Source: an optimization exercise on an open RTL-to-GDS flow (aim: a short achievable clock period and few clock cycles). Production flows keep margins and buffers that such runs may drop.
Only simulation tests tie the RTL to the original design; equivalence was not proved.
Not every run is shown, and edits may drop behaviour that the tests do not exercise.
Treat power and IR drop as tool artefacts here; the default activity estimate runs too high for this design.

[flow/config.mk]
export PLATFORM = sky130hd
export DESIGN_NAME = riscv151_core
export DESIGN_NICKNAME = riscv151_core
export VERILOG_FILES = /design/flow/design.v
export SDC_FILE = /design/flow/constraint.sdc
export NUM_CORES = 4
export LEC_CHECK = 0
export CAP_MARGIN = 20
export CORE_MARGIN = 2
export CORE_UTILIZATION = 32
export PLACE_DENSITY = 0.55
export SETUP_SLACK_MARGIN = 0.2
export SLEW_MARGIN = 20
[flow/constraint.sdc]
create_clock -name core_clock -period 10.5 [get_ports {clk}]
set_input_delay 2.1000 -clock core_clock [delete_from_list [all_inputs] [get_ports {clk}]]
set_output_delay 2.1000 -clock core_clock [all_outputs]
set_load 0.01 [all_outputs]
[flow/design.v]
module riscv151_core
(
    input         clk,
    input         rst,
    output [13:0] fetch_addr,
    output        fetch_en,
    input  [31:0] imem_rdata,
    input  [31:0] bios_irdata,
    output [13:0] data_addr,
    output [31:0] data_wdata,
    output [3:0]  dmem_we,
    output [3:0]  imem_we,
    output [3:0]  io_we,
    input  [31:0] dmem_rdata,
    input  [31:0] bios_drdata
);
    wire [32-1:0] pc_plus4F, pc_plus4M;
    wire [32-1:0] mem_adr;
    wire [32-1:0] mem_wdata;
    wire [3:0] wea, iwea, dwea;
    wire iowea;
    wire instr_stop;
    wire stallF;
    wire [1:0] iload_sel;
    wire [1:0] dload_sel;
    reg [32-1:0] din;
    always @(*) begin
        case(dload_sel)
            2'b00: begin
                din=dmem_rdata;
            end
            2'b01: begin
                din=bios_drdata;
            end
            default: begin
                din=32'd0;
            end
        endcase
    end
    riscv_core m_riscv_core(.imem_instr(imem_rdata),.bios_instr(bios_irdata), .iload_sel(iload_sel), .din(din),.clk(clk),.rst(rst),.pc_plus4F(pc_plus4F), .pc_plus4M(pc_plus4M),.mem_adrM(mem_adr),.mem_wdataM(mem_wdata),.wea(wea), .instr_stop(instr_stop),.stallF(stallF));
    mem_control m_mem_control(.clk(clk),.wea(wea),.pc_plus4_upper4F(pc_plus4F[31:28]), .pc_plus4_upper4M(pc_plus4M[31:28]),.data_adr_Upper4M(mem_adr[31:28]),.iwea(iwea),.dwea(dwea),.iload_sel(iload_sel),.dload_sel(dload_sel), .iowea(iowea));
    assign fetch_addr = pc_plus4F[15:2];
    assign fetch_en   = !stallF;
    assign data_addr  = mem_adr[15:2];
    assign data_wdata = mem_wdata;
    assign dmem_we    = dwea;
    assign imem_we    = iwea;
    assign io_we      = iowea ? wea : 4'd0;
endmodule
module riscv_core
(
	input [32-1:0]  imem_instr,
	input [32-1:0]  bios_instr,
	input [1:0]        iload_sel,
	input [32-1:0]  din,
	input clk,
	input rst,
	output [32-1:0] pc_plus4F,
	output [32-1:0] pc_plus4M,
	output [32-1:0] mem_adrM,
	output [32-1:0] mem_wdataM,
	output [3:0]       wea,
	output             instr_stop,
	output             stallF
);
	(*mark_debug="true"*) wire [32-1:0] jump_result, branch_result;
	(*mark_debug="true"*) wire [32-1:0] instrF;
	(*mark_debug="true"*) wire             branchD;
	(*mark_debug="true"*) wire [1:0]       pc_selD;
	(*mark_debug="true"*) wire             stallD;
	(*mark_debug="true"*) wire [32-1:0] instrD, pc_plus4D;
	(*mark_debug="true"*) wire [32-1:0] wb_resultW;
	(*mark_debug="true"*) wire [1:0]       forward1D, forward2D;
	(*mark_debug="true"*) wire [32-1:0] immD;
	(*mark_debug="true"*) wire [32-1:0] forward_rs1D, forward_rs2D;
	(*mark_debug="true"*) wire [6:0]       opcodeD;
	(*mark_debug="true"*) wire [2:0]       funct3D;
	(*mark_debug="true"*) wire [6:0]       funct7D;
	(*mark_debug="true"*) wire [4:0]       adr1D, adr2D, rdD;
	(*mark_debug="true"*) wire [4:0]       alu_ctlD;
	(*mark_debug="true"*) wire             reg_writeD;
	(*mark_debug="true"*) wire [1:0]       op_a_selD;
	(*mark_debug="true"*) wire             op_b_selD;
	(*mark_debug="true"*) wire             mem_accessD;
	(*mark_debug="true"*) wire [1:0]       wb_selD;
	(*mark_debug="true"*) wire [32-1:0] pc_plus4E;
	(*mark_debug="true"*) wire [32-1:0] forward_rs1E;
	(*mark_debug="true"*) wire [32-1:0] forward_rs2E;
	(*mark_debug="true"*) wire [6:0]       opcodeE;
	(*mark_debug="true"*) wire [32-1:0] immE;
	(*mark_debug="true"*) wire [2:0]       funct3E;
	(*mark_debug="true"*) wire [6:0]       funct7E;
	(*mark_debug="true"*) wire [4:0]       adr1E;
	(*mark_debug="true"*) wire [4:0]       adr2E;
	(*mark_debug="true"*) wire [4:0]       rdE;
	(*mark_debug="true"*) wire [4:0]       alu_ctlE;
	(*mark_debug="true"*) wire             reg_writeE;
	(*mark_debug="true"*) wire [1:0]       op_a_selE;
	(*mark_debug="true"*) wire             op_b_selE;
	(*mark_debug="true"*) wire [1:0]       wb_selE;
	(*mark_debug="true"*) wire             mem_accessE;
	(*mark_debug="true"*) wire [32-1:0] rs2E, rs2M;
	(*mark_debug="true"*) wire [32-1:0] alu_outE, alu_outM;
	(*mark_debug="true"*) wire [6:0]       opcodeM;
	(*mark_debug="true"*) wire [2:0]       funct3M;
	(*mark_debug="true"*) wire [32-1:0] forward_rs2M;
	(*mark_debug="true"*) wire             mem_accessM;
	(*mark_debug="true"*) wire [1:0]       wb_selM;
	(*mark_debug="true"*) wire             reg_writeM;
	(*mark_debug="true"*) wire [4:0]       rdM;
	(*mark_debug="true"*) wire [32-1:0] mem_adrW;
	(*mark_debug="true"*) wire [32-1:0] pc_plus4W;
	(*mark_debug="true"*) wire [2:0]       funct3W;
	(*mark_debug="true"*) wire [4:0]       rdW;
	(*mark_debug="true"*) wire [32-1:0] alu_outW;
	(*mark_debug="true"*) wire [1:0]       wb_selW;
	(*mark_debug="true"*) wire [1:0]       forward1E;
	(*mark_debug="true"*) wire [1:0]       forward2E;
	(*mark_debug="true"*) wire             flushE;
	stage_fetch m_stage_fetch(
		.clk(clk),
		.rst(rst),
		.stallF(stallF),
		.imem_instr(imem_instr),
		.bios_instr(bios_instr),
		.iload_sel(iload_sel),
		.jump_result(jump_result),
		.branch_result(branch_result),
		.pc_selD(pc_selD),
		.instrF(instrF),
		.pc_plus4F(pc_plus4F)
	);
	reg_fetch_decode m_fetch_decode(
		.clk(clk),
		.rst(rst),
		.pc_plus4F(pc_plus4F),
		.instrF(instrF),
		.stallD(stallD),
		.pc_selD(pc_selD),
		.pc_plus4D(pc_plus4D),
		.instrD(instrD)
	);
	stage_decode m_stage_decode(
		.clk(clk),
		.rst(rst),
		.instrD(instrD),
		.pc_plus4D(pc_plus4D),
		.forward1D(forward1D),
		.forward2D(forward2D),
		.reg_writeW(reg_writeW),
		.rdW(rdW),
		.wb_resultW(wb_resultW),
		.alu_outM(alu_outM),
		.branchD(branchD),
		.branch_result(branch_result),
		.jump_result(jump_result),
		.forward_rs1D(forward_rs1D),
		.forward_rs2D(forward_rs2D),
		.opcodeD(opcodeD),
		.immD(immD),
		.funct3D(funct3D),
		.funct7D(funct7D),
		.adr1D(adr1D),
		.adr2D(adr2D),
		.rdD(rdD),
		.pc_selD(pc_selD),
		.alu_ctlD(alu_ctlD),
		.reg_writeD(reg_writeD),
		.op_a_selD(op_a_selD),
		.op_b_selD(op_b_selD),
		.mem_accessD(mem_accessD),
		.wb_selD(wb_selD)
	);
	reg_decode_execute m_reg_decode_execute(
		.clk(clk),
		.flushE(flushE),
		.pc_plus4D(pc_plus4D),
		.forward_rs1D(forward_rs1D),
		.forward_rs2D(forward_rs2D),
		.opcodeD(opcodeD),
		.immD(immD),
		.funct3D(funct3D),
		.funct7D(funct7D),
		.adr1D(adr1D),
		.adr2D(adr2D),
		.rdD(rdD),
		.pc_selD(pc_selD),
		.alu_ctlD(alu_ctlD),
		.reg_writeD(reg_writeD),
		.inst_or_rs2D(inst_or_rs2D),
		.op_a_selD(op_a_selD),
		.op_b_selD(op_b_selD),
		.mem_accessD(mem_accessD),
		.wb_selD(wb_selD),
		.pc_plus4E(pc_plus4E),
		.forward_rs1E(forward_rs1E),
		.forward_rs2E(forward_rs2E),
		.opcodeE(opcodeE),
		.immE(immE),
		.funct3E(funct3E),
		.funct7E(funct7E),
		.adr1E(adr1E),
		.adr2E(adr2E),
		.rdE(rdE),
		.alu_ctlE(alu_ctlE),
		.reg_writeE(reg_writeE),
		.op_a_selE(op_a_selE),
		.op_b_selE(op_b_selE),
		.wb_selE(wb_selE),
		.mem_accessE(mem_accessE)
	);
	stage_execute m_stage_execute(
		.forward1E(forward1E),
		.forward2E(forward2E),
		.wb_resultW(wb_resultW),
		.alu_outM(alu_outM),
		.pc_plus4E(pc_plus4E),
		.forward_rs1E(forward_rs1E),
		.forward_rs2E(forward_rs2E),
		.immE(immE),
		.funct7E(funct7E),
		.alu_ctlE(alu_ctlE),
		.op_a_selE(op_a_selE),
		.op_b_selE(op_b_selE),
		.rs2E(rs2E),
		.alu_outE(alu_outE)
	);
	reg_execute_mem m_reg_execute_mem(
		.clk(clk),
		.opcodeE(opcodeE),
		.funct3E(funct3E),
		.rs2E(rs2E),
		.alu_outE(alu_outE),
		.forward_rs2E(forward_rs2E),
		.pc_plus4E(pc_plus4E),
		.mem_accessE(mem_accessE),
		.wb_selE(wb_selE),
		.reg_writeE(reg_writeE),
		.rdE(rdE),
		.opcodeM(opcodeM),
		.funct3M(funct3M),
		.pc_plus4M(pc_plus4M),
		.rs2M(rs2M),
		.alu_outM(alu_outM),
		.forward_rs2M(forward_rs2M),
		.mem_accessM(mem_accessM),
		.wb_selM(wb_selM),
		.reg_writeM(reg_writeM),
		.rdM(rdM)
	);
	stage_mem m_stage_mem(
		.alu_outM(alu_outM),
		.rs2M(rs2M),
		.opcodeM(opcodeM),
		.funct3M(funct3M),
		.mem_accessM(mem_accessM),
		.mem_adrM(mem_adrM),
		.mem_wdataM(mem_wdataM),
		.wea(wea)
	);
	reg_mem_wb m_reg_mem_wb(
		.clk(clk),
		.funct3M(funct3M),
		.mem_adrM(mem_adrM),
		.pc_plus4M(pc_plus4M),
		.alu_outM(alu_outM),
		.wb_selM(wb_selM),
		.reg_writeM(reg_writeM),
		.rdM(rdM),
		.funct3W(funct3W),
		.mem_adrW(mem_adrW),
		.pc_plus4W(pc_plus4W),
		.alu_outW(alu_outW),
		.wb_selW(wb_selW),
		.reg_writeW(reg_writeW),
		.rdW(rdW)
	);
	stage_wb m_stage_wb(
		.funct3W(funct3W),
		.mem_adrW(mem_adrW),
		.pc_plus4W(pc_plus4W),
		.din(din),
		.alu_outW(alu_outW),
		.wb_selW(wb_selW),
		.reg_writeW(reg_writeW),
		.rdW(rdW),
		.wb_resultW(wb_resultW)
	);
	hazard_unit m_hazard_unit(
		.rst(rst),
		.adr1D(adr1D),
		.adr2D(adr2D),
		.branchD(branchD),
		.jumpD(pc_selD[0]),
		.adr1E(adr1E),
		.adr2E(adr2E),
		.WB_SelE(wb_selE),
		.WB_SelM(wb_selM),
		.RegWriteE(reg_writeE),
		.rdE(rdE),
		.rdM(rdM),
		.rdW(rdW),
		.RegWriteM(reg_writeM),
		.RegWriteW(reg_writeW),
		.StallF(stallF),
		.StallD(stallD),
		.Forward1D(forward1D),
		.Forward2D(forward2D),
		.Forward1E(forward1E),
		.Forward2E(forward2E),
		.FlushE(flushE)
	);
	assign instr_stop=stallD||stallF||(pc_selD==2'b01)||(pc_selD==2'b10);
endmodule
module stage_fetch
(
	input    clk,
	input    rst,
	input    stallF,
	input [32-1:0]  imem_instr,
	input [32-1:0]  bios_instr,
	input [1:0]        iload_sel,
	input [32-1:0]  jump_result,
	input [32-1:0]  branch_result,
	input [1:0]        pc_selD,
	output [32-1:0] instrF,
	output [32-1:0] pc_plus4F
);
	reg [1:0]       iload_sel_reg;
	reg [32-1:0] pc_plus4F_reg;
	reg [32-1:0] fetch_pc;
	reg [32-1:0] instrF_reg;
	always @(*) begin
		case(pc_selD)
			2'b00: begin
				fetch_pc=pc_plus4F_reg+4;
				case(iload_sel_reg)
        		    2'b00: begin
        		        instrF_reg=imem_instr;
        		    end
        		    2'b01: begin
        		        instrF_reg=bios_instr;
        		    end
        		    2'b10:begin
        		        instrF_reg=32'd0;
        		    end
        		    default: begin
        		        instrF_reg=32'd0;
        		    end
				endcase
			end
			2'b01: begin
				fetch_pc=jump_result;
				instrF_reg=32'd0;
			end
			2'b10: begin
				fetch_pc=branch_result;
				instrF_reg=32'd0;
			end
			default: begin
				fetch_pc=pc_plus4F_reg;
				instrF_reg=32'd0;
			end
		endcase
	end
	always @(posedge clk) begin
		if (rst) begin
			pc_plus4F_reg<=32'h4000_0000;
			iload_sel_reg<=2'b10;		
		end
		else begin
			if(stallF) begin
				pc_plus4F_reg<=pc_plus4F_reg;
				iload_sel_reg<=iload_sel_reg;
			end
			else begin
				pc_plus4F_reg<=fetch_pc;
				iload_sel_reg<=iload_sel;
			end
		end
	end
	assign instrF=instrF_reg;
	assign pc_plus4F=(pc_selD!=2'b00)?32'd0:pc_plus4F_reg;
endmodule
module reg_fetch_decode
(
	input              clk,
	input              rst,
	input  [32-1:0] pc_plus4F,
	input  [32-1:0] instrF,
	input              stallD,
	input  [1:0]       pc_selD,
	output [32-1:0] pc_plus4D,
	output [32-1:0] instrD
);
	reg [32-1:0] pc_plus4D_reg;
	reg [32-1:0] instrD_reg;
	always @(posedge clk) begin
		if (rst) begin
			pc_plus4D_reg<=0;
			instrD_reg<=0;
		end
		else begin
			if(stallD) begin
				pc_plus4D_reg<=pc_plus4D_reg;
				instrD_reg<=instrD_reg;
			end
			else begin
				pc_plus4D_reg<=pc_plus4F;
				instrD_reg<=instrF;
			end
		end
	end
	assign instrD=instrD_reg;
	assign pc_plus4D=pc_plus4D_reg;
endmodule
module stage_decode
(
	input               clk,
	input               rst,
	input [32-1:0]   instrD,
	input [32-1:0]   pc_plus4D,
	input [1:0]         forward1D,
	input [1:0]         forward2D,
	input               reg_writeW,
	input [4:0]         rdW,
	input [32-1:0]   wb_resultW,
	input [32-1:0]   alu_outM,
	output  [32-1:0] branch_result,
	output  [32-1:0] jump_result,
	output  [32-1:0] forward_rs1D,
	output  [32-1:0] forward_rs2D,
	output              branchD,
	output [6:0]        opcodeD,
	output [32-1:0]  immD,
	output [2:0]        funct3D,
	output [6:0]        funct7D,
	output [4:0]        adr1D,
	output [4:0]        adr2D,
	output [4:0]        rdD,
	output [1:0]        pc_selD,
	output [4:0]        alu_ctlD,
	output              reg_writeD,
	output [1:0]        op_a_selD,
	output              op_b_selD,
	output              mem_accessD,
	output [1:0]        wb_selD
);
    wire               jopD;
    wire               pc_sel_bit0D;
	wire               pc_sel_bit1D;
	wire  [32-1:0]   rs1D;
	wire  [32-1:0]   rs2D;
	reg  [32-1:0]   forward_rs1D_reg;
	reg  [32-1:0]   forward_rs2D_reg;
	always @(*) begin
		case(forward1D)
			2'b00: begin
				forward_rs1D_reg=rs1D;
			end
			2'b01: begin
				forward_rs1D_reg=wb_resultW;
			end
			2'b10: begin
				forward_rs1D_reg=alu_outM;
			end
			default:begin
				forward_rs1D_reg=32'd0;
			end				
		endcase
		case(forward2D)
			2'b00: begin
				forward_rs2D_reg=rs2D;
			end
			2'b01: begin
				forward_rs2D_reg=wb_resultW;
			end
			2'b10: begin
				forward_rs2D_reg=alu_outM;
			end
			default:begin
				forward_rs2D_reg=32'd0;
			end				
		endcase
	end
	mini_decode m_mini_decode(
		.instrD(instrD),
		.opcodeD(opcodeD),
		.rd(rdD),
		.funct3(funct3D),
		.adr1(adr1D),
		.adr2(adr2D),
		.funct7(funct7D),
		.imm(immD),
		.reg_write(reg_writeD),
		.op_b_sel(op_b_selD),
		.op_a_sel(op_a_selD),
		.wb_sel(wb_selD),
		.pc_sel_bit0(pc_sel_bit0D),
		.branch(branchD),
		.jop(jopD),
		.alu_ctl(alu_ctlD),
		.mem_access(mem_accessD)	
	);
	reg_file m_reg_file(
		.clk(clk),
		.we(reg_writeW),
		.adr1(adr1D),
		.adr2(adr2D),
		.rd(rdW),
		.wd(wb_resultW),
		.rst(rst),
		.rs1(rs1D),
		.rs2(rs2D)
	);
	branch_target m_branch_target(
		.BImm(immD),
		.pc_plus4D(pc_plus4D),
		.rs1(forward_rs1D_reg),
		.rs2(forward_rs2D_reg),
		.funct3(funct3D),
		.branch(branchD),
		.BTarg(branch_result),
		.PCSel_bit1(pc_sel_bit1D)
	);
	jump_target m_jump_target(
		.pc_plus4D(pc_plus4D),
		.Imm(immD),
		.rs1(forward_rs1D_reg),
		.jop(jopD),
		.JTarg(jump_result)
	);
	assign pc_selD={pc_sel_bit1D,pc_sel_bit0D};
	assign forward_rs1D=forward_rs1D_reg;
	assign forward_rs2D=forward_rs2D_reg;
endmodule
module mini_decode
(
	input [32-1:0] instrD,
	output [6:0]       opcodeD,
	output [4:0]       rd,
	output [2:0]       funct3,
	output [4:0]       adr1,
	output [4:0]       adr2,
	output [6:0]       funct7,
	output [32-1:0] imm,
	output             reg_write,
    output             op_b_sel,
    output [1:0]       op_a_sel,
    output [1:0]       wb_sel,
    output             pc_sel_bit0,
    output             branch,
    output             jop,
    output [4:0]       alu_ctl,
	output             mem_access	
);
	wire [11:0] Itype_Imm;
	wire [31:0] Itype_Ext;
	wire [11:0] Stype_Imm;
	wire [31:0] Stype_Ext;
	wire [19:0] Utype_Imm;
	wire [31:0] Utype_Ext;
	wire [19:0] Jtype_Imm;
	wire [31:0] Jtype_Ext;
	wire [11:0] Btype_Imm;
	wire [31:0] Btype_Ext;
	wire [4:0]  rs1_addr;
	wire [4:0]  rs2_addr;
	wire [4:0]  rd_addr;
	wire [2:0] funct3_dat;
	wire [6:0] funct7_dat;
	wire [4:0] shamt_dat;
	reg [4:0]       rd_reg;
	reg [2:0]       funct3_reg;
	reg [4:0]       adr1_reg;
	reg [4:0]       adr2_reg;
	reg [6:0]       funct7_reg;
	reg [32-1:0] imm_reg;
	reg             mem_access_reg;
	reg ALU_Op_reg; 
    reg reg_write_reg;
    reg op_b_sel_reg;
    reg [1:0] op_a_sel_reg;
    reg [1:0] wb_sel_reg;
    reg pc_sel_bit0_reg;
    reg branch_reg;
    reg jop_reg;
    reg [4:0] alu_ctl_reg;
	always @(*) begin
		case(opcodeD)
			7'b0110111: begin
				rd_reg=rd_addr;
				funct3_reg=3'd0;
				adr1_reg=5'd0;
				adr2_reg=5'd0;
				funct7_reg=7'd0;
				imm_reg=Utype_Ext;
				reg_write_reg=1'b1;
				op_b_sel_reg=1'b0;
				op_a_sel_reg=2'b10;
				wb_sel_reg=2'b00;
				pc_sel_bit0_reg=1'b0;
				branch_reg=1'b0;
				jop_reg=1'b0;
				ALU_Op_reg=1'b0;
				mem_access_reg=1'b0;				
			end
			7'b0010111: begin
				rd_reg=rd_addr;
				funct3_reg=3'd0;
				adr1_reg=5'd0;
				adr2_reg=5'd0;
				funct7_reg=7'd0;
				imm_reg=Utype_Ext;
				reg_write_reg=1'b1;
				op_b_sel_reg=1'b0;
				op_a_sel_reg=2'b01;
				wb_sel_reg=2'b00;
				pc_sel_bit0_reg=1'b0;
				branch_reg=1'b0;
				jop_reg=1'b0;
				ALU_Op_reg=1'b0;
				mem_access_reg=1'b0;
			end
			7'b1101111: begin
				rd_reg=rd_addr;
				funct3_reg=3'd0;
				adr1_reg=5'd0;
				adr2_reg=5'd0;
				funct7_reg=7'd0;
				imm_reg=Jtype_Ext;
				reg_write_reg=1'b1;
				op_b_sel_reg=1'b0;
				op_a_sel_reg=2'b00;
				wb_sel_reg=2'b10;
				pc_sel_bit0_reg=1'b1;
				branch_reg=1'b0;
				jop_reg=1'b0;
				alu_ctl_reg=5'b00000;
				ALU_Op_reg=1'b0;
				mem_access_reg=1'b0;
			end
			7'b1100111: begin
				rd_reg=rd_addr;
				funct3_reg=funct3_dat;
				adr1_reg=rs1_addr;
				adr2_reg=5'd0;
				funct7_reg=7'd0;
				imm_reg=Itype_Ext;
				reg_write_reg=1'b1;
				op_b_sel_reg=1'b0;
				op_a_sel_reg=2'b00;
				wb_sel_reg=2'b10;
				pc_sel_bit0_reg=1'b1;
				branch_reg=1'b0;
				jop_reg=1'b1;
				alu_ctl_reg=5'b00000;
				ALU_Op_reg=1'b0;
				mem_access_reg=1'b0;				
			end
			7'b1100011: begin
				rd_reg=5'd0;
				funct3_reg=funct3_dat;
				adr1_reg=rs1_addr;
				adr2_reg=rs2_addr;
				funct7_reg=7'd0;
				imm_reg=Btype_Ext;
				reg_write_reg=1'b0;
				op_b_sel_reg=1'b0;
				op_a_sel_reg=2'b00;
				wb_sel_reg=2'b00;
				pc_sel_bit0_reg=1'b0;
				branch_reg=1'b1;
				jop_reg=1'b0;
				alu_ctl_reg=5'b00000;
				ALU_Op_reg=1'b0;
				mem_access_reg=1'b0;				
			end
			7'b0100011: begin
				rd_reg=5'd0;
				funct3_reg=funct3_dat;
				adr1_reg=rs1_addr;
				adr2_reg=rs2_addr;
				funct7_reg=7'd0;
				imm_reg=Stype_Ext;
				reg_write_reg=1'b0;
				op_b_sel_reg=1'b0;
				op_a_sel_reg=2'b00;
				wb_sel_reg=2'b00;
				pc_sel_bit0_reg=1'b0;
				branch_reg=1'b0;
				jop_reg=1'b0;
				ALU_Op_reg=1'b0;
				mem_access_reg=1'b1;
			end
			7'b0000011: begin
				rd_reg=rd_addr;
				funct3_reg=funct3_dat;
				adr1_reg=rs1_addr;
				adr2_reg=5'd0;
				funct7_reg=7'd0;
				imm_reg=Itype_Ext;
				reg_write_reg=1'b1;
				op_b_sel_reg=1'b0;
				op_a_sel_reg=2'b00;
				wb_sel_reg=2'b01;
				pc_sel_bit0_reg=1'b0;
				branch_reg=1'b0;
				jop_reg=1'b0;
				ALU_Op_reg=1'b0;
				mem_access_reg=1'b1;
			end
			7'b0110011: begin
				rd_reg=rd_addr;
				funct3_reg=funct3_dat;
				adr1_reg=rs1_addr;
				adr2_reg=rs2_addr;
				funct7_reg=funct7_dat;
				imm_reg=32'd0;
				reg_write_reg=1'b1;
				op_b_sel_reg=1'b1;
				op_a_sel_reg=2'b00;
				wb_sel_reg=2'b00;
				pc_sel_bit0_reg=1'b0;
				branch_reg=1'b0;
				jop_reg=1'b0;
				ALU_Op_reg=1'b1;
				mem_access_reg=1'b0;
			end
			7'b0010011: begin
				rd_reg=rd_addr;
				funct3_reg=funct3_dat;
				adr1_reg=rs1_addr;
				adr2_reg=5'd0;
				if((funct3==3'b001)|| (funct3==3'b101)) begin
					funct7_reg=funct7_dat;
					imm_reg={{27{1'b0}},shamt_dat};	
				end
				else begin
					funct7_reg=7'd0;
					imm_reg=Itype_Ext;	
				end
				reg_write_reg=1'b1;
				op_b_sel_reg=1'b0;
				op_a_sel_reg=2'b00;
				wb_sel_reg=2'b00;
				pc_sel_bit0_reg=1'b0;
				branch_reg=1'b0;
				jop_reg=1'b0;
				ALU_Op_reg=1'b1;
				mem_access_reg=1'b0;				
			end
			default: begin  
				rd_reg=rd_addr;
				funct3_reg=funct3_dat;
				adr1_reg=rs1_addr;
				adr2_reg=rs2_addr;
				funct7_reg=funct7_dat;
				imm_reg=32'd0;
				reg_write_reg=1'b0;
				op_b_sel_reg=1'b0;
				op_a_sel_reg=2'b00;
				wb_sel_reg=2'b00;
				pc_sel_bit0_reg=1'b0;
				branch_reg=1'b0;
				jop_reg=1'b0;
				alu_ctl_reg=5'b00000;
				ALU_Op_reg=1'b0;
				mem_access_reg=1'b0;
			end		
		endcase
		if(ALU_Op_reg) begin
			case(funct3)
				3'b000: begin
					if((instrD[30]==1'b1) && (opcodeD==7'b0110011)) begin
						alu_ctl_reg=5'b11000;
					end
					else begin
						alu_ctl_reg=5'b00000;
					end
				end
				3'b001: begin
					alu_ctl_reg=5'b00101;
				end
				3'b010: begin
					alu_ctl_reg=5'b11001;
				end
				3'b011: begin
					alu_ctl_reg=5'b00001;
				end
				3'b100: begin
					alu_ctl_reg=5'b00100;
				end
				3'b101: begin
					alu_ctl_reg=5'b00110;
				end
				3'b110: begin
					alu_ctl_reg=5'b00011;
				end
				3'b111: begin
					alu_ctl_reg=5'b00010;
				end
				default: begin
					alu_ctl_reg=5'b00000;
				end
			endcase
		end
		else begin
			alu_ctl_reg=5'b00000;
		end
	end
	assign opcodeD= instrD[6:0];
	assign Itype_Imm=instrD[31:20];
	assign Stype_Imm={instrD[31:25],instrD[11:7]};
	assign Utype_Imm=instrD[31:12];
	assign Jtype_Imm={instrD[31],instrD[19:12],instrD[20],instrD[30:21]};
	assign Btype_Imm={instrD[31],instrD[7],instrD[30:25],instrD[11:8]};
	assign Itype_Ext={{20{Itype_Imm[11]}},Itype_Imm};
	assign Stype_Ext={{20{Stype_Imm[11]}}, Stype_Imm};
	assign Utype_Ext={Utype_Imm,{12{1'b0}}};
	assign Jtype_Ext={{11{Jtype_Imm[19]}},Jtype_Imm,1'b0};
	assign Btype_Ext={{19{Btype_Imm[11]}},Btype_Imm,1'b0};
	assign rs1_addr=instrD[19:15];
	assign rs2_addr=instrD[24:20];
	assign rd_addr=instrD[11:7];
	assign funct3_dat=instrD[14:12];
	assign funct7_dat=instrD[31:25];
	assign shamt_dat=instrD[24:20];
	assign rd=rd_reg;
	assign funct3=funct3_reg;
	assign adr1=adr1_reg;
	assign adr2=adr2_reg;
	assign funct7=funct7_reg;
	assign imm=imm_reg;
	assign reg_write=reg_write_reg;
	assign op_b_sel=op_b_sel_reg;
	assign op_a_sel=op_a_sel_reg;
	assign wb_sel=wb_sel_reg;
	assign pc_sel_bit0=pc_sel_bit0_reg;
	assign branch=branch_reg;
	assign jop=jop_reg;
	assign alu_ctl=alu_ctl_reg;
	assign mem_access=mem_access_reg;
endmodule
module reg_file
(
    input clk,
    input we,
    input [5-1:0] adr1, adr2, rd,
    input [32-1:0] wd,
    input rst,
    output [32-1:0] rs1, rs2
);
    reg[31:0] reg_array [((((5) >= 1) ? 2 : 1) * 
			(((5) >= 2) ? 2 : 1) * 
			(((5) >= 3) ? 2 : 1) * 
			(((5) >= 4) ? 2 : 1) * 
			(((5) >= 5) ? 2 : 1) * 
			(((5) >= 6) ? 2 : 1) * 
			(((5) >= 7) ? 2 : 1) * 
			(((5) >= 8) ? 2 : 1) * 
			(((5) >= 9) ? 2 : 1) * 
			(((5) >= 10) ? 2 : 1) * 
			(((5) >= 11) ? 2 : 1) * 
			(((5) >= 12) ? 2 : 1) * 
			(((5) >= 13) ? 2 : 1) * 
			(((5) >= 14) ? 2 : 1) * 
			(((5) >= 15) ? 2 : 1) * 
			(((5) >= 16) ? 2 : 1) * 
			(((5) >= 17) ? 2 : 1) * 
			(((5) >= 18) ? 2 : 1) * 
			(((5) >= 19) ? 2 : 1) * 
			(((5) >= 20) ? 2 : 1) * 
			(((5) >= 21) ? 2 : 1) * 
			(((5) >= 22) ? 2 : 1) * 
			(((5) >= 23) ? 2 : 1) * 
			(((5) >= 24) ? 2 : 1) * 
			(((5) >= 25) ? 2 : 1) * 
			(((5) >= 26) ? 2 : 1) * 
			(((5) >= 27) ? 2 : 1) * 
			(((5) >= 28) ? 2 : 1) * 
			(((5) >= 29) ? 2 : 1) * 
			(((5) >= 30) ? 2 : 1) * 
			(((5) >= 31) ? 2 : 1))-1:0];
    always @(posedge clk) begin
        if(rst) begin
            reg_array[0]<=0;
        end
        else begin
            if (we && rd!=0) begin
                reg_array[rd]<=wd;
            end           
        end
    end
    assign rs1 =adr1==0?0:reg_array[adr1];
    assign rs2 =adr2==0?0:reg_array[adr2];
endmodule
module branch_target
(
	input  [32-1:0] BImm,
	input  [32-1:0] pc_plus4D,
	input  [32-1:0] rs1,
	input  [32-1:0] rs2,
	input  [2:0]       funct3,
	input              branch,
	output [32-1:0] BTarg,
	output             PCSel_bit1
);
	reg PCSel_bit1_reg;
	always @(*) begin
		if(branch==1) begin
			case(funct3)
				3'b000: begin
					if(rs1==rs2) begin
						PCSel_bit1_reg=1'b1;
					end
					else begin
						PCSel_bit1_reg=1'b0;
					end
				end
				3'b001: begin
					if(rs1!=rs2) begin
						PCSel_bit1_reg=1'b1;
					end
					else begin
						PCSel_bit1_reg=1'b0;
					end
				end
				3'b100: begin
					if($signed(rs1)<$signed(rs2)) begin
						PCSel_bit1_reg=1'b1;
					end
					else begin
						PCSel_bit1_reg=1'b0;
					end
				end
				3'b101: begin
					if(!($signed(rs1)<$signed(rs2))) begin
						PCSel_bit1_reg=1'b1;
					end
					else begin
						PCSel_bit1_reg=1'b0;
					end
				end
				3'b110: begin
					if(rs1<rs2) begin
						PCSel_bit1_reg=1'b1;
					end
					else begin
						PCSel_bit1_reg=1'b0;
					end
				end
				3'b111: begin
					if(!(rs1<rs2)) begin
						PCSel_bit1_reg=1'b1;
					end
					else begin
						PCSel_bit1_reg=1'b0;
					end
				end
				default: begin
					PCSel_bit1_reg=1'b0;
				end
			endcase
		end
		else begin
			PCSel_bit1_reg=1'b0;
		end
	end
	assign BTarg = BImm+pc_plus4D-4;
	assign PCSel_bit1=PCSel_bit1_reg;
endmodule
module jump_target
(
	input  [32-1:0] pc_plus4D,
	input  [32-1:0] Imm,
	input  [32-1:0] rs1,
	input              jop,
	output [32-1:0] JTarg
);
	reg [32-1:0] JTarg_reg;
	always @(*) begin
		case(jop)
			1'b0: begin
				JTarg_reg=(pc_plus4D-4)+Imm;
			end
			1'b1: begin
				JTarg_reg=(rs1+Imm)&(32'hffff_fffe);
			end
			default: begin
				JTarg_reg=32'd0;
			end
		endcase
	end
	assign JTarg=JTarg_reg;
endmodule
module reg_decode_execute
(
	input              clk,
	input              flushE,
	input [32-1:0]  pc_plus4D,
	input [32-1:0]  forward_rs1D,
	input [32-1:0]  forward_rs2D,
	input [6:0]        opcodeD,
	input [32-1:0]  immD,
	input [2:0]        funct3D,
	input [6:0]        funct7D,
	input [4:0]        adr1D,
	input [4:0]        adr2D,
	input [4:0]        rdD,
	input [1:0]        pc_selD,
	input [4:0]        alu_ctlD,
	input              reg_writeD,
	input              inst_or_rs2D,
	input [1:0]        op_a_selD,
	input              op_b_selD,
	input              mem_accessD,
	input [1:0]        wb_selD,
	output [32-1:0] pc_plus4E,
	output [32-1:0] forward_rs1E,
	output [32-1:0] forward_rs2E,
	output [6:0]       opcodeE,
	output [32-1:0] immE,
	output [2:0]       funct3E,
	output [6:0]       funct7E,
	output [4:0]       adr1E,
	output [4:0]       adr2E,
	output [4:0]       rdE,
	output [4:0]       alu_ctlE,
	output             reg_writeE,
	output [1:0]       op_a_selE,
	output             op_b_selE,
	output [1:0]       wb_selE,
	output             mem_accessE
);
	reg [32-1:0] pc_plus4E_reg;
	reg [32-1:0] forward_rs1E_reg;
	reg [32-1:0] forward_rs2E_reg;
	reg [6:0]       opcodeE_reg;
	reg [32-1:0] immE_reg;
	reg [2:0]       funct3E_reg;
	reg [6:0]       funct7E_reg;
	reg [4:0]       adr1E_reg;
	reg [4:0]       adr2E_reg;
	reg [4:0]       rdE_reg;
	reg [4:0]       alu_ctlE_reg;
	reg             reg_writeE_reg;
	reg [1:0]       op_a_selE_reg;
	reg             op_b_selE_reg;
	reg             mem_accessE_reg;
	reg [1:0]       wb_selE_reg;
	always @(posedge clk) begin
		if (flushE) begin
			pc_plus4E_reg               <=0;
			forward_rs1E_reg            <=0;
			forward_rs2E_reg            <=0;
			opcodeE_reg                 <=0;
			immE_reg                    <=0;
			funct3E_reg                 <=0;
			funct7E_reg                 <=0;
			adr1E_reg                   <=0;
			adr2E_reg                   <=0;
			rdE_reg                     <=0;
			alu_ctlE_reg                <=0;
			reg_writeE_reg              <=0;
			op_a_selE_reg               <=0;
			op_b_selE_reg               <=0;
			mem_accessE_reg             <=0;
			wb_selE_reg                 <=0;			
		end
		else begin
			pc_plus4E_reg               <= pc_plus4D;
			forward_rs1E_reg            <= forward_rs1D;
			forward_rs2E_reg            <= forward_rs2D;
			opcodeE_reg                 <= opcodeD;
			immE_reg                    <= immD;
			funct3E_reg                 <= funct3D;
			funct7E_reg                 <= funct7D;
			adr1E_reg                   <= adr1D;
			adr2E_reg                   <= adr2D;
			rdE_reg                     <= rdD;
			alu_ctlE_reg                <= alu_ctlD;
			reg_writeE_reg              <= reg_writeD;
			op_a_selE_reg               <= op_a_selD;
			op_b_selE_reg               <= op_b_selD;
			mem_accessE_reg             <= mem_accessD;
			wb_selE_reg                 <= wb_selD;
		end
	end
	assign pc_plus4E            = pc_plus4E_reg;
	assign forward_rs1E         = forward_rs1E_reg;
	assign forward_rs2E         = forward_rs2E_reg;
	assign opcodeE              = opcodeE_reg;
	assign immE                 = immE_reg;
	assign funct3E              = funct3E_reg;
	assign funct7E              = funct7E_reg;
	assign adr1E                = adr1E_reg;
	assign adr2E                = adr2E_reg;
	assign rdE                  = rdE_reg;
	assign alu_ctlE             = alu_ctlE_reg;
	assign reg_writeE           = reg_writeE_reg;
	assign op_a_selE            = op_a_selE_reg;
	assign op_b_selE            = op_b_selE_reg;
	assign wb_selE              = wb_selE_reg;
	assign mem_accessE          = mem_accessE_reg;
endmodule
module stage_execute
(
	input [1:0]        forward1E,
	input [1:0]        forward2E,
	input [32-1:0]  wb_resultW,
	input [32-1:0]  alu_outM,
	input [32-1:0]  pc_plus4E,
	input [32-1:0]  forward_rs1E,
	input [32-1:0]  forward_rs2E,
	input [32-1:0]  immE,
	input [6:0]        funct7E,
	input [4:0]        alu_ctlE,
	input [1:0]        op_a_selE,
	input              op_b_selE,
	output [32-1:0] rs2E,
	output [32-1:0] alu_outE
);
	reg [32-1:0] rs1E_reg;
	reg [32-1:0] rs2E_reg;
	reg [32-1:0] alu_op_a;
	reg [32-1:0] alu_op_b;
	always @(*) begin
		case(forward1E)
			2'b00: begin
				rs1E_reg=forward_rs1E;
			end
			2'b01: begin
				rs1E_reg=wb_resultW;
			end
			2'b10: begin
				rs1E_reg=alu_outM;
			end
			default: begin
				rs1E_reg=32'd0;
			end
		endcase
		case(forward2E)
			2'b00: begin
				rs2E_reg=forward_rs2E;
			end
			2'b01: begin
				rs2E_reg=wb_resultW;
			end
			2'b10: begin
				rs2E_reg=alu_outM;
			end
			default: begin
				rs2E_reg=32'd0;
			end
		endcase
		case(op_a_selE)
			2'b00: begin
				alu_op_a=rs1E_reg;
			end
			2'b01: begin
				alu_op_a=pc_plus4E-4;
			end
			2'b10: begin
				alu_op_a=32'd0;
			end
			default: begin
				alu_op_a=32'd0;
			end
		endcase
		case(op_b_selE)
			1'b0: begin
				alu_op_b=immE;
			end
			1'b1: begin
				alu_op_b=rs2E_reg;
			end
			default: begin
				alu_op_b=32'd0;
			end
		endcase
	end
	ALU m_ALU(
		.A(alu_op_a),
		.B(alu_op_b),
		.ALU_Ctl(alu_ctlE),
		.funct7(funct7E) ,
		.ALU_Out(alu_outE)
	);
	assign rs2E=rs2E_reg;
endmodule
module ALU
(
	input [32-1:0] A, B,
	input [4:0] ALU_Ctl,
	input [6:0] funct7,
	output [32-1:0] ALU_Out
);
	reg [32-1:0] ALU_Out_reg;
	always @(*) begin
		case(ALU_Ctl)
			5'b00000: begin
				ALU_Out_reg=A+B;
			end
			5'b00001: begin
				ALU_Out_reg=(A<B)?1:0;
			end
			5'b00010: begin
				ALU_Out_reg=A&B;
			end
			5'b00011: begin
				ALU_Out_reg=A|B;
			end
			5'b00100: begin
				ALU_Out_reg=A^B;
			end
			5'b00101: begin
				ALU_Out_reg=A<<B[4:0];
			end
			5'b00110: begin
				if(funct7[5]) begin
					ALU_Out_reg=$signed(A)>>>B[4:0];				
				end
				else begin
					ALU_Out_reg=A>>B[4:0];
				end
			end
			5'b11000: begin
				ALU_Out_reg=A-B;
			end
			5'b11001: begin
				ALU_Out_reg= $signed(A)<$signed(B)?1:0;
			end
			default: ALU_Out_reg=0;
		endcase
	end
	assign ALU_Out=ALU_Out_reg;
endmodule
module reg_execute_mem
(
	input               clk,
	input [2:0]         funct3E,
	input [32-1:0]   rs2E,
	input [32-1:0]   alu_outE,
	input [32-1:0]   forward_rs2E,
	input [32-1:0]   pc_plus4E,
	input [6:0]         opcodeE,
	input               mem_accessE,
	input [1:0]         wb_selE,
	input               reg_writeE,
	input [4:0]         rdE,
	output [2:0]        funct3M,
	output [32-1:0]  pc_plus4M,
	output [32-1:0]  rs2M,
	output [32-1:0]  alu_outM,
	output [32-1:0]  forward_rs2M,
	output [6:0]        opcodeM,
	output              mem_accessM,
	output [1:0]        wb_selM,
	output              reg_writeM,
	output [4:0]        rdM
);
	reg [6:0]        opcodeM_reg;
	reg [2:0]        funct3M_reg;
	reg [32-1:0]  pc_plus4M_reg;
	reg [32-1:0]  rs2M_reg;
	reg [32-1:0]  alu_outM_reg;
	reg [32-1:0]  forward_rs2M_reg;
	reg              mem_accessM_reg;
	reg [1:0]        wb_selM_reg;
	reg              reg_writeM_reg;
	reg [4:0]        rdM_reg;
	always @(posedge clk) begin
		opcodeM_reg              <=    opcodeE;
		funct3M_reg              <=    funct3E;
		pc_plus4M_reg            <=    pc_plus4E;
		rs2M_reg                 <=    rs2E;
		alu_outM_reg             <=    alu_outE;
		forward_rs2M_reg         <=    forward_rs2E;
		mem_accessM_reg          <=    mem_accessE;
		wb_selM_reg              <=    wb_selE;
		reg_writeM_reg           <=    reg_writeE;
		rdM_reg                  <=    rdE;
	end
assign   pc_plus4M                =    pc_plus4M_reg;
assign   opcodeM                  =    opcodeM_reg;
assign   funct3M                  =    funct3M_reg;
assign   rs2M                     =    rs2M_reg;
assign   alu_outM                 =    alu_outM_reg;
assign   forward_rs2M             =    forward_rs2M_reg;
assign   mem_accessM              =    mem_accessM_reg;
assign   wb_selM                  =    wb_selM_reg;
assign   reg_writeM               =    reg_writeM_reg;
assign   rdM                      =    rdM_reg;
endmodule
module stage_mem
(
	input  [32-1:0] alu_outM,
	input  [32-1:0] rs2M,
	input  [6:0]       opcodeM,
	input  [2:0]       funct3M,
	input              mem_accessM,
	output [32-1:0] mem_adrM,
	output [32-1:0] mem_wdataM,
	output [3:0]       wea
);
	reg [32-1:0] mem_adrM_reg;
	always @(*) begin
		case(mem_accessM)
			1'b0: begin
				mem_adrM_reg=32'd0;
			end
			1'b1: begin
				mem_adrM_reg=alu_outM;
			end
			default: begin
				mem_adrM_reg=32'd0;
			end
		endcase
	end
	store_mask_gen m_store_mask_gen(
		.Opcode(opcodeM),
		.funct3(funct3M),
		.sft(mem_adrM_reg[1:0]),
		.data(rs2M),
		.wea(wea), 
		.write_data(mem_wdataM)
	);
	assign mem_adrM=mem_adrM_reg;
endmodule
module store_mask_gen
(
	input  [6:0] Opcode,
	input  [2:0] funct3,
	input  [1:0] sft,
	input  [32-1:0] data,
	output [3:0] wea,
	output [32-1:0] write_data
);
	reg [3:0] wea_reg;
	reg [32-1:0] write_data_reg;
	always @(*) begin
		if(Opcode == 7'b0100011) begin
			case(funct3)
				3'b010: begin
					wea_reg=4'b1111;
					write_data_reg=data&32'hFFFF_FFFF;
				end
				3'b001: begin
					case(sft)
						2'b00: begin
							wea_reg=4'b0011;
							write_data_reg=(data&32'h0000_FFFF);
						end
						2'b01: begin
							wea_reg=4'b0110;
							write_data_reg=(data&32'h00_FFFF)<<8;
						end
						2'b10: begin
							wea_reg=4'b1100;
							write_data_reg=(data&32'h00_FFFF)<<16;
						end
						default: begin
							wea_reg=4'b0000;
							write_data_reg=32'h0000_0000;
						end
					endcase
				end
				3'b000: begin
					case(sft)
						2'b00: begin
							wea_reg=4'b0001;
							write_data_reg=(data&32'h0000_00FF);
						end
						2'b01: begin
							wea_reg=4'b0010;
							write_data_reg=(data&32'h0000_00FF)<<8;
						end
						2'b10: begin
							wea_reg=4'b0100;
							write_data_reg=(data&32'h0000_00FF)<<16;
						end
						2'b11: begin
							wea_reg=4'b1000;
							write_data_reg=(data&32'h0000_00FF)<<24;
						end
						default: begin
							wea_reg=4'b0000;
							write_data_reg=32'h0000_0000;
						end
					endcase
				end
				default: begin
					wea_reg=4'b0000;
					write_data_reg=32'h0000_0000;
				end
			endcase
		end
		else begin
			wea_reg=4'b0000;
			write_data_reg=32'h0000_0000;
		end
	end
	assign wea=wea_reg;
	assign write_data=write_data_reg;
endmodule
module reg_mem_wb
(
	input              clk,
	input  [2:0]       funct3M,
	input  [32-1:0] mem_adrM,
	input  [32-1:0] pc_plus4M,
	input  [32-1:0] alu_outM,
	input  [1:0]       wb_selM,
	input              reg_writeM,
	input  [4:0]       rdM,
	output [2:0]       funct3W,
	output [32-1:0] mem_adrW,
	output [32-1:0] pc_plus4W,
	output [32-1:0] alu_outW,
	output [1:0]       wb_selW,
	output             reg_writeW,
	output [4:0]       rdW
);
	reg [2:0]       funct3W_reg;
	reg [32-1:0] mem_adrW_reg;
	reg [32-1:0] pc_plus4W_reg;
	reg [32-1:0] alu_outW_reg;
	reg [1:0]       wb_selW_reg;
	reg             reg_writeW_reg;
	reg [4:0]       rdW_reg;
	always @(posedge clk) begin
		mem_adrW_reg              <=  mem_adrM;
		funct3W_reg               <=  funct3M;
		pc_plus4W_reg             <=  pc_plus4M;
		alu_outW_reg              <=  alu_outM;
		wb_selW_reg               <=  wb_selM;
		reg_writeW_reg            <=  reg_writeM;
		rdW_reg                   <=  rdM;
	end
	assign funct3W                =   funct3W_reg;
	assign mem_adrW               =   mem_adrW_reg;
	assign pc_plus4W              =   pc_plus4W_reg;
	assign alu_outW               =   alu_outW_reg;
	assign wb_selW                =   wb_selW_reg;
	assign reg_writeW             =   reg_writeW_reg;
	assign rdW                    =   rdW_reg;
endmodule
module stage_wb
(
	input [2:0]         funct3W,
	input [32-1:0]   mem_adrW,
	input [32-1:0] 	din,
	input [32-1:0] 	pc_plus4W,
	input [32-1:0] 	alu_outW,
	input [1:0]       	wb_selW,
	input             	reg_writeW,
	input [4:0]       	rdW,
	output [32-1:0]  wb_resultW
);
	wire [32-1:0] mem_resultW;
	reg [32-1:0] wb_resultW_reg;
	always @(*) begin
		case(wb_selW)
			2'b00: begin
				wb_resultW_reg=alu_outW;
			end
			2'b01: begin
				wb_resultW_reg=mem_resultW;
			end
			2'b10: begin
				wb_resultW_reg=pc_plus4W;
			end
			default: begin
				wb_resultW_reg=32'd0;
			end
		endcase
	end
	data_alignment m_data_alignment(
		.din(din),
		.sft(mem_adrW[1:0]),
		.funct3(funct3W),
		.dout(mem_resultW)
	);
	assign wb_resultW = wb_resultW_reg;
endmodule
module data_alignment
(
	input [32-1:0]  din,
	input [1:0]        sft,
	input [2:0]        funct3,
	output [32-1:0] dout
);
	reg [32-1:0] dout_reg;
	always @(*) begin
		case(funct3)
			3'b010: begin
				dout_reg=din;
			end
			3'b001: begin
				case(sft)
					2'b00: begin
						dout_reg={{16{din[15]}},din[15:0]};
					end
					2'b01: begin
						dout_reg={{16{din[23]}},din[23:8]};
					end
					2'b10: begin
						dout_reg={{16{din[31]}},din[31:16]};
					end
					default: begin
						dout_reg=32'd0;
					end
				endcase
			end
			3'b000: begin
				case(sft)
					2'b00: begin
						dout_reg={{24{din[7]}},din[7:0]};
					end
					2'b01: begin
						dout_reg={{24{din[15]}},din[15:8]};
					end
					2'b10: begin
						dout_reg={{24{din[23]}},din[23:16]};
					end
					2'b11: begin
						dout_reg={{24{din[31]}},din[31:24]};
					end
					default: begin
						dout_reg=32'd0;
					end
				endcase
			end
			3'b101: begin
				case(sft)
					2'b00: begin
						dout_reg={{16{1'b0}},din[15:0]};
					end
					2'b01: begin
						dout_reg={{16{1'b0}},din[23:8]};
					end
					2'b10: begin
						dout_reg={{16{1'b0}},din[31:16]};
					end
					default: begin
						dout_reg=32'd0;
					end
				endcase
			end
			3'b100: begin
				case(sft)
					2'b00: begin
						dout_reg={{24{1'b0}},din[7:0]};
					end
					2'b01: begin
						dout_reg={{24{1'b0}},din[15:8]};
					end
					2'b10: begin
						dout_reg={{24{1'b0}},din[23:16]};
					end
					2'b11: begin
						dout_reg={{24{1'b0}},din[31:24]};
					end
					default: begin
						dout_reg=32'd0;
					end
				endcase
			end
			default: begin
				dout_reg=32'd0;
			end
		endcase
	end
	assign dout = dout_reg;
endmodule
module hazard_unit
#(
	parameter ALUM=2'b10,
	parameter RESULTW=2'b01,
	parameter WBMEM=2'b01,
	parameter ALUE=2'b11
	)
(
	input        rst,
	input  [4:0] adr1D,
	input  [4:0] adr2D,
	input        branchD,
	input        jumpD,
	input  [4:0] adr1E,
	input  [4:0] adr2E,
	input  [1:0] WB_SelE,
	input  [1:0] WB_SelM,
	input        RegWriteE,
	input  [4:0] rdE,
	input  [4:0] rdM,
	input  [4:0] rdW,
	input        RegWriteM,
	input        RegWriteW,
	output       StallF,
	output       StallD,
	output [1:0] Forward1D,
	output [1:0] Forward2D,
	output [1:0] Forward1E,
	output [1:0] Forward2E,
	output       FlushE
);
	reg          lw_stall;
	reg          branch_stall;
	reg          jump_stall;
	reg [1:0]    Forward1D_reg;
	reg [1:0]    Forward2D_reg;
	reg [1:0]    Forward1E_reg;
	reg [1:0]    Forward2E_reg;
	always @(*) begin
		begin
			if((adr1E!=0) && (adr1E==rdM) && (RegWriteM==1)) begin
				Forward1E_reg=ALUM;
			end
			else if((adr1E!=0) && (adr1E==rdW) && (RegWriteW==1)) begin
					Forward1E_reg=RESULTW;
			end
			else begin
				Forward1E_reg=2'b00;
			end
			if((adr2E!=0) && (adr2E==rdM) && (RegWriteM==1)) begin
				Forward2E_reg=ALUM;
			end
			else if((adr2E!=0) && (adr2E==rdW) && (RegWriteW==1)) begin
					Forward2E_reg=RESULTW;
			end
			else begin
				Forward2E_reg=2'b00;
			end
			if((adr1D!=0) && (adr1D==rdM) && (RegWriteM==1)) begin
				Forward1D_reg=ALUM;
			end
			else if((adr1D!=0) && (adr1D==rdW) && (RegWriteW==1)) begin
				Forward1D_reg=RESULTW;
			end	
			else begin
				Forward1D_reg=2'b00;
			end
			if((adr2D!=0) && (adr2D==rdM) && (RegWriteM==1)) begin
				Forward2D_reg=ALUM;
			end
			else if((adr2D!=0) && (adr2D==rdW) && (RegWriteW==1))begin
				Forward2D_reg=RESULTW;			
			end	
			else begin
				Forward2D_reg=2'b00;
			end
			if(((adr1D==rdE) || (adr2D==rdE)) && (rdE!=5'd0)) begin
				if((WB_SelE==WBMEM)||((jumpD==1)&&(RegWriteE==1))) begin
					lw_stall=1'b1;
				end
				else begin
					lw_stall=1'b0;
				end
			end
			else begin
				lw_stall=1'b0;
			end
			if((jumpD==1) && (adr1D==rdM) && (rdM!=5'd0) && (WB_SelM==WBMEM)) begin
				lw_stall=1'b1;
			end
			if(branchD) begin
				if((((adr1D==rdE)||(adr2D==rdE)&&(RegWriteE==1))&&(rdE!=5'd0))
					||
					((adr1D==rdM)||(adr2D==rdM))&&(WB_SelM==WBMEM)) begin
					branch_stall=1'b1;
				end
				else begin
					branch_stall=1'b0;
				end
			end
			else begin
				branch_stall=1'b0;
			end
			if(branchD) begin
				if(((adr1D==rdE)||(adr2D==rdE)&&(RegWriteE==1))&&(rdE!=5'd0)) begin
					jump_stall=1'b1;
				end
				else begin
					jump_stall=1'b0;
				end
			end
			else begin
				jump_stall=1'b0;
			end
			if(rst) begin
				lw_stall=0;
				branch_stall=0;
				jump_stall=0;
			end
		end
	end
	assign StallF=lw_stall||branch_stall||jump_stall;
	assign StallD=lw_stall||branch_stall||jump_stall;
	assign FlushE=lw_stall||branch_stall||jump_stall;
	assign Forward1D=Forward1D_reg;
	assign Forward2D=Forward2D_reg;
	assign Forward1E=Forward1E_reg;
	assign Forward2E=Forward2E_reg;
endmodule
module mem_control
#(
	parameter fetch_inst_mem=0,
	parameter fetch_bios_mem=1,
	parameter invalid=2,
	parameter read_data_mem=0,
	parameter read_bios_mem=1,
	parameter read_io=2,
	parameter access_mem=0,
	parameter access_io=1
)
(
	input clk,
	input [3:0] wea,
	input [3:0] pc_plus4_upper4F,
	input [3:0] pc_plus4_upper4M,
	input [3:0] data_adr_Upper4M,
	output [3:0] iwea,
	output [3:0] dwea,
	output iowea,
	output [1:0] iload_sel,
	output [1:0] dload_sel
);
	wire [3:0] pc_upper4F, pc_upper4M;
	reg [3:0] data_adr_Upper4W;
	reg [3:0] iwea_reg, dwea_reg;
	reg [1:0] iload_sel_reg;
	reg [1:0] dload_sel_reg;
	reg istore_en_reg, dstore_en_reg, iostore_en_reg;
	always @(posedge clk) begin
		data_adr_Upper4W <= data_adr_Upper4M;
	end
	always @(*) begin
		case(data_adr_Upper4M)
			4'b0001: begin   
				istore_en_reg=1'b0;
				dstore_en_reg=1'b1;
				iostore_en_reg=1'b0;
			end
			4'b0010: begin   
				if(pc_upper4M[2]==1) begin
					istore_en_reg=1'b1;
				end
				else begin
					istore_en_reg=1'b0;
				end
				dstore_en_reg=1'b0;
				iostore_en_reg=1'b0;
			end
			4'b0011: begin  
				if(pc_upper4M[2]==1) begin
					istore_en_reg=1'b1;
				end
				else begin
					istore_en_reg=1'b0;
				end
				dstore_en_reg=1'b1;
				iostore_en_reg=1'b0;
			end
			4'b1000: begin
				istore_en_reg=1'b0;
				dstore_en_reg=1'b0;
				iostore_en_reg=1'b1;
			end
			default: begin
				iostore_en_reg=1'b0;
				istore_en_reg=1'b0;
				dstore_en_reg=1'b0;
			end
		endcase
		case(pc_plus4_upper4F)
			4'b0001: begin
				iload_sel_reg=fetch_inst_mem;
			end
			4'b0100: begin
				iload_sel_reg=fetch_bios_mem;
			end
			default: begin
				iload_sel_reg=invalid;
			end
		endcase
		case(data_adr_Upper4W)
			4'b0001: begin   
				dload_sel_reg=read_data_mem;
			end
			4'b0011: begin  
				dload_sel_reg=read_data_mem;
			end
			4'b0100: begin
				dload_sel_reg=read_bios_mem;
			end
			4'b1000: begin
				dload_sel_reg=read_io;
			end
			default: begin
				dload_sel_reg=2'd0;
			end
		endcase
		if(istore_en_reg) begin
			iwea_reg=wea;
		end
		else begin
			iwea_reg=4'd0;
		end
		if(dstore_en_reg) begin
			dwea_reg=wea;
		end
		else begin
			dwea_reg=4'd0;
		end
	end
	assign pc_upper4F=pc_plus4_upper4F-4;
	assign pc_upper4M=pc_plus4_upper4M;
	assign iwea=iwea_reg;
	assign dwea=dwea_reg;
	assign iowea=iostore_en_reg;
	assign iload_sel=iload_sel_reg;
	assign dload_sel=dload_sel_reg;
endmodule
[flow/run.sh]
#!/bin/bash
# synth_recipe.tcl (not shown) runs the flow's synth.tcl, then flattens the netlist and writes it again
# the make line also repeats each setting of config.mk as NAME=value (left out here)
make -C /OpenROAD-flow-scripts/flow DESIGN_CONFIG=/design/flow/config.mk WORK_HOME=/design/flow/orfs CLKGATE_MAP_FILE= SYNTH_SCRIPT=/design/flow/synth_recipe.tcl finish
==> impl_summary.log, run 1 <==
[metrics] total DRC errors in the routed layout: 0
[metrics] DRT antenna net count: 0
[metrics] number of antenna violations at the first check in global routing: 20
[metrics] measured slew at the worst slew-check pin: between 1 and 1.5 ns
[metrics] register with the highest flop count: m_riscv_core.m_stage_decode.m_reg_file.reg_array
[metrics] fraction of registers with async set or reset after synthesis: 0
[metrics] post-synth top area cell: sky130_fd_sc_hd__edfxtp_1
[metrics] leading cell type in the layout, fill and taps excluded: sky130_fd_sc_hd__edfxtp_1
[metrics] clock-pin slew reported for the worst setup and hold paths after clock tree synthesis: roughly 0.060 ns
[metrics] number of instances in the synthesized netlist: 8287
[metrics] cell with the most instances after synthesis: sky130_fd_sc_hd__edfxtp_1
[metrics] R2R depth: 28
[metrics] worst hold path cell count: 0
[metrics] filler-free cell count of the finished design: around 12000
[metrics] count of max-cap constraint violations: 0
[metrics] via count of the first global-routing pass: about 71000
[metrics] CTS max path bufs: 3
[metrics] fraction of synthesized cell area taken by the top area cell type: 0.364
[metrics] compound-gate portion of the synthesized area: 0.193
[metrics] slowest CP cell: sky130_fd_sc_hd__or4b_2
[metrics] first-pass GRT wire length: about 550000 um
[metrics] count of H-tree levels built during CTS: 4
[metrics] mux share of post-synthesis cell area: 0.110
[metrics] via count: about 76000
[metrics] Main synth FF type: sky130_fd_sc_hd__edfxtp_1
[metrics] most used cells in the layout excluding fill and tap cells: sky130_fd_sc_hd__edfxtp_1 (1024), sky130_fd_sc_hd__nor2_1 (679), sky130_fd_sc_hd__mux2i_1 (652)
[metrics] unrepaired setup endpoints after global routing: true
[metrics] most area-consuming cells after synthesis: sky130_fd_sc_hd__edfxtp_1 (36%), sky130_fd_sc_hd__dfxtp_1 (11%), sky130_fd_sc_hd__mux2i_1 (7.7%), sky130_fd_sc_hd__a21oi_1 (3.6%), sky130_fd_sc_hd__ha_1 (3.4%)
[metrics] Worst Path Arrival: slightly above 8 ns
[metrics] Global Route Usage Sum: 0.287
[metrics] Routability Congestion: around 1.0
[metrics] largest class: multi-input gates
[metrics] nature of the critical path startpoint: input pin
[metrics] number of well-tap cells placed: 3515
[metrics] source of the worst register-to-register timing path: m_mem_control.data_adr_Upper4W[2]
[metrics] number of detailed-routing iterations run before antenna repair: 9
[metrics] outcome: complete, no violations
[metrics] standard-cell row count: 188
[metrics] CP Max Fanout: 8
[metrics] setup slack at placement: -0.466 ns
[metrics] starting density of the core: 0.322
[metrics] Non-clock buffering overhead: 0.0674
[metrics] mean post-synth cell area: between 10 and 15 um^2
[metrics] upper clock frequency limit: 98.4 MHz
[metrics] Starting DRT DRC Count: about 11000
[metrics] number of flops mapped to enable cells by yosys: approximately 1000
[metrics] Worst path top cell family by delay: simple AND/OR/NAND/NOR gates
[metrics] sequential standard cell area: about 40000 um^2
[metrics] x dimension of the die: 517 um
[metrics] beginning of the worst hold path: m_riscv_core.m_reg_decode_execute.opcodeE_reg[6]
[metrics] cell count after placement: ~12000
[metrics] Worst Hold Endpoint: m_riscv_core.m_reg_execute_mem.opcodeM_reg[6]
[metrics] layout cell share with drive strength beyond 1: 0.149
[metrics] Seq/Total Area, Yosys: 0.473
[metrics] xor/xnor cell area share of the yosys netlist: 0.0152
[metrics] crit path capture type: output pin
[metrics] Ys Warns: 21
[metrics] final cycle utilization of the critical path: 0.968
[metrics] largest family of logic cells by synthesized area: compound AO/OA/AOI/OAI gates
[metrics] register share of the cell area: 0.402
[metrics] Core Region: 262000 um^2
[metrics] share of the core filled with cells in the final layout: 0.379
[metrics] final WL: between 300000 and 400000 um
[metrics] Total Die Area: roughly 270000 um^2
[metrics] multi-input logic area: between 40000 and 50000 um^2
[metrics] number of inserted filler cells in the final layout: between 20000 and 30000
[metrics] signed area change from the synthesized netlist to the final layout: 17.9%
[metrics] inverters: approximately 270
[metrics] accumulated negative setup slack: 0 ns
[metrics] layout sequential cell count: roughly 1500
[metrics] number of hold-slack violations in the final timing report: 0
[metrics] height of the chip: 517 um
[metrics] GRT Residual Overflow: 0
[metrics] post-layout minimum cycle time: slightly above 10 ns
[metrics] Critical path buffers and inverters: 5
[metrics] multi-input gates: between 5000 and 6000
[metrics] FF+latch count, synth: between 1000 and 1500
[metrics] Post-Synth Adder-Cell Area: 0.0352
[metrics] setup skew after layout: roughly 0.075 ns
[metrics] Clock buf/inv share: 0.0577
[metrics] worst reg-to-reg setup slack: roughly 2 ns
[metrics] multi-input gate share of the layout cell area: 0.418
[metrics] Max stage delay on crit path: 0.60 ns
[metrics] CTS tree: done
[metrics] Net Count, Synth: 8651
[metrics] post-DR wirelength/cell: 32.7 um
[metrics] max FFs per register: roughly 1000
[metrics] number of antenna cells inserted: 15
[metrics] number of vias per cell: between 6 and 7
[metrics] distinct cell type count of the synthesized netlist: about 110
[metrics] summed instance area of the synthesized netlist: ~84000 um^2
[metrics] Req. time, crit path: approximately 8.4 ns
[metrics] FF-to-FF End: m_riscv_core.m_reg_execute_mem.alu_outM_reg[24]
[metrics] number of setup violations in the final report: 0
[metrics] synthesized-area fraction occupied by and/or/nand/nor cells: 0.128
[metrics] Worst slew margin: 0.102
[metrics] insertion delay of the later-clocked pin in the worst-skew pair: just under 0.9 ns
[metrics] number of clock sinks: 1483
[metrics] critical path's most frequent cell: sky130_fd_sc_hd__nor2_1
[metrics] total of clock buffers placed in the layout: 212
[metrics] critical path start-end classification: input pin to output pin
[metrics] Worst Setup Slack, final: about 0.34 ns
[metrics] most frequent cells after synthesis: sky130_fd_sc_hd__edfxtp_1 (1024), sky130_fd_sc_hd__nor2_1 (743), sky130_fd_sc_hd__mux2i_1 (652)
[metrics] largest net degree at the start of global routing: 130
[metrics] layout net count: 8887
[metrics] max-slew violation count: 0
[metrics] Non-clk bufs: around 760
[metrics] worst min-delay path class: flip-flop to flip-flop
[metrics] hpwl dp: 270000 um
Testbench counts for the RTL of run 1, summed over its fixed seeds: cycles 99,662.
run 1: per-layer routing:
metal | track usage | routed length [um] | vias to the layer above
met4 | 0.155 | 24900 | 6
met5 | 0 | 41 | -
met1 | 0.377 | 157000 | 37669
li1 | - | - | 32059
met2 | 0.429 | 171000 | 4895
met3 | 0.0735 | 45400 | 995
run 1: how the worst max path moves through the flow:
stage,start,to,cells after the start
after floorplan,bios_drdata[31],fetch_addr[0],28
after detailed placement,bios_drdata[31],fetch_addr[6],30
after global placement,bios_drdata[31],fetch_addr[13],30
final,bios_drdata[31],fetch_addr[9],30
after CTS,bios_drdata[23],fetch_addr[6],30
after global routing,bios_drdata[31],fetch_addr[11],31
run 1: stage by stage:
step / hold slack [ns] / cell area [um^2]
finish: 0.289 / 99500
global route: 0.313 / 99400
CTS: 0.298 / 99000
detailed placement: 0.312 / 93200
global placement: 0.310 / 93200
floorplan: 0.310 / 84400
run 1: what timing repair did:
action                                  4_1_cts  5_1_grt
endpoints found under the setup margin       14       14
setup buffers                                 6        6
pin swaps                                     7       15
hold buffers                                  0        0
cloned                                        1        1
gates resized for setup                      43       97
Fig. 1: run 1, clock tree after CTS
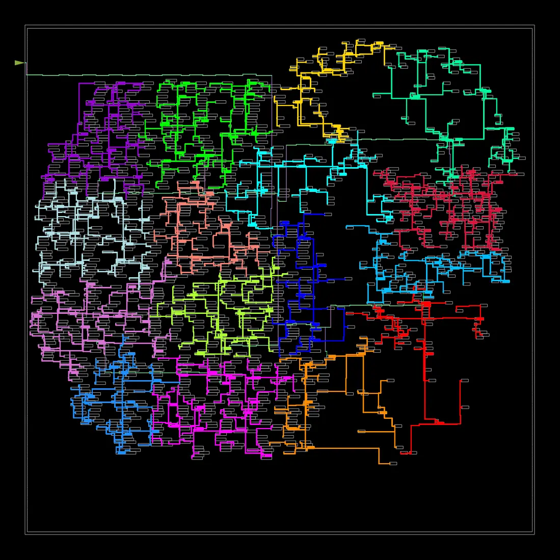
number of buffers inserted during clock tree synthesis: 165
Root Driver: sky130_fd_sc_hd__clkbuf_16

Fig. 2: run 1, nets reached from selected ports
The bar under the picture is 200 um long.
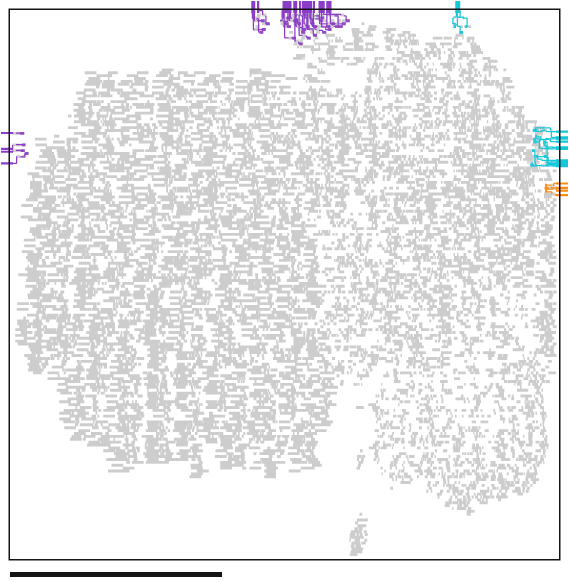
Purple stands for imem_rdata, bits 32, direction input, edge 28 top, 4 left, end cells 32, buffers 32, wire 620 um. Cyan stands for fetch_addr, bits 14, direction output, edge 11 right, 3 top, end cells 14, buffers 14, wire 358 um. Orange stands for imem_we, bits 4, direction output, edge right, end cells 4, buffers 4, wire 42.3 um.
count of buffers from port buffering: 202
IO Count: 203

Fig. 3: run 1, layout detail
Region (117, 117) to (142, 142) um. Cells in grey, sequential cells in the stronger grey; small squares are vias.
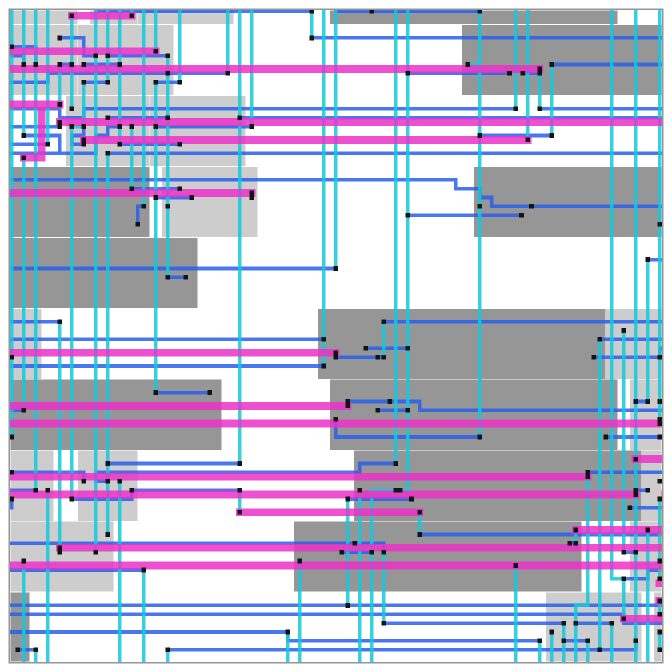
Cyan stands for M2. Orange stands for M4. Magenta stands for M3. Blue stands for M1.
Most frequent: edfxtp_1 (8), mux2i_1 (4), o22ai_1 (2). Sequential cells in the window: 8. Netlist names of flops here include m_riscv_core.m_stage_decode.m_reg_file.reg_array (8). 21 logic cells have their middle in the window.

Fig. 4: run 1, where the registers sit
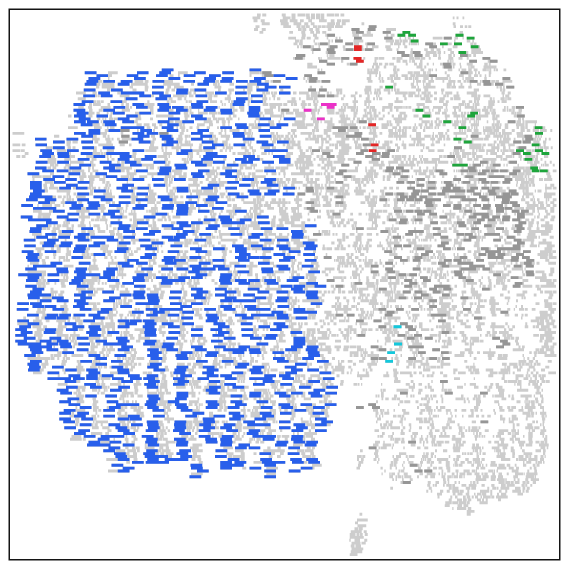
Blue stands for m_riscv_core.m_stage_decode.m_reg_file.reg_array, sequential cells 1024. Green stands for m_riscv_core.m_fetch_decode.pc_plus4D_reg, sequential cells 32, where top right. Red stands for m_riscv_core.m_reg_execute_mem.opcodeM_reg, sequential cells 7. Magenta stands for m_riscv_core.m_reg_execute_mem.rdM_reg, sequential cells 5, where top middle. Cyan stands for m_mem_control.data_adr_Upper4W, sequential cells 4.

## Run 2: files that changed since run 1, shown whole
==> flow/design.v <==
module riscv151_core
(
    input         clk,
    input         rst,
    output [13:0] fetch_addr,
    output        fetch_en,
    input  [31:0] imem_rdata,
    input  [31:0] bios_irdata,
    output [13:0] data_addr,
    output [31:0] data_wdata,
    output [3:0]  dmem_we,
    output [3:0]  imem_we,
    output [3:0]  io_we,
    input  [31:0] dmem_rdata,
    input  [31:0] bios_drdata
);
    localparam [29:0] RESET_PC = 30'h1000_0000;  
    reg  [29:0] pc_f;
    reg         v_i;
    reg  [29:0] pc_i;
    reg         selb_i, seli_i;
    reg         pred_i, hit_i;
    reg  [1:0]  ctr_i;
    reg  [29:0] ptgt_i;
    reg         v_d;
    reg  [31:0] ir_d;
    reg  [29:0] pc_d;
    reg         pred_d, hit_d;
    reg  [1:0]  ctr_d;
    reg  [29:0] ptgt_d;
    reg  [31:0] a_e, b_e, s_e;
    reg         fwa_e, fwb_e, fws_e;
    reg  [31:0] link_e;
    reg  [29:0] pc_e;
    reg  [29:0] tgt_e;
    reg         tok_e;
    reg         pred_e, hit_e;
    reg  [1:0]  ctr_e;
    reg         br_e, jal_e, jalr_e, ld_e, st_e, wen_e, bios_e;
    reg  [2:0]  f3_e;
    reg  [4:0]  rd_e;
    reg         op_add_e, op_sub_e, op_sll_e, op_slt_e, op_sltu_e, op_xor_e,
                op_srl_e, op_sra_e, op_or_e, op_and_e, op_link_e;
    reg  [31:0] res_m;
    reg  [31:0] wd_m;
    reg  [3:0]  dwe_m, iwe_m, iowe_m;
    reg         ld_m, wen_m;
    reg  [2:0]  f3_m;
    reg  [4:0]  rd_m;
    reg  [31:0] res_w;
    reg         ld_w, wen_w;
    reg  [1:0]  dsel_w;  
    reg  [2:0]  f3_w;
    reg  [1:0]  off_w;
    reg  [4:0]  rd_w;
    reg  [31:0] wb_w2;
    reg         wen_w2;
    reg  [4:0]  rd_w2;
    reg  [31:0] rf [1:31];
    reg         btb_v   [0:31];
    reg  [9:0]  btb_tag [0:31];
    reg  [29:0] btb_tgt [0:31];
    reg  [1:0]  btb_ctr [0:31];
    reg         btb_j   [0:31];
    wire [31:0] a = fwa_e ? res_m : a_e;
    wire [31:0] b = fwb_e ? res_m : b_e;
    wire [31:0] s = fws_e ? res_m : s_e;
    wire [31:0] sum  = a + b;
    wire [31:0] diff = a - b;
    wire        eq   = (a == b);
    wire        ltu  = (a < b);
    wire        lt   = ($signed(a) < $signed(b));
    wire [31:0] shl  = a << b[4:0];
    wire [31:0] shr  = a >> b[4:0];
    wire [31:0] sra  = $signed(a) >>> b[4:0];
    wire [31:0] alu =
          ({32{op_add_e}}  & sum)
        | ({32{op_sub_e}}  & diff)
        | ({32{op_sll_e}}  & shl)
        | ({32{op_slt_e}}  & {31'd0, lt})
        | ({32{op_sltu_e}} & {31'd0, ltu})
        | ({32{op_xor_e}}  & (a ^ b))
        | ({32{op_srl_e}}  & shr)
        | ({32{op_sra_e}}  & sra)
        | ({32{op_or_e}}   & (a | b))
        | ({32{op_and_e}}  & (a & b))
        | ({32{op_link_e}} & link_e);
    reg cond;
    always @(*) begin
        case (f3_e)
            3'd0: cond = eq;
            3'd1: cond = !eq;
            3'd4: cond = lt;
            3'd5: cond = !lt;
            3'd6: cond = ltu;
            3'd7: cond = !ltu;
            default: cond = 1'b0;
        endcase
    end
    wire taken_e = jal_e | (br_e & cond);
    wire redirect = jalr_e
                  | (taken_e & !(pred_e & tok_e))
                  | (!taken_e & pred_e);
    wire [29:0] rpc = jalr_e ? sum[31:2] : (taken_e ? tgt_e : link_e[31:2]);
    wire [3:0] region = sum[31:28];
    reg  [3:0] mask;
    reg  [31:0] wdata;
    always @(*) begin
        case (f3_e)
            3'd0: begin
                mask  = 4'b0001 << sum[1:0];
                wdata = {4{s[7:0]}};
            end
            3'd1: begin
                mask  = (sum[1:0] == 2'd0) ? 4'b0011 :
                        (sum[1:0] == 2'd1) ? 4'b0110 :
                        (sum[1:0] == 2'd2) ? 4'b1100 : 4'b0000;
                wdata = sum[0] ? {8'd0, s[15:0], 8'd0} : {2{s[15:0]}};
            end
            3'd2: begin
                mask  = 4'b1111;
                wdata = s;
            end
            default: begin
                mask  = 4'b0000;
                wdata = s;
            end
        endcase
    end
    wire [3:0] smask = st_e ? mask : 4'b0000;
    wire       r_d  = (region == 4'h1) | (region == 4'h3);
    wire       r_i  = ((region == 4'h2) | (region == 4'h3)) & bios_e;
    wire       r_io = (region == 4'h8);
    wire [31:0] din = (dsel_w == 2'd0) ? dmem_rdata :
                      (dsel_w == 2'd1) ? bios_drdata : 32'd0;
    reg  [31:0] ld_val;
    always @(*) begin
        case (f3_w)
            3'd0: case (off_w)
                2'd0: ld_val = {{24{din[7]}},  din[7:0]};
                2'd1: ld_val = {{24{din[15]}}, din[15:8]};
                2'd2: ld_val = {{24{din[23]}}, din[23:16]};
                default: ld_val = {{24{din[31]}}, din[31:24]};
            endcase
            3'd1: case (off_w)
                2'd0: ld_val = {{16{din[15]}}, din[15:0]};
                2'd1: ld_val = {{16{din[23]}}, din[23:8]};
                2'd2: ld_val = {{16{din[31]}}, din[31:16]};
                default: ld_val = 32'd0;
            endcase
            3'd2: ld_val = din;
            3'd4: case (off_w)
                2'd0: ld_val = {24'd0, din[7:0]};
                2'd1: ld_val = {24'd0, din[15:8]};
                2'd2: ld_val = {24'd0, din[23:16]};
                default: ld_val = {24'd0, din[31:24]};
            endcase
            3'd5: case (off_w)
                2'd0: ld_val = {16'd0, din[15:0]};
                2'd1: ld_val = {16'd0, din[23:8]};
                2'd2: ld_val = {16'd0, din[31:16]};
                default: ld_val = 32'd0;
            endcase
            default: ld_val = 32'd0;
        endcase
    end
    wire [31:0] wb_w = ld_w ? ld_val : res_w;
    wire [6:0] opc = ir_d[6:0];
    wire [4:0] rd  = ir_d[11:7];
    wire [2:0] f3  = ir_d[14:12];
    wire [4:0] rs1 = ir_d[19:15];
    wire [4:0] rs2 = ir_d[24:20];
    wire       i30 = ir_d[30];
    wire is_lui   = (opc == 7'b0110111);
    wire is_auipc = (opc == 7'b0010111);
    wire is_jal   = (opc == 7'b1101111);
    wire is_jalr  = (opc == 7'b1100111);
    wire is_br    = (opc == 7'b1100011);
    wire is_ld    = (opc == 7'b0000011);
    wire is_st    = (opc == 7'b0100011);
    wire is_opi   = (opc == 7'b0010011);
    wire is_op    = (opc == 7'b0110011);
    wire use1 = is_jalr | is_br | is_ld | is_st | is_opi | is_op;
    wire use2 = is_br | is_st | is_op;
    wire wr   = (is_lui | is_auipc | is_jal | is_jalr | is_ld | is_opi | is_op) & (rd != 5'd0);
    wire [31:0] imm_i = {{20{ir_d[31]}}, ir_d[31:20]};
    wire [31:0] imm_s = {{20{ir_d[31]}}, ir_d[31:25], ir_d[11:7]};
    wire [31:0] imm_u = {ir_d[31:12], 12'd0};
    wire [31:0] imm_b = {{19{ir_d[31]}}, ir_d[31], ir_d[7], ir_d[30:25], ir_d[11:8], 1'b0};
    wire [31:0] imm_j = {{11{ir_d[31]}}, ir_d[31], ir_d[19:12], ir_d[20], ir_d[30:21], 1'b0};
    wire        shift_i = (f3 == 3'd1) | (f3 == 3'd5);
    wire [31:0] imm = (is_lui | is_auipc) ? imm_u :
                      is_st ? imm_s :
                      (is_opi & shift_i) ? {27'd0, ir_d[24:20]} : imm_i;
    wire [31:0] pc_d32   = {pc_d, 2'b00};
    wire [31:0] link_d   = pc_d32 + 32'd4;
    wire [31:0] tgt_d32  = pc_d32 + (is_jal ? imm_j : imm_b);
    wire        tok_d    = (tgt_d32[31:2] == ptgt_d);
    wire arith = is_op | is_opi;
    wire d_add  = (arith & (f3 == 3'd0) & !(is_op & i30)) | is_lui | is_auipc | is_ld | is_st;
    wire d_sub  = arith & (f3 == 3'd0) & is_op & i30;
    wire d_sll  = arith & (f3 == 3'd1);
    wire d_slt  = arith & (f3 == 3'd2);
    wire d_sltu = arith & (f3 == 3'd3);
    wire d_xor  = arith & (f3 == 3'd4);
    wire d_srl  = arith & (f3 == 3'd5) & !i30;
    wire d_sra  = arith & (f3 == 3'd5) & i30;
    wire d_or   = arith & (f3 == 3'd6);
    wire d_and  = arith & (f3 == 3'd7);
    wire d_link = is_jal | is_jalr;
    wire e1 = wen_e  & (rd_e  == rs1);
    wire e2 = wen_e  & (rd_e  == rs2);
    wire m1 = wen_m  & (rd_m  == rs1);
    wire m2 = wen_m  & (rd_m  == rs2);
    wire w1 = wen_w  & (rd_w  == rs1);
    wire w2 = wen_w  & (rd_w  == rs2);
    wire x1 = wen_w2 & (rd_w2 == rs1);
    wire x2 = wen_w2 & (rd_w2 == rs2);
    wire stall = v_d & (
          (use1 & ((e1 & ld_e) | (m1 & ld_m)))
        | (use2 & ((e2 & ld_e) | (m2 & ld_m))));
    wire [31:0] rf1 = (rs1 == 5'd0) ? 32'd0 : rf[rs1];
    wire [31:0] rf2 = (rs2 == 5'd0) ? 32'd0 : rf[rs2];
    wire [31:0] old1 = m1 ? res_m : (x1 ? wb_w2 : rf1);
    wire [31:0] old2 = m2 ? res_m : (x2 ? wb_w2 : rf2);
    wire        late1 = w1 & !m1;
    wire        late2 = w2 & !m2;
    wire [31:0] val1 = late1 ? wb_w : old1;
    wire [31:0] val2 = late2 ? wb_w : old2;
    wire [31:0] a_d = is_auipc ? pc_d32 : ((is_lui | is_jal) ? 32'd0 : val1);
    wire [31:0] b_d = (is_op | is_br) ? val2 : imm;
    wire [4:0]  bi      = pc_f[4:0];
    wire        bhit    = btb_v[bi] & (btb_tag[bi] == {pc_f[28], pc_f[13:5]});
    wire        bpred   = bhit & (btb_j[bi] | btb_ctr[bi][1]);
    wire [29:0] btgt    = btb_tgt[bi];
    wire [29:0] pc_next = bpred ? btgt : (pc_f + 30'd1);
    wire go = !stall & !redirect;
    wire [31:0] ibus = ({32{selb_i}} & bios_irdata) | ({32{seli_i}} & imem_rdata);
    always @(posedge clk) begin
        if (rst) begin
            pc_f <= RESET_PC;
            v_i  <= 1'b0;
            v_d  <= 1'b0;
        end else if (redirect) begin
            pc_f <= rpc;
            v_i  <= 1'b0;
            v_d  <= 1'b0;
        end else if (!stall) begin
            pc_f <= pc_next;
            v_i  <= 1'b1;
            v_d  <= v_i;
        end
    end
    always @(posedge clk) begin
        if (!stall) begin
            pc_i   <= pc_f;
            selb_i <= (pc_f[29:26] == 4'h4);
            seli_i <= (pc_f[29:26] == 4'h1);
            pred_i <= bpred;
            hit_i  <= bhit;
            ctr_i  <= btb_ctr[bi];
            ptgt_i <= btgt;
            ir_d   <= ibus;
            pc_d   <= pc_i;
            pred_d <= pred_i;
            hit_d  <= hit_i;
            ctr_d  <= ctr_i;
            ptgt_d <= ptgt_i;
        end
    end
    always @(posedge clk) begin
        if (rst) begin
            br_e <= 1'b0; jal_e <= 1'b0; jalr_e <= 1'b0; ld_e <= 1'b0;
            st_e <= 1'b0; wen_e <= 1'b0; pred_e <= 1'b0;
        end else begin
            br_e   <= go & v_d & is_br;
            jal_e  <= go & v_d & is_jal;
            jalr_e <= go & v_d & is_jalr;
            ld_e   <= go & v_d & is_ld;
            st_e   <= go & v_d & is_st;
            wen_e  <= go & v_d & wr;
            pred_e <= go & v_d & pred_d;
        end
        a_e    <= a_d;
        b_e    <= b_d;
        s_e    <= val2;
        fwa_e  <= e1 & !(is_auipc | is_lui | is_jal);
        fwb_e  <= e2 & (is_op | is_br);
        fws_e  <= e2;
        link_e <= link_d;
        pc_e   <= pc_d;
        tgt_e  <= tgt_d32[31:2];
        tok_e  <= tok_d;
        hit_e  <= hit_d;
        ctr_e  <= ctr_d;
        bios_e <= link_d[30];
        f3_e   <= f3;
        rd_e   <= rd;
        op_add_e  <= d_add;
        op_sub_e  <= d_sub;
        op_sll_e  <= d_sll;
        op_slt_e  <= d_slt;
        op_sltu_e <= d_sltu;
        op_xor_e  <= d_xor;
        op_srl_e  <= d_srl;
        op_sra_e  <= d_sra;
        op_or_e   <= d_or;
        op_and_e  <= d_and;
        op_link_e <= d_link;
    end
    always @(posedge clk) begin
        if (rst) begin
            dwe_m  <= 4'd0;
            iwe_m  <= 4'd0;
            iowe_m <= 4'd0;
            ld_m   <= 1'b0;
            wen_m  <= 1'b0;
        end else begin
            dwe_m  <= r_d  ? smask : 4'd0;
            iwe_m  <= r_i  ? smask : 4'd0;
            iowe_m <= r_io ? smask : 4'd0;
            ld_m   <= ld_e;
            wen_m  <= wen_e;
        end
        res_m <= alu;
        wd_m  <= wdata;
        f3_m  <= f3_e;
        rd_m  <= rd_e;
    end
    always @(posedge clk) begin
        if (rst) begin
            wen_w <= 1'b0;
            ld_w  <= 1'b0;
        end else begin
            wen_w <= wen_m;
            ld_w  <= ld_m;
        end
        res_w  <= res_m;
        f3_w   <= f3_m;
        off_w  <= res_m[1:0];
        rd_w   <= rd_m;
        dsel_w <= (res_m[31:28] == 4'h4) ? 2'd1 :
                  (res_m[31:28] == 4'h8) ? 2'd2 : 2'd0;
    end
    always @(posedge clk) begin
        if (rst) wen_w2 <= 1'b0;
        else     wen_w2 <= wen_w;
        wb_w2 <= wb_w;
        rd_w2 <= rd_w;
        if (wen_w2) rf[rd_w2] <= wb_w2;
    end
    wire btb_we = (br_e | jal_e) & (taken_e | hit_e);
    wire [1:0] ctr_new = taken_e ? (hit_e ? ((ctr_e == 2'd3) ? 2'd3 : ctr_e + 2'd1) : 2'd2)
                                 : ((ctr_e == 2'd0) ? 2'd0 : ctr_e - 2'd1);
    integer k;
    always @(posedge clk) begin
        if (rst) begin
            for (k = 0; k < 32; k = k + 1) btb_v[k] <= 1'b0;
        end else if (btb_we) begin
            btb_v[pc_e[4:0]] <= 1'b1;
        end else if (pred_e & !(br_e | jal_e)) begin
            btb_v[pc_e[4:0]] <= 1'b0;
        end
        if (btb_we) begin
            btb_tag[pc_e[4:0]] <= {pc_e[28], pc_e[13:5]};
            btb_tgt[pc_e[4:0]] <= tgt_e;
            btb_ctr[pc_e[4:0]] <= ctr_new;
            btb_j[pc_e[4:0]]   <= jal_e;
        end
    end
    assign fetch_addr = pc_f[13:0];
    assign fetch_en   = !stall;
    assign data_addr  = res_m[15:2];
    assign data_wdata = wd_m;
    assign dmem_we    = dwe_m;
    assign imem_we    = iwe_m;
    assign io_we      = iowe_m;
endmodule
==> flow/config.mk <==
export PLATFORM = sky130hd
export DESIGN_NAME = riscv151_core
export DESIGN_NICKNAME = riscv151_core
export VERILOG_FILES = /design/flow/design.v
export SDC_FILE = /design/flow/constraint.sdc
export NUM_CORES = 4
export LEC_CHECK = 0
export ABC_CLOCK_PERIOD_IN_PS = 5000
export CAP_MARGIN = 20
export CORE_MARGIN = 2
export CORE_UTILIZATION = 32
export PLACE_DENSITY = 0.55
export SETUP_SLACK_MARGIN = 5
export SLEW_MARGIN = 20
Fig. 5: run 2, layout detail
Region (150, 150) to (175, 175) um. Cells in grey, sequential cells in the stronger grey; small squares are vias.
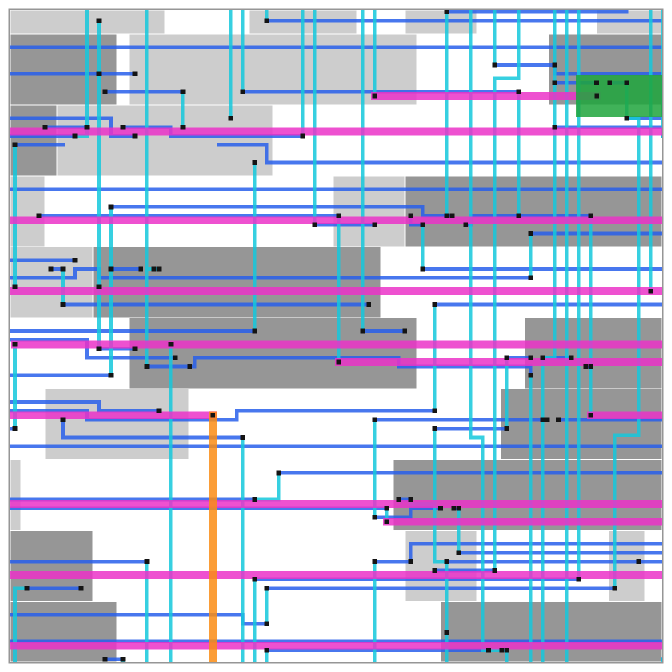
Orange stands for M4. Green stands for M5. Blue stands for M1. Cyan stands for M2. Magenta stands for M3.
Netlist names of flops here include btb_tag (3), btb_ctr (2). 12 logic cells have their middle in the window. Sequential cells in the window: 6. Most frequent: edfxtp_1 (6), buf_4 (2).

Fig. 6: run 2, clock tree after CTS
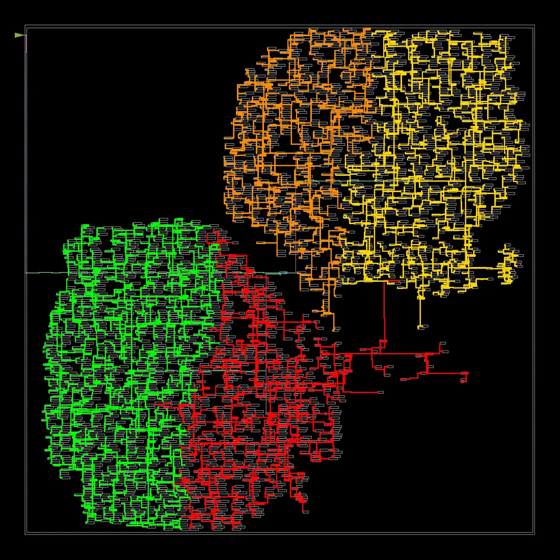
layout sequential cell count: 2981
count of H-tree levels built during CTS: 5
number of clock sinks: 2981
number of buffers inserted during clock tree synthesis: 327

Fig. 7: run 2, where the registers sit
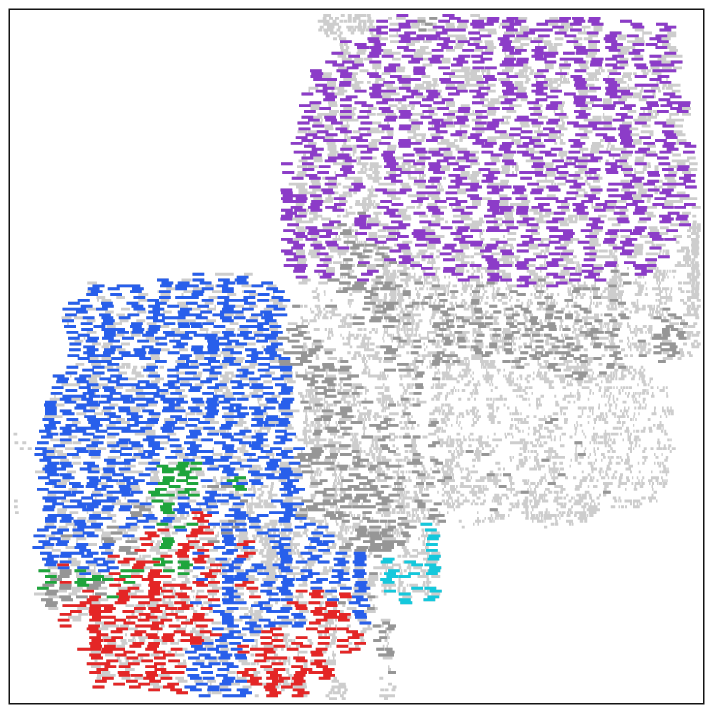
Blue stands for btb_tgt, sequential cells 960. Red stands for btb_tag, sequential cells 320. Green stands for btb_ctr, sequential cells 64, where bottom left. Purple stands for rf, sequential cells 992. Cyan stands for btb_v, sequential cells 32, where bottom middle.
Another 613 sequential cells are not coloured.

Fig. 8: run 2, nets reached from selected ports
The bar under the picture is 200 um long.
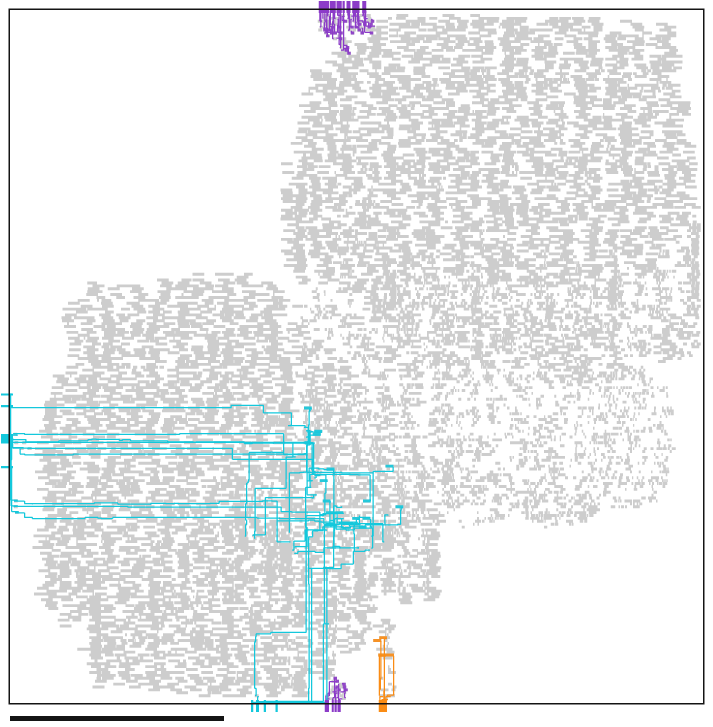
Orange stands for imem_we, bits 4, direction output, edge bottom, end cells 4, buffers 4, wire 229 um. Cyan stands for fetch_addr, bits 14, direction output, edge 9 left, 5 bottom, end cells 14, buffers 14, wire 5980 um. Purple stands for imem_rdata, bits 32, direction input, edge 25 top, 7 bottom, end cells 32, buffers 32, wire 737 um.

==> impl_summary.log, run 2 <==
[metrics] outcome: complete, no violations
[metrics] beginning of the worst hold path: f3_m[1]
[metrics] starting density of the core: 0.321 (about the same)
[metrics] number of hold-slack violations in the final timing report: 0 (unchanged)
[metrics] accumulated negative setup slack: 0 ns (unchanged)
[metrics] met2 wirelength from detailed routing: 209000 um (+23%)
[metrics] critical path's most frequent cell: sky130_fd_sc_hd__buf_4
[metrics] number of detailed-routing iterations run before antenna repair: 7 (-2)
[metrics] nature of the critical path startpoint: flip-flop
[metrics] insertion delay of the later-clocked pin in the worst-skew pair: 0.96 ns (+0.08 ns)
[metrics] setup skew after layout: 0.101 ns (+0.0264 ns)
[metrics] cell depth of the worst setup path: 16 (-47%)
[metrics] CTS max path bufs: 4 (+1)
[metrics] highest metal layer with signal wires: met5
[metrics] leading cell type in the layout, fill and taps excluded: sky130_fd_sc_hd__edfxtp_1
[metrics] Worst path top cell family by delay: buffers and inverters
[metrics] cell with the most instances after synthesis: sky130_fd_sc_hd__edfxtp_1
[metrics] capture point of the critical path: pc_f[22]
[metrics] Total Die Area: 420000 um^2 (+57%)
[metrics] Routability Congestion: 0.963 (-7.9%)
[metrics] hpwl dp: 300000 um (+11%)
[metrics] IO Count: 203 (unchanged)
[metrics] setup slack at placement: 3.38 ns (+3.85 ns)
[metrics] post-layout minimum cycle time: 5.42 ns (-4.74 ns)
[metrics] mux share of post-synthesis cell area: 0.197 (+0.0869)
[metrics] GRT Residual Overflow: 0 (unchanged)
[metrics] slowest CP cell: sky130_fd_sc_hd__buf_4
[metrics] Worst slew margin: 0.106 (+0.00446)
[metrics] final instance area: 154000 um^2 (+55%)
[metrics] signed area change from the synthesized netlist to the final layout: 15.9%
[metrics] Ys Warns: 1 (-95%)
[metrics] filler-free cell count of the finished design: 14259 (+17%)
[metrics] first-pass GRT wire length: 643000 um (+17%)
[metrics] FF+latch count, synth: 2981 (+100%)
[metrics] final WL: 468000 um (+17%)
[metrics] Seq/Total Area, Yosys: 0.642 (+0.169)
[metrics] number of antenna violations at the first check in global routing: 41 (+110%)
[metrics] cell count after placement: 13547 (+14%)
[metrics] Worst Path Arrival: 6.18 ns (-1.88 ns)
[metrics] CTS tree: done
[metrics] count of max-cap constraint violations: 0 (unchanged)
[metrics] post-DR wirelength/cell: 32.8 um (+0.46%)
[metrics] Post-CTS Hold Buffers: 0 (unchanged)
[metrics] xor/xnor cell area share of the yosys netlist: 0.0114 (-0.00376)
[metrics] Critical path origin: fwb_e
[metrics] CP Max Fanout: 35 (+27)
[metrics] cell breakdown of the critical path: mux2i_4, buf_4, buf_4, ha_1, nor4_1, nand4_1, nor2_1, xnor2_1, a21oi_1, o31ai_2, o21ai_4, buf_4, mux2_2, and3_1, a31oi_1, a21oi_1
[metrics] height of the chip: 648 um (+25%)
[metrics] worst min-delay path class: flip-flop to flip-flop
[metrics] number of instances in the synthesized netlist: 8224 (-0.76%)
[metrics] Root Driver: sky130_fd_sc_hd__clkbuf_16
[metrics] routed length on met3: 42500 um (-6.4%)
[metrics] max FFs per register: 992 (-3.1%)
[metrics] compound-gate portion of the synthesized area: 0.0662 (-0.126)
[metrics] Worst Setup Slack, final: 5.08 ns (+4.74 ns)
[metrics] standard-cell row count: 236 (+26%)
[metrics] mean post-synth cell area: 16.2 um^2 (+59%)
[metrics] via count of the first global-routing pass: 80024 (+12%)
[metrics] worst reg-to-reg setup slack: 5.08 ns (+3.07 ns)
[metrics] fraction of registers with async set or reset after synthesis: 0 (unchanged)
[metrics] R2R depth: 16 (-43%)
[metrics] Global Route Usage Sum: 0.217 (-0.0701)
[metrics] distinct cell type count of the synthesized netlist: 99 (-13%)
[metrics] unrepaired setup endpoints after global routing: true
[metrics] DRT antenna net count: 0 (unchanged)
[metrics] Critical path buffers and inverters: 3 (-2)
[metrics] total DRC errors in the routed layout: 0 (unchanged)
[metrics] number of setup violations in the final report: 0 (unchanged)
[metrics] worst hold path cell count: 0 (unchanged)
[metrics] max-slew violation count: 0 (unchanged)
[metrics] layout cell share with drive strength beyond 1: 0.233 (+0.0836)
[metrics] Post-Synth Adder-Cell Area: 0.0129 (-0.0223)
[metrics] metal1 wirelength: 197000 um (+25%)
[metrics] Net Count, Synth: 8489 (-1.9%)
[metrics] register with the highest flop count: rf
[metrics] Req. time, crit path: 11.26 ns (+2.86 ns)
[metrics] upper clock frequency limit: 184 MHz (+87%)
[metrics] final cycle utilization of the critical path: 0.516 (-0.451)
[metrics] count of buffers from port buffering: 202 (unchanged)
[metrics] most frequent cells after synthesis: sky130_fd_sc_hd__edfxtp_1 (2562), sky130_fd_sc_hd__mux4_2 (958), sky130_fd_sc_hd__nor2_1 (610)
[metrics] Main synth FF type: sky130_fd_sc_hd__edfxtp_1
[metrics] post-placement cell area: 142000 um^2 (+52%)
[metrics] measured slew at the worst slew-check pin: 1.32 ns (-0.0150 ns)
[metrics] clock-pin slew reported for the worst setup and hold paths after clock tree synthesis: 0.06 ns (about the same)
[metrics] Max stage delay on crit path: 0.57 ns (-0.03 ns)
[metrics] layout net count: 8754 (-1.5%)
[metrics] share of the core filled with cells in the final layout: 0.373 (-0.00654)
[metrics] number of flops mapped to enable cells by yosys: 2562 (+150%)
[metrics] fraction of synthesized cell area taken by the top area cell type: 0.579 (+0.214)
[metrics] critical path start-end classification: flip-flop to flip-flop
[metrics] post-synth top area cell: sky130_fd_sc_hd__edfxtp_1
[metrics] via count: 82199 (+8.7%)
[metrics] FF-to-FF End: pc_f[22]
[metrics] synthesized-area fraction occupied by and/or/nand/nor cells: 0.0488 (-0.0789)
[metrics] summed instance area of the synthesized netlist: 133000 um^2 (+58%)
[metrics] Core Region: 413000 um^2 (+58%)
[metrics] most area-consuming cells after synthesis: sky130_fd_sc_hd__edfxtp_1 (58%), sky130_fd_sc_hd__mux4_2 (16%), sky130_fd_sc_hd__dfxtp_1 (6.3%), sky130_fd_sc_hd__mux2i_1 (3.0%), sky130_fd_sc_hd__nor2_1 (1.7%)
[metrics] Worst Hold Endpoint: f3_w[1]
[metrics] x dimension of the die: 648 um (+25%)
[metrics] Starting DRT DRC Count: 11080 (-0.38%)
[metrics] number of vias per cell: 5.76 (-7.0%)
[metrics] largest family of logic cells by synthesized area: multiplexers
[metrics] crit path capture type: flip-flop
[metrics] most used cells in the layout excluding fill and tap cells: sky130_fd_sc_hd__edfxtp_1 (2562), sky130_fd_sc_hd__mux4_2 (958), sky130_fd_sc_hd__nor2_1 (540)
[metrics] source of the worst register-to-register timing path: fwb_e
[metrics] largest net degree at the start of global routing: 137 (+5.4%)
Testbench counts for the RTL of run 2, summed over its fixed seeds: cycles 88,802.
-- run 2: stage by stage --
step	hold slack, ns
final	0.329
after global placement	0.318
after global routing	0.347
after detailed placement	0.314
after floorplan	0.310
after CTS	0.328
-- run 2: metal layers --
layer,up-vias,global-route usage
met2,4300,0.329
met4,12,0.0771
li1,33533,-
met5,-,0.00173
met3,675,0.0424
met1,43679,0.308
-- run 2: final cells by class --
cell class	instances	area, um^2
repair buffers	497	4820
clock buffers	427	8950
well taps	5474	6850
diodes	36	90.1
fillers	38125	259000
inverters	134	524
repair inverters	1	8.76
clock inverters	162	1510
flip-flops and latches	2981	85400
multi-input cells	4547	45900
-- run 2: what timing repair did --
item | in CTS | in global routing
pin swaps | 29 | 6
setup buffers | 56 | 17
endpoints found under the setup margin | 1566 | 1455
cloned | 11 | 1
gates resized for setup | 131 | 55
-- run 2: cells by family after synthesis --
logic type | Yosys count
flops | 2981
simple gates | 1462
mux | 1413
compound gates | 1364
buf+inv | 704
xor+xnor | 165
fa+ha+maj | 135
==> run 2 -> run 3 <==
--- a/flow/design.v
+++ b/flow/design.v
@@ -351,5 +351,23 @@
     end
-    wire btb_we = (br_e | jal_e) & (taken_e | hit_e);
-    wire [1:0] ctr_new = taken_e ? (hit_e ? ((ctr_e == 2'd3) ? 2'd3 : ctr_e + 2'd1) : 2'd2)
-                                 : ((ctr_e == 2'd0) ? 2'd0 : ctr_e - 2'd1);
+    reg        bu_we, bu_clr;
+    reg [4:0]  bu_idx;
+    reg [9:0]  bu_tag;
+    reg [29:0] bu_tgt;
+    reg [1:0]  bu_ctr;
+    reg        bu_j;
+    always @(posedge clk) begin
+        if (rst) begin
+            bu_we  <= 1'b0;
+            bu_clr <= 1'b0;
+        end else begin
+            bu_we  <= (br_e | jal_e) & (taken_e | hit_e);
+            bu_clr <= pred_e & !(br_e | jal_e);
+        end
+        bu_idx <= pc_e[4:0];
+        bu_tag <= {pc_e[28], pc_e[13:5]};
+        bu_tgt <= tgt_e;
+        bu_ctr <= taken_e ? (hit_e ? ((ctr_e == 2'd3) ? 2'd3 : ctr_e + 2'd1) : 2'd2)
+                          : ((ctr_e == 2'd0) ? 2'd0 : ctr_e - 2'd1);
+        bu_j   <= jal_e;
+    end
     integer k;
@@ -358,12 +376,12 @@
             for (k = 0; k < 32; k = k + 1) btb_v[k] <= 1'b0;
-        end else if (btb_we) begin
-            btb_v[pc_e[4:0]] <= 1'b1;
-        end else if (pred_e & !(br_e | jal_e)) begin
-            btb_v[pc_e[4:0]] <= 1'b0;
+        end else if (bu_we) begin
+            btb_v[bu_idx] <= 1'b1;
+        end else if (bu_clr) begin
+            btb_v[bu_idx] <= 1'b0;
         end
-        if (btb_we) begin
-            btb_tag[pc_e[4:0]] <= {pc_e[28], pc_e[13:5]};
-            btb_tgt[pc_e[4:0]] <= tgt_e;
-            btb_ctr[pc_e[4:0]] <= ctr_new;
-            btb_j[pc_e[4:0]]   <= jal_e;
+        if (bu_we) begin
+            btb_tag[bu_idx] <= bu_tag;
+            btb_tgt[bu_idx] <= bu_tgt;
+            btb_ctr[bu_idx] <= bu_ctr;
+            btb_j[bu_idx]   <= bu_j;
         end
==> flow/flow/run.sh (new file) <==
#!/bin/bash
set -euo pipefail
bash standard.sh SETUP_SLACK_MARGIN=6.5 finish > standard.log 2>&1
==> flow/standard.sh (new file) <==
#!/bin/bash
# synth_recipe.tcl (not shown) runs the flow's synth.tcl, then flattens the netlist and writes it again
# the make line also repeats each setting of config.mk as NAME=value (left out here)
make -C /OpenROAD-flow-scripts/flow DESIGN_CONFIG=/design/flow/config.mk WORK_HOME=/design/flow/orfs CLKGATE_MAP_FILE= SYNTH_SCRIPT=/design/flow/synth_recipe.tcl "${@:-finish}"
--- a/flow/config.mk
+++ b/flow/config.mk
@@ -7,3 +7,3 @@
 export LEC_CHECK = 0
-export ABC_CLOCK_PERIOD_IN_PS = 5000
+export ABC_CLOCK_PERIOD_IN_PS = 4000
 export CAP_MARGIN = 20
@@ -12,3 +12,2 @@
 export PLACE_DENSITY = 0.55
-export SETUP_SLACK_MARGIN = 5
 export SLEW_MARGIN = 20
removed: flow/run.sh
==> impl_summary.log, run 3 <==
[metrics] outcome: complete, no violations
[metrics] post-CTS sizing: 554 (+320%)
[metrics] summed instance area of the synthesized netlist: 134000 um^2 (+0.79%)
[metrics] measured slew at the worst slew-check pin: 1.37 ns (+0.0514 ns)
[metrics] insertion delay of the later-clocked pin in the worst-skew pair: 1.00 ns (+0.04 ns)
[metrics] most used cells in the layout excluding fill and tap cells: sky130_fd_sc_hd__edfxtp_1 (2562), sky130_fd_sc_hd__mux4_2 (964), sky130_fd_sc_hd__nor2_1 (478)
[metrics] mean post-synth cell area: 16.2 um^2 (+0.50%)
[metrics] x dimension of the die: 651 um (+0.39%)
[metrics] final WL: 483000 um (+3.2%)
[metrics] count of max-cap constraint violations: 0 (unchanged)
[metrics] clock-pin slew reported for the worst setup and hold paths after clock tree synthesis: 0.06 ns (about the same)
[metrics] via count of the first global-routing pass: 82411 (+3.0%)
[metrics] Setup Buffers After CTS: 166 (+200%)
[metrics] sequential standard cell area: 86500 um^2 (+1.2%)
[metrics] largest net degree at the start of global routing: 136 (-0.73%)
[metrics] Non-clock buffering overhead: 0.0464 (+0.0152)
[metrics] setup slack at placement: 3.54 ns (+0.162 ns)
[metrics] Worst path top cell family by delay: compound AO/OA/AOI/OAI gates
[metrics] setup skew after layout: 0.115 ns (+0.0139 ns)
[metrics] number of well-tap cells placed: 5497 (+0.42%)
[metrics] share of the core filled with cells in the final layout: 0.385 (+0.0121)
[metrics] post-DR wirelength/cell: 33.3 um (+1.6%)
[metrics] multi-input gate share of the layout cell area: 0.301 (+0.00293)
[metrics] cell with the most instances after synthesis: sky130_fd_sc_hd__edfxtp_1
[metrics] layout net count: 8939 (+2.1%)
[metrics] layout cell share with drive strength beyond 1: 0.286 (+0.0539)
[metrics] number of setup violations in the final report: 0 (unchanged)
[metrics] CTS max path bufs: 4 (unchanged)
[metrics] Root Driver: sky130_fd_sc_hd__clkbuf_16
[metrics] Global Route Usage Sum: 0.220 (+0.00304)
[metrics] Total Die Area: 424000 um^2 (+0.79%)
[metrics] count of buffers from port buffering: 202 (unchanged)
[metrics] Worst slew margin: 0.0812 (-0.0250)
[metrics] upper clock frequency limit: 199 MHz (+7.8%)
[metrics] largest family of logic cells by synthesized area: multiplexers
[metrics] total DRC errors in the routed layout: 0 (unchanged)
[metrics] Main synth FF type: sky130_fd_sc_hd__edfxtp_1
[metrics] Critical path buffers and inverters: 2 (-1)
[metrics] number of flops mapped to enable cells by yosys: 2562 (unchanged)
[metrics] IO Count: 203 (unchanged)
[metrics] FF+latch count, synth: 3031 (+1.7%)
[metrics] leading cell type in the layout, fill and taps excluded: sky130_fd_sc_hd__edfxtp_1
[metrics] worst min-delay path class: flip-flop to flip-flop
[metrics] cell breakdown of the critical path: xor2_1, nor4_1, and3_1, a32oi_1, nor2_1, o31a_4, inv_16, buf_8
[metrics] CP Max Fanout: 4 (-89%)
[metrics] crit path capture type: output pin
[metrics] mux share of post-synthesis cell area: 0.194 (-0.00294)
[metrics] number of inserted filler cells in the final layout: 37979 (-0.38%)
[metrics] fraction of synthesized cell area taken by the top area cell type: 0.574 (-0.00453)
[metrics] nature of the critical path startpoint: flip-flop
[metrics] Post-CTS Hold Buffers: 0 (unchanged)
[metrics] largest class: registers
[metrics] most area-consuming cells after synthesis: sky130_fd_sc_hd__edfxtp_1 (57%), sky130_fd_sc_hd__mux4_2 (16%), sky130_fd_sc_hd__dfxtp_1 (7.0%), sky130_fd_sc_hd__mux2i_1 (2.7%), sky130_fd_sc_hd__a21oi_1 (1.6%)
[metrics] hpwl dp: 288000 um (-3.9%)
[metrics] Core Region: 417000 um^2 (+0.78%)
[metrics] most frequent cells after synthesis: sky130_fd_sc_hd__edfxtp_1 (2562), sky130_fd_sc_hd__mux4_2 (964), sky130_fd_sc_hd__nor2_1 (567)
[metrics] Worst Path Arrival: 2.93 ns (-3.25 ns)
[metrics] total of clock buffers placed in the layout: 466 (+9.1%)
[metrics] Post-Synth Adder-Cell Area: 0.0128 (-0.000101)
[metrics] filler-free cell count of the finished design: 14490 (+1.6%)
[metrics] critical path start-end classification: flip-flop to output pin
[metrics] number of hold-slack violations in the final timing report: 0 (unchanged)
[metrics] post-layout minimum cycle time: 5.03 ns (-0.394 ns)
[metrics] signed area change from the synthesized netlist to the final layout: 19.7%
[metrics] compound-gate portion of the synthesized area: 0.0684 (+0.00220)
[metrics] unrepaired setup endpoints after global routing: true
[metrics] count of H-tree levels built during CTS: 5 (unchanged)
[metrics] post-placement cell area: 143000 um^2 (+0.63%)
Testbench counts for the RTL of run 3, summed over its fixed seeds: cycles 88,802.
==> run 3: cell types whose count changed after synthesis, moves of 31 or more <==
cell | before | now
sky130_fd_sc_hd__nor2_1 | 610 | 567
sky130_fd_sc_hd__o21bai_1 | 51 | 20
sky130_fd_sc_hd__dfxtp_1 | 419 | 469
sky130_fd_sc_hd__buf_2 | 31 | 74
sky130_fd_sc_hd__buf_1 | 155 | 106
sky130_fd_sc_hd__a211oi_1 | 60 | 97
==> run 3: worst paths after layout <==
path | slack, ns | endpoint | depth (start not counted) | startpoint
hold reg to reg | 0.33 | bu_tag[8] | 0 | pc_e[13]
setup / recovery | 5.47 | fetch_en | 8 | ir_d[18]
hold / removal | 0.33 | bu_tag[8] | 0 | pc_e[13]
setup reg to reg | 5.65 | tok_e | 12 | pc_d[6]
==> run 3: layer usage <==
layer	vias to the layer above	part of all wire	track usage
met1	44469	0.39	0.290
met5	-	0.00010	0
li1	34043	-	-
met2	4375	0.47	0.348
met4	10	0.055	0.108
met3	849	0.085	0.0417
Fig. 9: run 3, clock tree after CTS
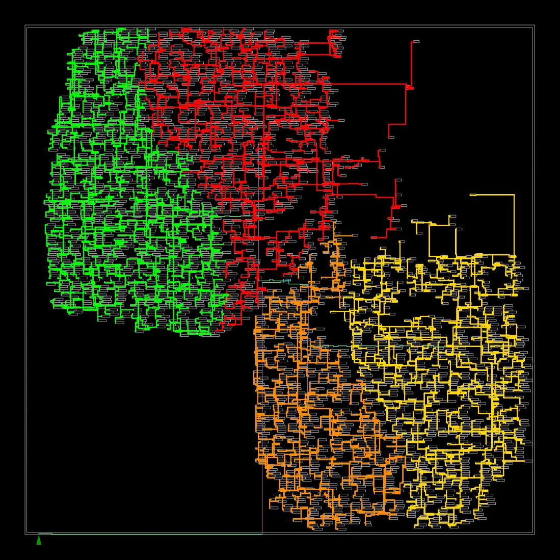
layout sequential cell count: 3031
number of clock sinks: 3031
number of buffers inserted during clock tree synthesis: 330

Fig. 10: run 3, metal 1
Supply wires on this layer in grey.
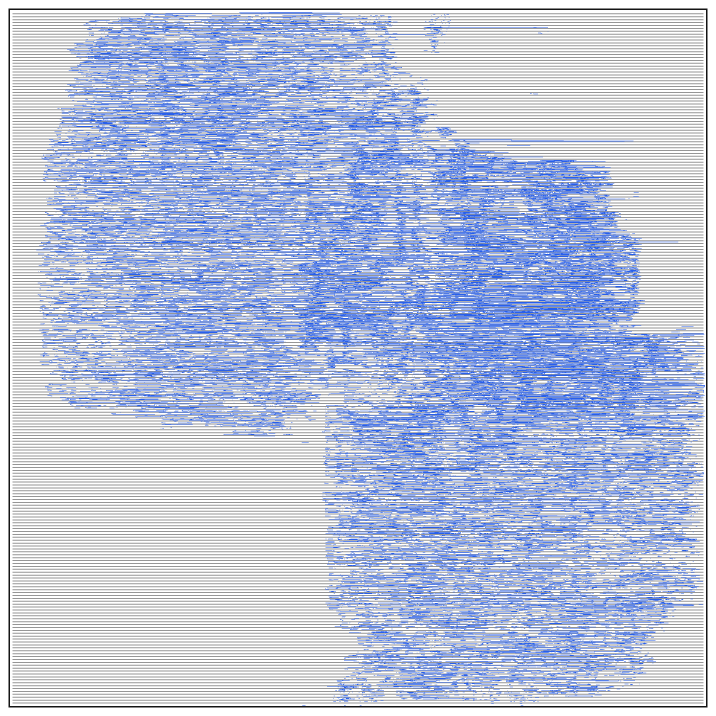
The layer carries 190 mm of wire. The longest straight run is 122 um. 8553 nets have wire on it. The wires run mostly horizontal.

Fig. 11: run 3, nets reached from selected ports
The bar under the picture is 200 um long.
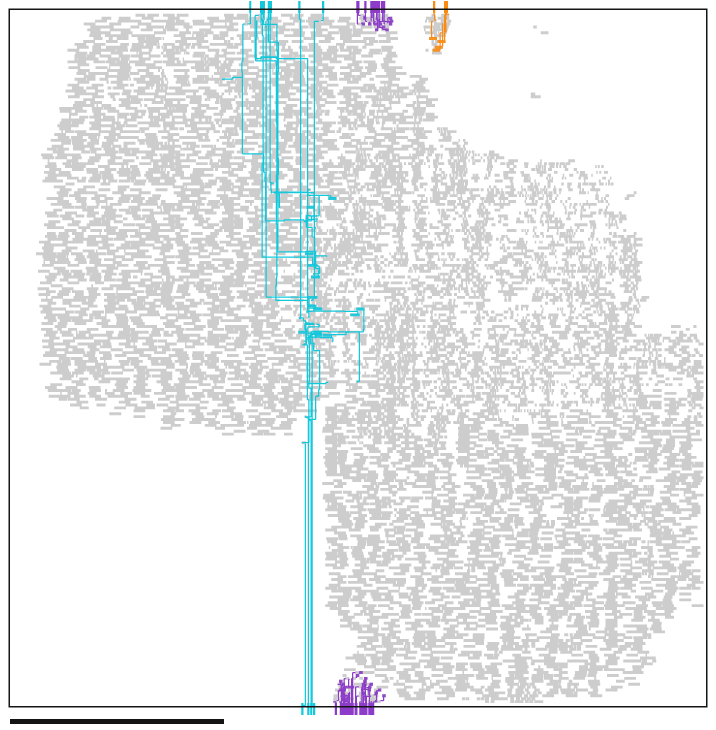
Cyan stands for fetch_addr, bits 14, direction output, edge 10 top, 4 bottom, end cells 14, buffers 15, wire 4930 um. Purple stands for imem_rdata, bits 32, direction input, edge 21 bottom, 11 top, end cells 32, buffers 32, wire 650 um. Orange stands for imem_we, bits 4, direction output, edge top, end cells 4, buffers 4, wire 138 um.

Fig. 12: run 3, where the registers sit
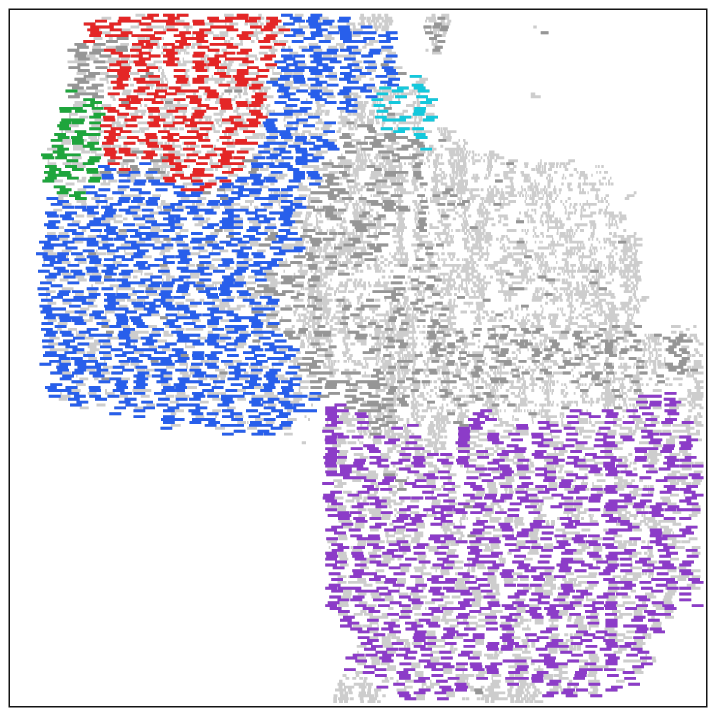
Red stands for btb_tag, sequential cells 320, where top left. Cyan stands for btb_v, sequential cells 32, where top middle. Green stands for btb_ctr, sequential cells 64, where top left. Blue stands for btb_tgt, sequential cells 960. Purple stands for rf, sequential cells 992.
Another 663 sequential cells are not coloured.

==> run 3 -> run 4 <==
--- a/flow/design.v
+++ b/flow/design.v
@@ -35,3 +35,4 @@
     reg  [29:0] tgt_e;
-    reg         tok_e;
+    reg         rA_e, rT_e, rN_e;    
+    reg         c_eq_e, c_ne_e, c_lt_e, c_ge_e, c_ltu_e, c_geu_e;
     reg         pred_e, hit_e;
@@ -87,18 +88,6 @@
         | ({32{op_link_e}} & link_e);
-    reg cond;
-    always @(*) begin
-        case (f3_e)
-            3'd0: cond = eq;
-            3'd1: cond = !eq;
-            3'd4: cond = lt;
-            3'd5: cond = !lt;
-            3'd6: cond = ltu;
-            3'd7: cond = !ltu;
-            default: cond = 1'b0;
-        endcase
-    end
+    wire cond = (c_eq_e & eq) | (c_ne_e & !eq) | (c_lt_e & lt) | (c_ge_e & !lt)
+              | (c_ltu_e & ltu) | (c_geu_e & !ltu);
     wire taken_e = jal_e | (br_e & cond);
-    wire redirect = jalr_e
-                  | (taken_e & !(pred_e & tok_e))
-                  | (!taken_e & pred_e);
+    wire redirect = rA_e | (rT_e & cond) | (rN_e & !cond);
     wire [29:0] rpc = jalr_e ? sum[31:2] : (taken_e ? tgt_e : link_e[31:2]);
@@ -197,3 +186,8 @@
     wire [31:0] tgt_d32  = pc_d32 + (is_jal ? imm_j : imm_b);
-    wire        tok_d    = (tgt_d32[31:2] == ptgt_d);
+    wire [29:0] ta = pc_d;
+    wire [29:0] tb = is_jal ? imm_j[31:2] : imm_b[31:2];
+    wire [29:0] tk = ptgt_d;
+    wire [29:0] tx = ta ^ tb ^ tk;
+    wire [29:0] tc = {((ta[28:0] & tb[28:0]) | ((ta[28:0] ^ tb[28:0]) & ~tk[28:0])), 1'b0};
+    wire        tok_d    = (tx == tc);
     wire arith = is_op | is_opi;
@@ -218,5 +212,18 @@
     wire x2 = wen_w2 & (rd_w2 == rs2);
-    wire stall = v_d & (
-          (use1 & ((e1 & ld_e) | (m1 & ld_m)))
-        | (use2 & ((e2 & ld_e) | (m2 & ld_m))));
+    reg  stall;
+    wire [31:0] nb = ibus;
+    wire [6:0]  nopc = nb[6:0];
+    wire [4:0]  nrs1 = nb[19:15];
+    wire [4:0]  nrs2 = nb[24:20];
+    wire nuse1 = (nopc == 7'b1100111) | (nopc == 7'b1100011) | (nopc == 7'b0000011)
+               | (nopc == 7'b0100011) | (nopc == 7'b0010011) | (nopc == 7'b0110011);
+    wire nuse2 = (nopc == 7'b1100011) | (nopc == 7'b0100011) | (nopc == 7'b0110011);
+    wire ldd   = v_d & is_ld & wr;    
+    wire lde   = wen_e & ld_e;        
+    wire sB = v_i & (
+          (nuse1 & ((ldd & (rd == nrs1)) | (lde & (rd_e == nrs1))))
+        | (nuse2 & ((ldd & (rd == nrs2)) | (lde & (rd_e == nrs2)))));
+    wire sA = v_d & ((use1 & e1 & ld_e) | (use2 & e2 & ld_e));
+    wire stall_n = !redirect & (stall ? sA : sB);
+    wire [31:0] ibus = ({32{selb_i}} & bios_irdata) | ({32{seli_i}} & imem_rdata);
     wire [31:0] rf1 = (rs1 == 5'd0) ? 32'd0 : rf[rs1];
@@ -237,4 +244,5 @@
     wire go = !stall & !redirect;
-    wire [31:0] ibus = ({32{selb_i}} & bios_irdata) | ({32{seli_i}} & imem_rdata);
     always @(posedge clk) begin
+        if (rst) stall <= 1'b0;
+        else     stall <= stall_n;
         if (rst) begin
@@ -274,3 +282,7 @@
             st_e <= 1'b0; wen_e <= 1'b0; pred_e <= 1'b0;
+            rA_e <= 1'b0; rT_e <= 1'b0; rN_e <= 1'b0;
         end else begin
+            rA_e   <= go & v_d & (is_jalr | (is_jal & !(pred_d & tok_d)) | (!is_jal & !is_br & pred_d));
+            rT_e   <= go & v_d & is_br & !(pred_d & tok_d);
+            rN_e   <= go & v_d & is_br & pred_d;
             br_e   <= go & v_d & is_br;
@@ -292,3 +304,8 @@
         tgt_e  <= tgt_d32[31:2];
-        tok_e  <= tok_d;
+        c_eq_e  <= (f3 == 3'd0);
+        c_ne_e  <= (f3 == 3'd1);
+        c_lt_e  <= (f3 == 3'd4);
+        c_ge_e  <= (f3 == 3'd5);
+        c_ltu_e <= (f3 == 3'd6);
+        c_geu_e <= (f3 == 3'd7);
         hit_e  <= hit_d;
Fig. 13: run 4, clock tree after CTS
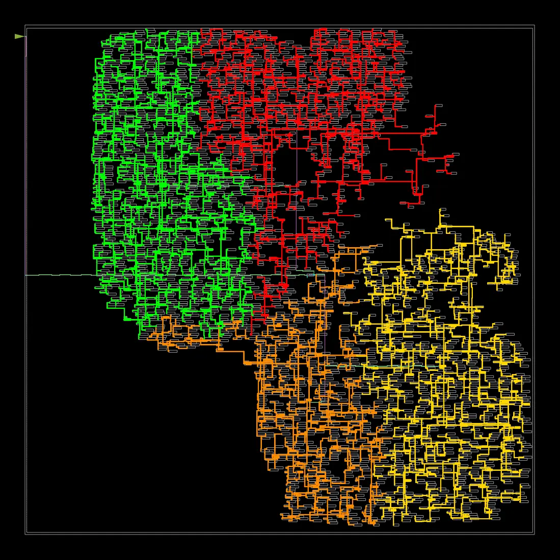
number of clock sinks: 3040
layout sequential cell count: 3040

Fig. 14: run 4, metal 1
Supply wires on this layer in grey.
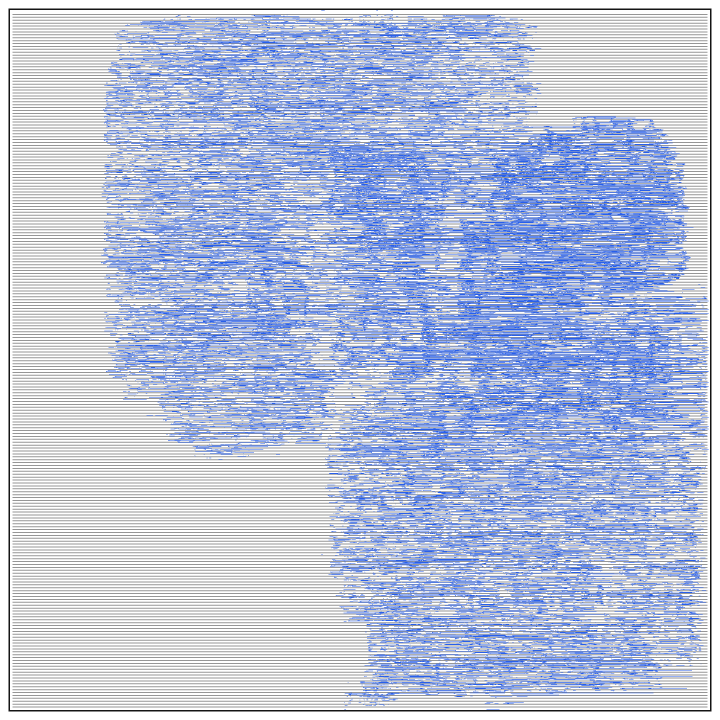
8640 nets have wire on it. The layer holds 40% of the routed length. The longest straight run is 150 um. The layer carries 197 mm of wire. The wires run mostly horizontal.
routing usage on met1: 0.300
final WL: 491000 um
via count: 84297

==> impl_summary.log, run 4 <==
[metrics] worst min-delay path class: flip-flop to flip-flop
[metrics] first-pass GRT wire length: approximately 670000 um
[metrics] GRT Residual Overflow: 0
[metrics] Critical path buffers and inverters: 2 (unchanged)
[metrics] number of flops mapped to enable cells by yosys: 2562 (unchanged)
[metrics] Req. time, crit path: approximately 11 ns
[metrics] inverters: approximately 190
[metrics] register share of the cell area: 0.537
[metrics] CTS tree: done
[metrics] post-placement cell area: 144000 um^2 (+1.1%)
[metrics] fraction of met3 tracks used by global routing: 0.0361 (-0.00560)
[metrics] leading cell type in the layout, fill and taps excluded: sky130_fd_sc_hd__edfxtp_1
[metrics] register with the highest flop count: rf
[metrics] summed instance area of the synthesized netlist: 135000 um^2 (+1.0%)
[metrics] Worst Setup Slack, final: around 6 ns
[metrics] total of clock buffers placed in the layout: 423 (-9.2%)
[metrics] setup slack at placement: 4.20 ns (+0.660 ns)
[metrics] Clock buf/inv share: 0.0663
[metrics] upper clock frequency limit: 227 MHz (+14%)
[metrics] number of antenna cells inserted: 17
[metrics] most frequent cells after synthesis: sky130_fd_sc_hd__edfxtp_1 (2562), sky130_fd_sc_hd__mux4_2 (978), sky130_fd_sc_hd__nor2_1 (507)
[metrics] Main synth FF type: sky130_fd_sc_hd__edfxtp_1
[metrics] via count of the first global-routing pass: 82838 (+0.52%)
[metrics] sequential standard cell area: 86700 um^2 (+0.22%)
[metrics] starting density of the core: 0.322
[metrics] DRT antenna net count: 0
[metrics] Post-CTS Hold Buffers: 0 (unchanged)
[metrics] most used cells in the layout excluding fill and tap cells: sky130_fd_sc_hd__edfxtp_1 (2562), sky130_fd_sc_hd__mux4_2 (978), sky130_fd_sc_hd__nor2_1 (430)
[metrics] Worst path top cell family by delay: simple AND/OR/NAND/NOR gates
[metrics] max-slew violation count: 0
[metrics] multi-input gate share of the layout cell area: 0.304 (+0.00296)
[metrics] insertion delay of the later-clocked pin in the worst-skew pair: 0.96 ns (-0.04 ns)
[metrics] layout cell share with drive strength beyond 1: 0.285 (-0.00145)
[metrics] number of vias per cell: between 5 and 6
[metrics] Core Region: 420000 um^2 (+0.92%)
[metrics] count of H-tree levels built during CTS: 5 (unchanged)
[metrics] busiest grt layer: met2
[metrics] CTS max path bufs: 4 (unchanged)
[metrics] post-synth top area cell: sky130_fd_sc_hd__edfxtp_1
[metrics] Non-clock buffering overhead: 0.0435 (-0.00293)
[metrics] final instance area: 161000 um^2
[metrics] fraction of registers with async set or reset after synthesis: 0
[metrics] filler-free cell count of the finished design: 14652 (+1.1%)
[metrics] Ys Warns: 1
[metrics] Worst Path Arrival: 5.21 ns (+2.28 ns)
[metrics] Routability Congestion: between 0.9 and 1
[metrics] highest metal layer with signal wires: met5
[metrics] Non-clk bufs: a little under 700
[metrics] post-layout minimum cycle time: 4.40 ns (-0.625 ns)
[metrics] setup skew after layout: 0.0911 ns (-0.0243 ns)
[metrics] mux share of post-synthesis cell area: 0.199 (+0.00491)
[metrics] number of setup violations in the final report: 0 (unchanged)
[metrics] CP Max Fanout: 12 (+8)
[metrics] largest family of logic cells by synthesized area: multiplexers
[metrics] number of antenna violations at the first check in global routing: 29
[metrics] Critical path origin: res_m[20]
[metrics] fraction of synthesized cell area taken by the top area cell type: 0.569 (-0.00574)
[metrics] standard-cell row count: approximately 240
[metrics] post-DR wirelength/cell: 33.5 um (+0.58%)
[metrics] distinct cell type count of the synthesized netlist: just over 90
[metrics] height of the chip: 654 um
[metrics] Min Hold Slack: 0.331 ns
[metrics] largest class: registers
[metrics] accumulated negative setup slack: 0 ns
[metrics] FF+latch count, synth: 3040 (+0.30%)
[metrics] critical path's most frequent cell: sky130_fd_sc_hd__or3_4
[metrics] x dimension of the die: 654 um (+0.50%)
[metrics] cell breakdown of the critical path: mux2i_4, ha_4, or4_4, or2_4, or3_4, or3_4, nand3_4, a21oi_4, o31ai_4, buf_6, buf_12, mux2_4, o211ai_1, o21ai_2
[metrics] metal1 wirelength: 197000 um (+3.5%)
[metrics] Net Count, Synth: around 8600
[metrics] final cycle utilization of the critical path: 0.419
[metrics] total DRC errors in the routed layout: 0 (unchanged)
[metrics] number of hold-slack violations in the final timing report: 0 (unchanged)
[metrics] most area-consuming cells after synthesis: sky130_fd_sc_hd__edfxtp_1 (57%), sky130_fd_sc_hd__mux4_2 (16%), sky130_fd_sc_hd__dfxtp_1 (7.1%), sky130_fd_sc_hd__mux2i_1 (3.0%), sky130_fd_sc_hd__a21oi_1 (1.4%)
[metrics] beginning of the worst hold path: f3_m[2]
[metrics] number of well-tap cells placed: 5640 (+2.6%)
[metrics] multi-input logic area: 49000 um^2
[metrics] unrepaired setup endpoints after global routing: true
[metrics] nature of the critical path startpoint: flip-flop
[metrics] outcome: complete, no violations
[metrics] Total Die Area: 428000 um^2 (+1.0%)
[metrics] clock-pin slew reported for the worst setup and hold paths after clock tree synthesis: 0.06 ns (about the same)
[metrics] Global Route Usage Sum: 0.223 (+0.00321)
[metrics] xor/xnor cell area share of the yosys netlist: 0.0117
[metrics] Root Driver: sky130_fd_sc_hd__clkbuf_16
[metrics] largest net degree at the start of global routing: 143 (+5.1%)
[metrics] crit path capture type: flip-flop
[metrics] count of buffers from port buffering: 202 (unchanged)
[metrics] Max stage delay on crit path: roughly 0.74 ns
[metrics] max FFs per register: about 1000
[metrics] number of detailed-routing iterations run before antenna repair: 7
[metrics] mean post-synth cell area: 16.3 um^2 (+0.52%)
[metrics] critical path start-end classification: flip-flop to flip-flop
[metrics] IO Count: 203 (unchanged)
[metrics] compound-gate portion of the synthesized area: 0.0651 (-0.00333)
[metrics] routed length on met3: 39300 um (-4.5%)
[metrics] hpwl dp: 300000 um (+4.2%)
[metrics] number of instances in the synthesized netlist: 8288
[metrics] slowest CP cell: sky130_fd_sc_hd__dfxtp_1
[metrics] cell with the most instances after synthesis: sky130_fd_sc_hd__edfxtp_1
[metrics] Worst slew margin: 0.208 (+0.127)
[metrics] Seq/Total Area, Yosys: 0.639
[metrics] measured slew at the worst slew-check pin: 1.18 ns (-0.198 ns)
[metrics] count of max-cap constraint violations: 0 (unchanged)
[metrics] number of buffers inserted during clock tree synthesis: 326 (-1.2%)
[metrics] signed area change from the synthesized netlist to the final layout: 19.2%
[metrics] multi-input gates: 4479
[metrics] synthesized-area fraction occupied by and/or/nand/nor cells: 0.0443
[metrics] source of the worst register-to-register timing path: res_m[20]
[metrics] met2 wirelength from detailed routing: 229000 um (+2.0%)
[metrics] number of inserted filler cells in the final layout: 38671 (+1.8%)
[metrics] cell count after placement: ~14000
[metrics] Post-Synth Adder-Cell Area: 0.0169 (+0.00416)
[metrics] Starting DRT DRC Count: between 10000 and 15000
[metrics] met2 Resource Use GR: 0.356 (+0.00799)
[metrics] layout net count: 9016 (+0.86%)
Testbench counts for the RTL of run 4, summed over its fixed seeds: cycles 88,802.
Fig. 15: run 4, nets reached from selected ports
The bar under the picture is 200 um long.
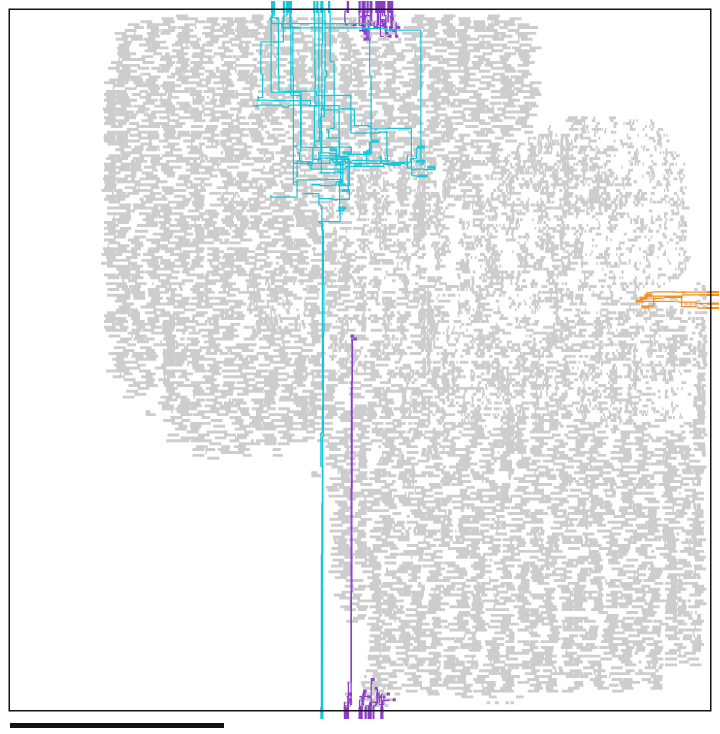
Purple stands for imem_rdata, bits 32, direction input, edge 18 top, 14 bottom, end cells 32, buffers 32, wire 1320 um. Orange stands for imem_we, bits 4, direction output, edge right, end cells 4, buffers 4, wire 245 um. Cyan stands for fetch_addr, bits 14, direction output, edge 12 top, 2 bottom, end cells 14, buffers 14, wire 4480 um.

Fig. 16: run 4, where the registers sit
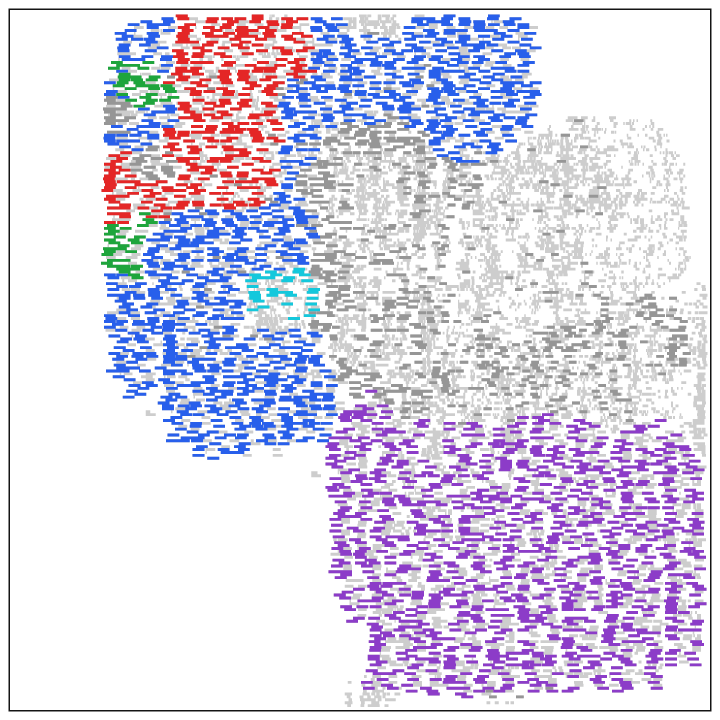
Cyan stands for btb_v, sequential cells 32, where middle. Green stands for btb_ctr, sequential cells 64, where top left. Purple stands for rf, sequential cells 992. Blue stands for btb_tgt, sequential cells 960. Red stands for btb_tag, sequential cells 320.
share of the core filled with cells in the final layout: 0.383

[run 4: cell types whose count changed in the layout (fill, tap and decap cells not counted), sizes merged, moves of 20 or more]
cell,previous run,this run
a211oi,99,74
a21oi,431,383
clkbuf,474,429
clkinv,108,128
diode,47,17
fa,3,32
inv,145,204
mux2i,364,406
nand2,403,377
nor2,568,508
o21ai,301,332
[run 4: final timing paths]
| path | end | slack [ns] | cells past startpoint |
|---|---|---|---|
| setup reg to reg | flip-flop | 6.10 | 14 |
| hold reg to reg | f3_w[2] | 0.33 | 0 |
| hold / removal | f3_w[2] | 0.33 | 0 |
| setup / recovery | flip-flop | 6.10 | 14 |
[run 4: cells by family (layout without fill, tap and decap cells)]
kind of cell	Yosys count	in the layout
buffers and inverters	772	1476
xor gates and xnor gates	180	180
and+or+nand+nor	1314	1315
adders and majority gates	164	164
other	0	17
DFF	3040	3040
muxes	1460	1460
AOI/OAI and AO/OA	1358	1360
[run 4: what timing repair did]
item | CTS | global route
gates cloned | 20 | 6
setup endpoints to repair | 271 | 137
buffers inserted | 178 | 87
pin swaps | 72 | 111
gates resized for setup | 554 | 205
==> run 4 -> run 5 <==
--- a/flow/design.v
+++ b/flow/design.v
@@ -68,7 +68,23 @@
     wire [31:0] s = fws_e ? res_m : s_e;
-    wire [31:0] sum  = a + b;
-    wire [31:0] diff = a - b;
-    wire        eq   = (a == b);
-    wire        ltu  = (a < b);
-    wire        lt   = ($signed(a) < $signed(b));
+    wire [31:0] sum_ab  = a_e + b_e;
+    wire [31:0] sum_mb  = res_m + b_e;
+    wire [31:0] sum_am  = a_e + res_m;
+    wire [31:0] sum_mm  = {res_m[30:0], 1'b0};
+    wire [31:0] diff_ab = a_e - b_e;
+    wire [31:0] diff_mb = res_m - b_e;
+    wire [31:0] diff_am = a_e - res_m;
+    wire        eq_ab   = (a_e == b_e);
+    wire        eq_mb   = (res_m == b_e);
+    wire        eq_am   = (a_e == res_m);
+    wire        ltu_ab  = (a_e < b_e);
+    wire        ltu_mb  = (res_m < b_e);
+    wire        ltu_am  = (a_e < res_m);
+    wire        lt_ab   = ($signed(a_e) < $signed(b_e));
+    wire        lt_mb   = ($signed(res_m) < $signed(b_e));
+    wire        lt_am   = ($signed(a_e) < $signed(res_m));
+    wire [31:0] sum  = fwa_e ? (fwb_e ? sum_mm : sum_mb) : (fwb_e ? sum_am : sum_ab);
+    wire [31:0] diff = fwa_e ? (fwb_e ? 32'd0 : diff_mb) : (fwb_e ? diff_am : diff_ab);
+    wire        eq   = fwa_e ? (fwb_e ? 1'b1 : eq_mb) : (fwb_e ? eq_am : eq_ab);
+    wire        ltu  = fwa_e ? (fwb_e ? 1'b0 : ltu_mb) : (fwb_e ? ltu_am : ltu_ab);
+    wire        lt   = fwa_e ? (fwb_e ? 1'b0 : lt_mb) : (fwb_e ? lt_am : lt_ab);
     wire [31:0] shl  = a << b[4:0];
@@ -248,3 +264,2 @@
         if (rst) begin
-            pc_f <= RESET_PC;
             v_i  <= 1'b0;
@@ -252,3 +267,2 @@
         end else if (redirect) begin
-            pc_f <= rpc;
             v_i  <= 1'b0;
@@ -256,3 +270,2 @@
         end else if (!stall) begin
-            pc_f <= pc_next;
             v_i  <= 1'b1;
@@ -260,2 +273,5 @@
         end
+        if (redirect)   pc_f <= rpc;
+        else if (rst)   pc_f <= RESET_PC;
+        else if (!stall) pc_f <= pc_next;
     end
Fig. 17: run 5, where the registers sit
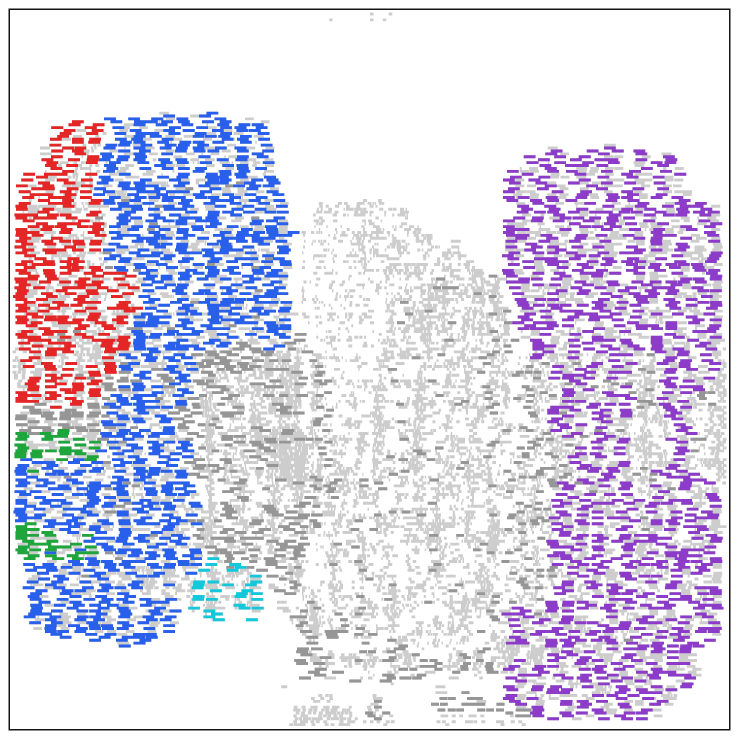
Cyan stands for btb_v, sequential cells 32. Purple stands for rf, sequential cells 992, where a vertical strip on the right. Green stands for btb_ctr, sequential cells 64. Red stands for btb_tag, sequential cells 320. Blue stands for btb_tgt, sequential cells 960.
Another 672 sequential cells are not coloured.
sequential standard cell area: 87000 um^2
share of the core filled with cells in the final layout: 0.389
register share of the cell area: 0.503

Fig. 18: run 5, clock tree after CTS
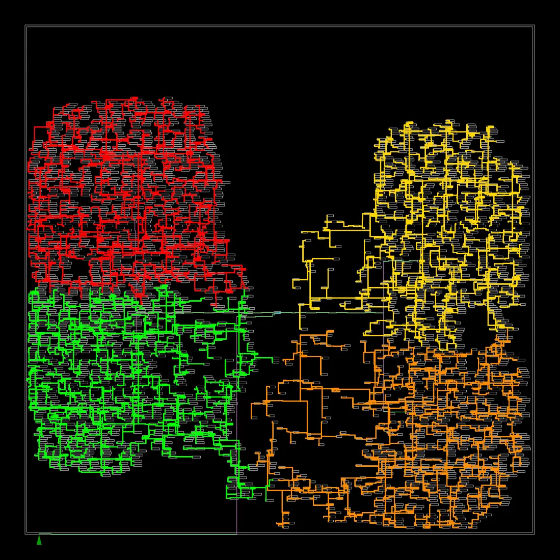
number of buffers inserted during clock tree synthesis: 329

Fig. 19: run 5, nets reached from selected ports
The bar under the picture is 200 um long.
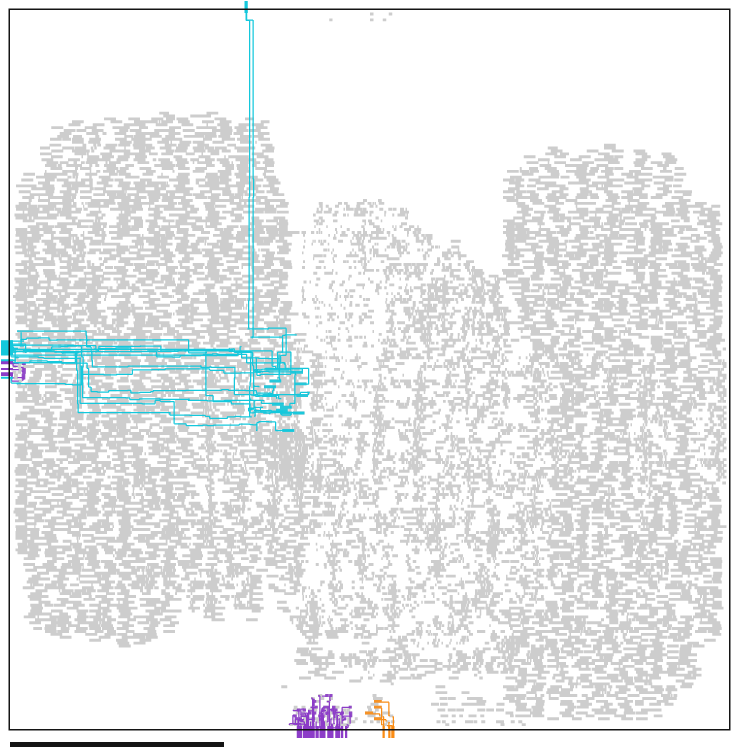
Orange stands for imem_we, bits 4, direction output, edge bottom, end cells 4, buffers 4, wire 88.9 um. Purple stands for imem_rdata, bits 32, direction input, edge 27 bottom, 5 left, end cells 32, buffers 32, wire 686 um. Cyan stands for fetch_addr, bits 14, direction output, edge 12 left, 2 top, end cells 14, buffers 23, wire 4950 um.

Fig. 20: run 5, metal 1
Supply wires on this layer in grey.
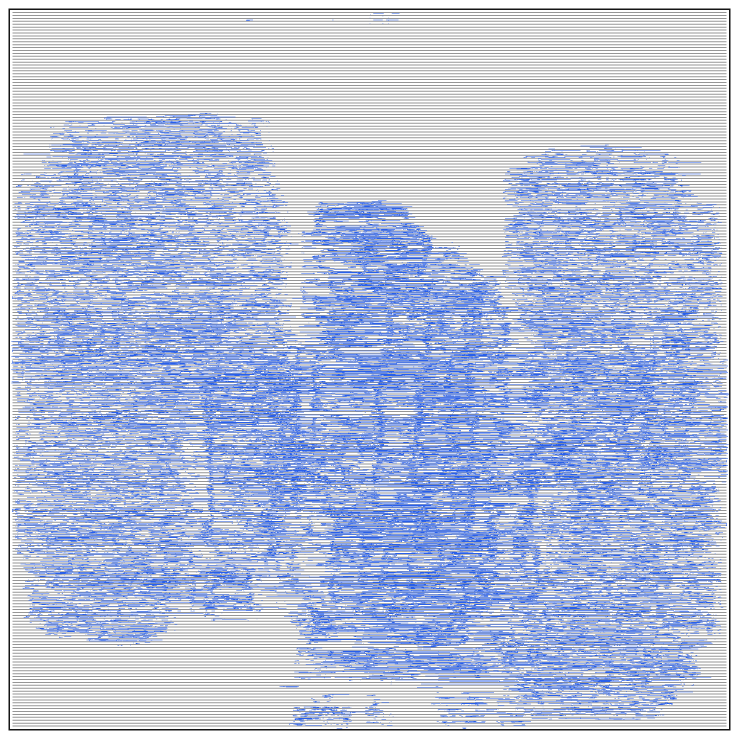
The layer holds 38% of the routed length. The wires run mostly horizontal.
routing usage on met1: 0.307
via count: 94210

==> impl_summary.log, run 5 <==
[metrics] cell depth of the worst setup path: 17 (+3)
[metrics] highest metal layer with signal wires: met5
[metrics] register with the highest flop count: rf
[metrics] insertion delay of the later-clocked pin in the worst-skew pair: 0.95 ns (about the same)
[metrics] source of the worst register-to-register timing path: fwb_e
[metrics] cell count after placement: 15111 (+10%)
[metrics] worst reg-to-reg setup slack: 6.26 ns (+0.17 ns)
[metrics] capture point of the critical path: pc_f[26]
[metrics] nature of the critical path startpoint: flip-flop
[metrics] distinct cell type count of the synthesized netlist: 92 (unchanged)
[metrics] Req. time, crit path: 11.17 ns (-0.14 ns)
[metrics] count of H-tree levels built during CTS: 5 (unchanged)
[metrics] Global Route Usage Sum: 0.241 (+0.0179)
[metrics] Worst Hold Endpoint: f3_w[2]
[metrics] outcome: complete, no violations
[metrics] layout net count: 10354 (+15%)
[metrics] number of antenna violations at the first check in global routing: 36 (+24%)
[metrics] Seq/Total Area, Yosys: 0.609 (-0.0307)
[metrics] number of inserted filler cells in the final layout: 40931 (+5.8%)
[metrics] max FFs per register: 992 (unchanged)
[metrics] Setup Buffers After CTS: 196 (+10%)
[metrics] signed area change from the synthesized netlist to the final layout: 21.4%
[metrics] Ys Warns: 1 (unchanged)
[metrics] DRT antenna net count: 0 (unchanged)
[metrics] starting density of the core: 0.321 (-0.000932)
[metrics] crit path capture type: flip-flop
[metrics] x dimension of the die: 672 um (+2.7%)
[metrics] routed length on met3: 45100 um (+15%)
[metrics] setup skew after layout: 0.0439 ns (-0.0472 ns)
[metrics] unrepaired setup endpoints after global routing: true
[metrics] largest family of logic cells by synthesized area: multiplexers
[metrics] post-DR wirelength/cell: 34.7 um (+3.6%)
[metrics] Post-Synth Adder-Cell Area: 0.0275 (+0.0106)
[metrics] final WL: 562000 um (+14%)
[metrics] FF-to-FF End: pc_f[26]
[metrics] Total Die Area: 451000 um^2 (+5.4%)
[metrics] beginning of the worst hold path: f3_m[2]
[metrics] met2 wirelength from detailed routing: 268000 um (+17%)
[metrics] fraction of registers with async set or reset after synthesis: 0 (unchanged)
[metrics] worst min-delay path class: flip-flop to flip-flop
[metrics] number of setup violations in the final report: 0 (unchanged)
[metrics] xor/xnor cell area share of the yosys netlist: 0.0184 (+0.00671)
[metrics] layout cell share with drive strength beyond 1: 0.289 (+0.00382)
[metrics] hpwl dp: 358000 um (+19%)
[metrics] Root Driver: sky130_fd_sc_hd__clkbuf_16
[metrics] most used cells in the layout excluding fill and tap cells: sky130_fd_sc_hd__edfxtp_1 (2592), sky130_fd_sc_hd__mux4_2 (977), sky130_fd_sc_hd__nand2_1 (583)
[metrics] number of instances in the synthesized netlist: 9341 (+13%)
[metrics] FF+latch count, synth: 3040 (unchanged)
[metrics] critical path start-end classification: flip-flop to flip-flop
[metrics] most frequent cells after synthesis: sky130_fd_sc_hd__edfxtp_1 (2592), sky130_fd_sc_hd__mux4_2 (977), sky130_fd_sc_hd__nand2_1 (598)
[metrics] Critical path buffers and inverters: 5 (+3)
[metrics] cell breakdown of the critical path: buf_12, buf_12, buf_16, nand2_1, a21boi_4, inv_2, ha_4, nand2_4, nor3b_4, o31ai_4, o22a_4, o311ai_4, buf_4, o211ai_1, a21oi_2, o221a_4, o221ai_2
[metrics] mean post-synth cell area: 15.3 um^2 (-6.5%)
[metrics] Post-CTS Hold Buffers: 0 (unchanged)
[metrics] Main synth FF type: sky130_fd_sc_hd__edfxtp_1
[metrics] worst hold path cell count: 0 (unchanged)
[metrics] total DRC errors in the routed layout: 0 (unchanged)
[metrics] via count of the first global-routing pass: 92611 (+12%)
[metrics] critical path's most frequent cell: sky130_fd_sc_hd__buf_12
[metrics] Worst path top cell family by delay: compound AO/OA/AOI/OAI gates
[metrics] number of hold-slack violations in the final timing report: 0 (unchanged)
[metrics] slowest CP cell: sky130_fd_sc_hd__o311ai_4
[metrics] CP Max Fanout: 8 (-4)
[metrics] fraction of met3 tracks used by global routing: 0.0415 (+0.00540)
[metrics] IO Count: 203 (unchanged)
[metrics] summed instance area of the synthesized netlist: 143000 um^2 (+5.4%)
[metrics] synthesized-area fraction occupied by and/or/nand/nor cells: 0.0536 (+0.00930)
[metrics] Worst Path Arrival: 4.91 ns (-0.30 ns)
[metrics] filler-free cell count of the finished design: 16183 (+10%)
[metrics] GRT Residual Overflow: 0 (unchanged)
[metrics] most area-consuming cells after synthesis: sky130_fd_sc_hd__edfxtp_1 (55%), sky130_fd_sc_hd__mux4_2 (15%), sky130_fd_sc_hd__dfxtp_1 (6.3%), sky130_fd_sc_hd__mux2i_1 (3.0%), sky130_fd_sc_hd__ha_1 (2.3%)
[metrics] Routability Congestion: 0.994 (+1.3%)
[metrics] Core Region: 444000 um^2 (+5.7%)
[metrics] upper clock frequency limit: 236 MHz (+3.9%)
[metrics] Starting DRT DRC Count: 11656 (+10%)
[metrics] count of buffers from port buffering: 202 (unchanged)
[metrics] final cycle utilization of the critical path: 0.403 (-0.0159)
[metrics] measured slew at the worst slew-check pin: 1.28 ns (+0.101 ns)
[metrics] accumulated negative setup slack: 0 ns (unchanged)
[metrics] count of max-cap constraint violations: 0 (unchanged)
[metrics] Max stage delay on crit path: 0.41 ns (-0.33 ns)
[metrics] metal1 wirelength: 215000 um (+9.3%)
[metrics] Net Count, Synth: 9764 (+14%)
[metrics] post-layout minimum cycle time: 4.24 ns (-0.167 ns)
[metrics] number of vias per cell: 5.82 (+1.2%)
[metrics] standard-cell row count: 245 (+2.9%)
[metrics] CTS tree: done
[metrics] number of flops mapped to enable cells by yosys: 2592 (+1.2%)
[metrics] Critical path origin: fwb_e
[metrics] height of the chip: 672 um (+2.7%)
[metrics] leading cell type in the layout, fill and taps excluded: sky130_fd_sc_hd__edfxtp_1
[metrics] clock-pin slew reported for the worst setup and hold paths after clock tree synthesis: 0.06 ns (about the same)
[metrics] R2R depth: 17 (+3)
[metrics] number of detailed-routing iterations run before antenna repair: 6 (-1)
[metrics] met2 Resource Use GR: 0.397 (+0.0414)
[metrics] Worst slew margin: 0.145 (-0.0631)
[metrics] first-pass GRT wire length: 763000 um (+14%)
[metrics] CTS max path bufs: 4 (unchanged)
[metrics] mux share of post-synthesis cell area: 0.187 (-0.0124)
[metrics] cell with the most instances after synthesis: sky130_fd_sc_hd__edfxtp_1
[metrics] number of clock sinks: 3040 (unchanged)
[metrics] largest net degree at the start of global routing: 98 (-31%)
[metrics] post-CTS sizing: 851 (+54%)
[metrics] fraction of synthesized cell area taken by the top area cell type: 0.546 (-0.0228)
[metrics] post-synth top area cell: sky130_fd_sc_hd__edfxtp_1
[metrics] max-slew violation count: 0 (unchanged)
[metrics] compound-gate portion of the synthesized area: 0.0803 (+0.0152)
[metrics] busiest grt layer: met2
Testbench counts for the RTL of run 5, summed over its fixed seeds: cycles 88,802.
[run 5: cell count changes after synthesis, sizes merged, moves of 45 or more]
cell,change
a21o,+46
clkbuf,+62
ha,+126
inv,+72
mux2,-45
nand2,+222
o211ai,+56
xnor2,+71
xor2,+48
[run 5: metrics by stage]
step / utilization / area (um^2) / setup slack, ns / hold WS, ns
after floorplan: - / 143000 / 6.39 / 0.310
final: 0.389 / 173000 / 6.26 / 0.319
after global placement: 0.343 / 152000 / 3.14 / 0.316
after global routing: 0.389 / 173000 / 6.20 / 0.314
after CTS: 0.381 / 170000 / 6.27 / 0.313
after detailed placement: 0.343 / 152000 / 4.00 / 0.312
[run 5: area by class of cell]
cell class / count / area (um^2) / share of cell area
repair buffers: 870 / 9420 / 0.0544
inverters: 263 / 1060 / 0.00615
well taps: 5928 / 7420 / 0.0428
flip-flops and latches: 3040 / 87000 / 0.503
clock inverters: 147 / 1670 / 0.00962
multi-input cells: 5422 / 57100 / 0.330
clock buffers: 455 / 9210 / 0.0532
repair inverters: 5 / 58.8 / 0.000340
diodes: 53 / 133 / 0.000766
==> run 5 -> run 6 <==
--- a/flow/config.mk
+++ b/flow/config.mk
@@ -7,7 +7,7 @@
 export LEC_CHECK = 0
-export ABC_CLOCK_PERIOD_IN_PS = 4000
+export ABC_CLOCK_PERIOD_IN_PS = 2500
 export CAP_MARGIN = 20
 export CORE_MARGIN = 2
-export CORE_UTILIZATION = 32
-export PLACE_DENSITY = 0.55
+export CORE_UTILIZATION = 40
+export PLACE_DENSITY = 0.6
 export SLEW_MARGIN = 20
Fig. 21: run 6, layout detail
Region (138, 138) to (163, 163) um. Cells in grey, sequential cells in the stronger grey; small squares are vias.
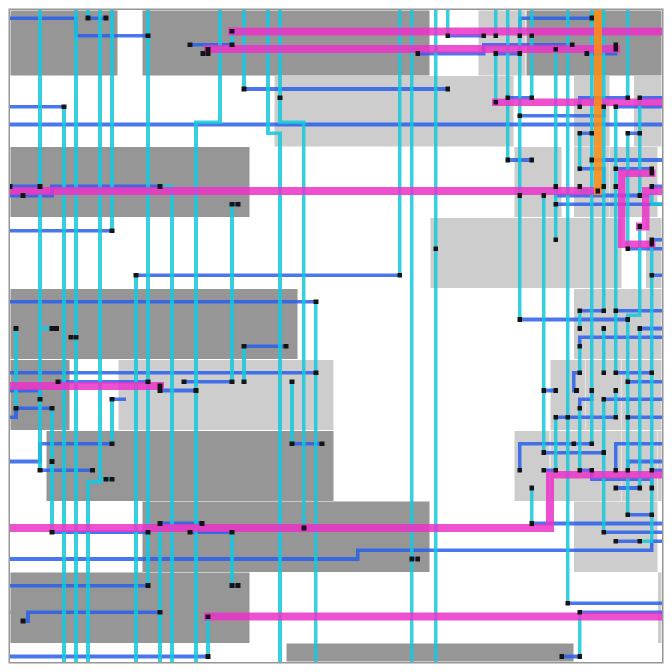
Cyan stands for M2. Orange stands for M4. Magenta stands for M3. Blue stands for M1.
22 logic cells have their middle in the window. Sequential cells in the window: 6. Most frequent: edfxtp_1 (6), nand2_1 (4). Netlist names of flops here include btb_tgt (3).

Fig. 22: run 6, nets reached from selected ports
The bar under the picture is 200 um long.
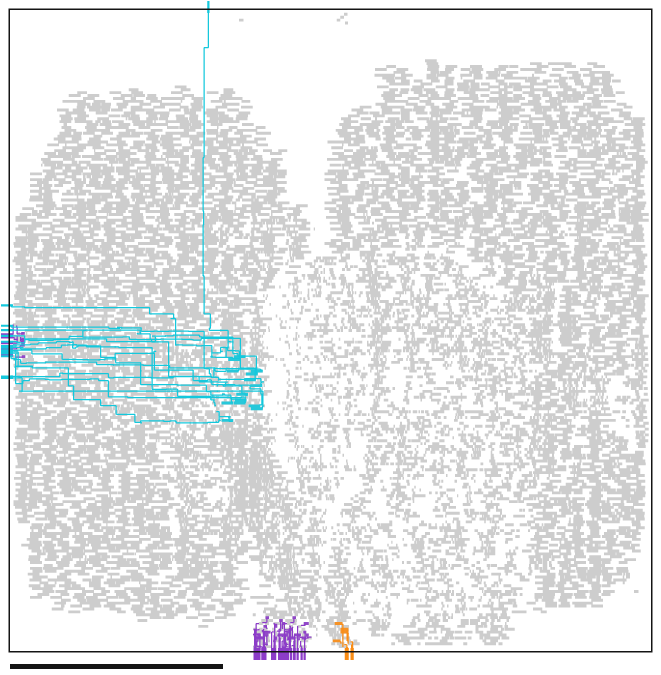
Purple stands for imem_rdata, bits 32, direction input, edge 27 bottom, 5 left, end cells 32, buffers 32, wire 718 um. Cyan stands for fetch_addr, bits 14, direction output, edge 13 left, 1 top, end cells 14, buffers 24, wire 4100 um. Orange stands for imem_we, bits 4, direction output, edge bottom, end cells 4, buffers 4, wire 73.6 um.

==> impl_summary.log, run 6 <==
[metrics] outcome: complete, no violations
[metrics] post-DR wirelength/cell: 36.5 um (+5.2%)
[metrics] critical path start-end classification: flip-flop to flip-flop
[metrics] number of instances in the synthesized netlist: 9341 (unchanged)
[metrics] multi-input logic area: 56400 um^2 (-1.2%)
[metrics] critical path's most frequent cell: sky130_fd_sc_hd__buf_6
[metrics] Core Region: 355000 um^2 (-20%)
[metrics] insertion delay of the later-clocked pin in the worst-skew pair: 0.95 ns (about the same)
[metrics] source of the worst register-to-register timing path: res_m[7]
[metrics] Non-clock buffering overhead: 0.0480 (-0.00640)
[metrics] Starting DRT DRC Count: 12025 (+3.2%)
[metrics] Root Driver: sky130_fd_sc_hd__clkbuf_16
[metrics] CTS max path bufs: 4 (unchanged)
[metrics] Non-clk bufs: 764 (-12%)
[metrics] Critical path origin: res_m[7]
[metrics] Max stage delay on crit path: 0.45 ns (+0.04 ns)
[metrics] cell with the most instances after synthesis: sky130_fd_sc_hd__edfxtp_1
[metrics] setup slack at placement: 4.20 ns (+0.199 ns)
[metrics] max-slew violation count: 0 (unchanged)
[metrics] cell breakdown of the critical path: buf_6, inv_4, ha_4, nand4_1, buf_6, nor4_4, nand4_1, a31oi_4, mux2i_2, nor4bb_4, or2_4, buf_12, a2111oi_4, clkbuf_16, buf_6, buf_12, o21ai_4, clkbuf_16
[metrics] Seq/Total Area, Yosys: 0.609 (unchanged)
[metrics] max FFs per register: 992 (unchanged)
[metrics] Net Count, Synth: 9764 (unchanged)
[metrics] number of clock sinks: 3040 (unchanged)
[metrics] number of buffers inserted during clock tree synthesis: 326 (-0.91%)
[metrics] upper clock frequency limit: 232 MHz (-1.7%)
[metrics] number of antenna violations at the first check in global routing: 40 (+11%)
[metrics] number of hold-slack violations in the final timing report: 0 (unchanged)
[metrics] share of the core filled with cells in the final layout: 0.476 (+0.0869)
[metrics] largest family of logic cells by synthesized area: multiplexers
[metrics] number of flops mapped to enable cells by yosys: 2592 (unchanged)
[metrics] final cycle utilization of the critical path: 0.410 (+0.00679)
[metrics] capture point of the critical path: pc_f[17]
[metrics] height of the chip: 601 um (-10%)
[metrics] leading cell type in the layout, fill and taps excluded: sky130_fd_sc_hd__edfxtp_1
[metrics] nature of the critical path startpoint: flip-flop
[metrics] x dimension of the die: 601 um (-10%)
[metrics] most area-consuming cells after synthesis: sky130_fd_sc_hd__edfxtp_1 (55%), sky130_fd_sc_hd__mux4_2 (15%), sky130_fd_sc_hd__dfxtp_1 (6.3%), sky130_fd_sc_hd__mux2i_1 (3.0%), sky130_fd_sc_hd__ha_1 (2.3%)
[metrics] clock-pin slew reported for the worst setup and hold paths after clock tree synthesis: 0.07 ns (about the same)
[metrics] fraction of registers with async set or reset after synthesis: 0 (unchanged)
[metrics] FF-to-FF End: pc_f[17]
[metrics] worst reg-to-reg setup slack: 6.19 ns (-0.07 ns)
[metrics] fraction of synthesized cell area taken by the top area cell type: 0.546 (unchanged)
[metrics] IO Count: 203 (unchanged)
[metrics] mux share of post-synthesis cell area: 0.187 (unchanged)
[metrics] Global Route Usage Sum: 0.292 (+0.0511)
[metrics] Routability Congestion: 1.01 (+2.0%)
[metrics] CP Max Fanout: 5 (-3)
[metrics] layout net count: 10244 (-1.1%)
[metrics] layout cell share with drive strength beyond 1: 0.274 (-0.0149)
[metrics] slowest CP cell: sky130_fd_sc_hd__nor4_4
[metrics] via count of the first global-routing pass: 92130 (-0.52%)
[metrics] signed area change from the synthesized netlist to the final layout: 18.7%
[metrics] synthesized-area fraction occupied by and/or/nand/nor cells: 0.0536 (unchanged)
[metrics] accumulated negative setup slack: 0 ns (unchanged)
[metrics] most frequent cells after synthesis: sky130_fd_sc_hd__edfxtp_1 (2592), sky130_fd_sc_hd__mux4_2 (977), sky130_fd_sc_hd__nand2_1 (598)
[metrics] number of vias per cell: 6.35 (+9.1%)
[metrics] count of max-cap constraint violations: 0 (unchanged)
[metrics] count of buffers from port buffering: 202 (unchanged)
[metrics] measured slew at the worst slew-check pin: 1.29 ns (+0.0119 ns)
[metrics] R2R depth: 18 (+1)
Fig. 23: run 6, where the registers sit
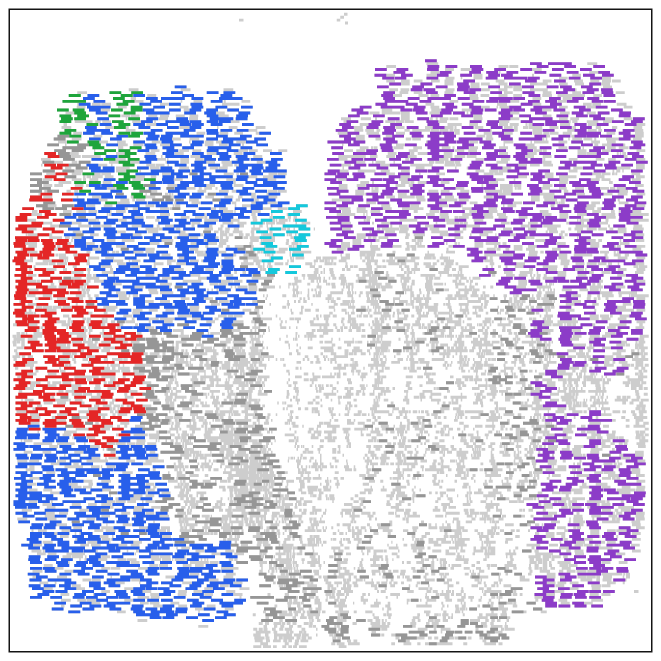
Purple stands for rf, sequential cells 992. Red stands for btb_tag, sequential cells 320, where left middle. Cyan stands for btb_v, sequential cells 32. Green stands for btb_ctr, sequential cells 64, where top left. Blue stands for btb_tgt, sequential cells 960.
register share of the cell area: 0.514

Fig. 24: run 6, metal 1
Supply wires on this layer in grey.
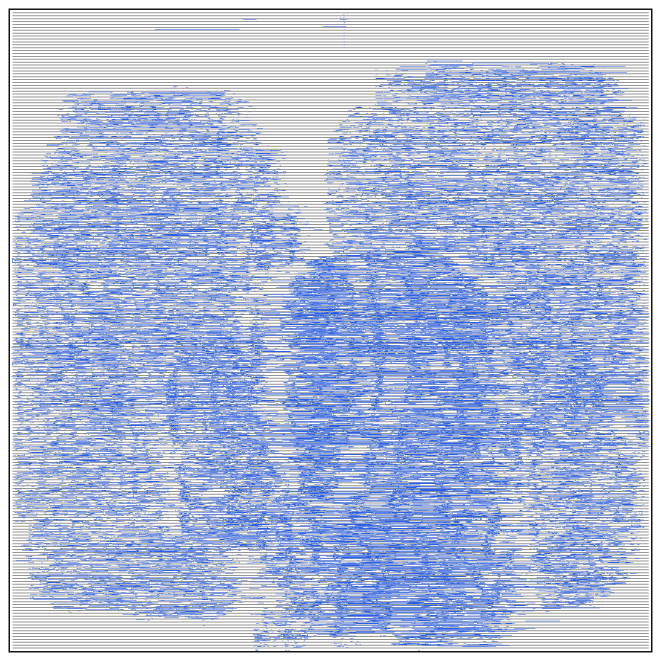
The longest straight run is 210 um. 9815 nets have wire on it. The layer holds 38% of the routed length. The wires run mostly horizontal. The layer carries 208 mm of wire.
final WL: 543000 um
via count: 94434
routing usage on met1: 0.384

run 6: worst min path at each step:
stage / start / to / slack, ns / cells after the start
after floorplan: pc_e[0] / bu_idx[0] / 0.31 / 0
after global placement: pc_e[2] / bu_idx[2] / 0.31 / 0
after detailed placement: f3_m[0] / f3_w[0] / 0.31 / 0
after CTS: f3_m[0] / f3_w[0] / 0.33 / 0
after global routing: pc_e[3] / bu_idx[3] / 0.33 / 0
final: f3_m[0] / f3_w[0] / 0.33 / 0
run 6: critical path, delay by kind of cell (launching register included):
family	cells	cell delay [ns]
fa+ha+maj	1	0.26
mux	1	0.30
buf+inv	8	1.07
simple gates	5	1.33
compound gates	3	0.72
flops	1	0.32
run 6: repair_timing:
action                                 CTS  global route
setup buffers                          188            90
setup endpoints to repair              310           216
pin swaps                               94           118
endpoints found under the hold margin    0             0
gates resized for setup                767           274
cloned                                  37             8
run 6: routing by layer:
layer  wire length [um]  global-route usage  share of wire  up-vias
met4              34800               0.159          0.064       20
met3              47300              0.0493          0.087     1238
met1             208000               0.384           0.38    49561
li1                   -                   -              -    38198
met5                138                   0        0.00025        -
met2             253000               0.463           0.47     5417
==> run 6 -> run 7 <==
--- a/flow/design.v
+++ b/flow/design.v
@@ -17,2 +17,5 @@
     localparam [29:0] RESET_PC = 30'h1000_0000;  
+    localparam BI = 5;               
+    localparam BN = 1 << BI;         
+    localparam TW = 15 - BI;         
     reg  [29:0] pc_f;
@@ -36,2 +39,5 @@
     reg         rA_e, rT_e, rN_e;    
+    reg         rJ_e;                
+    reg         call_e, ret_e;
+    reg  [29:0] ptgt_e;
     reg         c_eq_e, c_ne_e, c_lt_e, c_ge_e, c_ltu_e, c_geu_e;
@@ -60,7 +66,9 @@
     reg  [31:0] rf [1:31];
-    reg         btb_v   [0:31];
-    reg  [9:0]  btb_tag [0:31];
-    reg  [29:0] btb_tgt [0:31];
-    reg  [1:0]  btb_ctr [0:31];
-    reg         btb_j   [0:31];
+    reg         btb_v   [0:BN-1];
+    reg  [TW-1:0] btb_tag [0:BN-1];
+    reg  [29:0] btb_tgt [0:BN-1];
+    reg  [1:0]  btb_ctr [0:BN-1];
+    reg         btb_j   [0:BN-1];
+    reg         btb_r   [0:BN-1];      
+    reg  [29:0] ras0, ras1, ras2, ras3;
     wire [31:0] a = fwa_e ? res_m : a_e;
@@ -107,4 +115,25 @@
     wire taken_e = jal_e | (br_e & cond);
-    wire redirect = rA_e | (rT_e & cond) | (rN_e & !cond);
-    wire [29:0] rpc = jalr_e ? sum[31:2] : (taken_e ? tgt_e : link_e[31:2]);
+    wire [31:0] jk   = {ptgt_e, 2'b00};
+    wire        jc2a = (a_e[1] & b_e[1]) | ((a_e[1] ^ b_e[1]) & a_e[0] & b_e[0]);
+    wire        jc2m = (res_m[1] & b_e[1]) | ((res_m[1] ^ b_e[1]) & res_m[0] & b_e[0]);
+    wire [31:0] jga  = (a_e & b_e) | ((a_e ^ b_e) & ~jk);
+    wire [31:0] jgm  = (res_m & b_e) | ((res_m ^ b_e) & ~jk);
+    wire        jok_a = ((a_e ^ b_e ^ jk) >> 2) == {jga[30:2], jc2a};
+    wire        jok_m = ((res_m ^ b_e ^ jk) >> 2) == {jgm[30:2], jc2m};
+    wire        jok   = fwa_e ? jok_m : jok_a;
+    function lsel;
+        input c_eq, c_ne, c_lt, c_ge, c_ltu, c_geu, br, rj, pr;
+        input eq_x, lt_x, ltu_x, jok_x;
+        lsel = br ? ((c_eq & eq_x) | (c_ne & !eq_x) | (c_lt & lt_x) | (c_ge & !lt_x)
+                   | (c_ltu & ltu_x) | (c_geu & !ltu_x))
+                  : (pr & jok_x);
+    endfunction
+    wire l_ab = lsel(c_eq_e, c_ne_e, c_lt_e, c_ge_e, c_ltu_e, c_geu_e, br_e, rJ_e, pred_e, eq_ab, lt_ab, ltu_ab, jok_a);
+    wire l_mb = lsel(c_eq_e, c_ne_e, c_lt_e, c_ge_e, c_ltu_e, c_geu_e, br_e, rJ_e, pred_e, eq_mb, lt_mb, ltu_mb, jok_m);
+    wire l_am = lsel(c_eq_e, c_ne_e, c_lt_e, c_ge_e, c_ltu_e, c_geu_e, br_e, rJ_e, pred_e, eq_am, lt_am, ltu_am, jok_a);
+    wire l_mm = lsel(c_eq_e, c_ne_e, c_lt_e, c_ge_e, c_ltu_e, c_geu_e, br_e, rJ_e, pred_e, 1'b1, 1'b0, 1'b0, jok_m);
+    wire late = fwa_e ? (fwb_e ? l_mm : l_mb) : (fwb_e ? l_am : l_ab);
+    wire red1 = rA_e | rT_e;
+    wire red0 = rA_e | rN_e | rJ_e;
+    wire redirect = late ? red1 : red0;
     wire [3:0] region = sum[31:28];
@@ -135,5 +164,10 @@
     wire [3:0] smask = st_e ? mask : 4'b0000;
-    wire       r_d  = (region == 4'h1) | (region == 4'h3);
-    wire       r_i  = ((region == 4'h2) | (region == 4'h3)) & bios_e;
-    wire       r_io = (region == 4'h8);
+    wire [3:0] rg_ab = sum_ab[31:28], rg_mb = sum_mb[31:28], rg_am = sum_am[31:28], rg_mm = sum_mm[31:28];
+    wire rd_ab = (rg_ab == 4'h1) | (rg_ab == 4'h3), ri_ab = (rg_ab == 4'h2) | (rg_ab == 4'h3), ro_ab = (rg_ab == 4'h8);
+    wire rd_mb = (rg_mb == 4'h1) | (rg_mb == 4'h3), ri_mb = (rg_mb == 4'h2) | (rg_mb == 4'h3), ro_mb = (rg_mb == 4'h8);
+    wire rd_am = (rg_am == 4'h1) | (rg_am == 4'h3), ri_am = (rg_am == 4'h2) | (rg_am == 4'h3), ro_am = (rg_am == 4'h8);
+    wire rd_mm = (rg_mm == 4'h1) | (rg_mm == 4'h3), ri_mm = (rg_mm == 4'h2) | (rg_mm == 4'h3), ro_mm = (rg_mm == 4'h8);
+    wire       r_d  = fwa_e ? (fwb_e ? rd_mm : rd_mb) : (fwb_e ? rd_am : rd_ab);
+    wire       r_i  = (fwa_e ? (fwb_e ? ri_mm : ri_mb) : (fwb_e ? ri_am : ri_ab)) & bios_e;
+    wire       r_io = fwa_e ? (fwb_e ? ro_mm : ro_mb) : (fwb_e ? ro_am : ro_ab);
     wire [31:0] din = (dsel_w == 2'd0) ? dmem_rdata :
@@ -254,8 +288,12 @@
     wire [31:0] b_d = (is_op | is_br) ? val2 : imm;
-    wire [4:0]  bi      = pc_f[4:0];
-    wire        bhit    = btb_v[bi] & (btb_tag[bi] == {pc_f[28], pc_f[13:5]});
-    wire        bpred   = bhit & (btb_j[bi] | btb_ctr[bi][1]);
-    wire [29:0] btgt    = btb_tgt[bi];
+    wire [BI-1:0] bi    = pc_f[BI-1:0];
+    wire        bhit    = btb_v[bi] & (btb_tag[bi] == {pc_f[28], pc_f[13:BI]});
+    wire        bpred   = bhit & (btb_j[bi] | btb_r[bi] | btb_ctr[bi][1]);
+    wire [29:0] btgt    = btb_r[bi] ? ras0 : btb_tgt[bi];
     wire [29:0] pc_next = bpred ? btgt : (pc_f + 30'd1);
     wire go = !stall & !redirect;
+    wire [29:0] pc_norm = rst ? RESET_PC : (stall ? pc_f : pc_next);
+    wire [29:0] pc_a    = jal_e ? tgt_e : link_e[31:2];
+    wire [29:0] pc1 = rA_e ? pc_a : (rT_e ? tgt_e : pc_norm);
+    wire [29:0] pc0 = rA_e ? pc_a : (rN_e ? link_e[31:2] : (rJ_e ? sum[31:2] : pc_norm));
     always @(posedge clk) begin
@@ -273,5 +311,3 @@
         end
-        if (redirect)   pc_f <= rpc;
-        else if (rst)   pc_f <= RESET_PC;
-        else if (!stall) pc_f <= pc_next;
+        pc_f <= late ? pc1 : pc0;
     end
@@ -298,5 +334,9 @@
             st_e <= 1'b0; wen_e <= 1'b0; pred_e <= 1'b0;
-            rA_e <= 1'b0; rT_e <= 1'b0; rN_e <= 1'b0;
+            rA_e <= 1'b0; rT_e <= 1'b0; rN_e <= 1'b0; rJ_e <= 1'b0;
+            call_e <= 1'b0; ret_e <= 1'b0;
         end else begin
-            rA_e   <= go & v_d & (is_jalr | (is_jal & !(pred_d & tok_d)) | (!is_jal & !is_br & pred_d));
+            rA_e   <= go & v_d & ((is_jal & !(pred_d & tok_d)) | (!is_jal & !is_br & !is_jalr & pred_d));
+            rJ_e   <= go & v_d & is_jalr;
+            call_e <= go & v_d & (is_jal | is_jalr) & ((rd == 5'd1) | (rd == 5'd5));
+            ret_e  <= go & v_d & is_jalr & (rd == 5'd0) & ((rs1 == 5'd1) | (rs1 == 5'd5));
             rT_e   <= go & v_d & is_br & !(pred_d & tok_d);
@@ -320,2 +360,3 @@
         tgt_e  <= tgt_d32[31:2];
+        ptgt_e <= ptgt_d;
         c_eq_e  <= (f3 == 3'd0);
@@ -385,7 +426,7 @@
     reg        bu_we, bu_clr;
-    reg [4:0]  bu_idx;
-    reg [9:0]  bu_tag;
+    reg [BI-1:0] bu_idx;
+    reg [TW-1:0] bu_tag;
     reg [29:0] bu_tgt;
     reg [1:0]  bu_ctr;
-    reg        bu_j;
+    reg        bu_j, bu_r;
     always @(posedge clk) begin
@@ -395,7 +436,7 @@
         end else begin
-            bu_we  <= (br_e | jal_e) & (taken_e | hit_e);
-            bu_clr <= pred_e & !(br_e | jal_e);
+            bu_we  <= ((br_e | jal_e) & (taken_e | hit_e)) | ret_e;
+            bu_clr <= pred_e & !(br_e | jal_e | ret_e);
         end
-        bu_idx <= pc_e[4:0];
-        bu_tag <= {pc_e[28], pc_e[13:5]};
+        bu_idx <= pc_e[BI-1:0];
+        bu_tag <= {pc_e[28], pc_e[13:BI]};
         bu_tgt <= tgt_e;
@@ -404,2 +445,12 @@
         bu_j   <= jal_e;
+        bu_r   <= ret_e;
+    end
+    always @(posedge clk) begin
+        if (rst) begin
+            ras0 <= 30'd0; ras1 <= 30'd0; ras2 <= 30'd0; ras3 <= 30'd0;
+        end else if (call_e) begin
+            ras0 <= link_e[31:2]; ras1 <= ras0; ras2 <= ras1; ras3 <= ras2;
+        end else if (ret_e) begin
+            ras0 <= ras1; ras1 <= ras2; ras2 <= ras3;
+        end
     end
@@ -408,3 +459,3 @@
         if (rst) begin
-            for (k = 0; k < 32; k = k + 1) btb_v[k] <= 1'b0;
+            for (k = 0; k < BN; k = k + 1) btb_v[k] <= 1'b0;
         end else if (bu_we) begin
@@ -419,2 +470,3 @@
             btb_j[bu_idx]   <= bu_j;
+            btb_r[bu_idx]   <= bu_r;
         end
--- a/flow/config.mk
+++ b/flow/config.mk
@@ -7,7 +7,7 @@
 export LEC_CHECK = 0
-export ABC_CLOCK_PERIOD_IN_PS = 2500
+export ABC_CLOCK_PERIOD_IN_PS = 4000
 export CAP_MARGIN = 20
 export CORE_MARGIN = 2
-export CORE_UTILIZATION = 40
-export PLACE_DENSITY = 0.6
+export CORE_UTILIZATION = 32
+export PLACE_DENSITY = 0.55
 export SLEW_MARGIN = 20
==> impl_summary.log, run 7 <==
[metrics] post-synth top area cell: sky130_fd_sc_hd__edfxtp_1
[metrics] Global Route Usage Sum: 0.228 (-0.0641)
[metrics] Worst Path Arrival: around 5 ns
[metrics] layout cell share with drive strength beyond 1: 0.257 (-0.0168)
[metrics] Worst slew margin: 0.229
[metrics] Seq/Total Area, Yosys: 0.592 (-0.0162)
[metrics] critical path start-end classification: flip-flop to flip-flop
[metrics] count of buffers from port buffering: 202 (unchanged)
[metrics] worst reg-to-reg setup slack: 6.20 ns (about the same)
[metrics] FF+latch count, synth: 3220
[metrics] standard-cell row count: ~250
[metrics] post-placement cell area: about 160000 um^2
[metrics] unrepaired setup endpoints after global routing: true
[metrics] Min Hold Slack: 0.325 ns
[metrics] final instance area: 182000 um^2
[metrics] height of the chip: 695 um (+16%)
[metrics] worst hold path cell count: 0 (unchanged)
[metrics] number of hold-slack violations in the final timing report: 0 (unchanged)
[metrics] number of flops mapped to enable cells by yosys: 2594 (+0.077%)
[metrics] cell count after placement: between 15000 and 20000
[metrics] GRT Residual Overflow: 0
[metrics] Req. time, crit path: roughly 11 ns
[metrics] max FFs per register: 992 (unchanged)
[metrics] distinct cell type count of the synthesized netlist: 94
[metrics] accumulated negative setup slack: 0 ns (unchanged)
[metrics] metal1 wirelength: 233000 um (+12%)
[metrics] IO Count: 203 (unchanged)
[metrics] post-DR wirelength/cell: 32.4 um (-11%)
[metrics] upper clock frequency limit: 232 MHz (about the same)
[metrics] fraction of registers with async set or reset after synthesis: 0 (unchanged)
[metrics] FF-to-FF End: res_m[28]
[metrics] mean post-synth cell area: between 10 and 15 um^2
[metrics] outcome: complete, no violations
[metrics] multi-input logic area: 61900 um^2 (+9.7%)
[metrics] filler-free cell count of the finished design: between 15000 and 20000
[metrics] largest family of logic cells by synthesized area: multiplexers
[metrics] routed length on met3: 55900 um (+18%)
[metrics] capture point of the critical path: res_m[28]
[metrics] synthesized-area fraction occupied by and/or/nand/nor cells: 0.0614 (+0.00785)
[metrics] Routability Congestion: 0.984 (-3.0%)
[metrics] number of instances in the synthesized netlist: 10593 (+13%)
[metrics] count of max-cap constraint violations: 0 (unchanged)
[metrics] source of the worst register-to-register timing path: b_e[1]
[metrics] CTS tree: done
[metrics] register with the highest flop count: rf
[metrics] max-slew violation count: 0 (unchanged)
[metrics] leading cell type in the layout, fill and taps excluded: sky130_fd_sc_hd__edfxtp_1
[metrics] Critical path origin: b_e[1]
[metrics] via count of the first global-routing pass: 97249 (+5.6%)
[metrics] Root Driver: sky130_fd_sc_hd__clkbuf_16
[metrics] Core Region: 475000 um^2 (+34%)
[metrics] signed area change from the synthesized netlist to the final layout: 19.5%
[metrics] mux share of post-synthesis cell area: 0.176 (-0.0108)
[metrics] R2R depth: 15 (-3)
[metrics] Post-Synth Adder-Cell Area: 0.0360
[metrics] number of detailed-routing iterations run before antenna repair: 9
[metrics] count of H-tree levels built during CTS: 5
[metrics] most frequent cells after synthesis: sky130_fd_sc_hd__edfxtp_1 (2594), sky130_fd_sc_hd__mux4_2 (990), sky130_fd_sc_hd__nor2_1 (925)
[metrics] insertion delay of the later-clocked pin in the worst-skew pair: 0.99 ns (+0.04 ns)
[metrics] highest metal layer with signal wires: met5
[metrics] Max stage delay on crit path: 0.53 ns (+0.08 ns)
[metrics] DRT antenna net count: 0
[metrics] hpwl dp: 364000 um
[metrics] crit path capture type: flip-flop
[metrics] first-pass GRT wire length: a little under 800000 um
[metrics] CP Max Fanout: 6 (+1)
[metrics] number of setup violations in the final report: 0
[metrics] setup slack at placement: 4.56 ns (+0.359 ns)
[metrics] largest net degree at the start of global routing: about 140
[metrics] post-layout minimum cycle time: approximately 4.3 ns
[metrics] Main synth FF type: sky130_fd_sc_hd__edfxtp_1
[metrics] Starting DRT DRC Count: 14504 (+21%)
[metrics] most area-consuming cells after synthesis: sky130_fd_sc_hd__edfxtp_1 (51%), sky130_fd_sc_hd__mux4_2 (15%), sky130_fd_sc_hd__dfxtp_1 (8.2%), sky130_fd_sc_hd__mux2i_1 (2.7%), sky130_fd_sc_hd__ha_1 (2.4%)
[metrics] total DRC errors in the routed layout: 0
[metrics] summed instance area of the synthesized netlist: ~150000 um^2
[metrics] compound-gate portion of the synthesized area: 0.0848
[metrics] Worst Setup Slack, final: 6.20 ns
[metrics] CTS max path bufs: 4 (unchanged)
[metrics] Ys Warns: 1
[metrics] measured slew at the worst slew-check pin: 1.12 ns (-0.165 ns)
[metrics] cell with the most instances after synthesis: sky130_fd_sc_hd__edfxtp_1
[metrics] nature of the critical path startpoint: flip-flop
[metrics] number of inserted filler cells in the final layout: ~44000
[metrics] clock-pin slew reported for the worst setup and hold paths after clock tree synthesis: 0.07 ns (about the same)
[metrics] layout net count: 11609 (+13%)
[metrics] most used cells in the layout excluding fill and tap cells: sky130_fd_sc_hd__edfxtp_1 (2594), sky130_fd_sc_hd__mux4_2 (990), sky130_fd_sc_hd__nor2_1 (836)
[metrics] cell breakdown of the critical path: clkinvlp_4, buf_4, fa_2, nand3_2, a21oi_2, or3_4, a221o_2, a311o_1, a211o_1, a21oi_4, o21ai_4, nor2_2, mux2i_1, o22ai_1, or4_1
[metrics] worst min-delay path class: flip-flop to flip-flop
[metrics] number of antenna violations at the first check in global routing: 39 (-2.5%)
[metrics] Critical path buffers and inverters: 2 (-6)
[metrics] met2 wirelength from detailed routing: 257000 um (+1.6%)
[metrics] slowest CP cell: sky130_fd_sc_hd__or4_1
[metrics] setup skew after layout: 0.117 ns
[metrics] x dimension of the die: 695 um (+16%)
[metrics] beginning of the worst hold path: f3_m[0]
[metrics] final cycle utilization of the critical path: 0.410 (about the same)
[metrics] Worst Hold Endpoint: f3_w[0]
[metrics] xor/xnor cell area share of the yosys netlist: 0.0212
[metrics] Total Die Area: between 400000 and 500000 um^2
[metrics] Net Count, Synth: 11106 (+14%)
[metrics] number of vias per cell: 5.82 (-8.4%)
[metrics] starting density of the core: 0.321
[metrics] fraction of synthesized cell area taken by the top area cell type: 0.510 (-0.0354)
[metrics] cell depth of the worst setup path: 15 (-3)
[metrics] Worst path top cell family by delay: compound AO/OA/AOI/OAI gates
Testbench counts for the RTL of run 7, summed over its fixed seeds: cycles 88,385.
run 7: cell families after synthesis:
kind of cell | Yosys count
buffers and inverters | 1068
XOR/XNOR | 370
flip-flops | 3220
AO/OA/AOI/OAI | 2004
AND/OR/NAND/NOR | 2108
multiplexers | 1440
adder cells (fa/ha/maj) | 383
run 7: layer usage:
metal,up-vias,GRT usage
met5,-,0
met4,16,0.0827
met3,960,0.0476
met2,5633,0.353
met1,53803,0.316
li1,42272,-
run 7: repair_timing:
action / CTS / global route
setup buffers: 174 / 150
pin swaps: 122 / 163
cloned: 28 / 11
resized for setup: 692 / 394
hold buffers: 0 / 0
setup endpoints to repair: 257 / 141
run 7: final cells by class:
type / count / share of cell area
timing repair inverter: 1 / 0.0000480
multi-input combinational: 6308 / 0.339
timing repair buffer: 883 / 0.0500
clock buffer: 468 / 0.0525
inverter: 336 / 0.00739
sequential: 3220 / 0.497
tap: 6247 / 0.0428
antenna: 14 / 0.000192
clock inverter: 174 / 0.0108
Fig. 25: run 7, clock tree after CTS
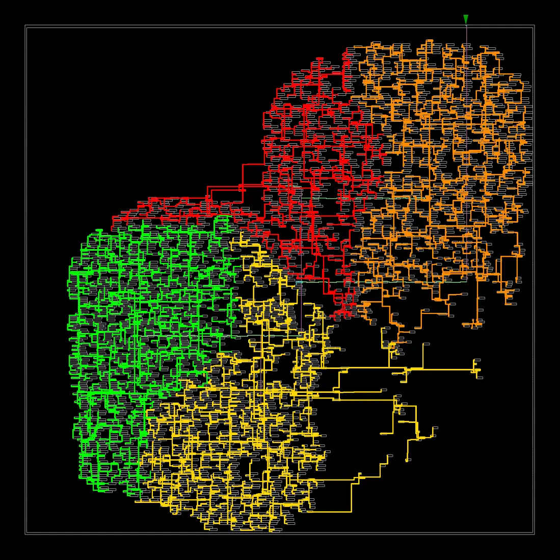
number of clock sinks: 3220
number of buffers inserted during clock tree synthesis: 346

Fig. 26: run 7, metal 1
Supply wires on this layer in grey.
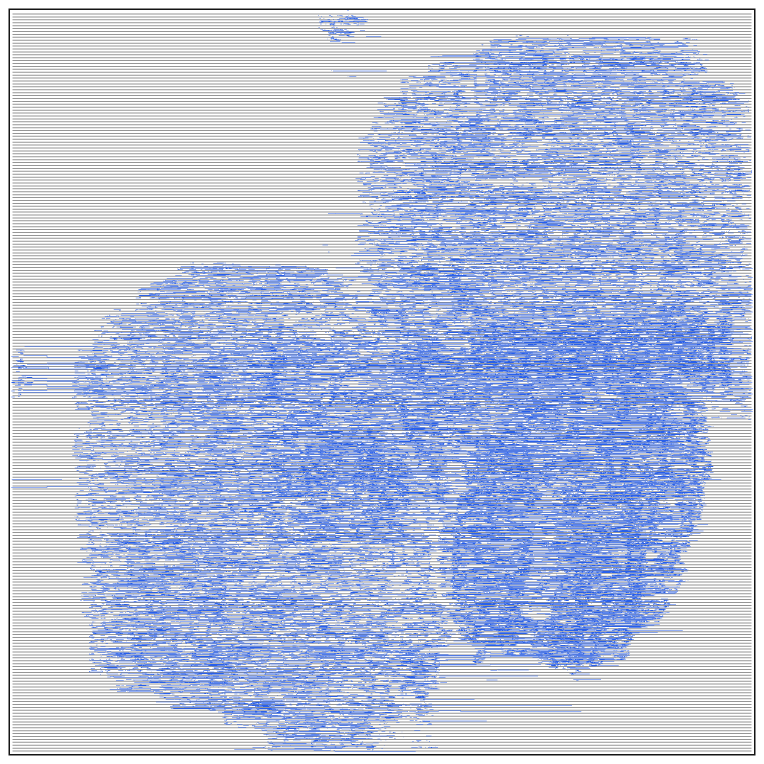
The layer holds 41% of the routed length. 11016 nets have wire on it. The layer carries 233 mm of wire.
final WL: 571000 um
routing usage on met1: 0.316
via count: 102684

Fig. 27: run 7, layout detail
Region (161, 161) to (186, 186) um. Cells in grey, sequential cells in the stronger grey; small squares are vias.
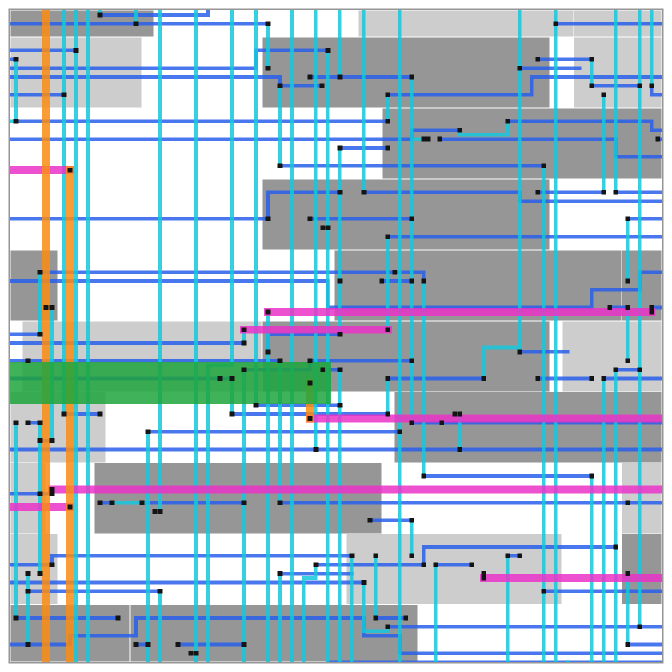
Green stands for M5. Orange stands for M4. Magenta stands for M3. Blue stands for M1. Cyan stands for M2.
Netlist names of flops here include btb_r (8). 13 logic cells have their middle in the window. Sequential cells in the window: 8. Most frequent: edfxtp_1 (8), clkbuf_16 (2).

Fig. 28: run 7, where the registers sit
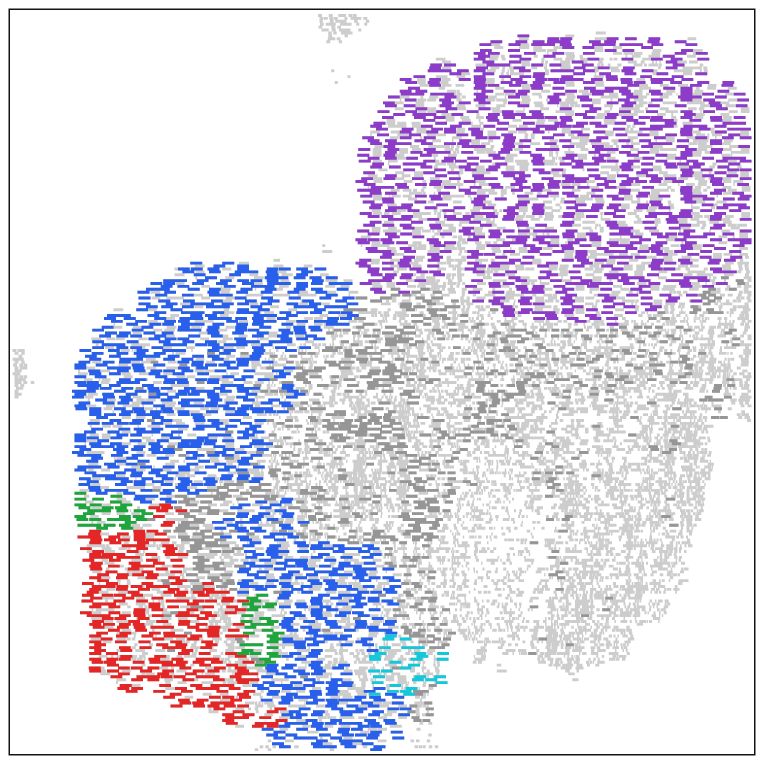
Purple stands for rf, sequential cells 992. Blue stands for btb_tgt, sequential cells 960. Red stands for btb_tag, sequential cells 320, where bottom left. Green stands for btb_ctr, sequential cells 64, where bottom left. Cyan stands for btb_v, sequential cells 32, where bottom middle.
Another 852 sequential cells are not coloured.
register share of the cell area: 0.497
sequential standard cell area: 90700 um^2
share of the core filled with cells in the final layout: 0.384

Fig. 29: run 7, nets reached from selected ports
The bar under the picture is 200 um long.
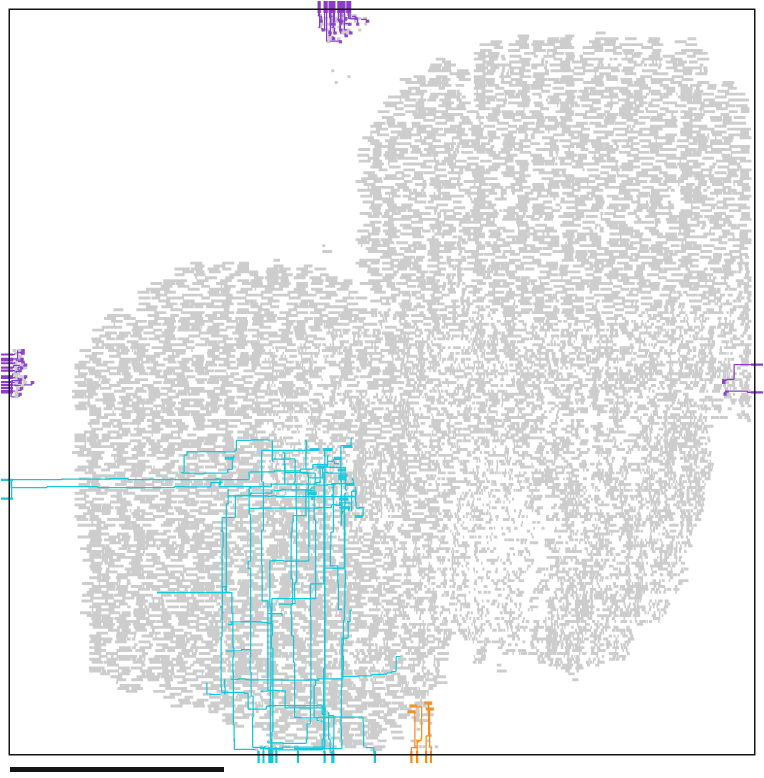

==> run 7 -> run 8 <==
--- a/flow/design.v
+++ b/flow/design.v
@@ -92,7 +92,12 @@
     wire        lt_am   = ($signed(a_e) < $signed(res_m));
-    wire [31:0] sum  = fwa_e ? (fwb_e ? sum_mm : sum_mb) : (fwb_e ? sum_am : sum_ab);
-    wire [31:0] diff = fwa_e ? (fwb_e ? 32'd0 : diff_mb) : (fwb_e ? diff_am : diff_ab);
-    wire        eq   = fwa_e ? (fwb_e ? 1'b1 : eq_mb) : (fwb_e ? eq_am : eq_ab);
-    wire        ltu  = fwa_e ? (fwb_e ? 1'b0 : ltu_mb) : (fwb_e ? ltu_am : ltu_ab);
-    wire        lt   = fwa_e ? (fwb_e ? 1'b0 : lt_mb) : (fwb_e ? lt_am : lt_ab);
+    wire        f_ab = !fwa_e & !fwb_e;
+    wire        f_mb =  fwa_e & !fwb_e;
+    wire        f_am = !fwa_e &  fwb_e;
+    wire        f_mm =  fwa_e &  fwb_e;
+    wire [31:0] sum  = ({32{f_ab}} & sum_ab) | ({32{f_mb}} & sum_mb)
+                     | ({32{f_am}} & sum_am) | ({32{f_mm}} & sum_mm);
+    wire [31:0] diff = ({32{f_ab}} & diff_ab) | ({32{f_mb}} & diff_mb) | ({32{f_am}} & diff_am);
+    wire        eq   = (f_ab & eq_ab) | (f_mb & eq_mb) | (f_am & eq_am) | f_mm;
+    wire        ltu  = (f_ab & ltu_ab) | (f_mb & ltu_mb) | (f_am & ltu_am);
+    wire        lt   = (f_ab & lt_ab) | (f_mb & lt_mb) | (f_am & lt_am);
     wire [31:0] shl  = a << b[4:0];
@@ -122,3 +127,3 @@
     wire        jok_m = ((res_m ^ b_e ^ jk) >> 2) == {jgm[30:2], jc2m};
-    wire        jok   = fwa_e ? jok_m : jok_a;
+    wire        jok   = (fwa_e & jok_m) | (!fwa_e & jok_a);
     function lsel;
@@ -134,3 +139,3 @@
     wire l_mm = lsel(c_eq_e, c_ne_e, c_lt_e, c_ge_e, c_ltu_e, c_geu_e, br_e, rJ_e, pred_e, 1'b1, 1'b0, 1'b0, jok_m);
-    wire late = fwa_e ? (fwb_e ? l_mm : l_mb) : (fwb_e ? l_am : l_ab);
+    wire late = (f_ab & l_ab) | (f_mb & l_mb) | (f_am & l_am) | (f_mm & l_mm);
     wire red1 = rA_e | rT_e;
@@ -169,5 +174,5 @@
     wire rd_mm = (rg_mm == 4'h1) | (rg_mm == 4'h3), ri_mm = (rg_mm == 4'h2) | (rg_mm == 4'h3), ro_mm = (rg_mm == 4'h8);
-    wire       r_d  = fwa_e ? (fwb_e ? rd_mm : rd_mb) : (fwb_e ? rd_am : rd_ab);
-    wire       r_i  = (fwa_e ? (fwb_e ? ri_mm : ri_mb) : (fwb_e ? ri_am : ri_ab)) & bios_e;
-    wire       r_io = fwa_e ? (fwb_e ? ro_mm : ro_mb) : (fwb_e ? ro_am : ro_ab);
+    wire       r_d  = (f_ab & rd_ab) | (f_mb & rd_mb) | (f_am & rd_am) | (f_mm & rd_mm);
+    wire       r_i  = ((f_ab & ri_ab) | (f_mb & ri_mb) | (f_am & ri_am) | (f_mm & ri_mm)) & bios_e;
+    wire       r_io = (f_ab & ro_ab) | (f_mb & ro_mb) | (f_am & ro_am) | (f_mm & ro_mm);
     wire [31:0] din = (dsel_w == 2'd0) ? dmem_rdata :
Fig. 30: run 8, nets reached from selected ports
The bar under the picture is 200 um long.
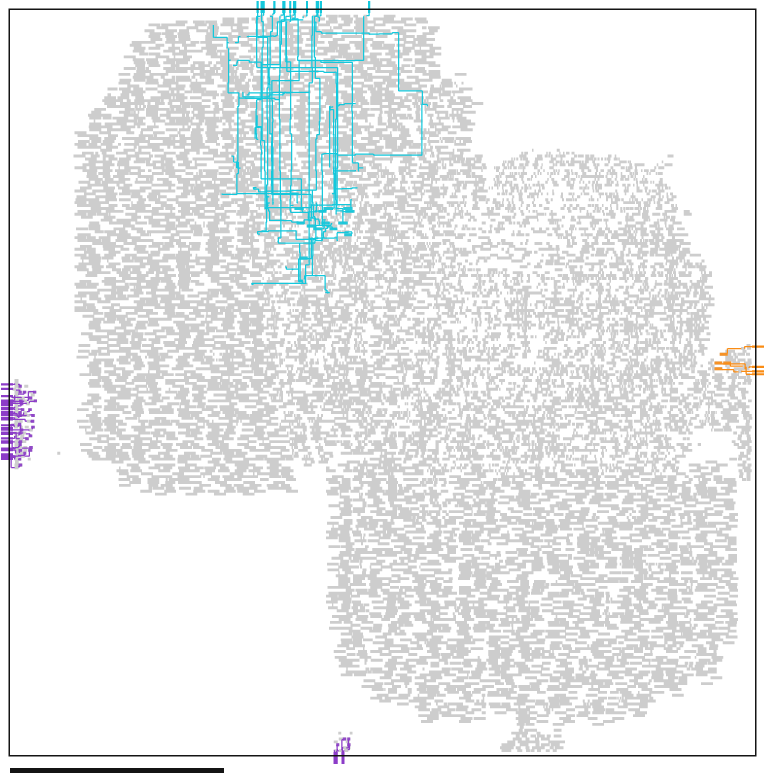
Purple stands for imem_rdata, bits 32, direction input, edge 28 left, 4 bottom, end cells 32, buffers 32, wire 443 um. Orange stands for imem_we, bits 4, direction output, edge right, end cells 4, buffers 4, wire 119 um. Cyan stands for fetch_addr, bits 14, direction output, edge top, end cells 14, buffers 27, wire 4950 um.

Fig. 31: run 8, where the registers sit
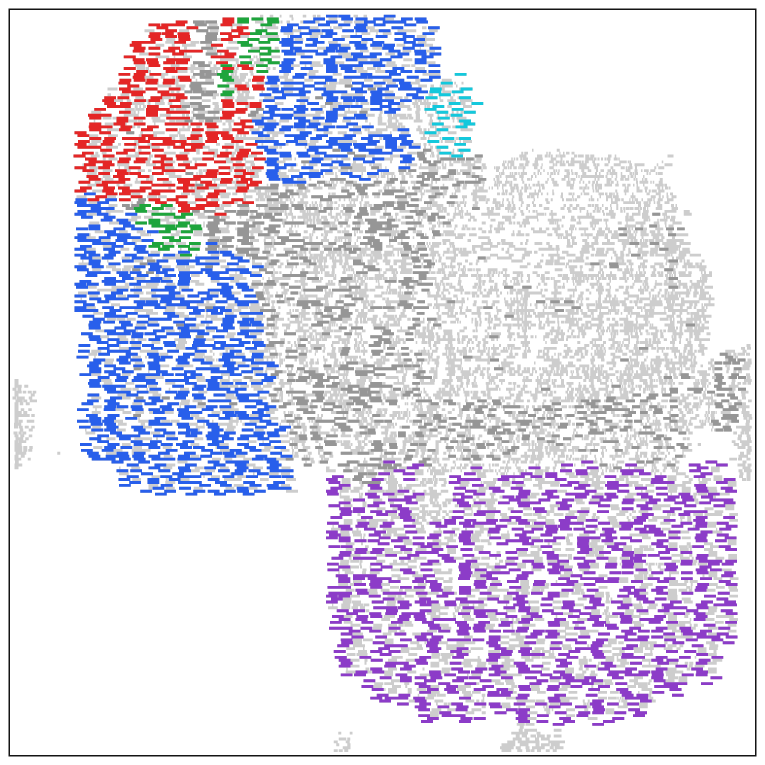
Purple stands for rf, sequential cells 992. Cyan stands for btb_v, sequential cells 32, where top middle. Blue stands for btb_tgt, sequential cells 960. Green stands for btb_ctr, sequential cells 64, where top left. Red stands for btb_tag, sequential cells 320, where top left.
Another 852 sequential cells are not coloured.

==> impl_summary.log, run 8 <==
[metrics] outcome: complete, no violations
[metrics] worst min-delay path class: flip-flop to flip-flop
[metrics] register share of the cell area: 0.499 (+0.00238)
[metrics] CTS max path bufs: 4 (unchanged)
[metrics] sequential standard cell area: 90800 um^2 (+0.16%)
[metrics] number of antenna violations at the first check in global routing: 35 (-10%)
[metrics] highest metal layer with signal wires: met5
[metrics] Worst path top cell family by delay: compound AO/OA/AOI/OAI gates
[metrics] Max stage delay on crit path: 0.66 ns (+0.13 ns)
[metrics] inverters: 361 (+7.1%)
[metrics] FF-to-FF End: pc_f[10]
[metrics] upper clock frequency limit: 244 MHz (+4.9%)
[metrics] cell depth of the worst setup path: 8 (-7)
[metrics] measured slew at the worst slew-check pin: 1.29 ns (+0.166 ns)
[metrics] Non-clk bufs: 792 (-10%)
[metrics] mux share of post-synthesis cell area: 0.179 (+0.00351)
[metrics] GRT Residual Overflow: 0 (unchanged)
[metrics] Critical path buffers and inverters: 1 (-1)
[metrics] xor/xnor cell area share of the yosys netlist: 0.0210 (-0.000266)
[metrics] number of vias per cell: 5.73 (-1.6%)
[metrics] CP Max Fanout: 3 (-3)
[metrics] multi-input gates: 6250 (-0.92%)
[metrics] setup skew after layout: 0.112 ns (-0.00552 ns)
[metrics] Main synth FF type: sky130_fd_sc_hd__edfxtp_1
[metrics] layout net count: 11483 (-1.1%)
[metrics] Req. time, crit path: 11.29 ns (-0.04 ns)
[metrics] total DRC errors in the routed layout: 0 (unchanged)
[metrics] routing usage on met1: 0.312 (-0.00379)
[metrics] count of buffers from port buffering: 202 (unchanged)
[metrics] Seq/Total Area, Yosys: 0.591 (-0.00102)
[metrics] distinct cell type count of the synthesized netlist: 100 (+6.4%)
[metrics] first-pass GRT wire length: 760000 um (-2.5%)
[metrics] final cycle utilization of the critical path: 0.391 (-0.0193)
[metrics] height of the chip: 695 um (about the same)
[metrics] slowest CP cell: sky130_fd_sc_hd__a222oi_1
[metrics] Total Die Area: 483000 um^2 (+0.17%)
[metrics] starting density of the core: 0.322 (about the same)
[metrics] count of H-tree levels built during CTS: 5 (unchanged)
[metrics] number of inserted filler cells in the final layout: 44499 (+0.64%)
[metrics] max FFs per register: 992 (unchanged)
[metrics] Worst Path Arrival: 4.89 ns (-0.25 ns)
[metrics] crit path capture type: flip-flop
[metrics] Worst Setup Slack, final: 6.40 ns (+0.203 ns)
[metrics] most frequent cells after synthesis: sky130_fd_sc_hd__edfxtp_1 (2594), sky130_fd_sc_hd__mux4_2 (995), sky130_fd_sc_hd__nor2_1 (876)
[metrics] most area-consuming cells after synthesis: sky130_fd_sc_hd__edfxtp_1 (51%), sky130_fd_sc_hd__mux4_2 (15%), sky130_fd_sc_hd__dfxtp_1 (8.2%), sky130_fd_sc_hd__mux2i_1 (3.0%), sky130_fd_sc_hd__ha_1 (2.4%)
[metrics] fraction of synthesized cell area taken by the top area cell type: 0.509 (-0.000881)
[metrics] cell count after placement: 16653 (+0.14%)
[metrics] clock-pin slew reported for the worst setup and hold paths after clock tree synthesis: 0.06 ns (about the same)
[metrics] Routability Congestion: 0.984 (about the same)
[metrics] max-slew violation count: 0 (unchanged)
[metrics] layout cell share with drive strength beyond 1: 0.254 (-0.00360)
[metrics] post-placement cell area: 163000 um^2 (-0.15%)
[metrics] number of instances in the synthesized netlist: 10548 (-0.42%)
[metrics] routed length on met3: 59200 um (+5.9%)
[metrics] standard-cell row count: 253 (unchanged)
[metrics] number of hold-slack violations in the final timing report: 0 (unchanged)
[metrics] Worst slew margin: 0.134 (-0.0952)
[metrics] fraction of registers with async set or reset after synthesis: 0 (unchanged)
[metrics] setup slack at placement: 4.65 ns (+0.0952 ns)
[metrics] post-DR wirelength/cell: 31.7 um (-2.0%)
[metrics] Root Driver: sky130_fd_sc_hd__clkbuf_16
[metrics] Clock buf/inv share: 0.0629 (-0.000422)
[metrics] summed instance area of the synthesized netlist: 153000 um^2 (+0.17%)
[metrics] FF+latch count, synth: 3220 (unchanged)
[metrics] synthesized-area fraction occupied by and/or/nand/nor cells: 0.0607 (-0.000728)
[metrics] DRT antenna net count: 0 (unchanged)
[metrics] Global Route Usage Sum: 0.222 (-0.00556)
[metrics] final instance area: 182000 um^2 (-0.32%)
[metrics] Ys Warns: 1 (unchanged)
[metrics] final WL: 560000 um (-2.0%)
[metrics] worst reg-to-reg setup slack: 6.43 ns (+0.23 ns)
[metrics] Critical path origin: dmem_rdata[29]
[metrics] Starting DRT DRC Count: 13525 (-6.7%)
[metrics] x dimension of the die: 695 um (about the same)
[metrics] metal1 wirelength: 230000 um (-1.3%)
[metrics] Post-CTS Hold Buffers: 0 (unchanged)
[metrics] total of clock buffers placed in the layout: 452 (-3.4%)
[metrics] insertion delay of the later-clocked pin in the worst-skew pair: 0.99 ns (about the same)
[metrics] largest class: registers
[metrics] Net Count, Synth: 11061 (-0.41%)
[metrics] multi-input logic area: 61700 um^2 (-0.33%)
[metrics] met2 wirelength from detailed routing: 247000 um (-3.9%)
[metrics] largest net degree at the start of global routing: 123 (-14%)
[metrics] fraction of met3 tracks used by global routing: 0.0547 (+0.00707)
[metrics] number of antenna cells inserted: 13 (-1)
[metrics] signed area change from the synthesized netlist to the final layout: 19.0%
[metrics] leading cell type in the layout, fill and taps excluded: sky130_fd_sc_hd__edfxtp_1
[metrics] number of well-tap cells placed: 6375 (+2.0%)
[metrics] number of clock sinks: 3220 (unchanged)
[metrics] Core Region: 475000 um^2 (+0.13%)
[metrics] cell breakdown of the critical path: clkdlybuf4s50_1, mux2i_4, nor2_1, a222oi_1, o22ai_1, o21ai_1, o21ai_0, a22o_1
[metrics] IO Count: 203 (unchanged)
[metrics] accumulated negative setup slack: 0 ns (unchanged)
[metrics] via count: 101031 (-1.6%)
[metrics] critical path start-end classification: input pin to flip-flop
[metrics] register with the highest flop count: rf
[metrics] share of the core filled with cells in the final layout: 0.383 (-0.00174)
[metrics] number of flops mapped to enable cells by yosys: 2594 (unchanged)
[metrics] largest family of logic cells by synthesized area: multiplexers
[metrics] compound-gate portion of the synthesized area: 0.0814 (-0.00338)
[metrics] busiest grt layer: met2
[metrics] nature of the critical path startpoint: input pin
[metrics] capture point of the critical path: b_e[5]
[metrics] via count of the first global-routing pass: 95072 (-2.2%)
[metrics] Min Hold Slack: 0.325 ns (+0.000451 ns)
[metrics] Post-Synth Adder-Cell Area: 0.0360 (-0.0000622)
[metrics] cell with the most instances after synthesis: sky130_fd_sc_hd__edfxtp_1
[metrics] post-layout minimum cycle time: 4.10 ns (-0.203 ns)
[metrics] post-synth top area cell: sky130_fd_sc_hd__edfxtp_1
[metrics] filler-free cell count of the finished design: 17644 (-0.040%)
[metrics] unrepaired setup endpoints after global routing: true
[metrics] number of setup violations in the final report: 0 (unchanged)
[metrics] number of detailed-routing iterations run before antenna repair: 7 (-2)
[metrics] hpwl dp: 350000 um (-3.7%)
[metrics] count of max-cap constraint violations: 0 (unchanged)
[metrics] most used cells in the layout excluding fill and tap cells: sky130_fd_sc_hd__edfxtp_1 (2594), sky130_fd_sc_hd__mux4_2 (995), sky130_fd_sc_hd__nor2_1 (789)
[metrics] Non-clock buffering overhead: 0.0468 (-0.00320)
[metrics] met2 Resource Use GR: 0.336 (-0.0162)
[metrics] source of the worst register-to-register timing path: ptgt_e[11]
[metrics] CTS tree: done
[metrics] multi-input gate share of the layout cell area: 0.339 (about the same)
[metrics] mean post-synth cell area: 14.5 um^2 (+0.60%)
[metrics] R2R depth: 16 (+1)
Testbench counts for the RTL of run 8, summed over its fixed seeds: cycles 88,385.
Fig. 32: run 8, metal 1
Supply wires on this layer in grey.
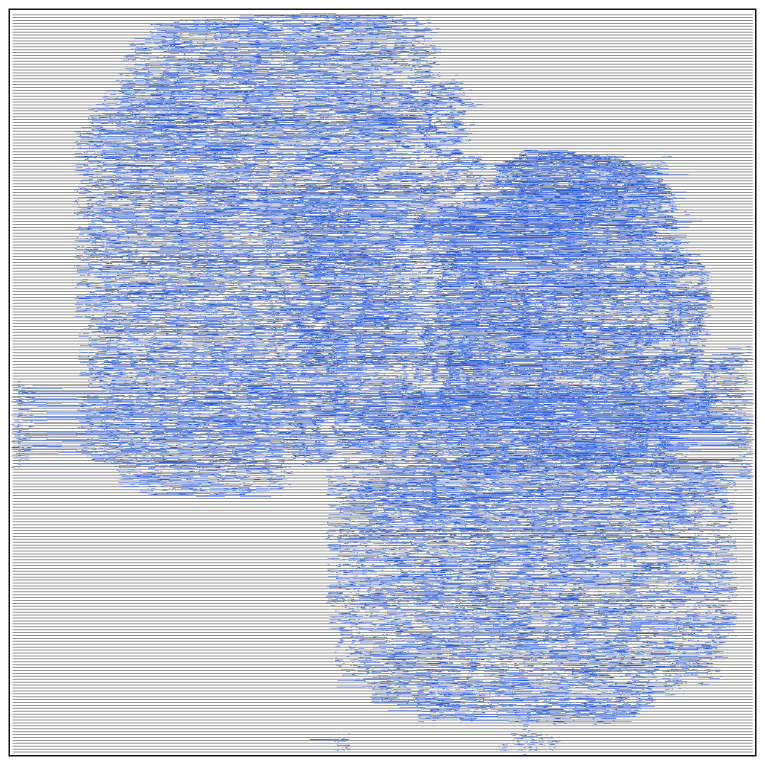
The longest straight run is 149 um. The layer carries 230 mm of wire. The layer holds 41% of the routed length.

Fig. 33: run 8, clock tree after CTS
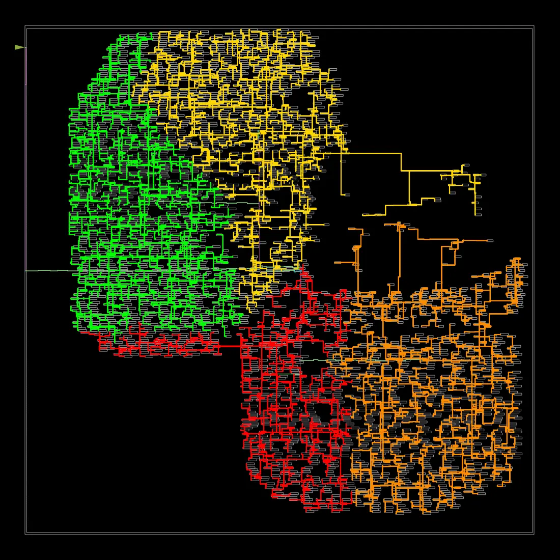
layout sequential cell count: 3220
number of buffers inserted during clock tree synthesis: 345

-- run 8: what timing repair did --
action,4_1_cts,5_1_grt
endpoints found under the setup margin,266,158
cloned,22,16
pin swaps,55,160
setup buffers,118,189
gates resized for setup,557,480
-- run 8: logic make-up (layout without fill, tap and decap cells) --
family          after synthesis  count (layout)
xor+xnor                    366             366
fa+ha+maj                   383             383
buf+inv                    1080            1786
other cells                   0              13
mux                        1492            1492
compound gates             1926            1926
simple gates               2081            2083
flops                      3220            3220
-- run 8: worst min-delay path by stage --
stage / from / to / slack (ns) / cells past startpoint
final: pc_e[4] / bu_idx[4] / 0.33 / 0
after global routing: f3_m[2] / f3_w[2] / 0.33 / 0
after CTS: f3_m[2] / f3_w[2] / 0.33 / 0
after detailed placement: pc_e[6] / bu_tag[1] / 0.31 / 0
after global placement: pc_e[4] / bu_idx[4] / 0.31 / 0
after floorplan: pc_e[0] / bu_idx[0] / 0.31 / 0
==> run 8 -> run 9 <==
--- a/flow/config.mk
+++ b/flow/config.mk
@@ -11,3 +11,3 @@
 export CORE_UTILIZATION = 32
-export PLACE_DENSITY = 0.55
+export PLACE_DENSITY = 0.65
 export SLEW_MARGIN = 20
Fig. 34: run 9, metal 1
Supply wires on this layer in grey.
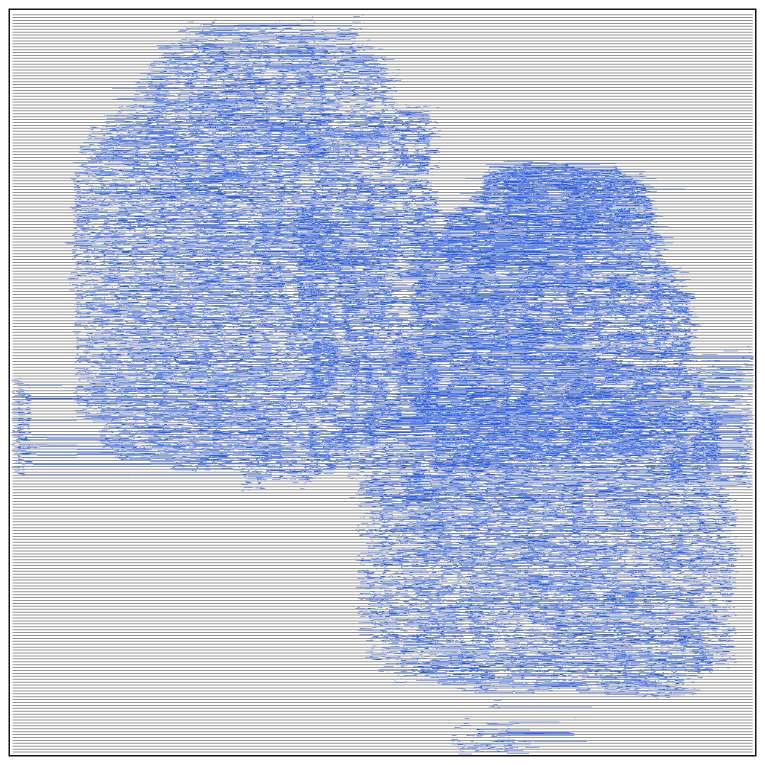
The longest straight run is 144 um. The wires run mostly horizontal. The layer holds 39% of the routed length. The layer carries 213 mm of wire.

Fig. 35: run 9, where the registers sit
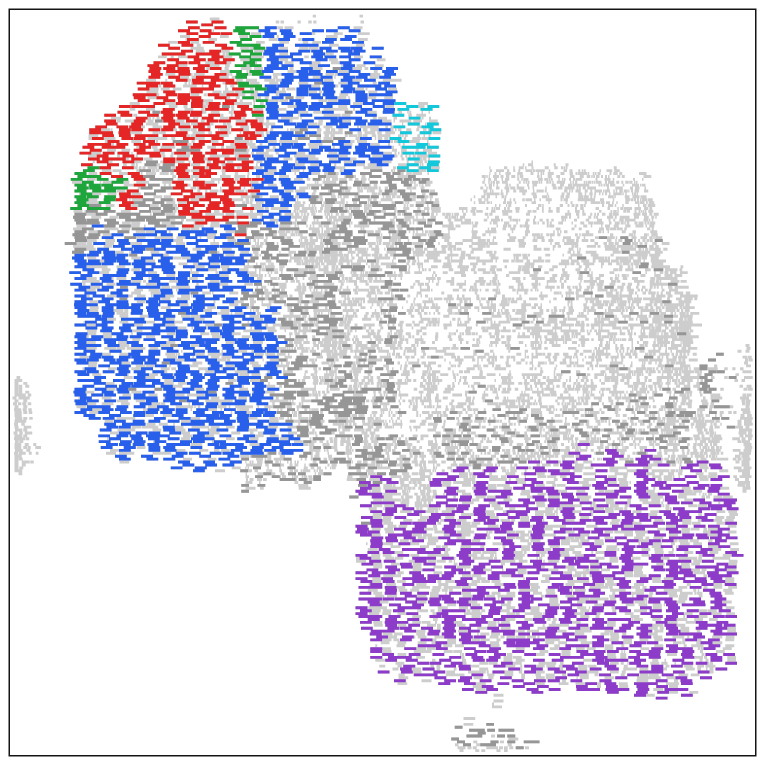
Green stands for btb_ctr, sequential cells 64, where top left. Red stands for btb_tag, sequential cells 320, where top left. Cyan stands for btb_v, sequential cells 32, where top middle. Blue stands for btb_tgt, sequential cells 960. Purple stands for rf, sequential cells 992.
Another 852 sequential cells are not coloured.

Fig. 36: run 9, nets reached from selected ports
The bar under the picture is 200 um long.
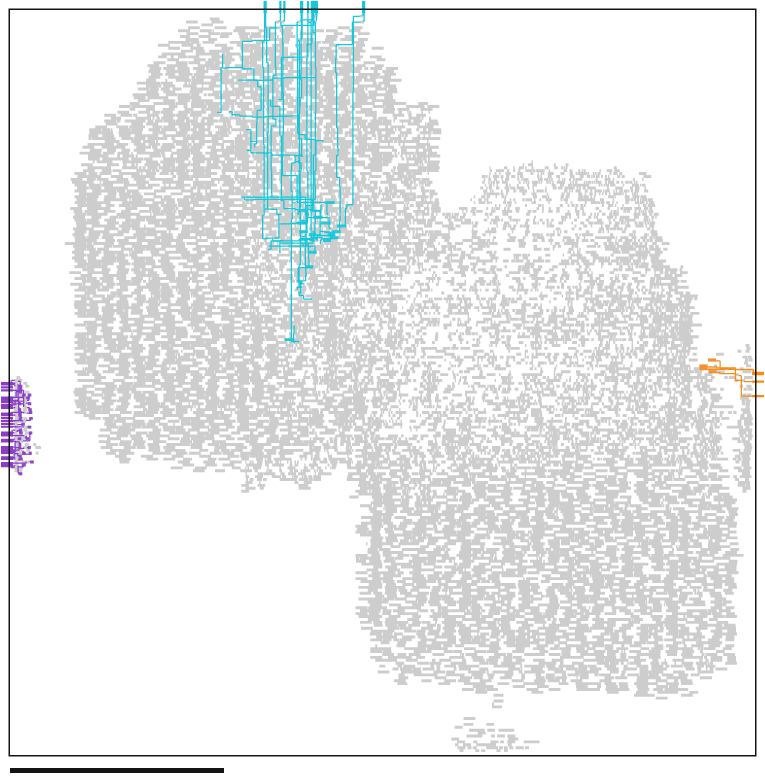
Orange stands for imem_we, bits 4, direction output, edge right, end cells 4, buffers 4, wire 199 um. Cyan stands for fetch_addr, bits 14, direction output, edge top, end cells 14, buffers 22, wire 4470 um. Purple stands for imem_rdata, bits 32, direction input, edge left, end cells 32, buffers 32, wire 449 um.

Fig. 37: run 9, clock tree after CTS
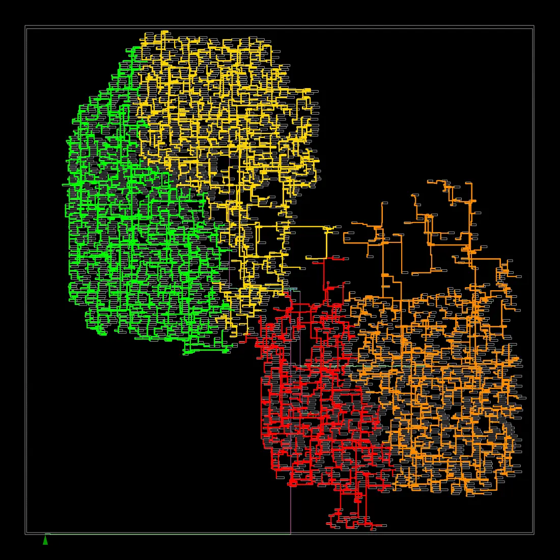
number of buffers inserted during clock tree synthesis: 336

==> impl_summary.log, run 9 <==
[metrics] number of clock sinks: 3220 (unchanged)
[metrics] via count: 102299 (+1.3%)
[metrics] cell count after placement: 16658 (+0.030%)
[metrics] FF+latch count, synth: 3220 (unchanged)
[metrics] CTS tree: done
[metrics] post-DR wirelength/cell: 31.1 um (-1.9%)
[metrics] cell with the most instances after synthesis: sky130_fd_sc_hd__edfxtp_1
[metrics] Post-CTS Hold Buffers: 0 (unchanged)
[metrics] IO Count: 203 (unchanged)
[metrics] summed instance area of the synthesized netlist: 153000 um^2 (unchanged)
[metrics] Worst Setup Slack, final: 6.29 ns (-0.112 ns)
[metrics] xor/xnor cell area share of the yosys netlist: 0.0210 (unchanged)
[metrics] post-layout minimum cycle time: 4.21 ns (+0.112 ns)
[metrics] register with the highest flop count: rf
[metrics] unrepaired setup endpoints after global routing: true
[metrics] Main synth FF type: sky130_fd_sc_hd__edfxtp_1
[metrics] count of max-cap constraint violations: 0 (unchanged)
[metrics] crit path capture type: flip-flop
[metrics] fraction of registers with async set or reset after synthesis: 0 (unchanged)
[metrics] most area-consuming cells after synthesis: sky130_fd_sc_hd__edfxtp_1 (51%), sky130_fd_sc_hd__mux4_2 (15%), sky130_fd_sc_hd__dfxtp_1 (8.2%), sky130_fd_sc_hd__mux2i_1 (3.0%), sky130_fd_sc_hd__ha_1 (2.4%)
[metrics] critical path start-end classification: flip-flop to flip-flop
[metrics] mean post-synth cell area: 14.5 um^2 (unchanged)
[metrics] via count of the first global-routing pass: 96787 (+1.8%)
[metrics] number of vias per cell: 5.81 (+1.4%)
[metrics] setup skew after layout: 0.117 ns (+0.00541 ns)
[metrics] Worst Path Arrival: 5.07 ns (+0.18 ns)
[metrics] standard-cell row count: 253 (unchanged)
[metrics] count of buffers from port buffering: 202 (unchanged)
[metrics] Worst slew margin: 0.199 (+0.0648)
[metrics] clock-pin slew reported for the worst setup and hold paths after clock tree synthesis: 0.07 ns (about the same)
[metrics] worst min-delay path class: flip-flop to flip-flop
[metrics] setup slack at placement: 4.61 ns (-0.0476 ns)
[metrics] first-pass GRT wire length: 750000 um (-1.3%)
[metrics] mux share of post-synthesis cell area: 0.179 (unchanged)
[metrics] layout cell share with drive strength beyond 1: 0.252 (-0.00181)
[metrics] accumulated negative setup slack: 0 ns (unchanged)
[metrics] Routability Congestion: 1.02 (+3.8%)
[metrics] measured slew at the worst slew-check pin: 1.20 ns (-0.0885 ns)
[metrics] max FFs per register: 992 (unchanged)
[metrics] R2R depth: 15 (-1)
[metrics] CP Max Fanout: 5 (+2)
[metrics] cell breakdown of the critical path: inv_1, fa_1, xnor2_1, nor4_1, nand4_1, nor3_4, a31oi_4, a211oi_2, o31ai_2, o311a_4, and2_4, and3_4, buf_16, a222oi_1, nand2_1
[metrics] compound-gate portion of the synthesized area: 0.0814 (unchanged)
[metrics] final instance area: 181000 um^2 (-0.47%)
[metrics] total DRC errors in the routed layout: 0 (unchanged)
[metrics] final WL: 548000 um (-2.1%)
[metrics] routed length on met3: 71500 um (+21%)
[metrics] Req. time, crit path: 11.36 ns (+0.07 ns)
[metrics] count of H-tree levels built during CTS: 5 (unchanged)
[metrics] Root Driver: sky130_fd_sc_hd__clkbuf_16
[metrics] filler-free cell count of the finished design: 17622 (-0.12%)
[metrics] post-synth top area cell: sky130_fd_sc_hd__edfxtp_1
[metrics] share of the core filled with cells in the final layout: 0.381 (-0.00180)
[metrics] final cycle utilization of the critical path: 0.401 (+0.0107)
[metrics] nature of the critical path startpoint: flip-flop
[metrics] number of antenna violations at the first check in global routing: 59 (+69%)
[metrics] Ys Warns: 1 (unchanged)
[metrics] busiest grt layer: met2
[metrics] Worst path top cell family by delay: simple AND/OR/NAND/NOR gates
[metrics] met2 wirelength from detailed routing: 239000 um (-3.4%)
[metrics] number of flops mapped to enable cells by yosys: 2594 (unchanged)
[metrics] Global Route Usage Sum: 0.217 (-0.00519)
[metrics] worst hold path cell count: 0 (unchanged)
[metrics] Starting DRT DRC Count: 15415 (+14%)
[metrics] number of hold-slack violations in the final timing report: 0 (unchanged)
[metrics] Total Die Area: 483000 um^2 (unchanged)
[metrics] Post-Synth Adder-Cell Area: 0.0360 (unchanged)
[metrics] metal1 wirelength: 213000 um (-7.7%)
[metrics] slowest CP cell: sky130_fd_sc_hd__dfxtp_2
[metrics] Setup Buffers After CTS: 141 (+19%)
[metrics] signed area change from the synthesized netlist to the final layout: 18.4%
[metrics] number of setup violations in the final report: 0 (unchanged)
[metrics] starting density of the core: 0.322 (unchanged)
[metrics] layout net count: 11422 (-0.53%)
[metrics] max-slew violation count: 0 (unchanged)
[metrics] post-placement cell area: 163000 um^2 (about the same)
[metrics] distinct cell type count of the synthesized netlist: 100 (unchanged)
[metrics] x dimension of the die: 695 um (unchanged)
[metrics] number of detailed-routing iterations run before antenna repair: 8 (+1)
[metrics] met2 Resource Use GR: 0.321 (-0.0150)
[metrics] Net Count, Synth: 11061 (unchanged)
[metrics] routing usage on met1: 0.294 (-0.0179)
[metrics] highest metal layer with signal wires: met5
[metrics] Seq/Total Area, Yosys: 0.591 (unchanged)
[metrics] Min Hold Slack: 0.326 ns (+0.0000170 ns)
[metrics] synthesized-area fraction occupied by and/or/nand/nor cells: 0.0607 (unchanged)
[metrics] fraction of met3 tracks used by global routing: 0.0694 (+0.0148)
[metrics] cell depth of the worst setup path: 15 (+7)
[metrics] GRT Residual Overflow: 0 (unchanged)
[metrics] upper clock frequency limit: 237 MHz (-2.7%)
[metrics] Critical path buffers and inverters: 2 (+1)
[metrics] most used cells in the layout excluding fill and tap cells: sky130_fd_sc_hd__edfxtp_1 (2594), sky130_fd_sc_hd__mux4_2 (995), sky130_fd_sc_hd__nor2_1 (779)
[metrics] hpwl dp: 342000 um (-2.4%)
[metrics] leading cell type in the layout, fill and taps excluded: sky130_fd_sc_hd__edfxtp_1
[metrics] post-CTS sizing: 698 (+25%)
[metrics] insertion delay of the later-clocked pin in the worst-skew pair: 1.01 ns (+0.02 ns)
[metrics] Core Region: 475000 um^2 (unchanged)
[metrics] fraction of synthesized cell area taken by the top area cell type: 0.509 (unchanged)
[metrics] most frequent cells after synthesis: sky130_fd_sc_hd__edfxtp_1 (2594), sky130_fd_sc_hd__mux4_2 (995), sky130_fd_sc_hd__nor2_1 (876)
[metrics] height of the chip: 695 um (unchanged)
[metrics] DRT antenna net count: 0 (unchanged)
[metrics] largest net degree at the start of global routing: 101 (-18%)
[metrics] outcome: complete, no violations
[metrics] CTS max path bufs: 4 (unchanged)
## run 9: cell counts after synthesis
Identical to the previous run, type by type.
## run 9: path summary, 6_finish.rpt
| kind | start | slack, ns | to |
|---|---|---|---|
| max | ptgt_e[7] | 6.29 | pc_f[5] |
| min | f3_m[1] | 0.33 | f3_w[1] |
| max reg2reg | ptgt_e[7] | 6.29 | pc_f[5] |
| min reg2reg | f3_m[1] | 0.33 | f3_w[1] |
## run 9: final cells by class
| class | count | area (um^2) |
|---|---|---|
| Clock buffer | 466 | 9420 |
| Clock inverter | 153 | 1670 |
| Timing Repair inverter | 1 | 8.76 |
| Sequential cell | 3220 | 90700 |
| Multi-Input combinational cell | 6249 | 61700 |
| Antenna cell | 57 | 143 |
| Tap cell | 6375 | 7980 |
| Inverter | 360 | 1390 |
| Fill cell | 44088 | 294000 |
| Timing Repair Buffer | 741 | 7940 |
==> run 9 -> run 10 <==
==> flow/flow/run.sh (replaced) <==
#!/bin/bash
set -euo pipefail
bash standard.sh SETUP_SLACK_MARGIN=6.5 "BUFFER_PORTS_ARGS=-buffer_cell sky130_fd_sc_hd__buf_4" finish > standard.log 2>&1
--- a/flow/config.mk
+++ b/flow/config.mk
@@ -8,6 +8,6 @@
 export ABC_CLOCK_PERIOD_IN_PS = 4000
-export CAP_MARGIN = 20
+export CAP_MARGIN = 30
 export CORE_MARGIN = 2
 export CORE_UTILIZATION = 32
-export PLACE_DENSITY = 0.65
-export SLEW_MARGIN = 20
+export PLACE_DENSITY = 0.55
+export SLEW_MARGIN = 30
Fig. 38: run 10, metal 1
Supply wires on this layer in grey.
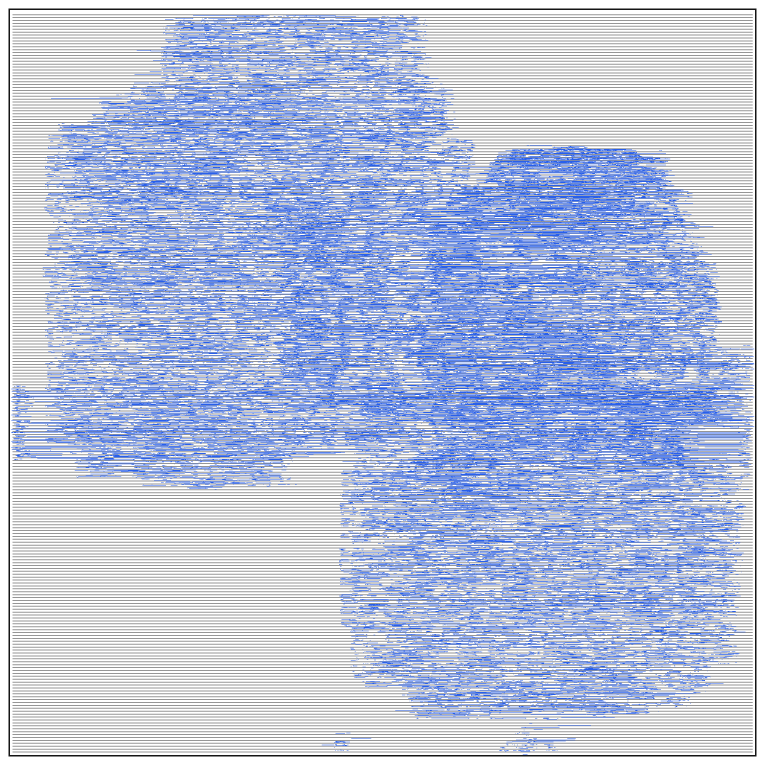
The layer holds 42% of the routed length. 10803 nets have wire on it. The wires run mostly horizontal. The layer carries 236 mm of wire. The longest straight run is 175 um.

Fig. 39: run 10, where the registers sit
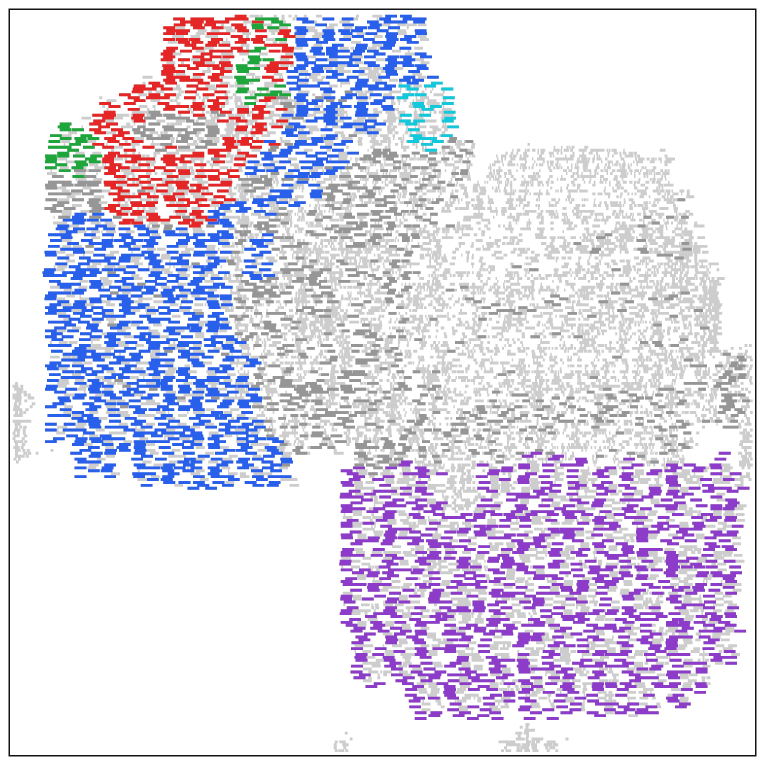
Purple stands for rf, sequential cells 992. Blue stands for btb_tgt, sequential cells 960. Cyan stands for btb_v, sequential cells 32, where top middle. Red stands for btb_tag, sequential cells 320, where top left. Green stands for btb_ctr, sequential cells 64, where top left.
Another 852 sequential cells are not coloured.

==> impl_summary.log, run 10 <==
[metrics] Total Die Area: 483000 um^2 (unchanged)
[metrics] number of setup violations in the final report: 0 (unchanged)
[metrics] FF+latch count, synth: 3220 (unchanged)
[metrics] cell with the most instances after synthesis: sky130_fd_sc_hd__edfxtp_1
[metrics] Post-Synth Adder-Cell Area: 0.0360 (unchanged)
[metrics] number of antenna violations at the first check in global routing: 40 (-32%)
[metrics] layout sequential cell count: 3220 (unchanged)
[metrics] measured slew at the worst slew-check pin: 1.23 ns (+0.0304 ns)
[metrics] signed area change from the synthesized netlist to the final layout: 18.1%
[metrics] post-synth top area cell: sky130_fd_sc_hd__edfxtp_1
[metrics] mux share of post-synthesis cell area: 0.179 (unchanged)
[metrics] fraction of registers with async set or reset after synthesis: 0 (unchanged)
[metrics] Main synth FF type: sky130_fd_sc_hd__edfxtp_1
[metrics] number of vias per cell: 5.70 (-1.8%)
[metrics] CTS tree: done
[metrics] layout net count: 11455 (+0.29%)
[metrics] routing usage on met1: 0.314 (+0.0205)
[metrics] xor/xnor cell area share of the yosys netlist: 0.0210 (unchanged)
[metrics] CP Max Fanout: 7 (+2)
[metrics] layout cell share with drive strength beyond 1: 0.270 (+0.0184)
[metrics] upper clock frequency limit: 240 MHz (+1.1%)
[metrics] worst min-delay path class: flip-flop to flip-flop
[metrics] Routability Congestion: 0.997 (-2.3%)
[metrics] Worst slew margin: 0.174 (-0.0252)
[metrics] number of flops mapped to enable cells by yosys: 2594 (unchanged)
[metrics] number of inserted filler cells in the final layout: 44721 (+1.4%)
[metrics] highest metal layer with signal wires: met5
[metrics] crit path capture type: flip-flop
[metrics] height of the chip: 695 um (unchanged)
[metrics] cell breakdown of the critical path: inv_1, fa_1, xnor2_1, nor4_2, nand4_1, nor3_4, a31oi_4, a211oi_2, o31ai_2, o311a_4, buf_6, nor3b_4, buf_6, a21o_4, a222oi_1, nand2_1
[metrics] largest class: registers
[metrics] routed length on met3: 59000 um (-18%)
[metrics] Clock buf/inv share: 0.0627 (+0.00142)
[metrics] distinct cell type count of the synthesized netlist: 100 (unchanged)
[metrics] setup skew after layout: 0.0834 ns (-0.0338 ns)
[metrics] max FFs per register: 992 (unchanged)
[metrics] final cycle utilization of the critical path: 0.397 (-0.00449)
[metrics] outcome: complete, no violations
[metrics] most used cells in the layout excluding fill and tap cells: sky130_fd_sc_hd__edfxtp_1 (2594), sky130_fd_sc_hd__mux4_2 (995), sky130_fd_sc_hd__nor2_1 (795)
[metrics] multi-input gates: 6253 (+0.064%)
[metrics] Max stage delay on crit path: slightly below 0.7 ns
[metrics] number of instances in the synthesized netlist: 10548
[metrics] Min Hold Slack: 0.325 ns (-0.000245 ns)
[metrics] fraction of synthesized cell area taken by the top area cell type: 0.509 (unchanged)
[metrics] mean post-synth cell area: 14.5 um^2 (unchanged)
[metrics] leading cell type in the layout, fill and taps excluded: sky130_fd_sc_hd__edfxtp_1
[metrics] post-DR wirelength/cell: 32.0 um (+2.9%)
[metrics] critical path's most frequent cell: sky130_fd_sc_hd__buf_6
[metrics] Req. time, crit path: 11.34 ns (-0.02 ns)
[metrics] sequential standard cell area: 90800 um^2 (about the same)
[metrics] nature of the critical path startpoint: flip-flop
[metrics] metal1 wirelength: 236000 um (+11%)
[metrics] Non-clk bufs: 756 (+2.0%)
[metrics] Non-clock buffering overhead: 0.0424 (-0.00145)
[metrics] max-slew violation count: 0 (unchanged)
[metrics] Worst Path Arrival: 5.00 ns (-0.07 ns)
[metrics] most area-consuming cells after synthesis: sky130_fd_sc_hd__edfxtp_1 (51%), sky130_fd_sc_hd__mux4_2 (15%), sky130_fd_sc_hd__dfxtp_1 (8.2%), sky130_fd_sc_hd__mux2i_1 (3.0%), sky130_fd_sc_hd__ha_1 (2.4%)
[metrics] final instance area: 181000 um^2 (-0.21%)
[metrics] slowest CP cell: sky130_fd_sc_hd__xnor2_1
[metrics] total DRC errors in the routed layout: 0 (unchanged)
[metrics] Starting DRT DRC Count: 13732 (-11%)
[metrics] met2 Resource Use GR: 0.337 (+0.0160)
[metrics] Core Region: 475000 um^2 (unchanged)
[metrics] number of well-tap cells placed: 6375 (unchanged)
[metrics] Worst path top cell family by delay: compound AO/OA/AOI/OAI gates
[metrics] via count: 100445 (-1.8%)
[metrics] synthesized-area fraction occupied by and/or/nand/nor cells: 0.0607 (unchanged)
[metrics] clock-pin slew reported for the worst setup and hold paths after clock tree synthesis: 0.06 ns (about the same)
[metrics] post-placement cell area: 162000 um^2 (-0.15%)
[metrics] most frequent cells after synthesis: sky130_fd_sc_hd__edfxtp_1 (2594), sky130_fd_sc_hd__mux4_2 (995), sky130_fd_sc_hd__nor2_1 (876)
[metrics] post-layout minimum cycle time: 4.17 ns (-0.0471 ns)
[metrics] largest family of logic cells by synthesized area: multiplexers
[metrics] total of clock buffers placed in the layout: 456 (-2.1%)
[metrics] Seq/Total Area, Yosys: 0.591 (unchanged)
[metrics] register share of the cell area: 0.503 (+0.00152)
[metrics] standard-cell row count: 253 (unchanged)
[metrics] count of H-tree levels built during CTS: 5 (unchanged)
[metrics] first-pass GRT wire length: 768000 um (+2.4%)
[metrics] IO Count: 203 (unchanged)
[metrics] busiest grt layer: met2
[metrics] number of clock sinks: 3220 (unchanged)
[metrics] Critical path buffers and inverters: 3 (+1)
[metrics] register with the highest flop count: rf
[metrics] via count of the first global-routing pass: 95878 (-0.94%)
[metrics] multi-input logic area: 61400 um^2 (-0.50%)
[metrics] compound-gate portion of the synthesized area: 0.0814 (unchanged)
[metrics] final WL: 564000 um (+2.9%)
[metrics] GRT Residual Overflow: 0 (unchanged)
[metrics] met2 wirelength from detailed routing: 248000 um (+3.8%)
[metrics] Root Driver: sky130_fd_sc_hd__clkbuf_16
[metrics] DRT antenna net count: 0 (unchanged)
[metrics] hpwl dp: 359000 um (+5.0%)
[metrics] Ys Warns: 1 (unchanged)
[metrics] inverters: 360 (-0.28%)
[metrics] number of hold-slack violations in the final timing report: 0 (unchanged)
[metrics] number of detailed-routing iterations run before antenna repair: 9 (+1)
[metrics] count of buffers from port buffering: 202 (unchanged)
[metrics] number of antenna cells inserted: 18 (-68%)
[metrics] unrepaired setup endpoints after global routing: true
[metrics] fraction of met3 tracks used by global routing: 0.0601 (-0.00933)
[metrics] Net Count, Synth: 11061 (unchanged)
[metrics] insertion delay of the later-clocked pin in the worst-skew pair: 0.97 ns (-0.04 ns)
[metrics] summed instance area of the synthesized netlist: 153000 um^2 (unchanged)
[metrics] accumulated negative setup slack: 0 ns (unchanged)
[metrics] starting density of the core: 0.322 (unchanged)
[metrics] x dimension of the die: 695 um (unchanged)
[metrics] Global Route Usage Sum: 0.224 (+0.00741)
[metrics] critical path start-end classification: flip-flop to flip-flop
[metrics] count of max-cap constraint violations: 0 (unchanged)
[metrics] largest net degree at the start of global routing: 164 (+62%)
[metrics] multi-input gate share of the layout cell area: 0.340 (-0.000992)
[metrics] CTS max path bufs: 4 (unchanged)
Fig. 40: run 10, nets reached from selected ports
The bar under the picture is 200 um long.
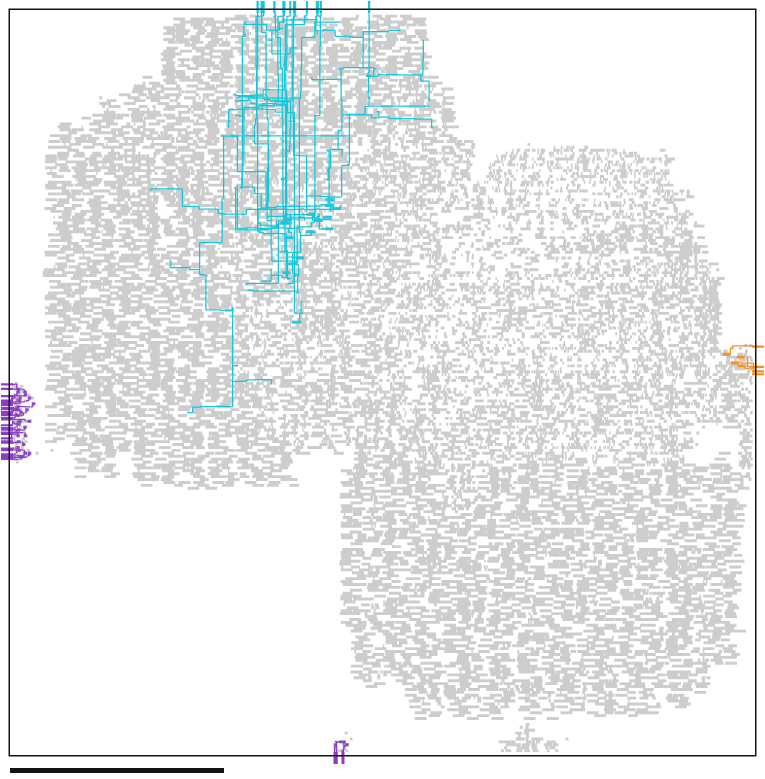
Orange stands for imem_we, bits 4, direction output, edge right, end cells 4, buffers 4, wire 83.8 um. Cyan stands for fetch_addr, bits 14, direction output, edge top, end cells 14, buffers 22, wire 6260 um. Purple stands for imem_rdata, bits 32, direction input, edge 28 left, 4 bottom, end cells 32, buffers 32, wire 432 um.

Fig. 41: run 10, clock tree after CTS
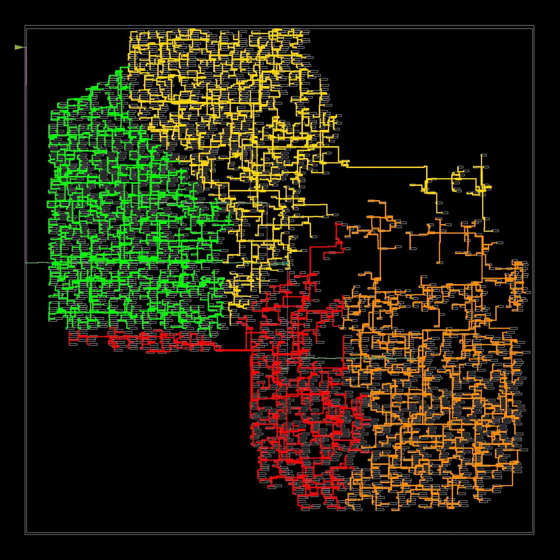
number of buffers inserted during clock tree synthesis: 351

[run 10: cell counts after synthesis]
No cell type changed its count.
[run 10: final timing paths]
| check | start | end | slack (ns) | cells past startpoint |
|---|---|---|---|---|
| setup / recovery | ptgt_e[27] | pc_f[2] | 6.33 | 16 |
| hold / removal | pc_e[1] | bu_idx[1] | 0.33 | 0 |
| setup reg to reg | ptgt_e[27] | pc_f[2] | 6.33 | 16 |
| hold reg to reg | pc_e[1] | bu_idx[1] | 0.33 | 0 |
[run 10: metrics by stage]
stage,cells,setup WS (ns),utilization
2_1_floorplan,10548,6.49,-
6_report,17626,6.33,0.380
3_5_place_dp,16669,4.99,0.341
4_1_cts,17472,6.37,0.374
3_3_place_gp,16661,4.44,0.341
5_1_grt,17609,6.30,0.380
[run 10: timing repair]
action | CTS | global route
hold buffers | 0 | 0
buffers inserted | 137 | 118
resized for setup | 606 | 236
cloned | 22 | 17
pin swaps | 97 | 136
endpoints found under the setup margin | 226 | 152
==> run 10 -> run 11 <==
--- a/flow/design.v
+++ b/flow/design.v
@@ -434,3 +434,6 @@
     reg [29:0] bu_tgt;
-    reg [1:0]  bu_ctr;
+    reg        bu_tk, bu_hit;
+    reg [1:0]  bu_oc;
+    wire [1:0] bu_ctr = bu_tk ? (bu_hit ? ((bu_oc == 2'd3) ? 2'd3 : bu_oc + 2'd1) : 2'd2)
+                              : ((bu_oc == 2'd0) ? 2'd0 : bu_oc - 2'd1);
     reg        bu_j, bu_r;
@@ -447,4 +450,5 @@
         bu_tgt <= tgt_e;
-        bu_ctr <= taken_e ? (hit_e ? ((ctr_e == 2'd3) ? 2'd3 : ctr_e + 2'd1) : 2'd2)
-                          : ((ctr_e == 2'd0) ? 2'd0 : ctr_e - 2'd1);
+        bu_tk  <= taken_e;
+        bu_hit <= hit_e;
+        bu_oc  <= ctr_e;
         bu_j   <= jal_e;
==> flow/flow/run.sh (replaced) <==
#!/bin/bash
set -euo pipefail
bash standard.sh SETUP_SLACK_MARGIN=6.5 finish > standard.log 2>&1
--- a/flow/config.mk
+++ b/flow/config.mk
@@ -8,3 +8,3 @@
 export ABC_CLOCK_PERIOD_IN_PS = 4000
-export CAP_MARGIN = 30
+export CAP_MARGIN = 20
 export CORE_MARGIN = 2
@@ -12,2 +12,2 @@
 export PLACE_DENSITY = 0.55
-export SLEW_MARGIN = 30
+export SLEW_MARGIN = 20
Fig. 42: run 11, where the registers sit
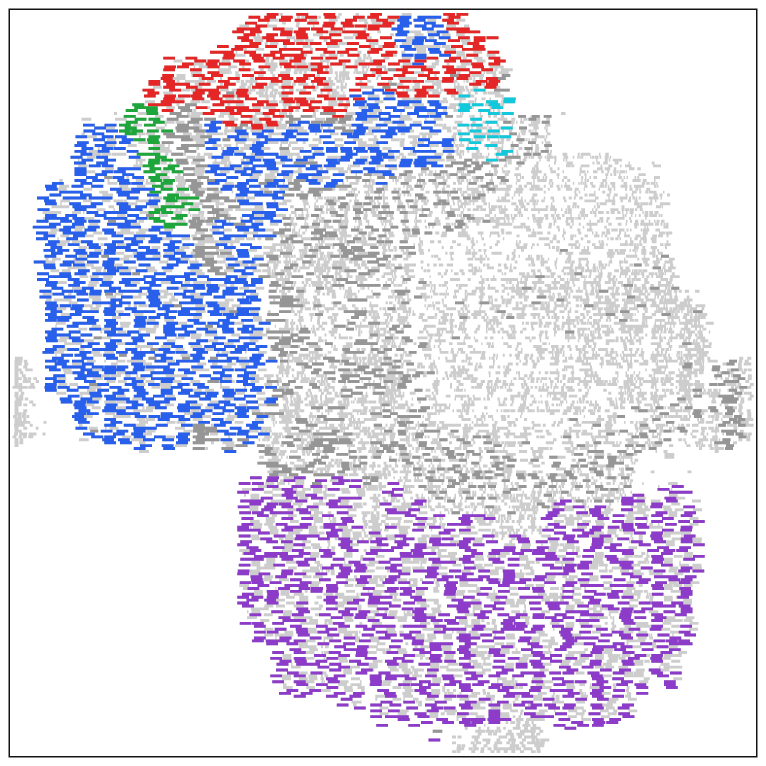
Blue stands for btb_tgt, sequential cells 960. Purple stands for rf, sequential cells 992. Cyan stands for btb_v, sequential cells 32. Red stands for btb_tag, sequential cells 320. Green stands for btb_ctr, sequential cells 64, where top left.
Another 854 sequential cells are not coloured.

Fig. 43: run 11, clock tree after CTS
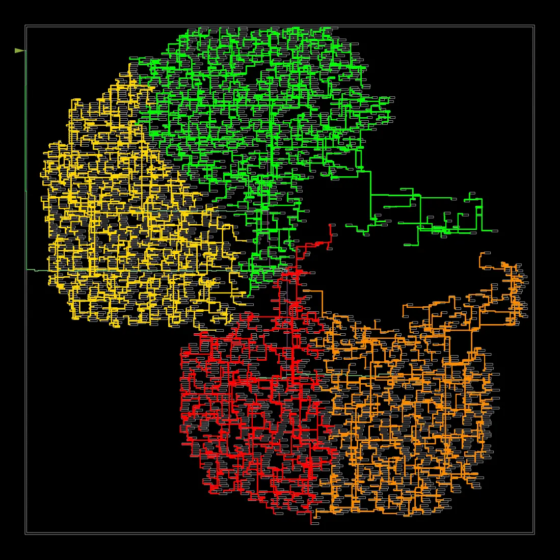
layout sequential cell count: 3222
number of clock sinks: 3222
number of buffers inserted during clock tree synthesis: 350

Fig. 44: run 11, nets reached from selected ports
The bar under the picture is 200 um long.
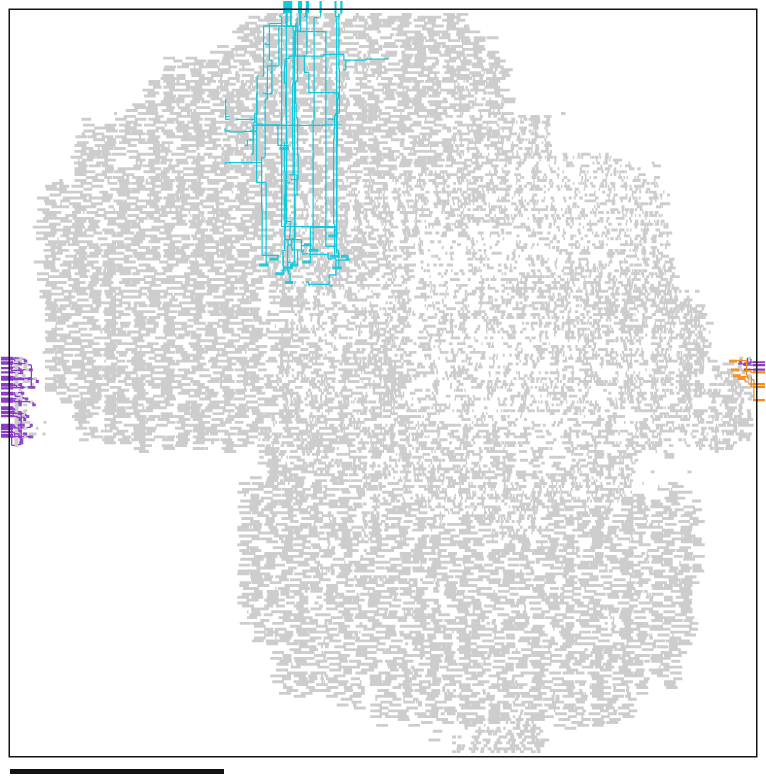
Purple stands for imem_rdata, bits 32, direction input, edge 29 left, 3 right, end cells 32, buffers 32, wire 465 um. Orange stands for imem_we, bits 4, direction output, edge right, end cells 4, buffers 4, wire 98.0 um. Cyan stands for fetch_addr, bits 14, direction output, edge top, end cells 14, buffers 21, wire 4140 um.

Fig. 45: run 11, metal 1
Supply wires on this layer in grey.
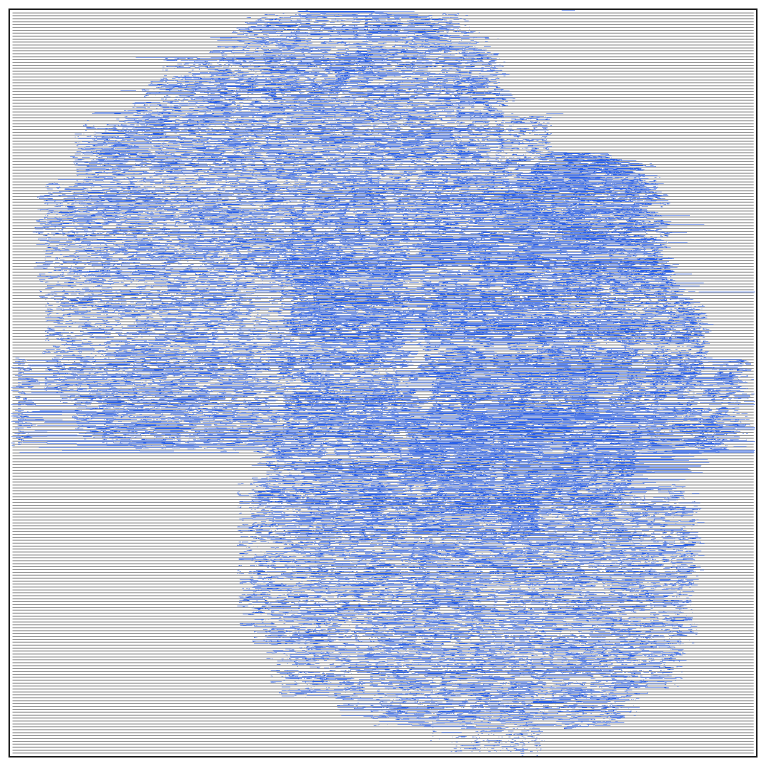
The longest straight run is 205 um. The layer holds 42% of the routed length.
via count: 102548
final WL: 584000 um
routing usage on met1: 0.329

==> impl_summary.log, run 11 <==
[metrics] outcome: complete, no violations
[metrics] mean post-synth cell area: 14.5 um^2 (-0.26%)
[metrics] count of buffers from port buffering: 202 (unchanged)
[metrics] post-CTS sizing: 646 (+6.6%)
[metrics] Net Count, Synth: 11122 (+0.55%)
[metrics] number of antenna violations at the first check in global routing: 53 (+33%)
[metrics] cell with the most instances after synthesis: sky130_fd_sc_hd__edfxtp_1
[metrics] beginning of the worst hold path: pc_e[1]
[metrics] number of setup violations in the final report: 0 (unchanged)
[metrics] most frequent cells after synthesis: sky130_fd_sc_hd__edfxtp_1 (2594), sky130_fd_sc_hd__mux4_2 (984), sky130_fd_sc_hd__nor2_1 (871)
[metrics] total of clock buffers placed in the layout: 447 (-2.0%)
[metrics] Worst Hold Endpoint: bu_idx[1]
[metrics] number of instances in the synthesized netlist: 10609 (+0.58%)
[metrics] count of H-tree levels built during CTS: 5 (unchanged)
[metrics] met2 Resource Use GR: 0.351 (+0.0136)
[metrics] clock-pin slew reported for the worst setup and hold paths after clock tree synthesis: 0.06 ns (about the same)
[metrics] critical path start-end classification: flip-flop to output pin
[metrics] Routability Congestion: 0.988 (-0.95%)
[metrics] DRT antenna net count: 0 (unchanged)
[metrics] number of detailed-routing iterations run before antenna repair: 8 (-1)
[metrics] xor/xnor cell area share of the yosys netlist: 0.0212 (+0.000210)
[metrics] Worst Path Arrival: 2.00 ns (-3.00 ns)
[metrics] via count of the first global-routing pass: 97091 (+1.3%)
[metrics] worst min-delay path class: flip-flop to flip-flop
[metrics] Worst slew margin: 0.172 (-0.00182)
[metrics] worst hold path cell count: 0 (unchanged)
[metrics] post-synth top area cell: sky130_fd_sc_hd__edfxtp_1
[metrics] fraction of registers with async set or reset after synthesis: 0 (unchanged)
[metrics] number of well-tap cells placed: 6400 (+0.39%)
[metrics] max FFs per register: 992 (unchanged)
[metrics] Setup Buffers After CTS: 151 (+10%)
[metrics] Main synth FF type: sky130_fd_sc_hd__edfxtp_1
[metrics] Total Die Area: 485000 um^2 (+0.32%)
[metrics] Worst Setup Slack, final: 6.40 ns (+0.0625 ns)
[metrics] hpwl dp: 376000 um (+4.6%)
[metrics] post-placement cell area: 164000 um^2 (+0.74%)
[metrics] IO Count: 203 (unchanged)
[metrics] count of max-cap constraint violations: 0 (unchanged)
[metrics] upper clock frequency limit: 244 MHz (+1.5%)
[metrics] cell count after placement: 16788 (+0.71%)
[metrics] CTS max path bufs: 4 (unchanged)
[metrics] Starting DRT DRC Count: 14517 (+5.7%)
[metrics] largest family of logic cells by synthesized area: multiplexers
[metrics] number of flops mapped to enable cells by yosys: 2594 (unchanged)
[metrics] standard-cell row count: 254 (+0.40%)
[metrics] Post-CTS Hold Buffers: 0 (unchanged)
[metrics] fraction of synthesized cell area taken by the top area cell type: 0.508 (-0.00163)
[metrics] inverters: 373 (+3.6%)
[metrics] nature of the critical path startpoint: flip-flop
[metrics] Critical path origin: pc_f[0]
[metrics] Post-Synth Adder-Cell Area: 0.0358 (-0.000115)
[metrics] post-layout minimum cycle time: 4.10 ns (-0.0625 ns)
[metrics] GRT Residual Overflow: 0 (unchanged)
[metrics] synthesized-area fraction occupied by and/or/nand/nor cells: 0.0583 (-0.00236)
[metrics] metal1 wirelength: 244000 um (+3.2%)
[metrics] most used cells in the layout excluding fill and tap cells: sky130_fd_sc_hd__edfxtp_1 (2594), sky130_fd_sc_hd__mux4_2 (986), sky130_fd_sc_hd__nor2_1 (775)
[metrics] total DRC errors in the routed layout: 0 (unchanged)
[metrics] unrepaired setup endpoints after global routing: true
[metrics] CTS tree: done
Testbench counts for the RTL of run 11, summed over its fixed seeds: cycles 88,385.
==> run 11: changes by cell type after synthesis, moves of 19 or more <==
| cell | change |
|---|---|
| sky130_fd_sc_hd__nand2_1 | -115 |
| sky130_fd_sc_hd__mux2i_1 | +60 |
| sky130_fd_sc_hd__clkbuf_1 | +35 |
| sky130_fd_sc_hd__o211ai_1 | +33 |
| sky130_fd_sc_hd__a21oi_1 | +26 |
| sky130_fd_sc_hd__a22o_1 | +26 |
| sky130_fd_sc_hd__a222oi_1 | -22 |
| sky130_fd_sc_hd__a31oi_1 | -22 |
| sky130_fd_sc_hd__xor2_1 | +22 |
| sky130_fd_sc_hd__o21ai_0 | +21 |
| sky130_fd_sc_hd__nand4_1 | +20 |
| sky130_fd_sc_hd__o21ai_1 | -19 |
| sky130_fd_sc_hd__xnor2_1 | -19 |
==> run 11: worst max-delay path, cell delays in order, from the launching register on <==
cell	delay (ns)
sky130_fd_sc_hd__dfxtp_4	0.36
sky130_fd_sc_hd__buf_12	0.13
sky130_fd_sc_hd__buf_16	0.12
sky130_fd_sc_hd__buf_12	0.12
sky130_fd_sc_hd__buf_12	0.12
sky130_fd_sc_hd__buf_8	0.12

## port drivers added, routing unchanged
The flow's constraints put no driver on any port. The routed layouts listed below were extracted and timed again, unchanged, in two steps. Step 1 (the two cells are an assumption about what drives the block):
set clk [get_ports {clk}]
set_driving_cell -lib_cell sky130_fd_sc_hd__clkbuf_16 $clk
set_driving_cell -lib_cell sky130_fd_sc_hd__buf_2 [delete_from_list [all_inputs] $clk]
Step 2 moves the port delays by t, midway between the first and last clock arrival at a register: inputs arrive t later, outputs are due t later. That takes back most of the time a late clock gives input paths. Three values: no drivers, after step 1, after step 2; two values: the first two.
run	t, ns	setup WS [ns]	worst data-port slew with drivers (ns)	cell pins on the clock port's net
run 1	0.929	0.340 / 0.314 / 0.314	0.05	1
run 2	1.015	5.078 / 5.060 / 4.658	0.07	1
run 3	1.046	5.472 / 5.362 / 5.518	0.05	1
run 4	1.031	6.097 / 6.097 / 5.525	0.04	1
run 5	1.044	6.264 / 6.264 / 5.466	0.05	1
run 6	1.020	6.193 / 6.193 / 5.478	0.06	1
run 7	1.062	6.196 / 6.196 / 5.423	0.05	1
run 8	1.051	6.399 / 6.333 / 5.432	0.04	1
run 9	1.062	6.287 / 6.287 / 5.447	0.14	1
run 10	1.042	6.334 / 6.334 / 5.491	0.04	1
run 11	1.065	6.396 / 6.299 / 5.446	0.08	1
After both steps setup and hold are still met in every run listed. The setup slack of run 8, which loses most, moves by -0.066 ns with the drivers and by -0.967 ns with both steps.
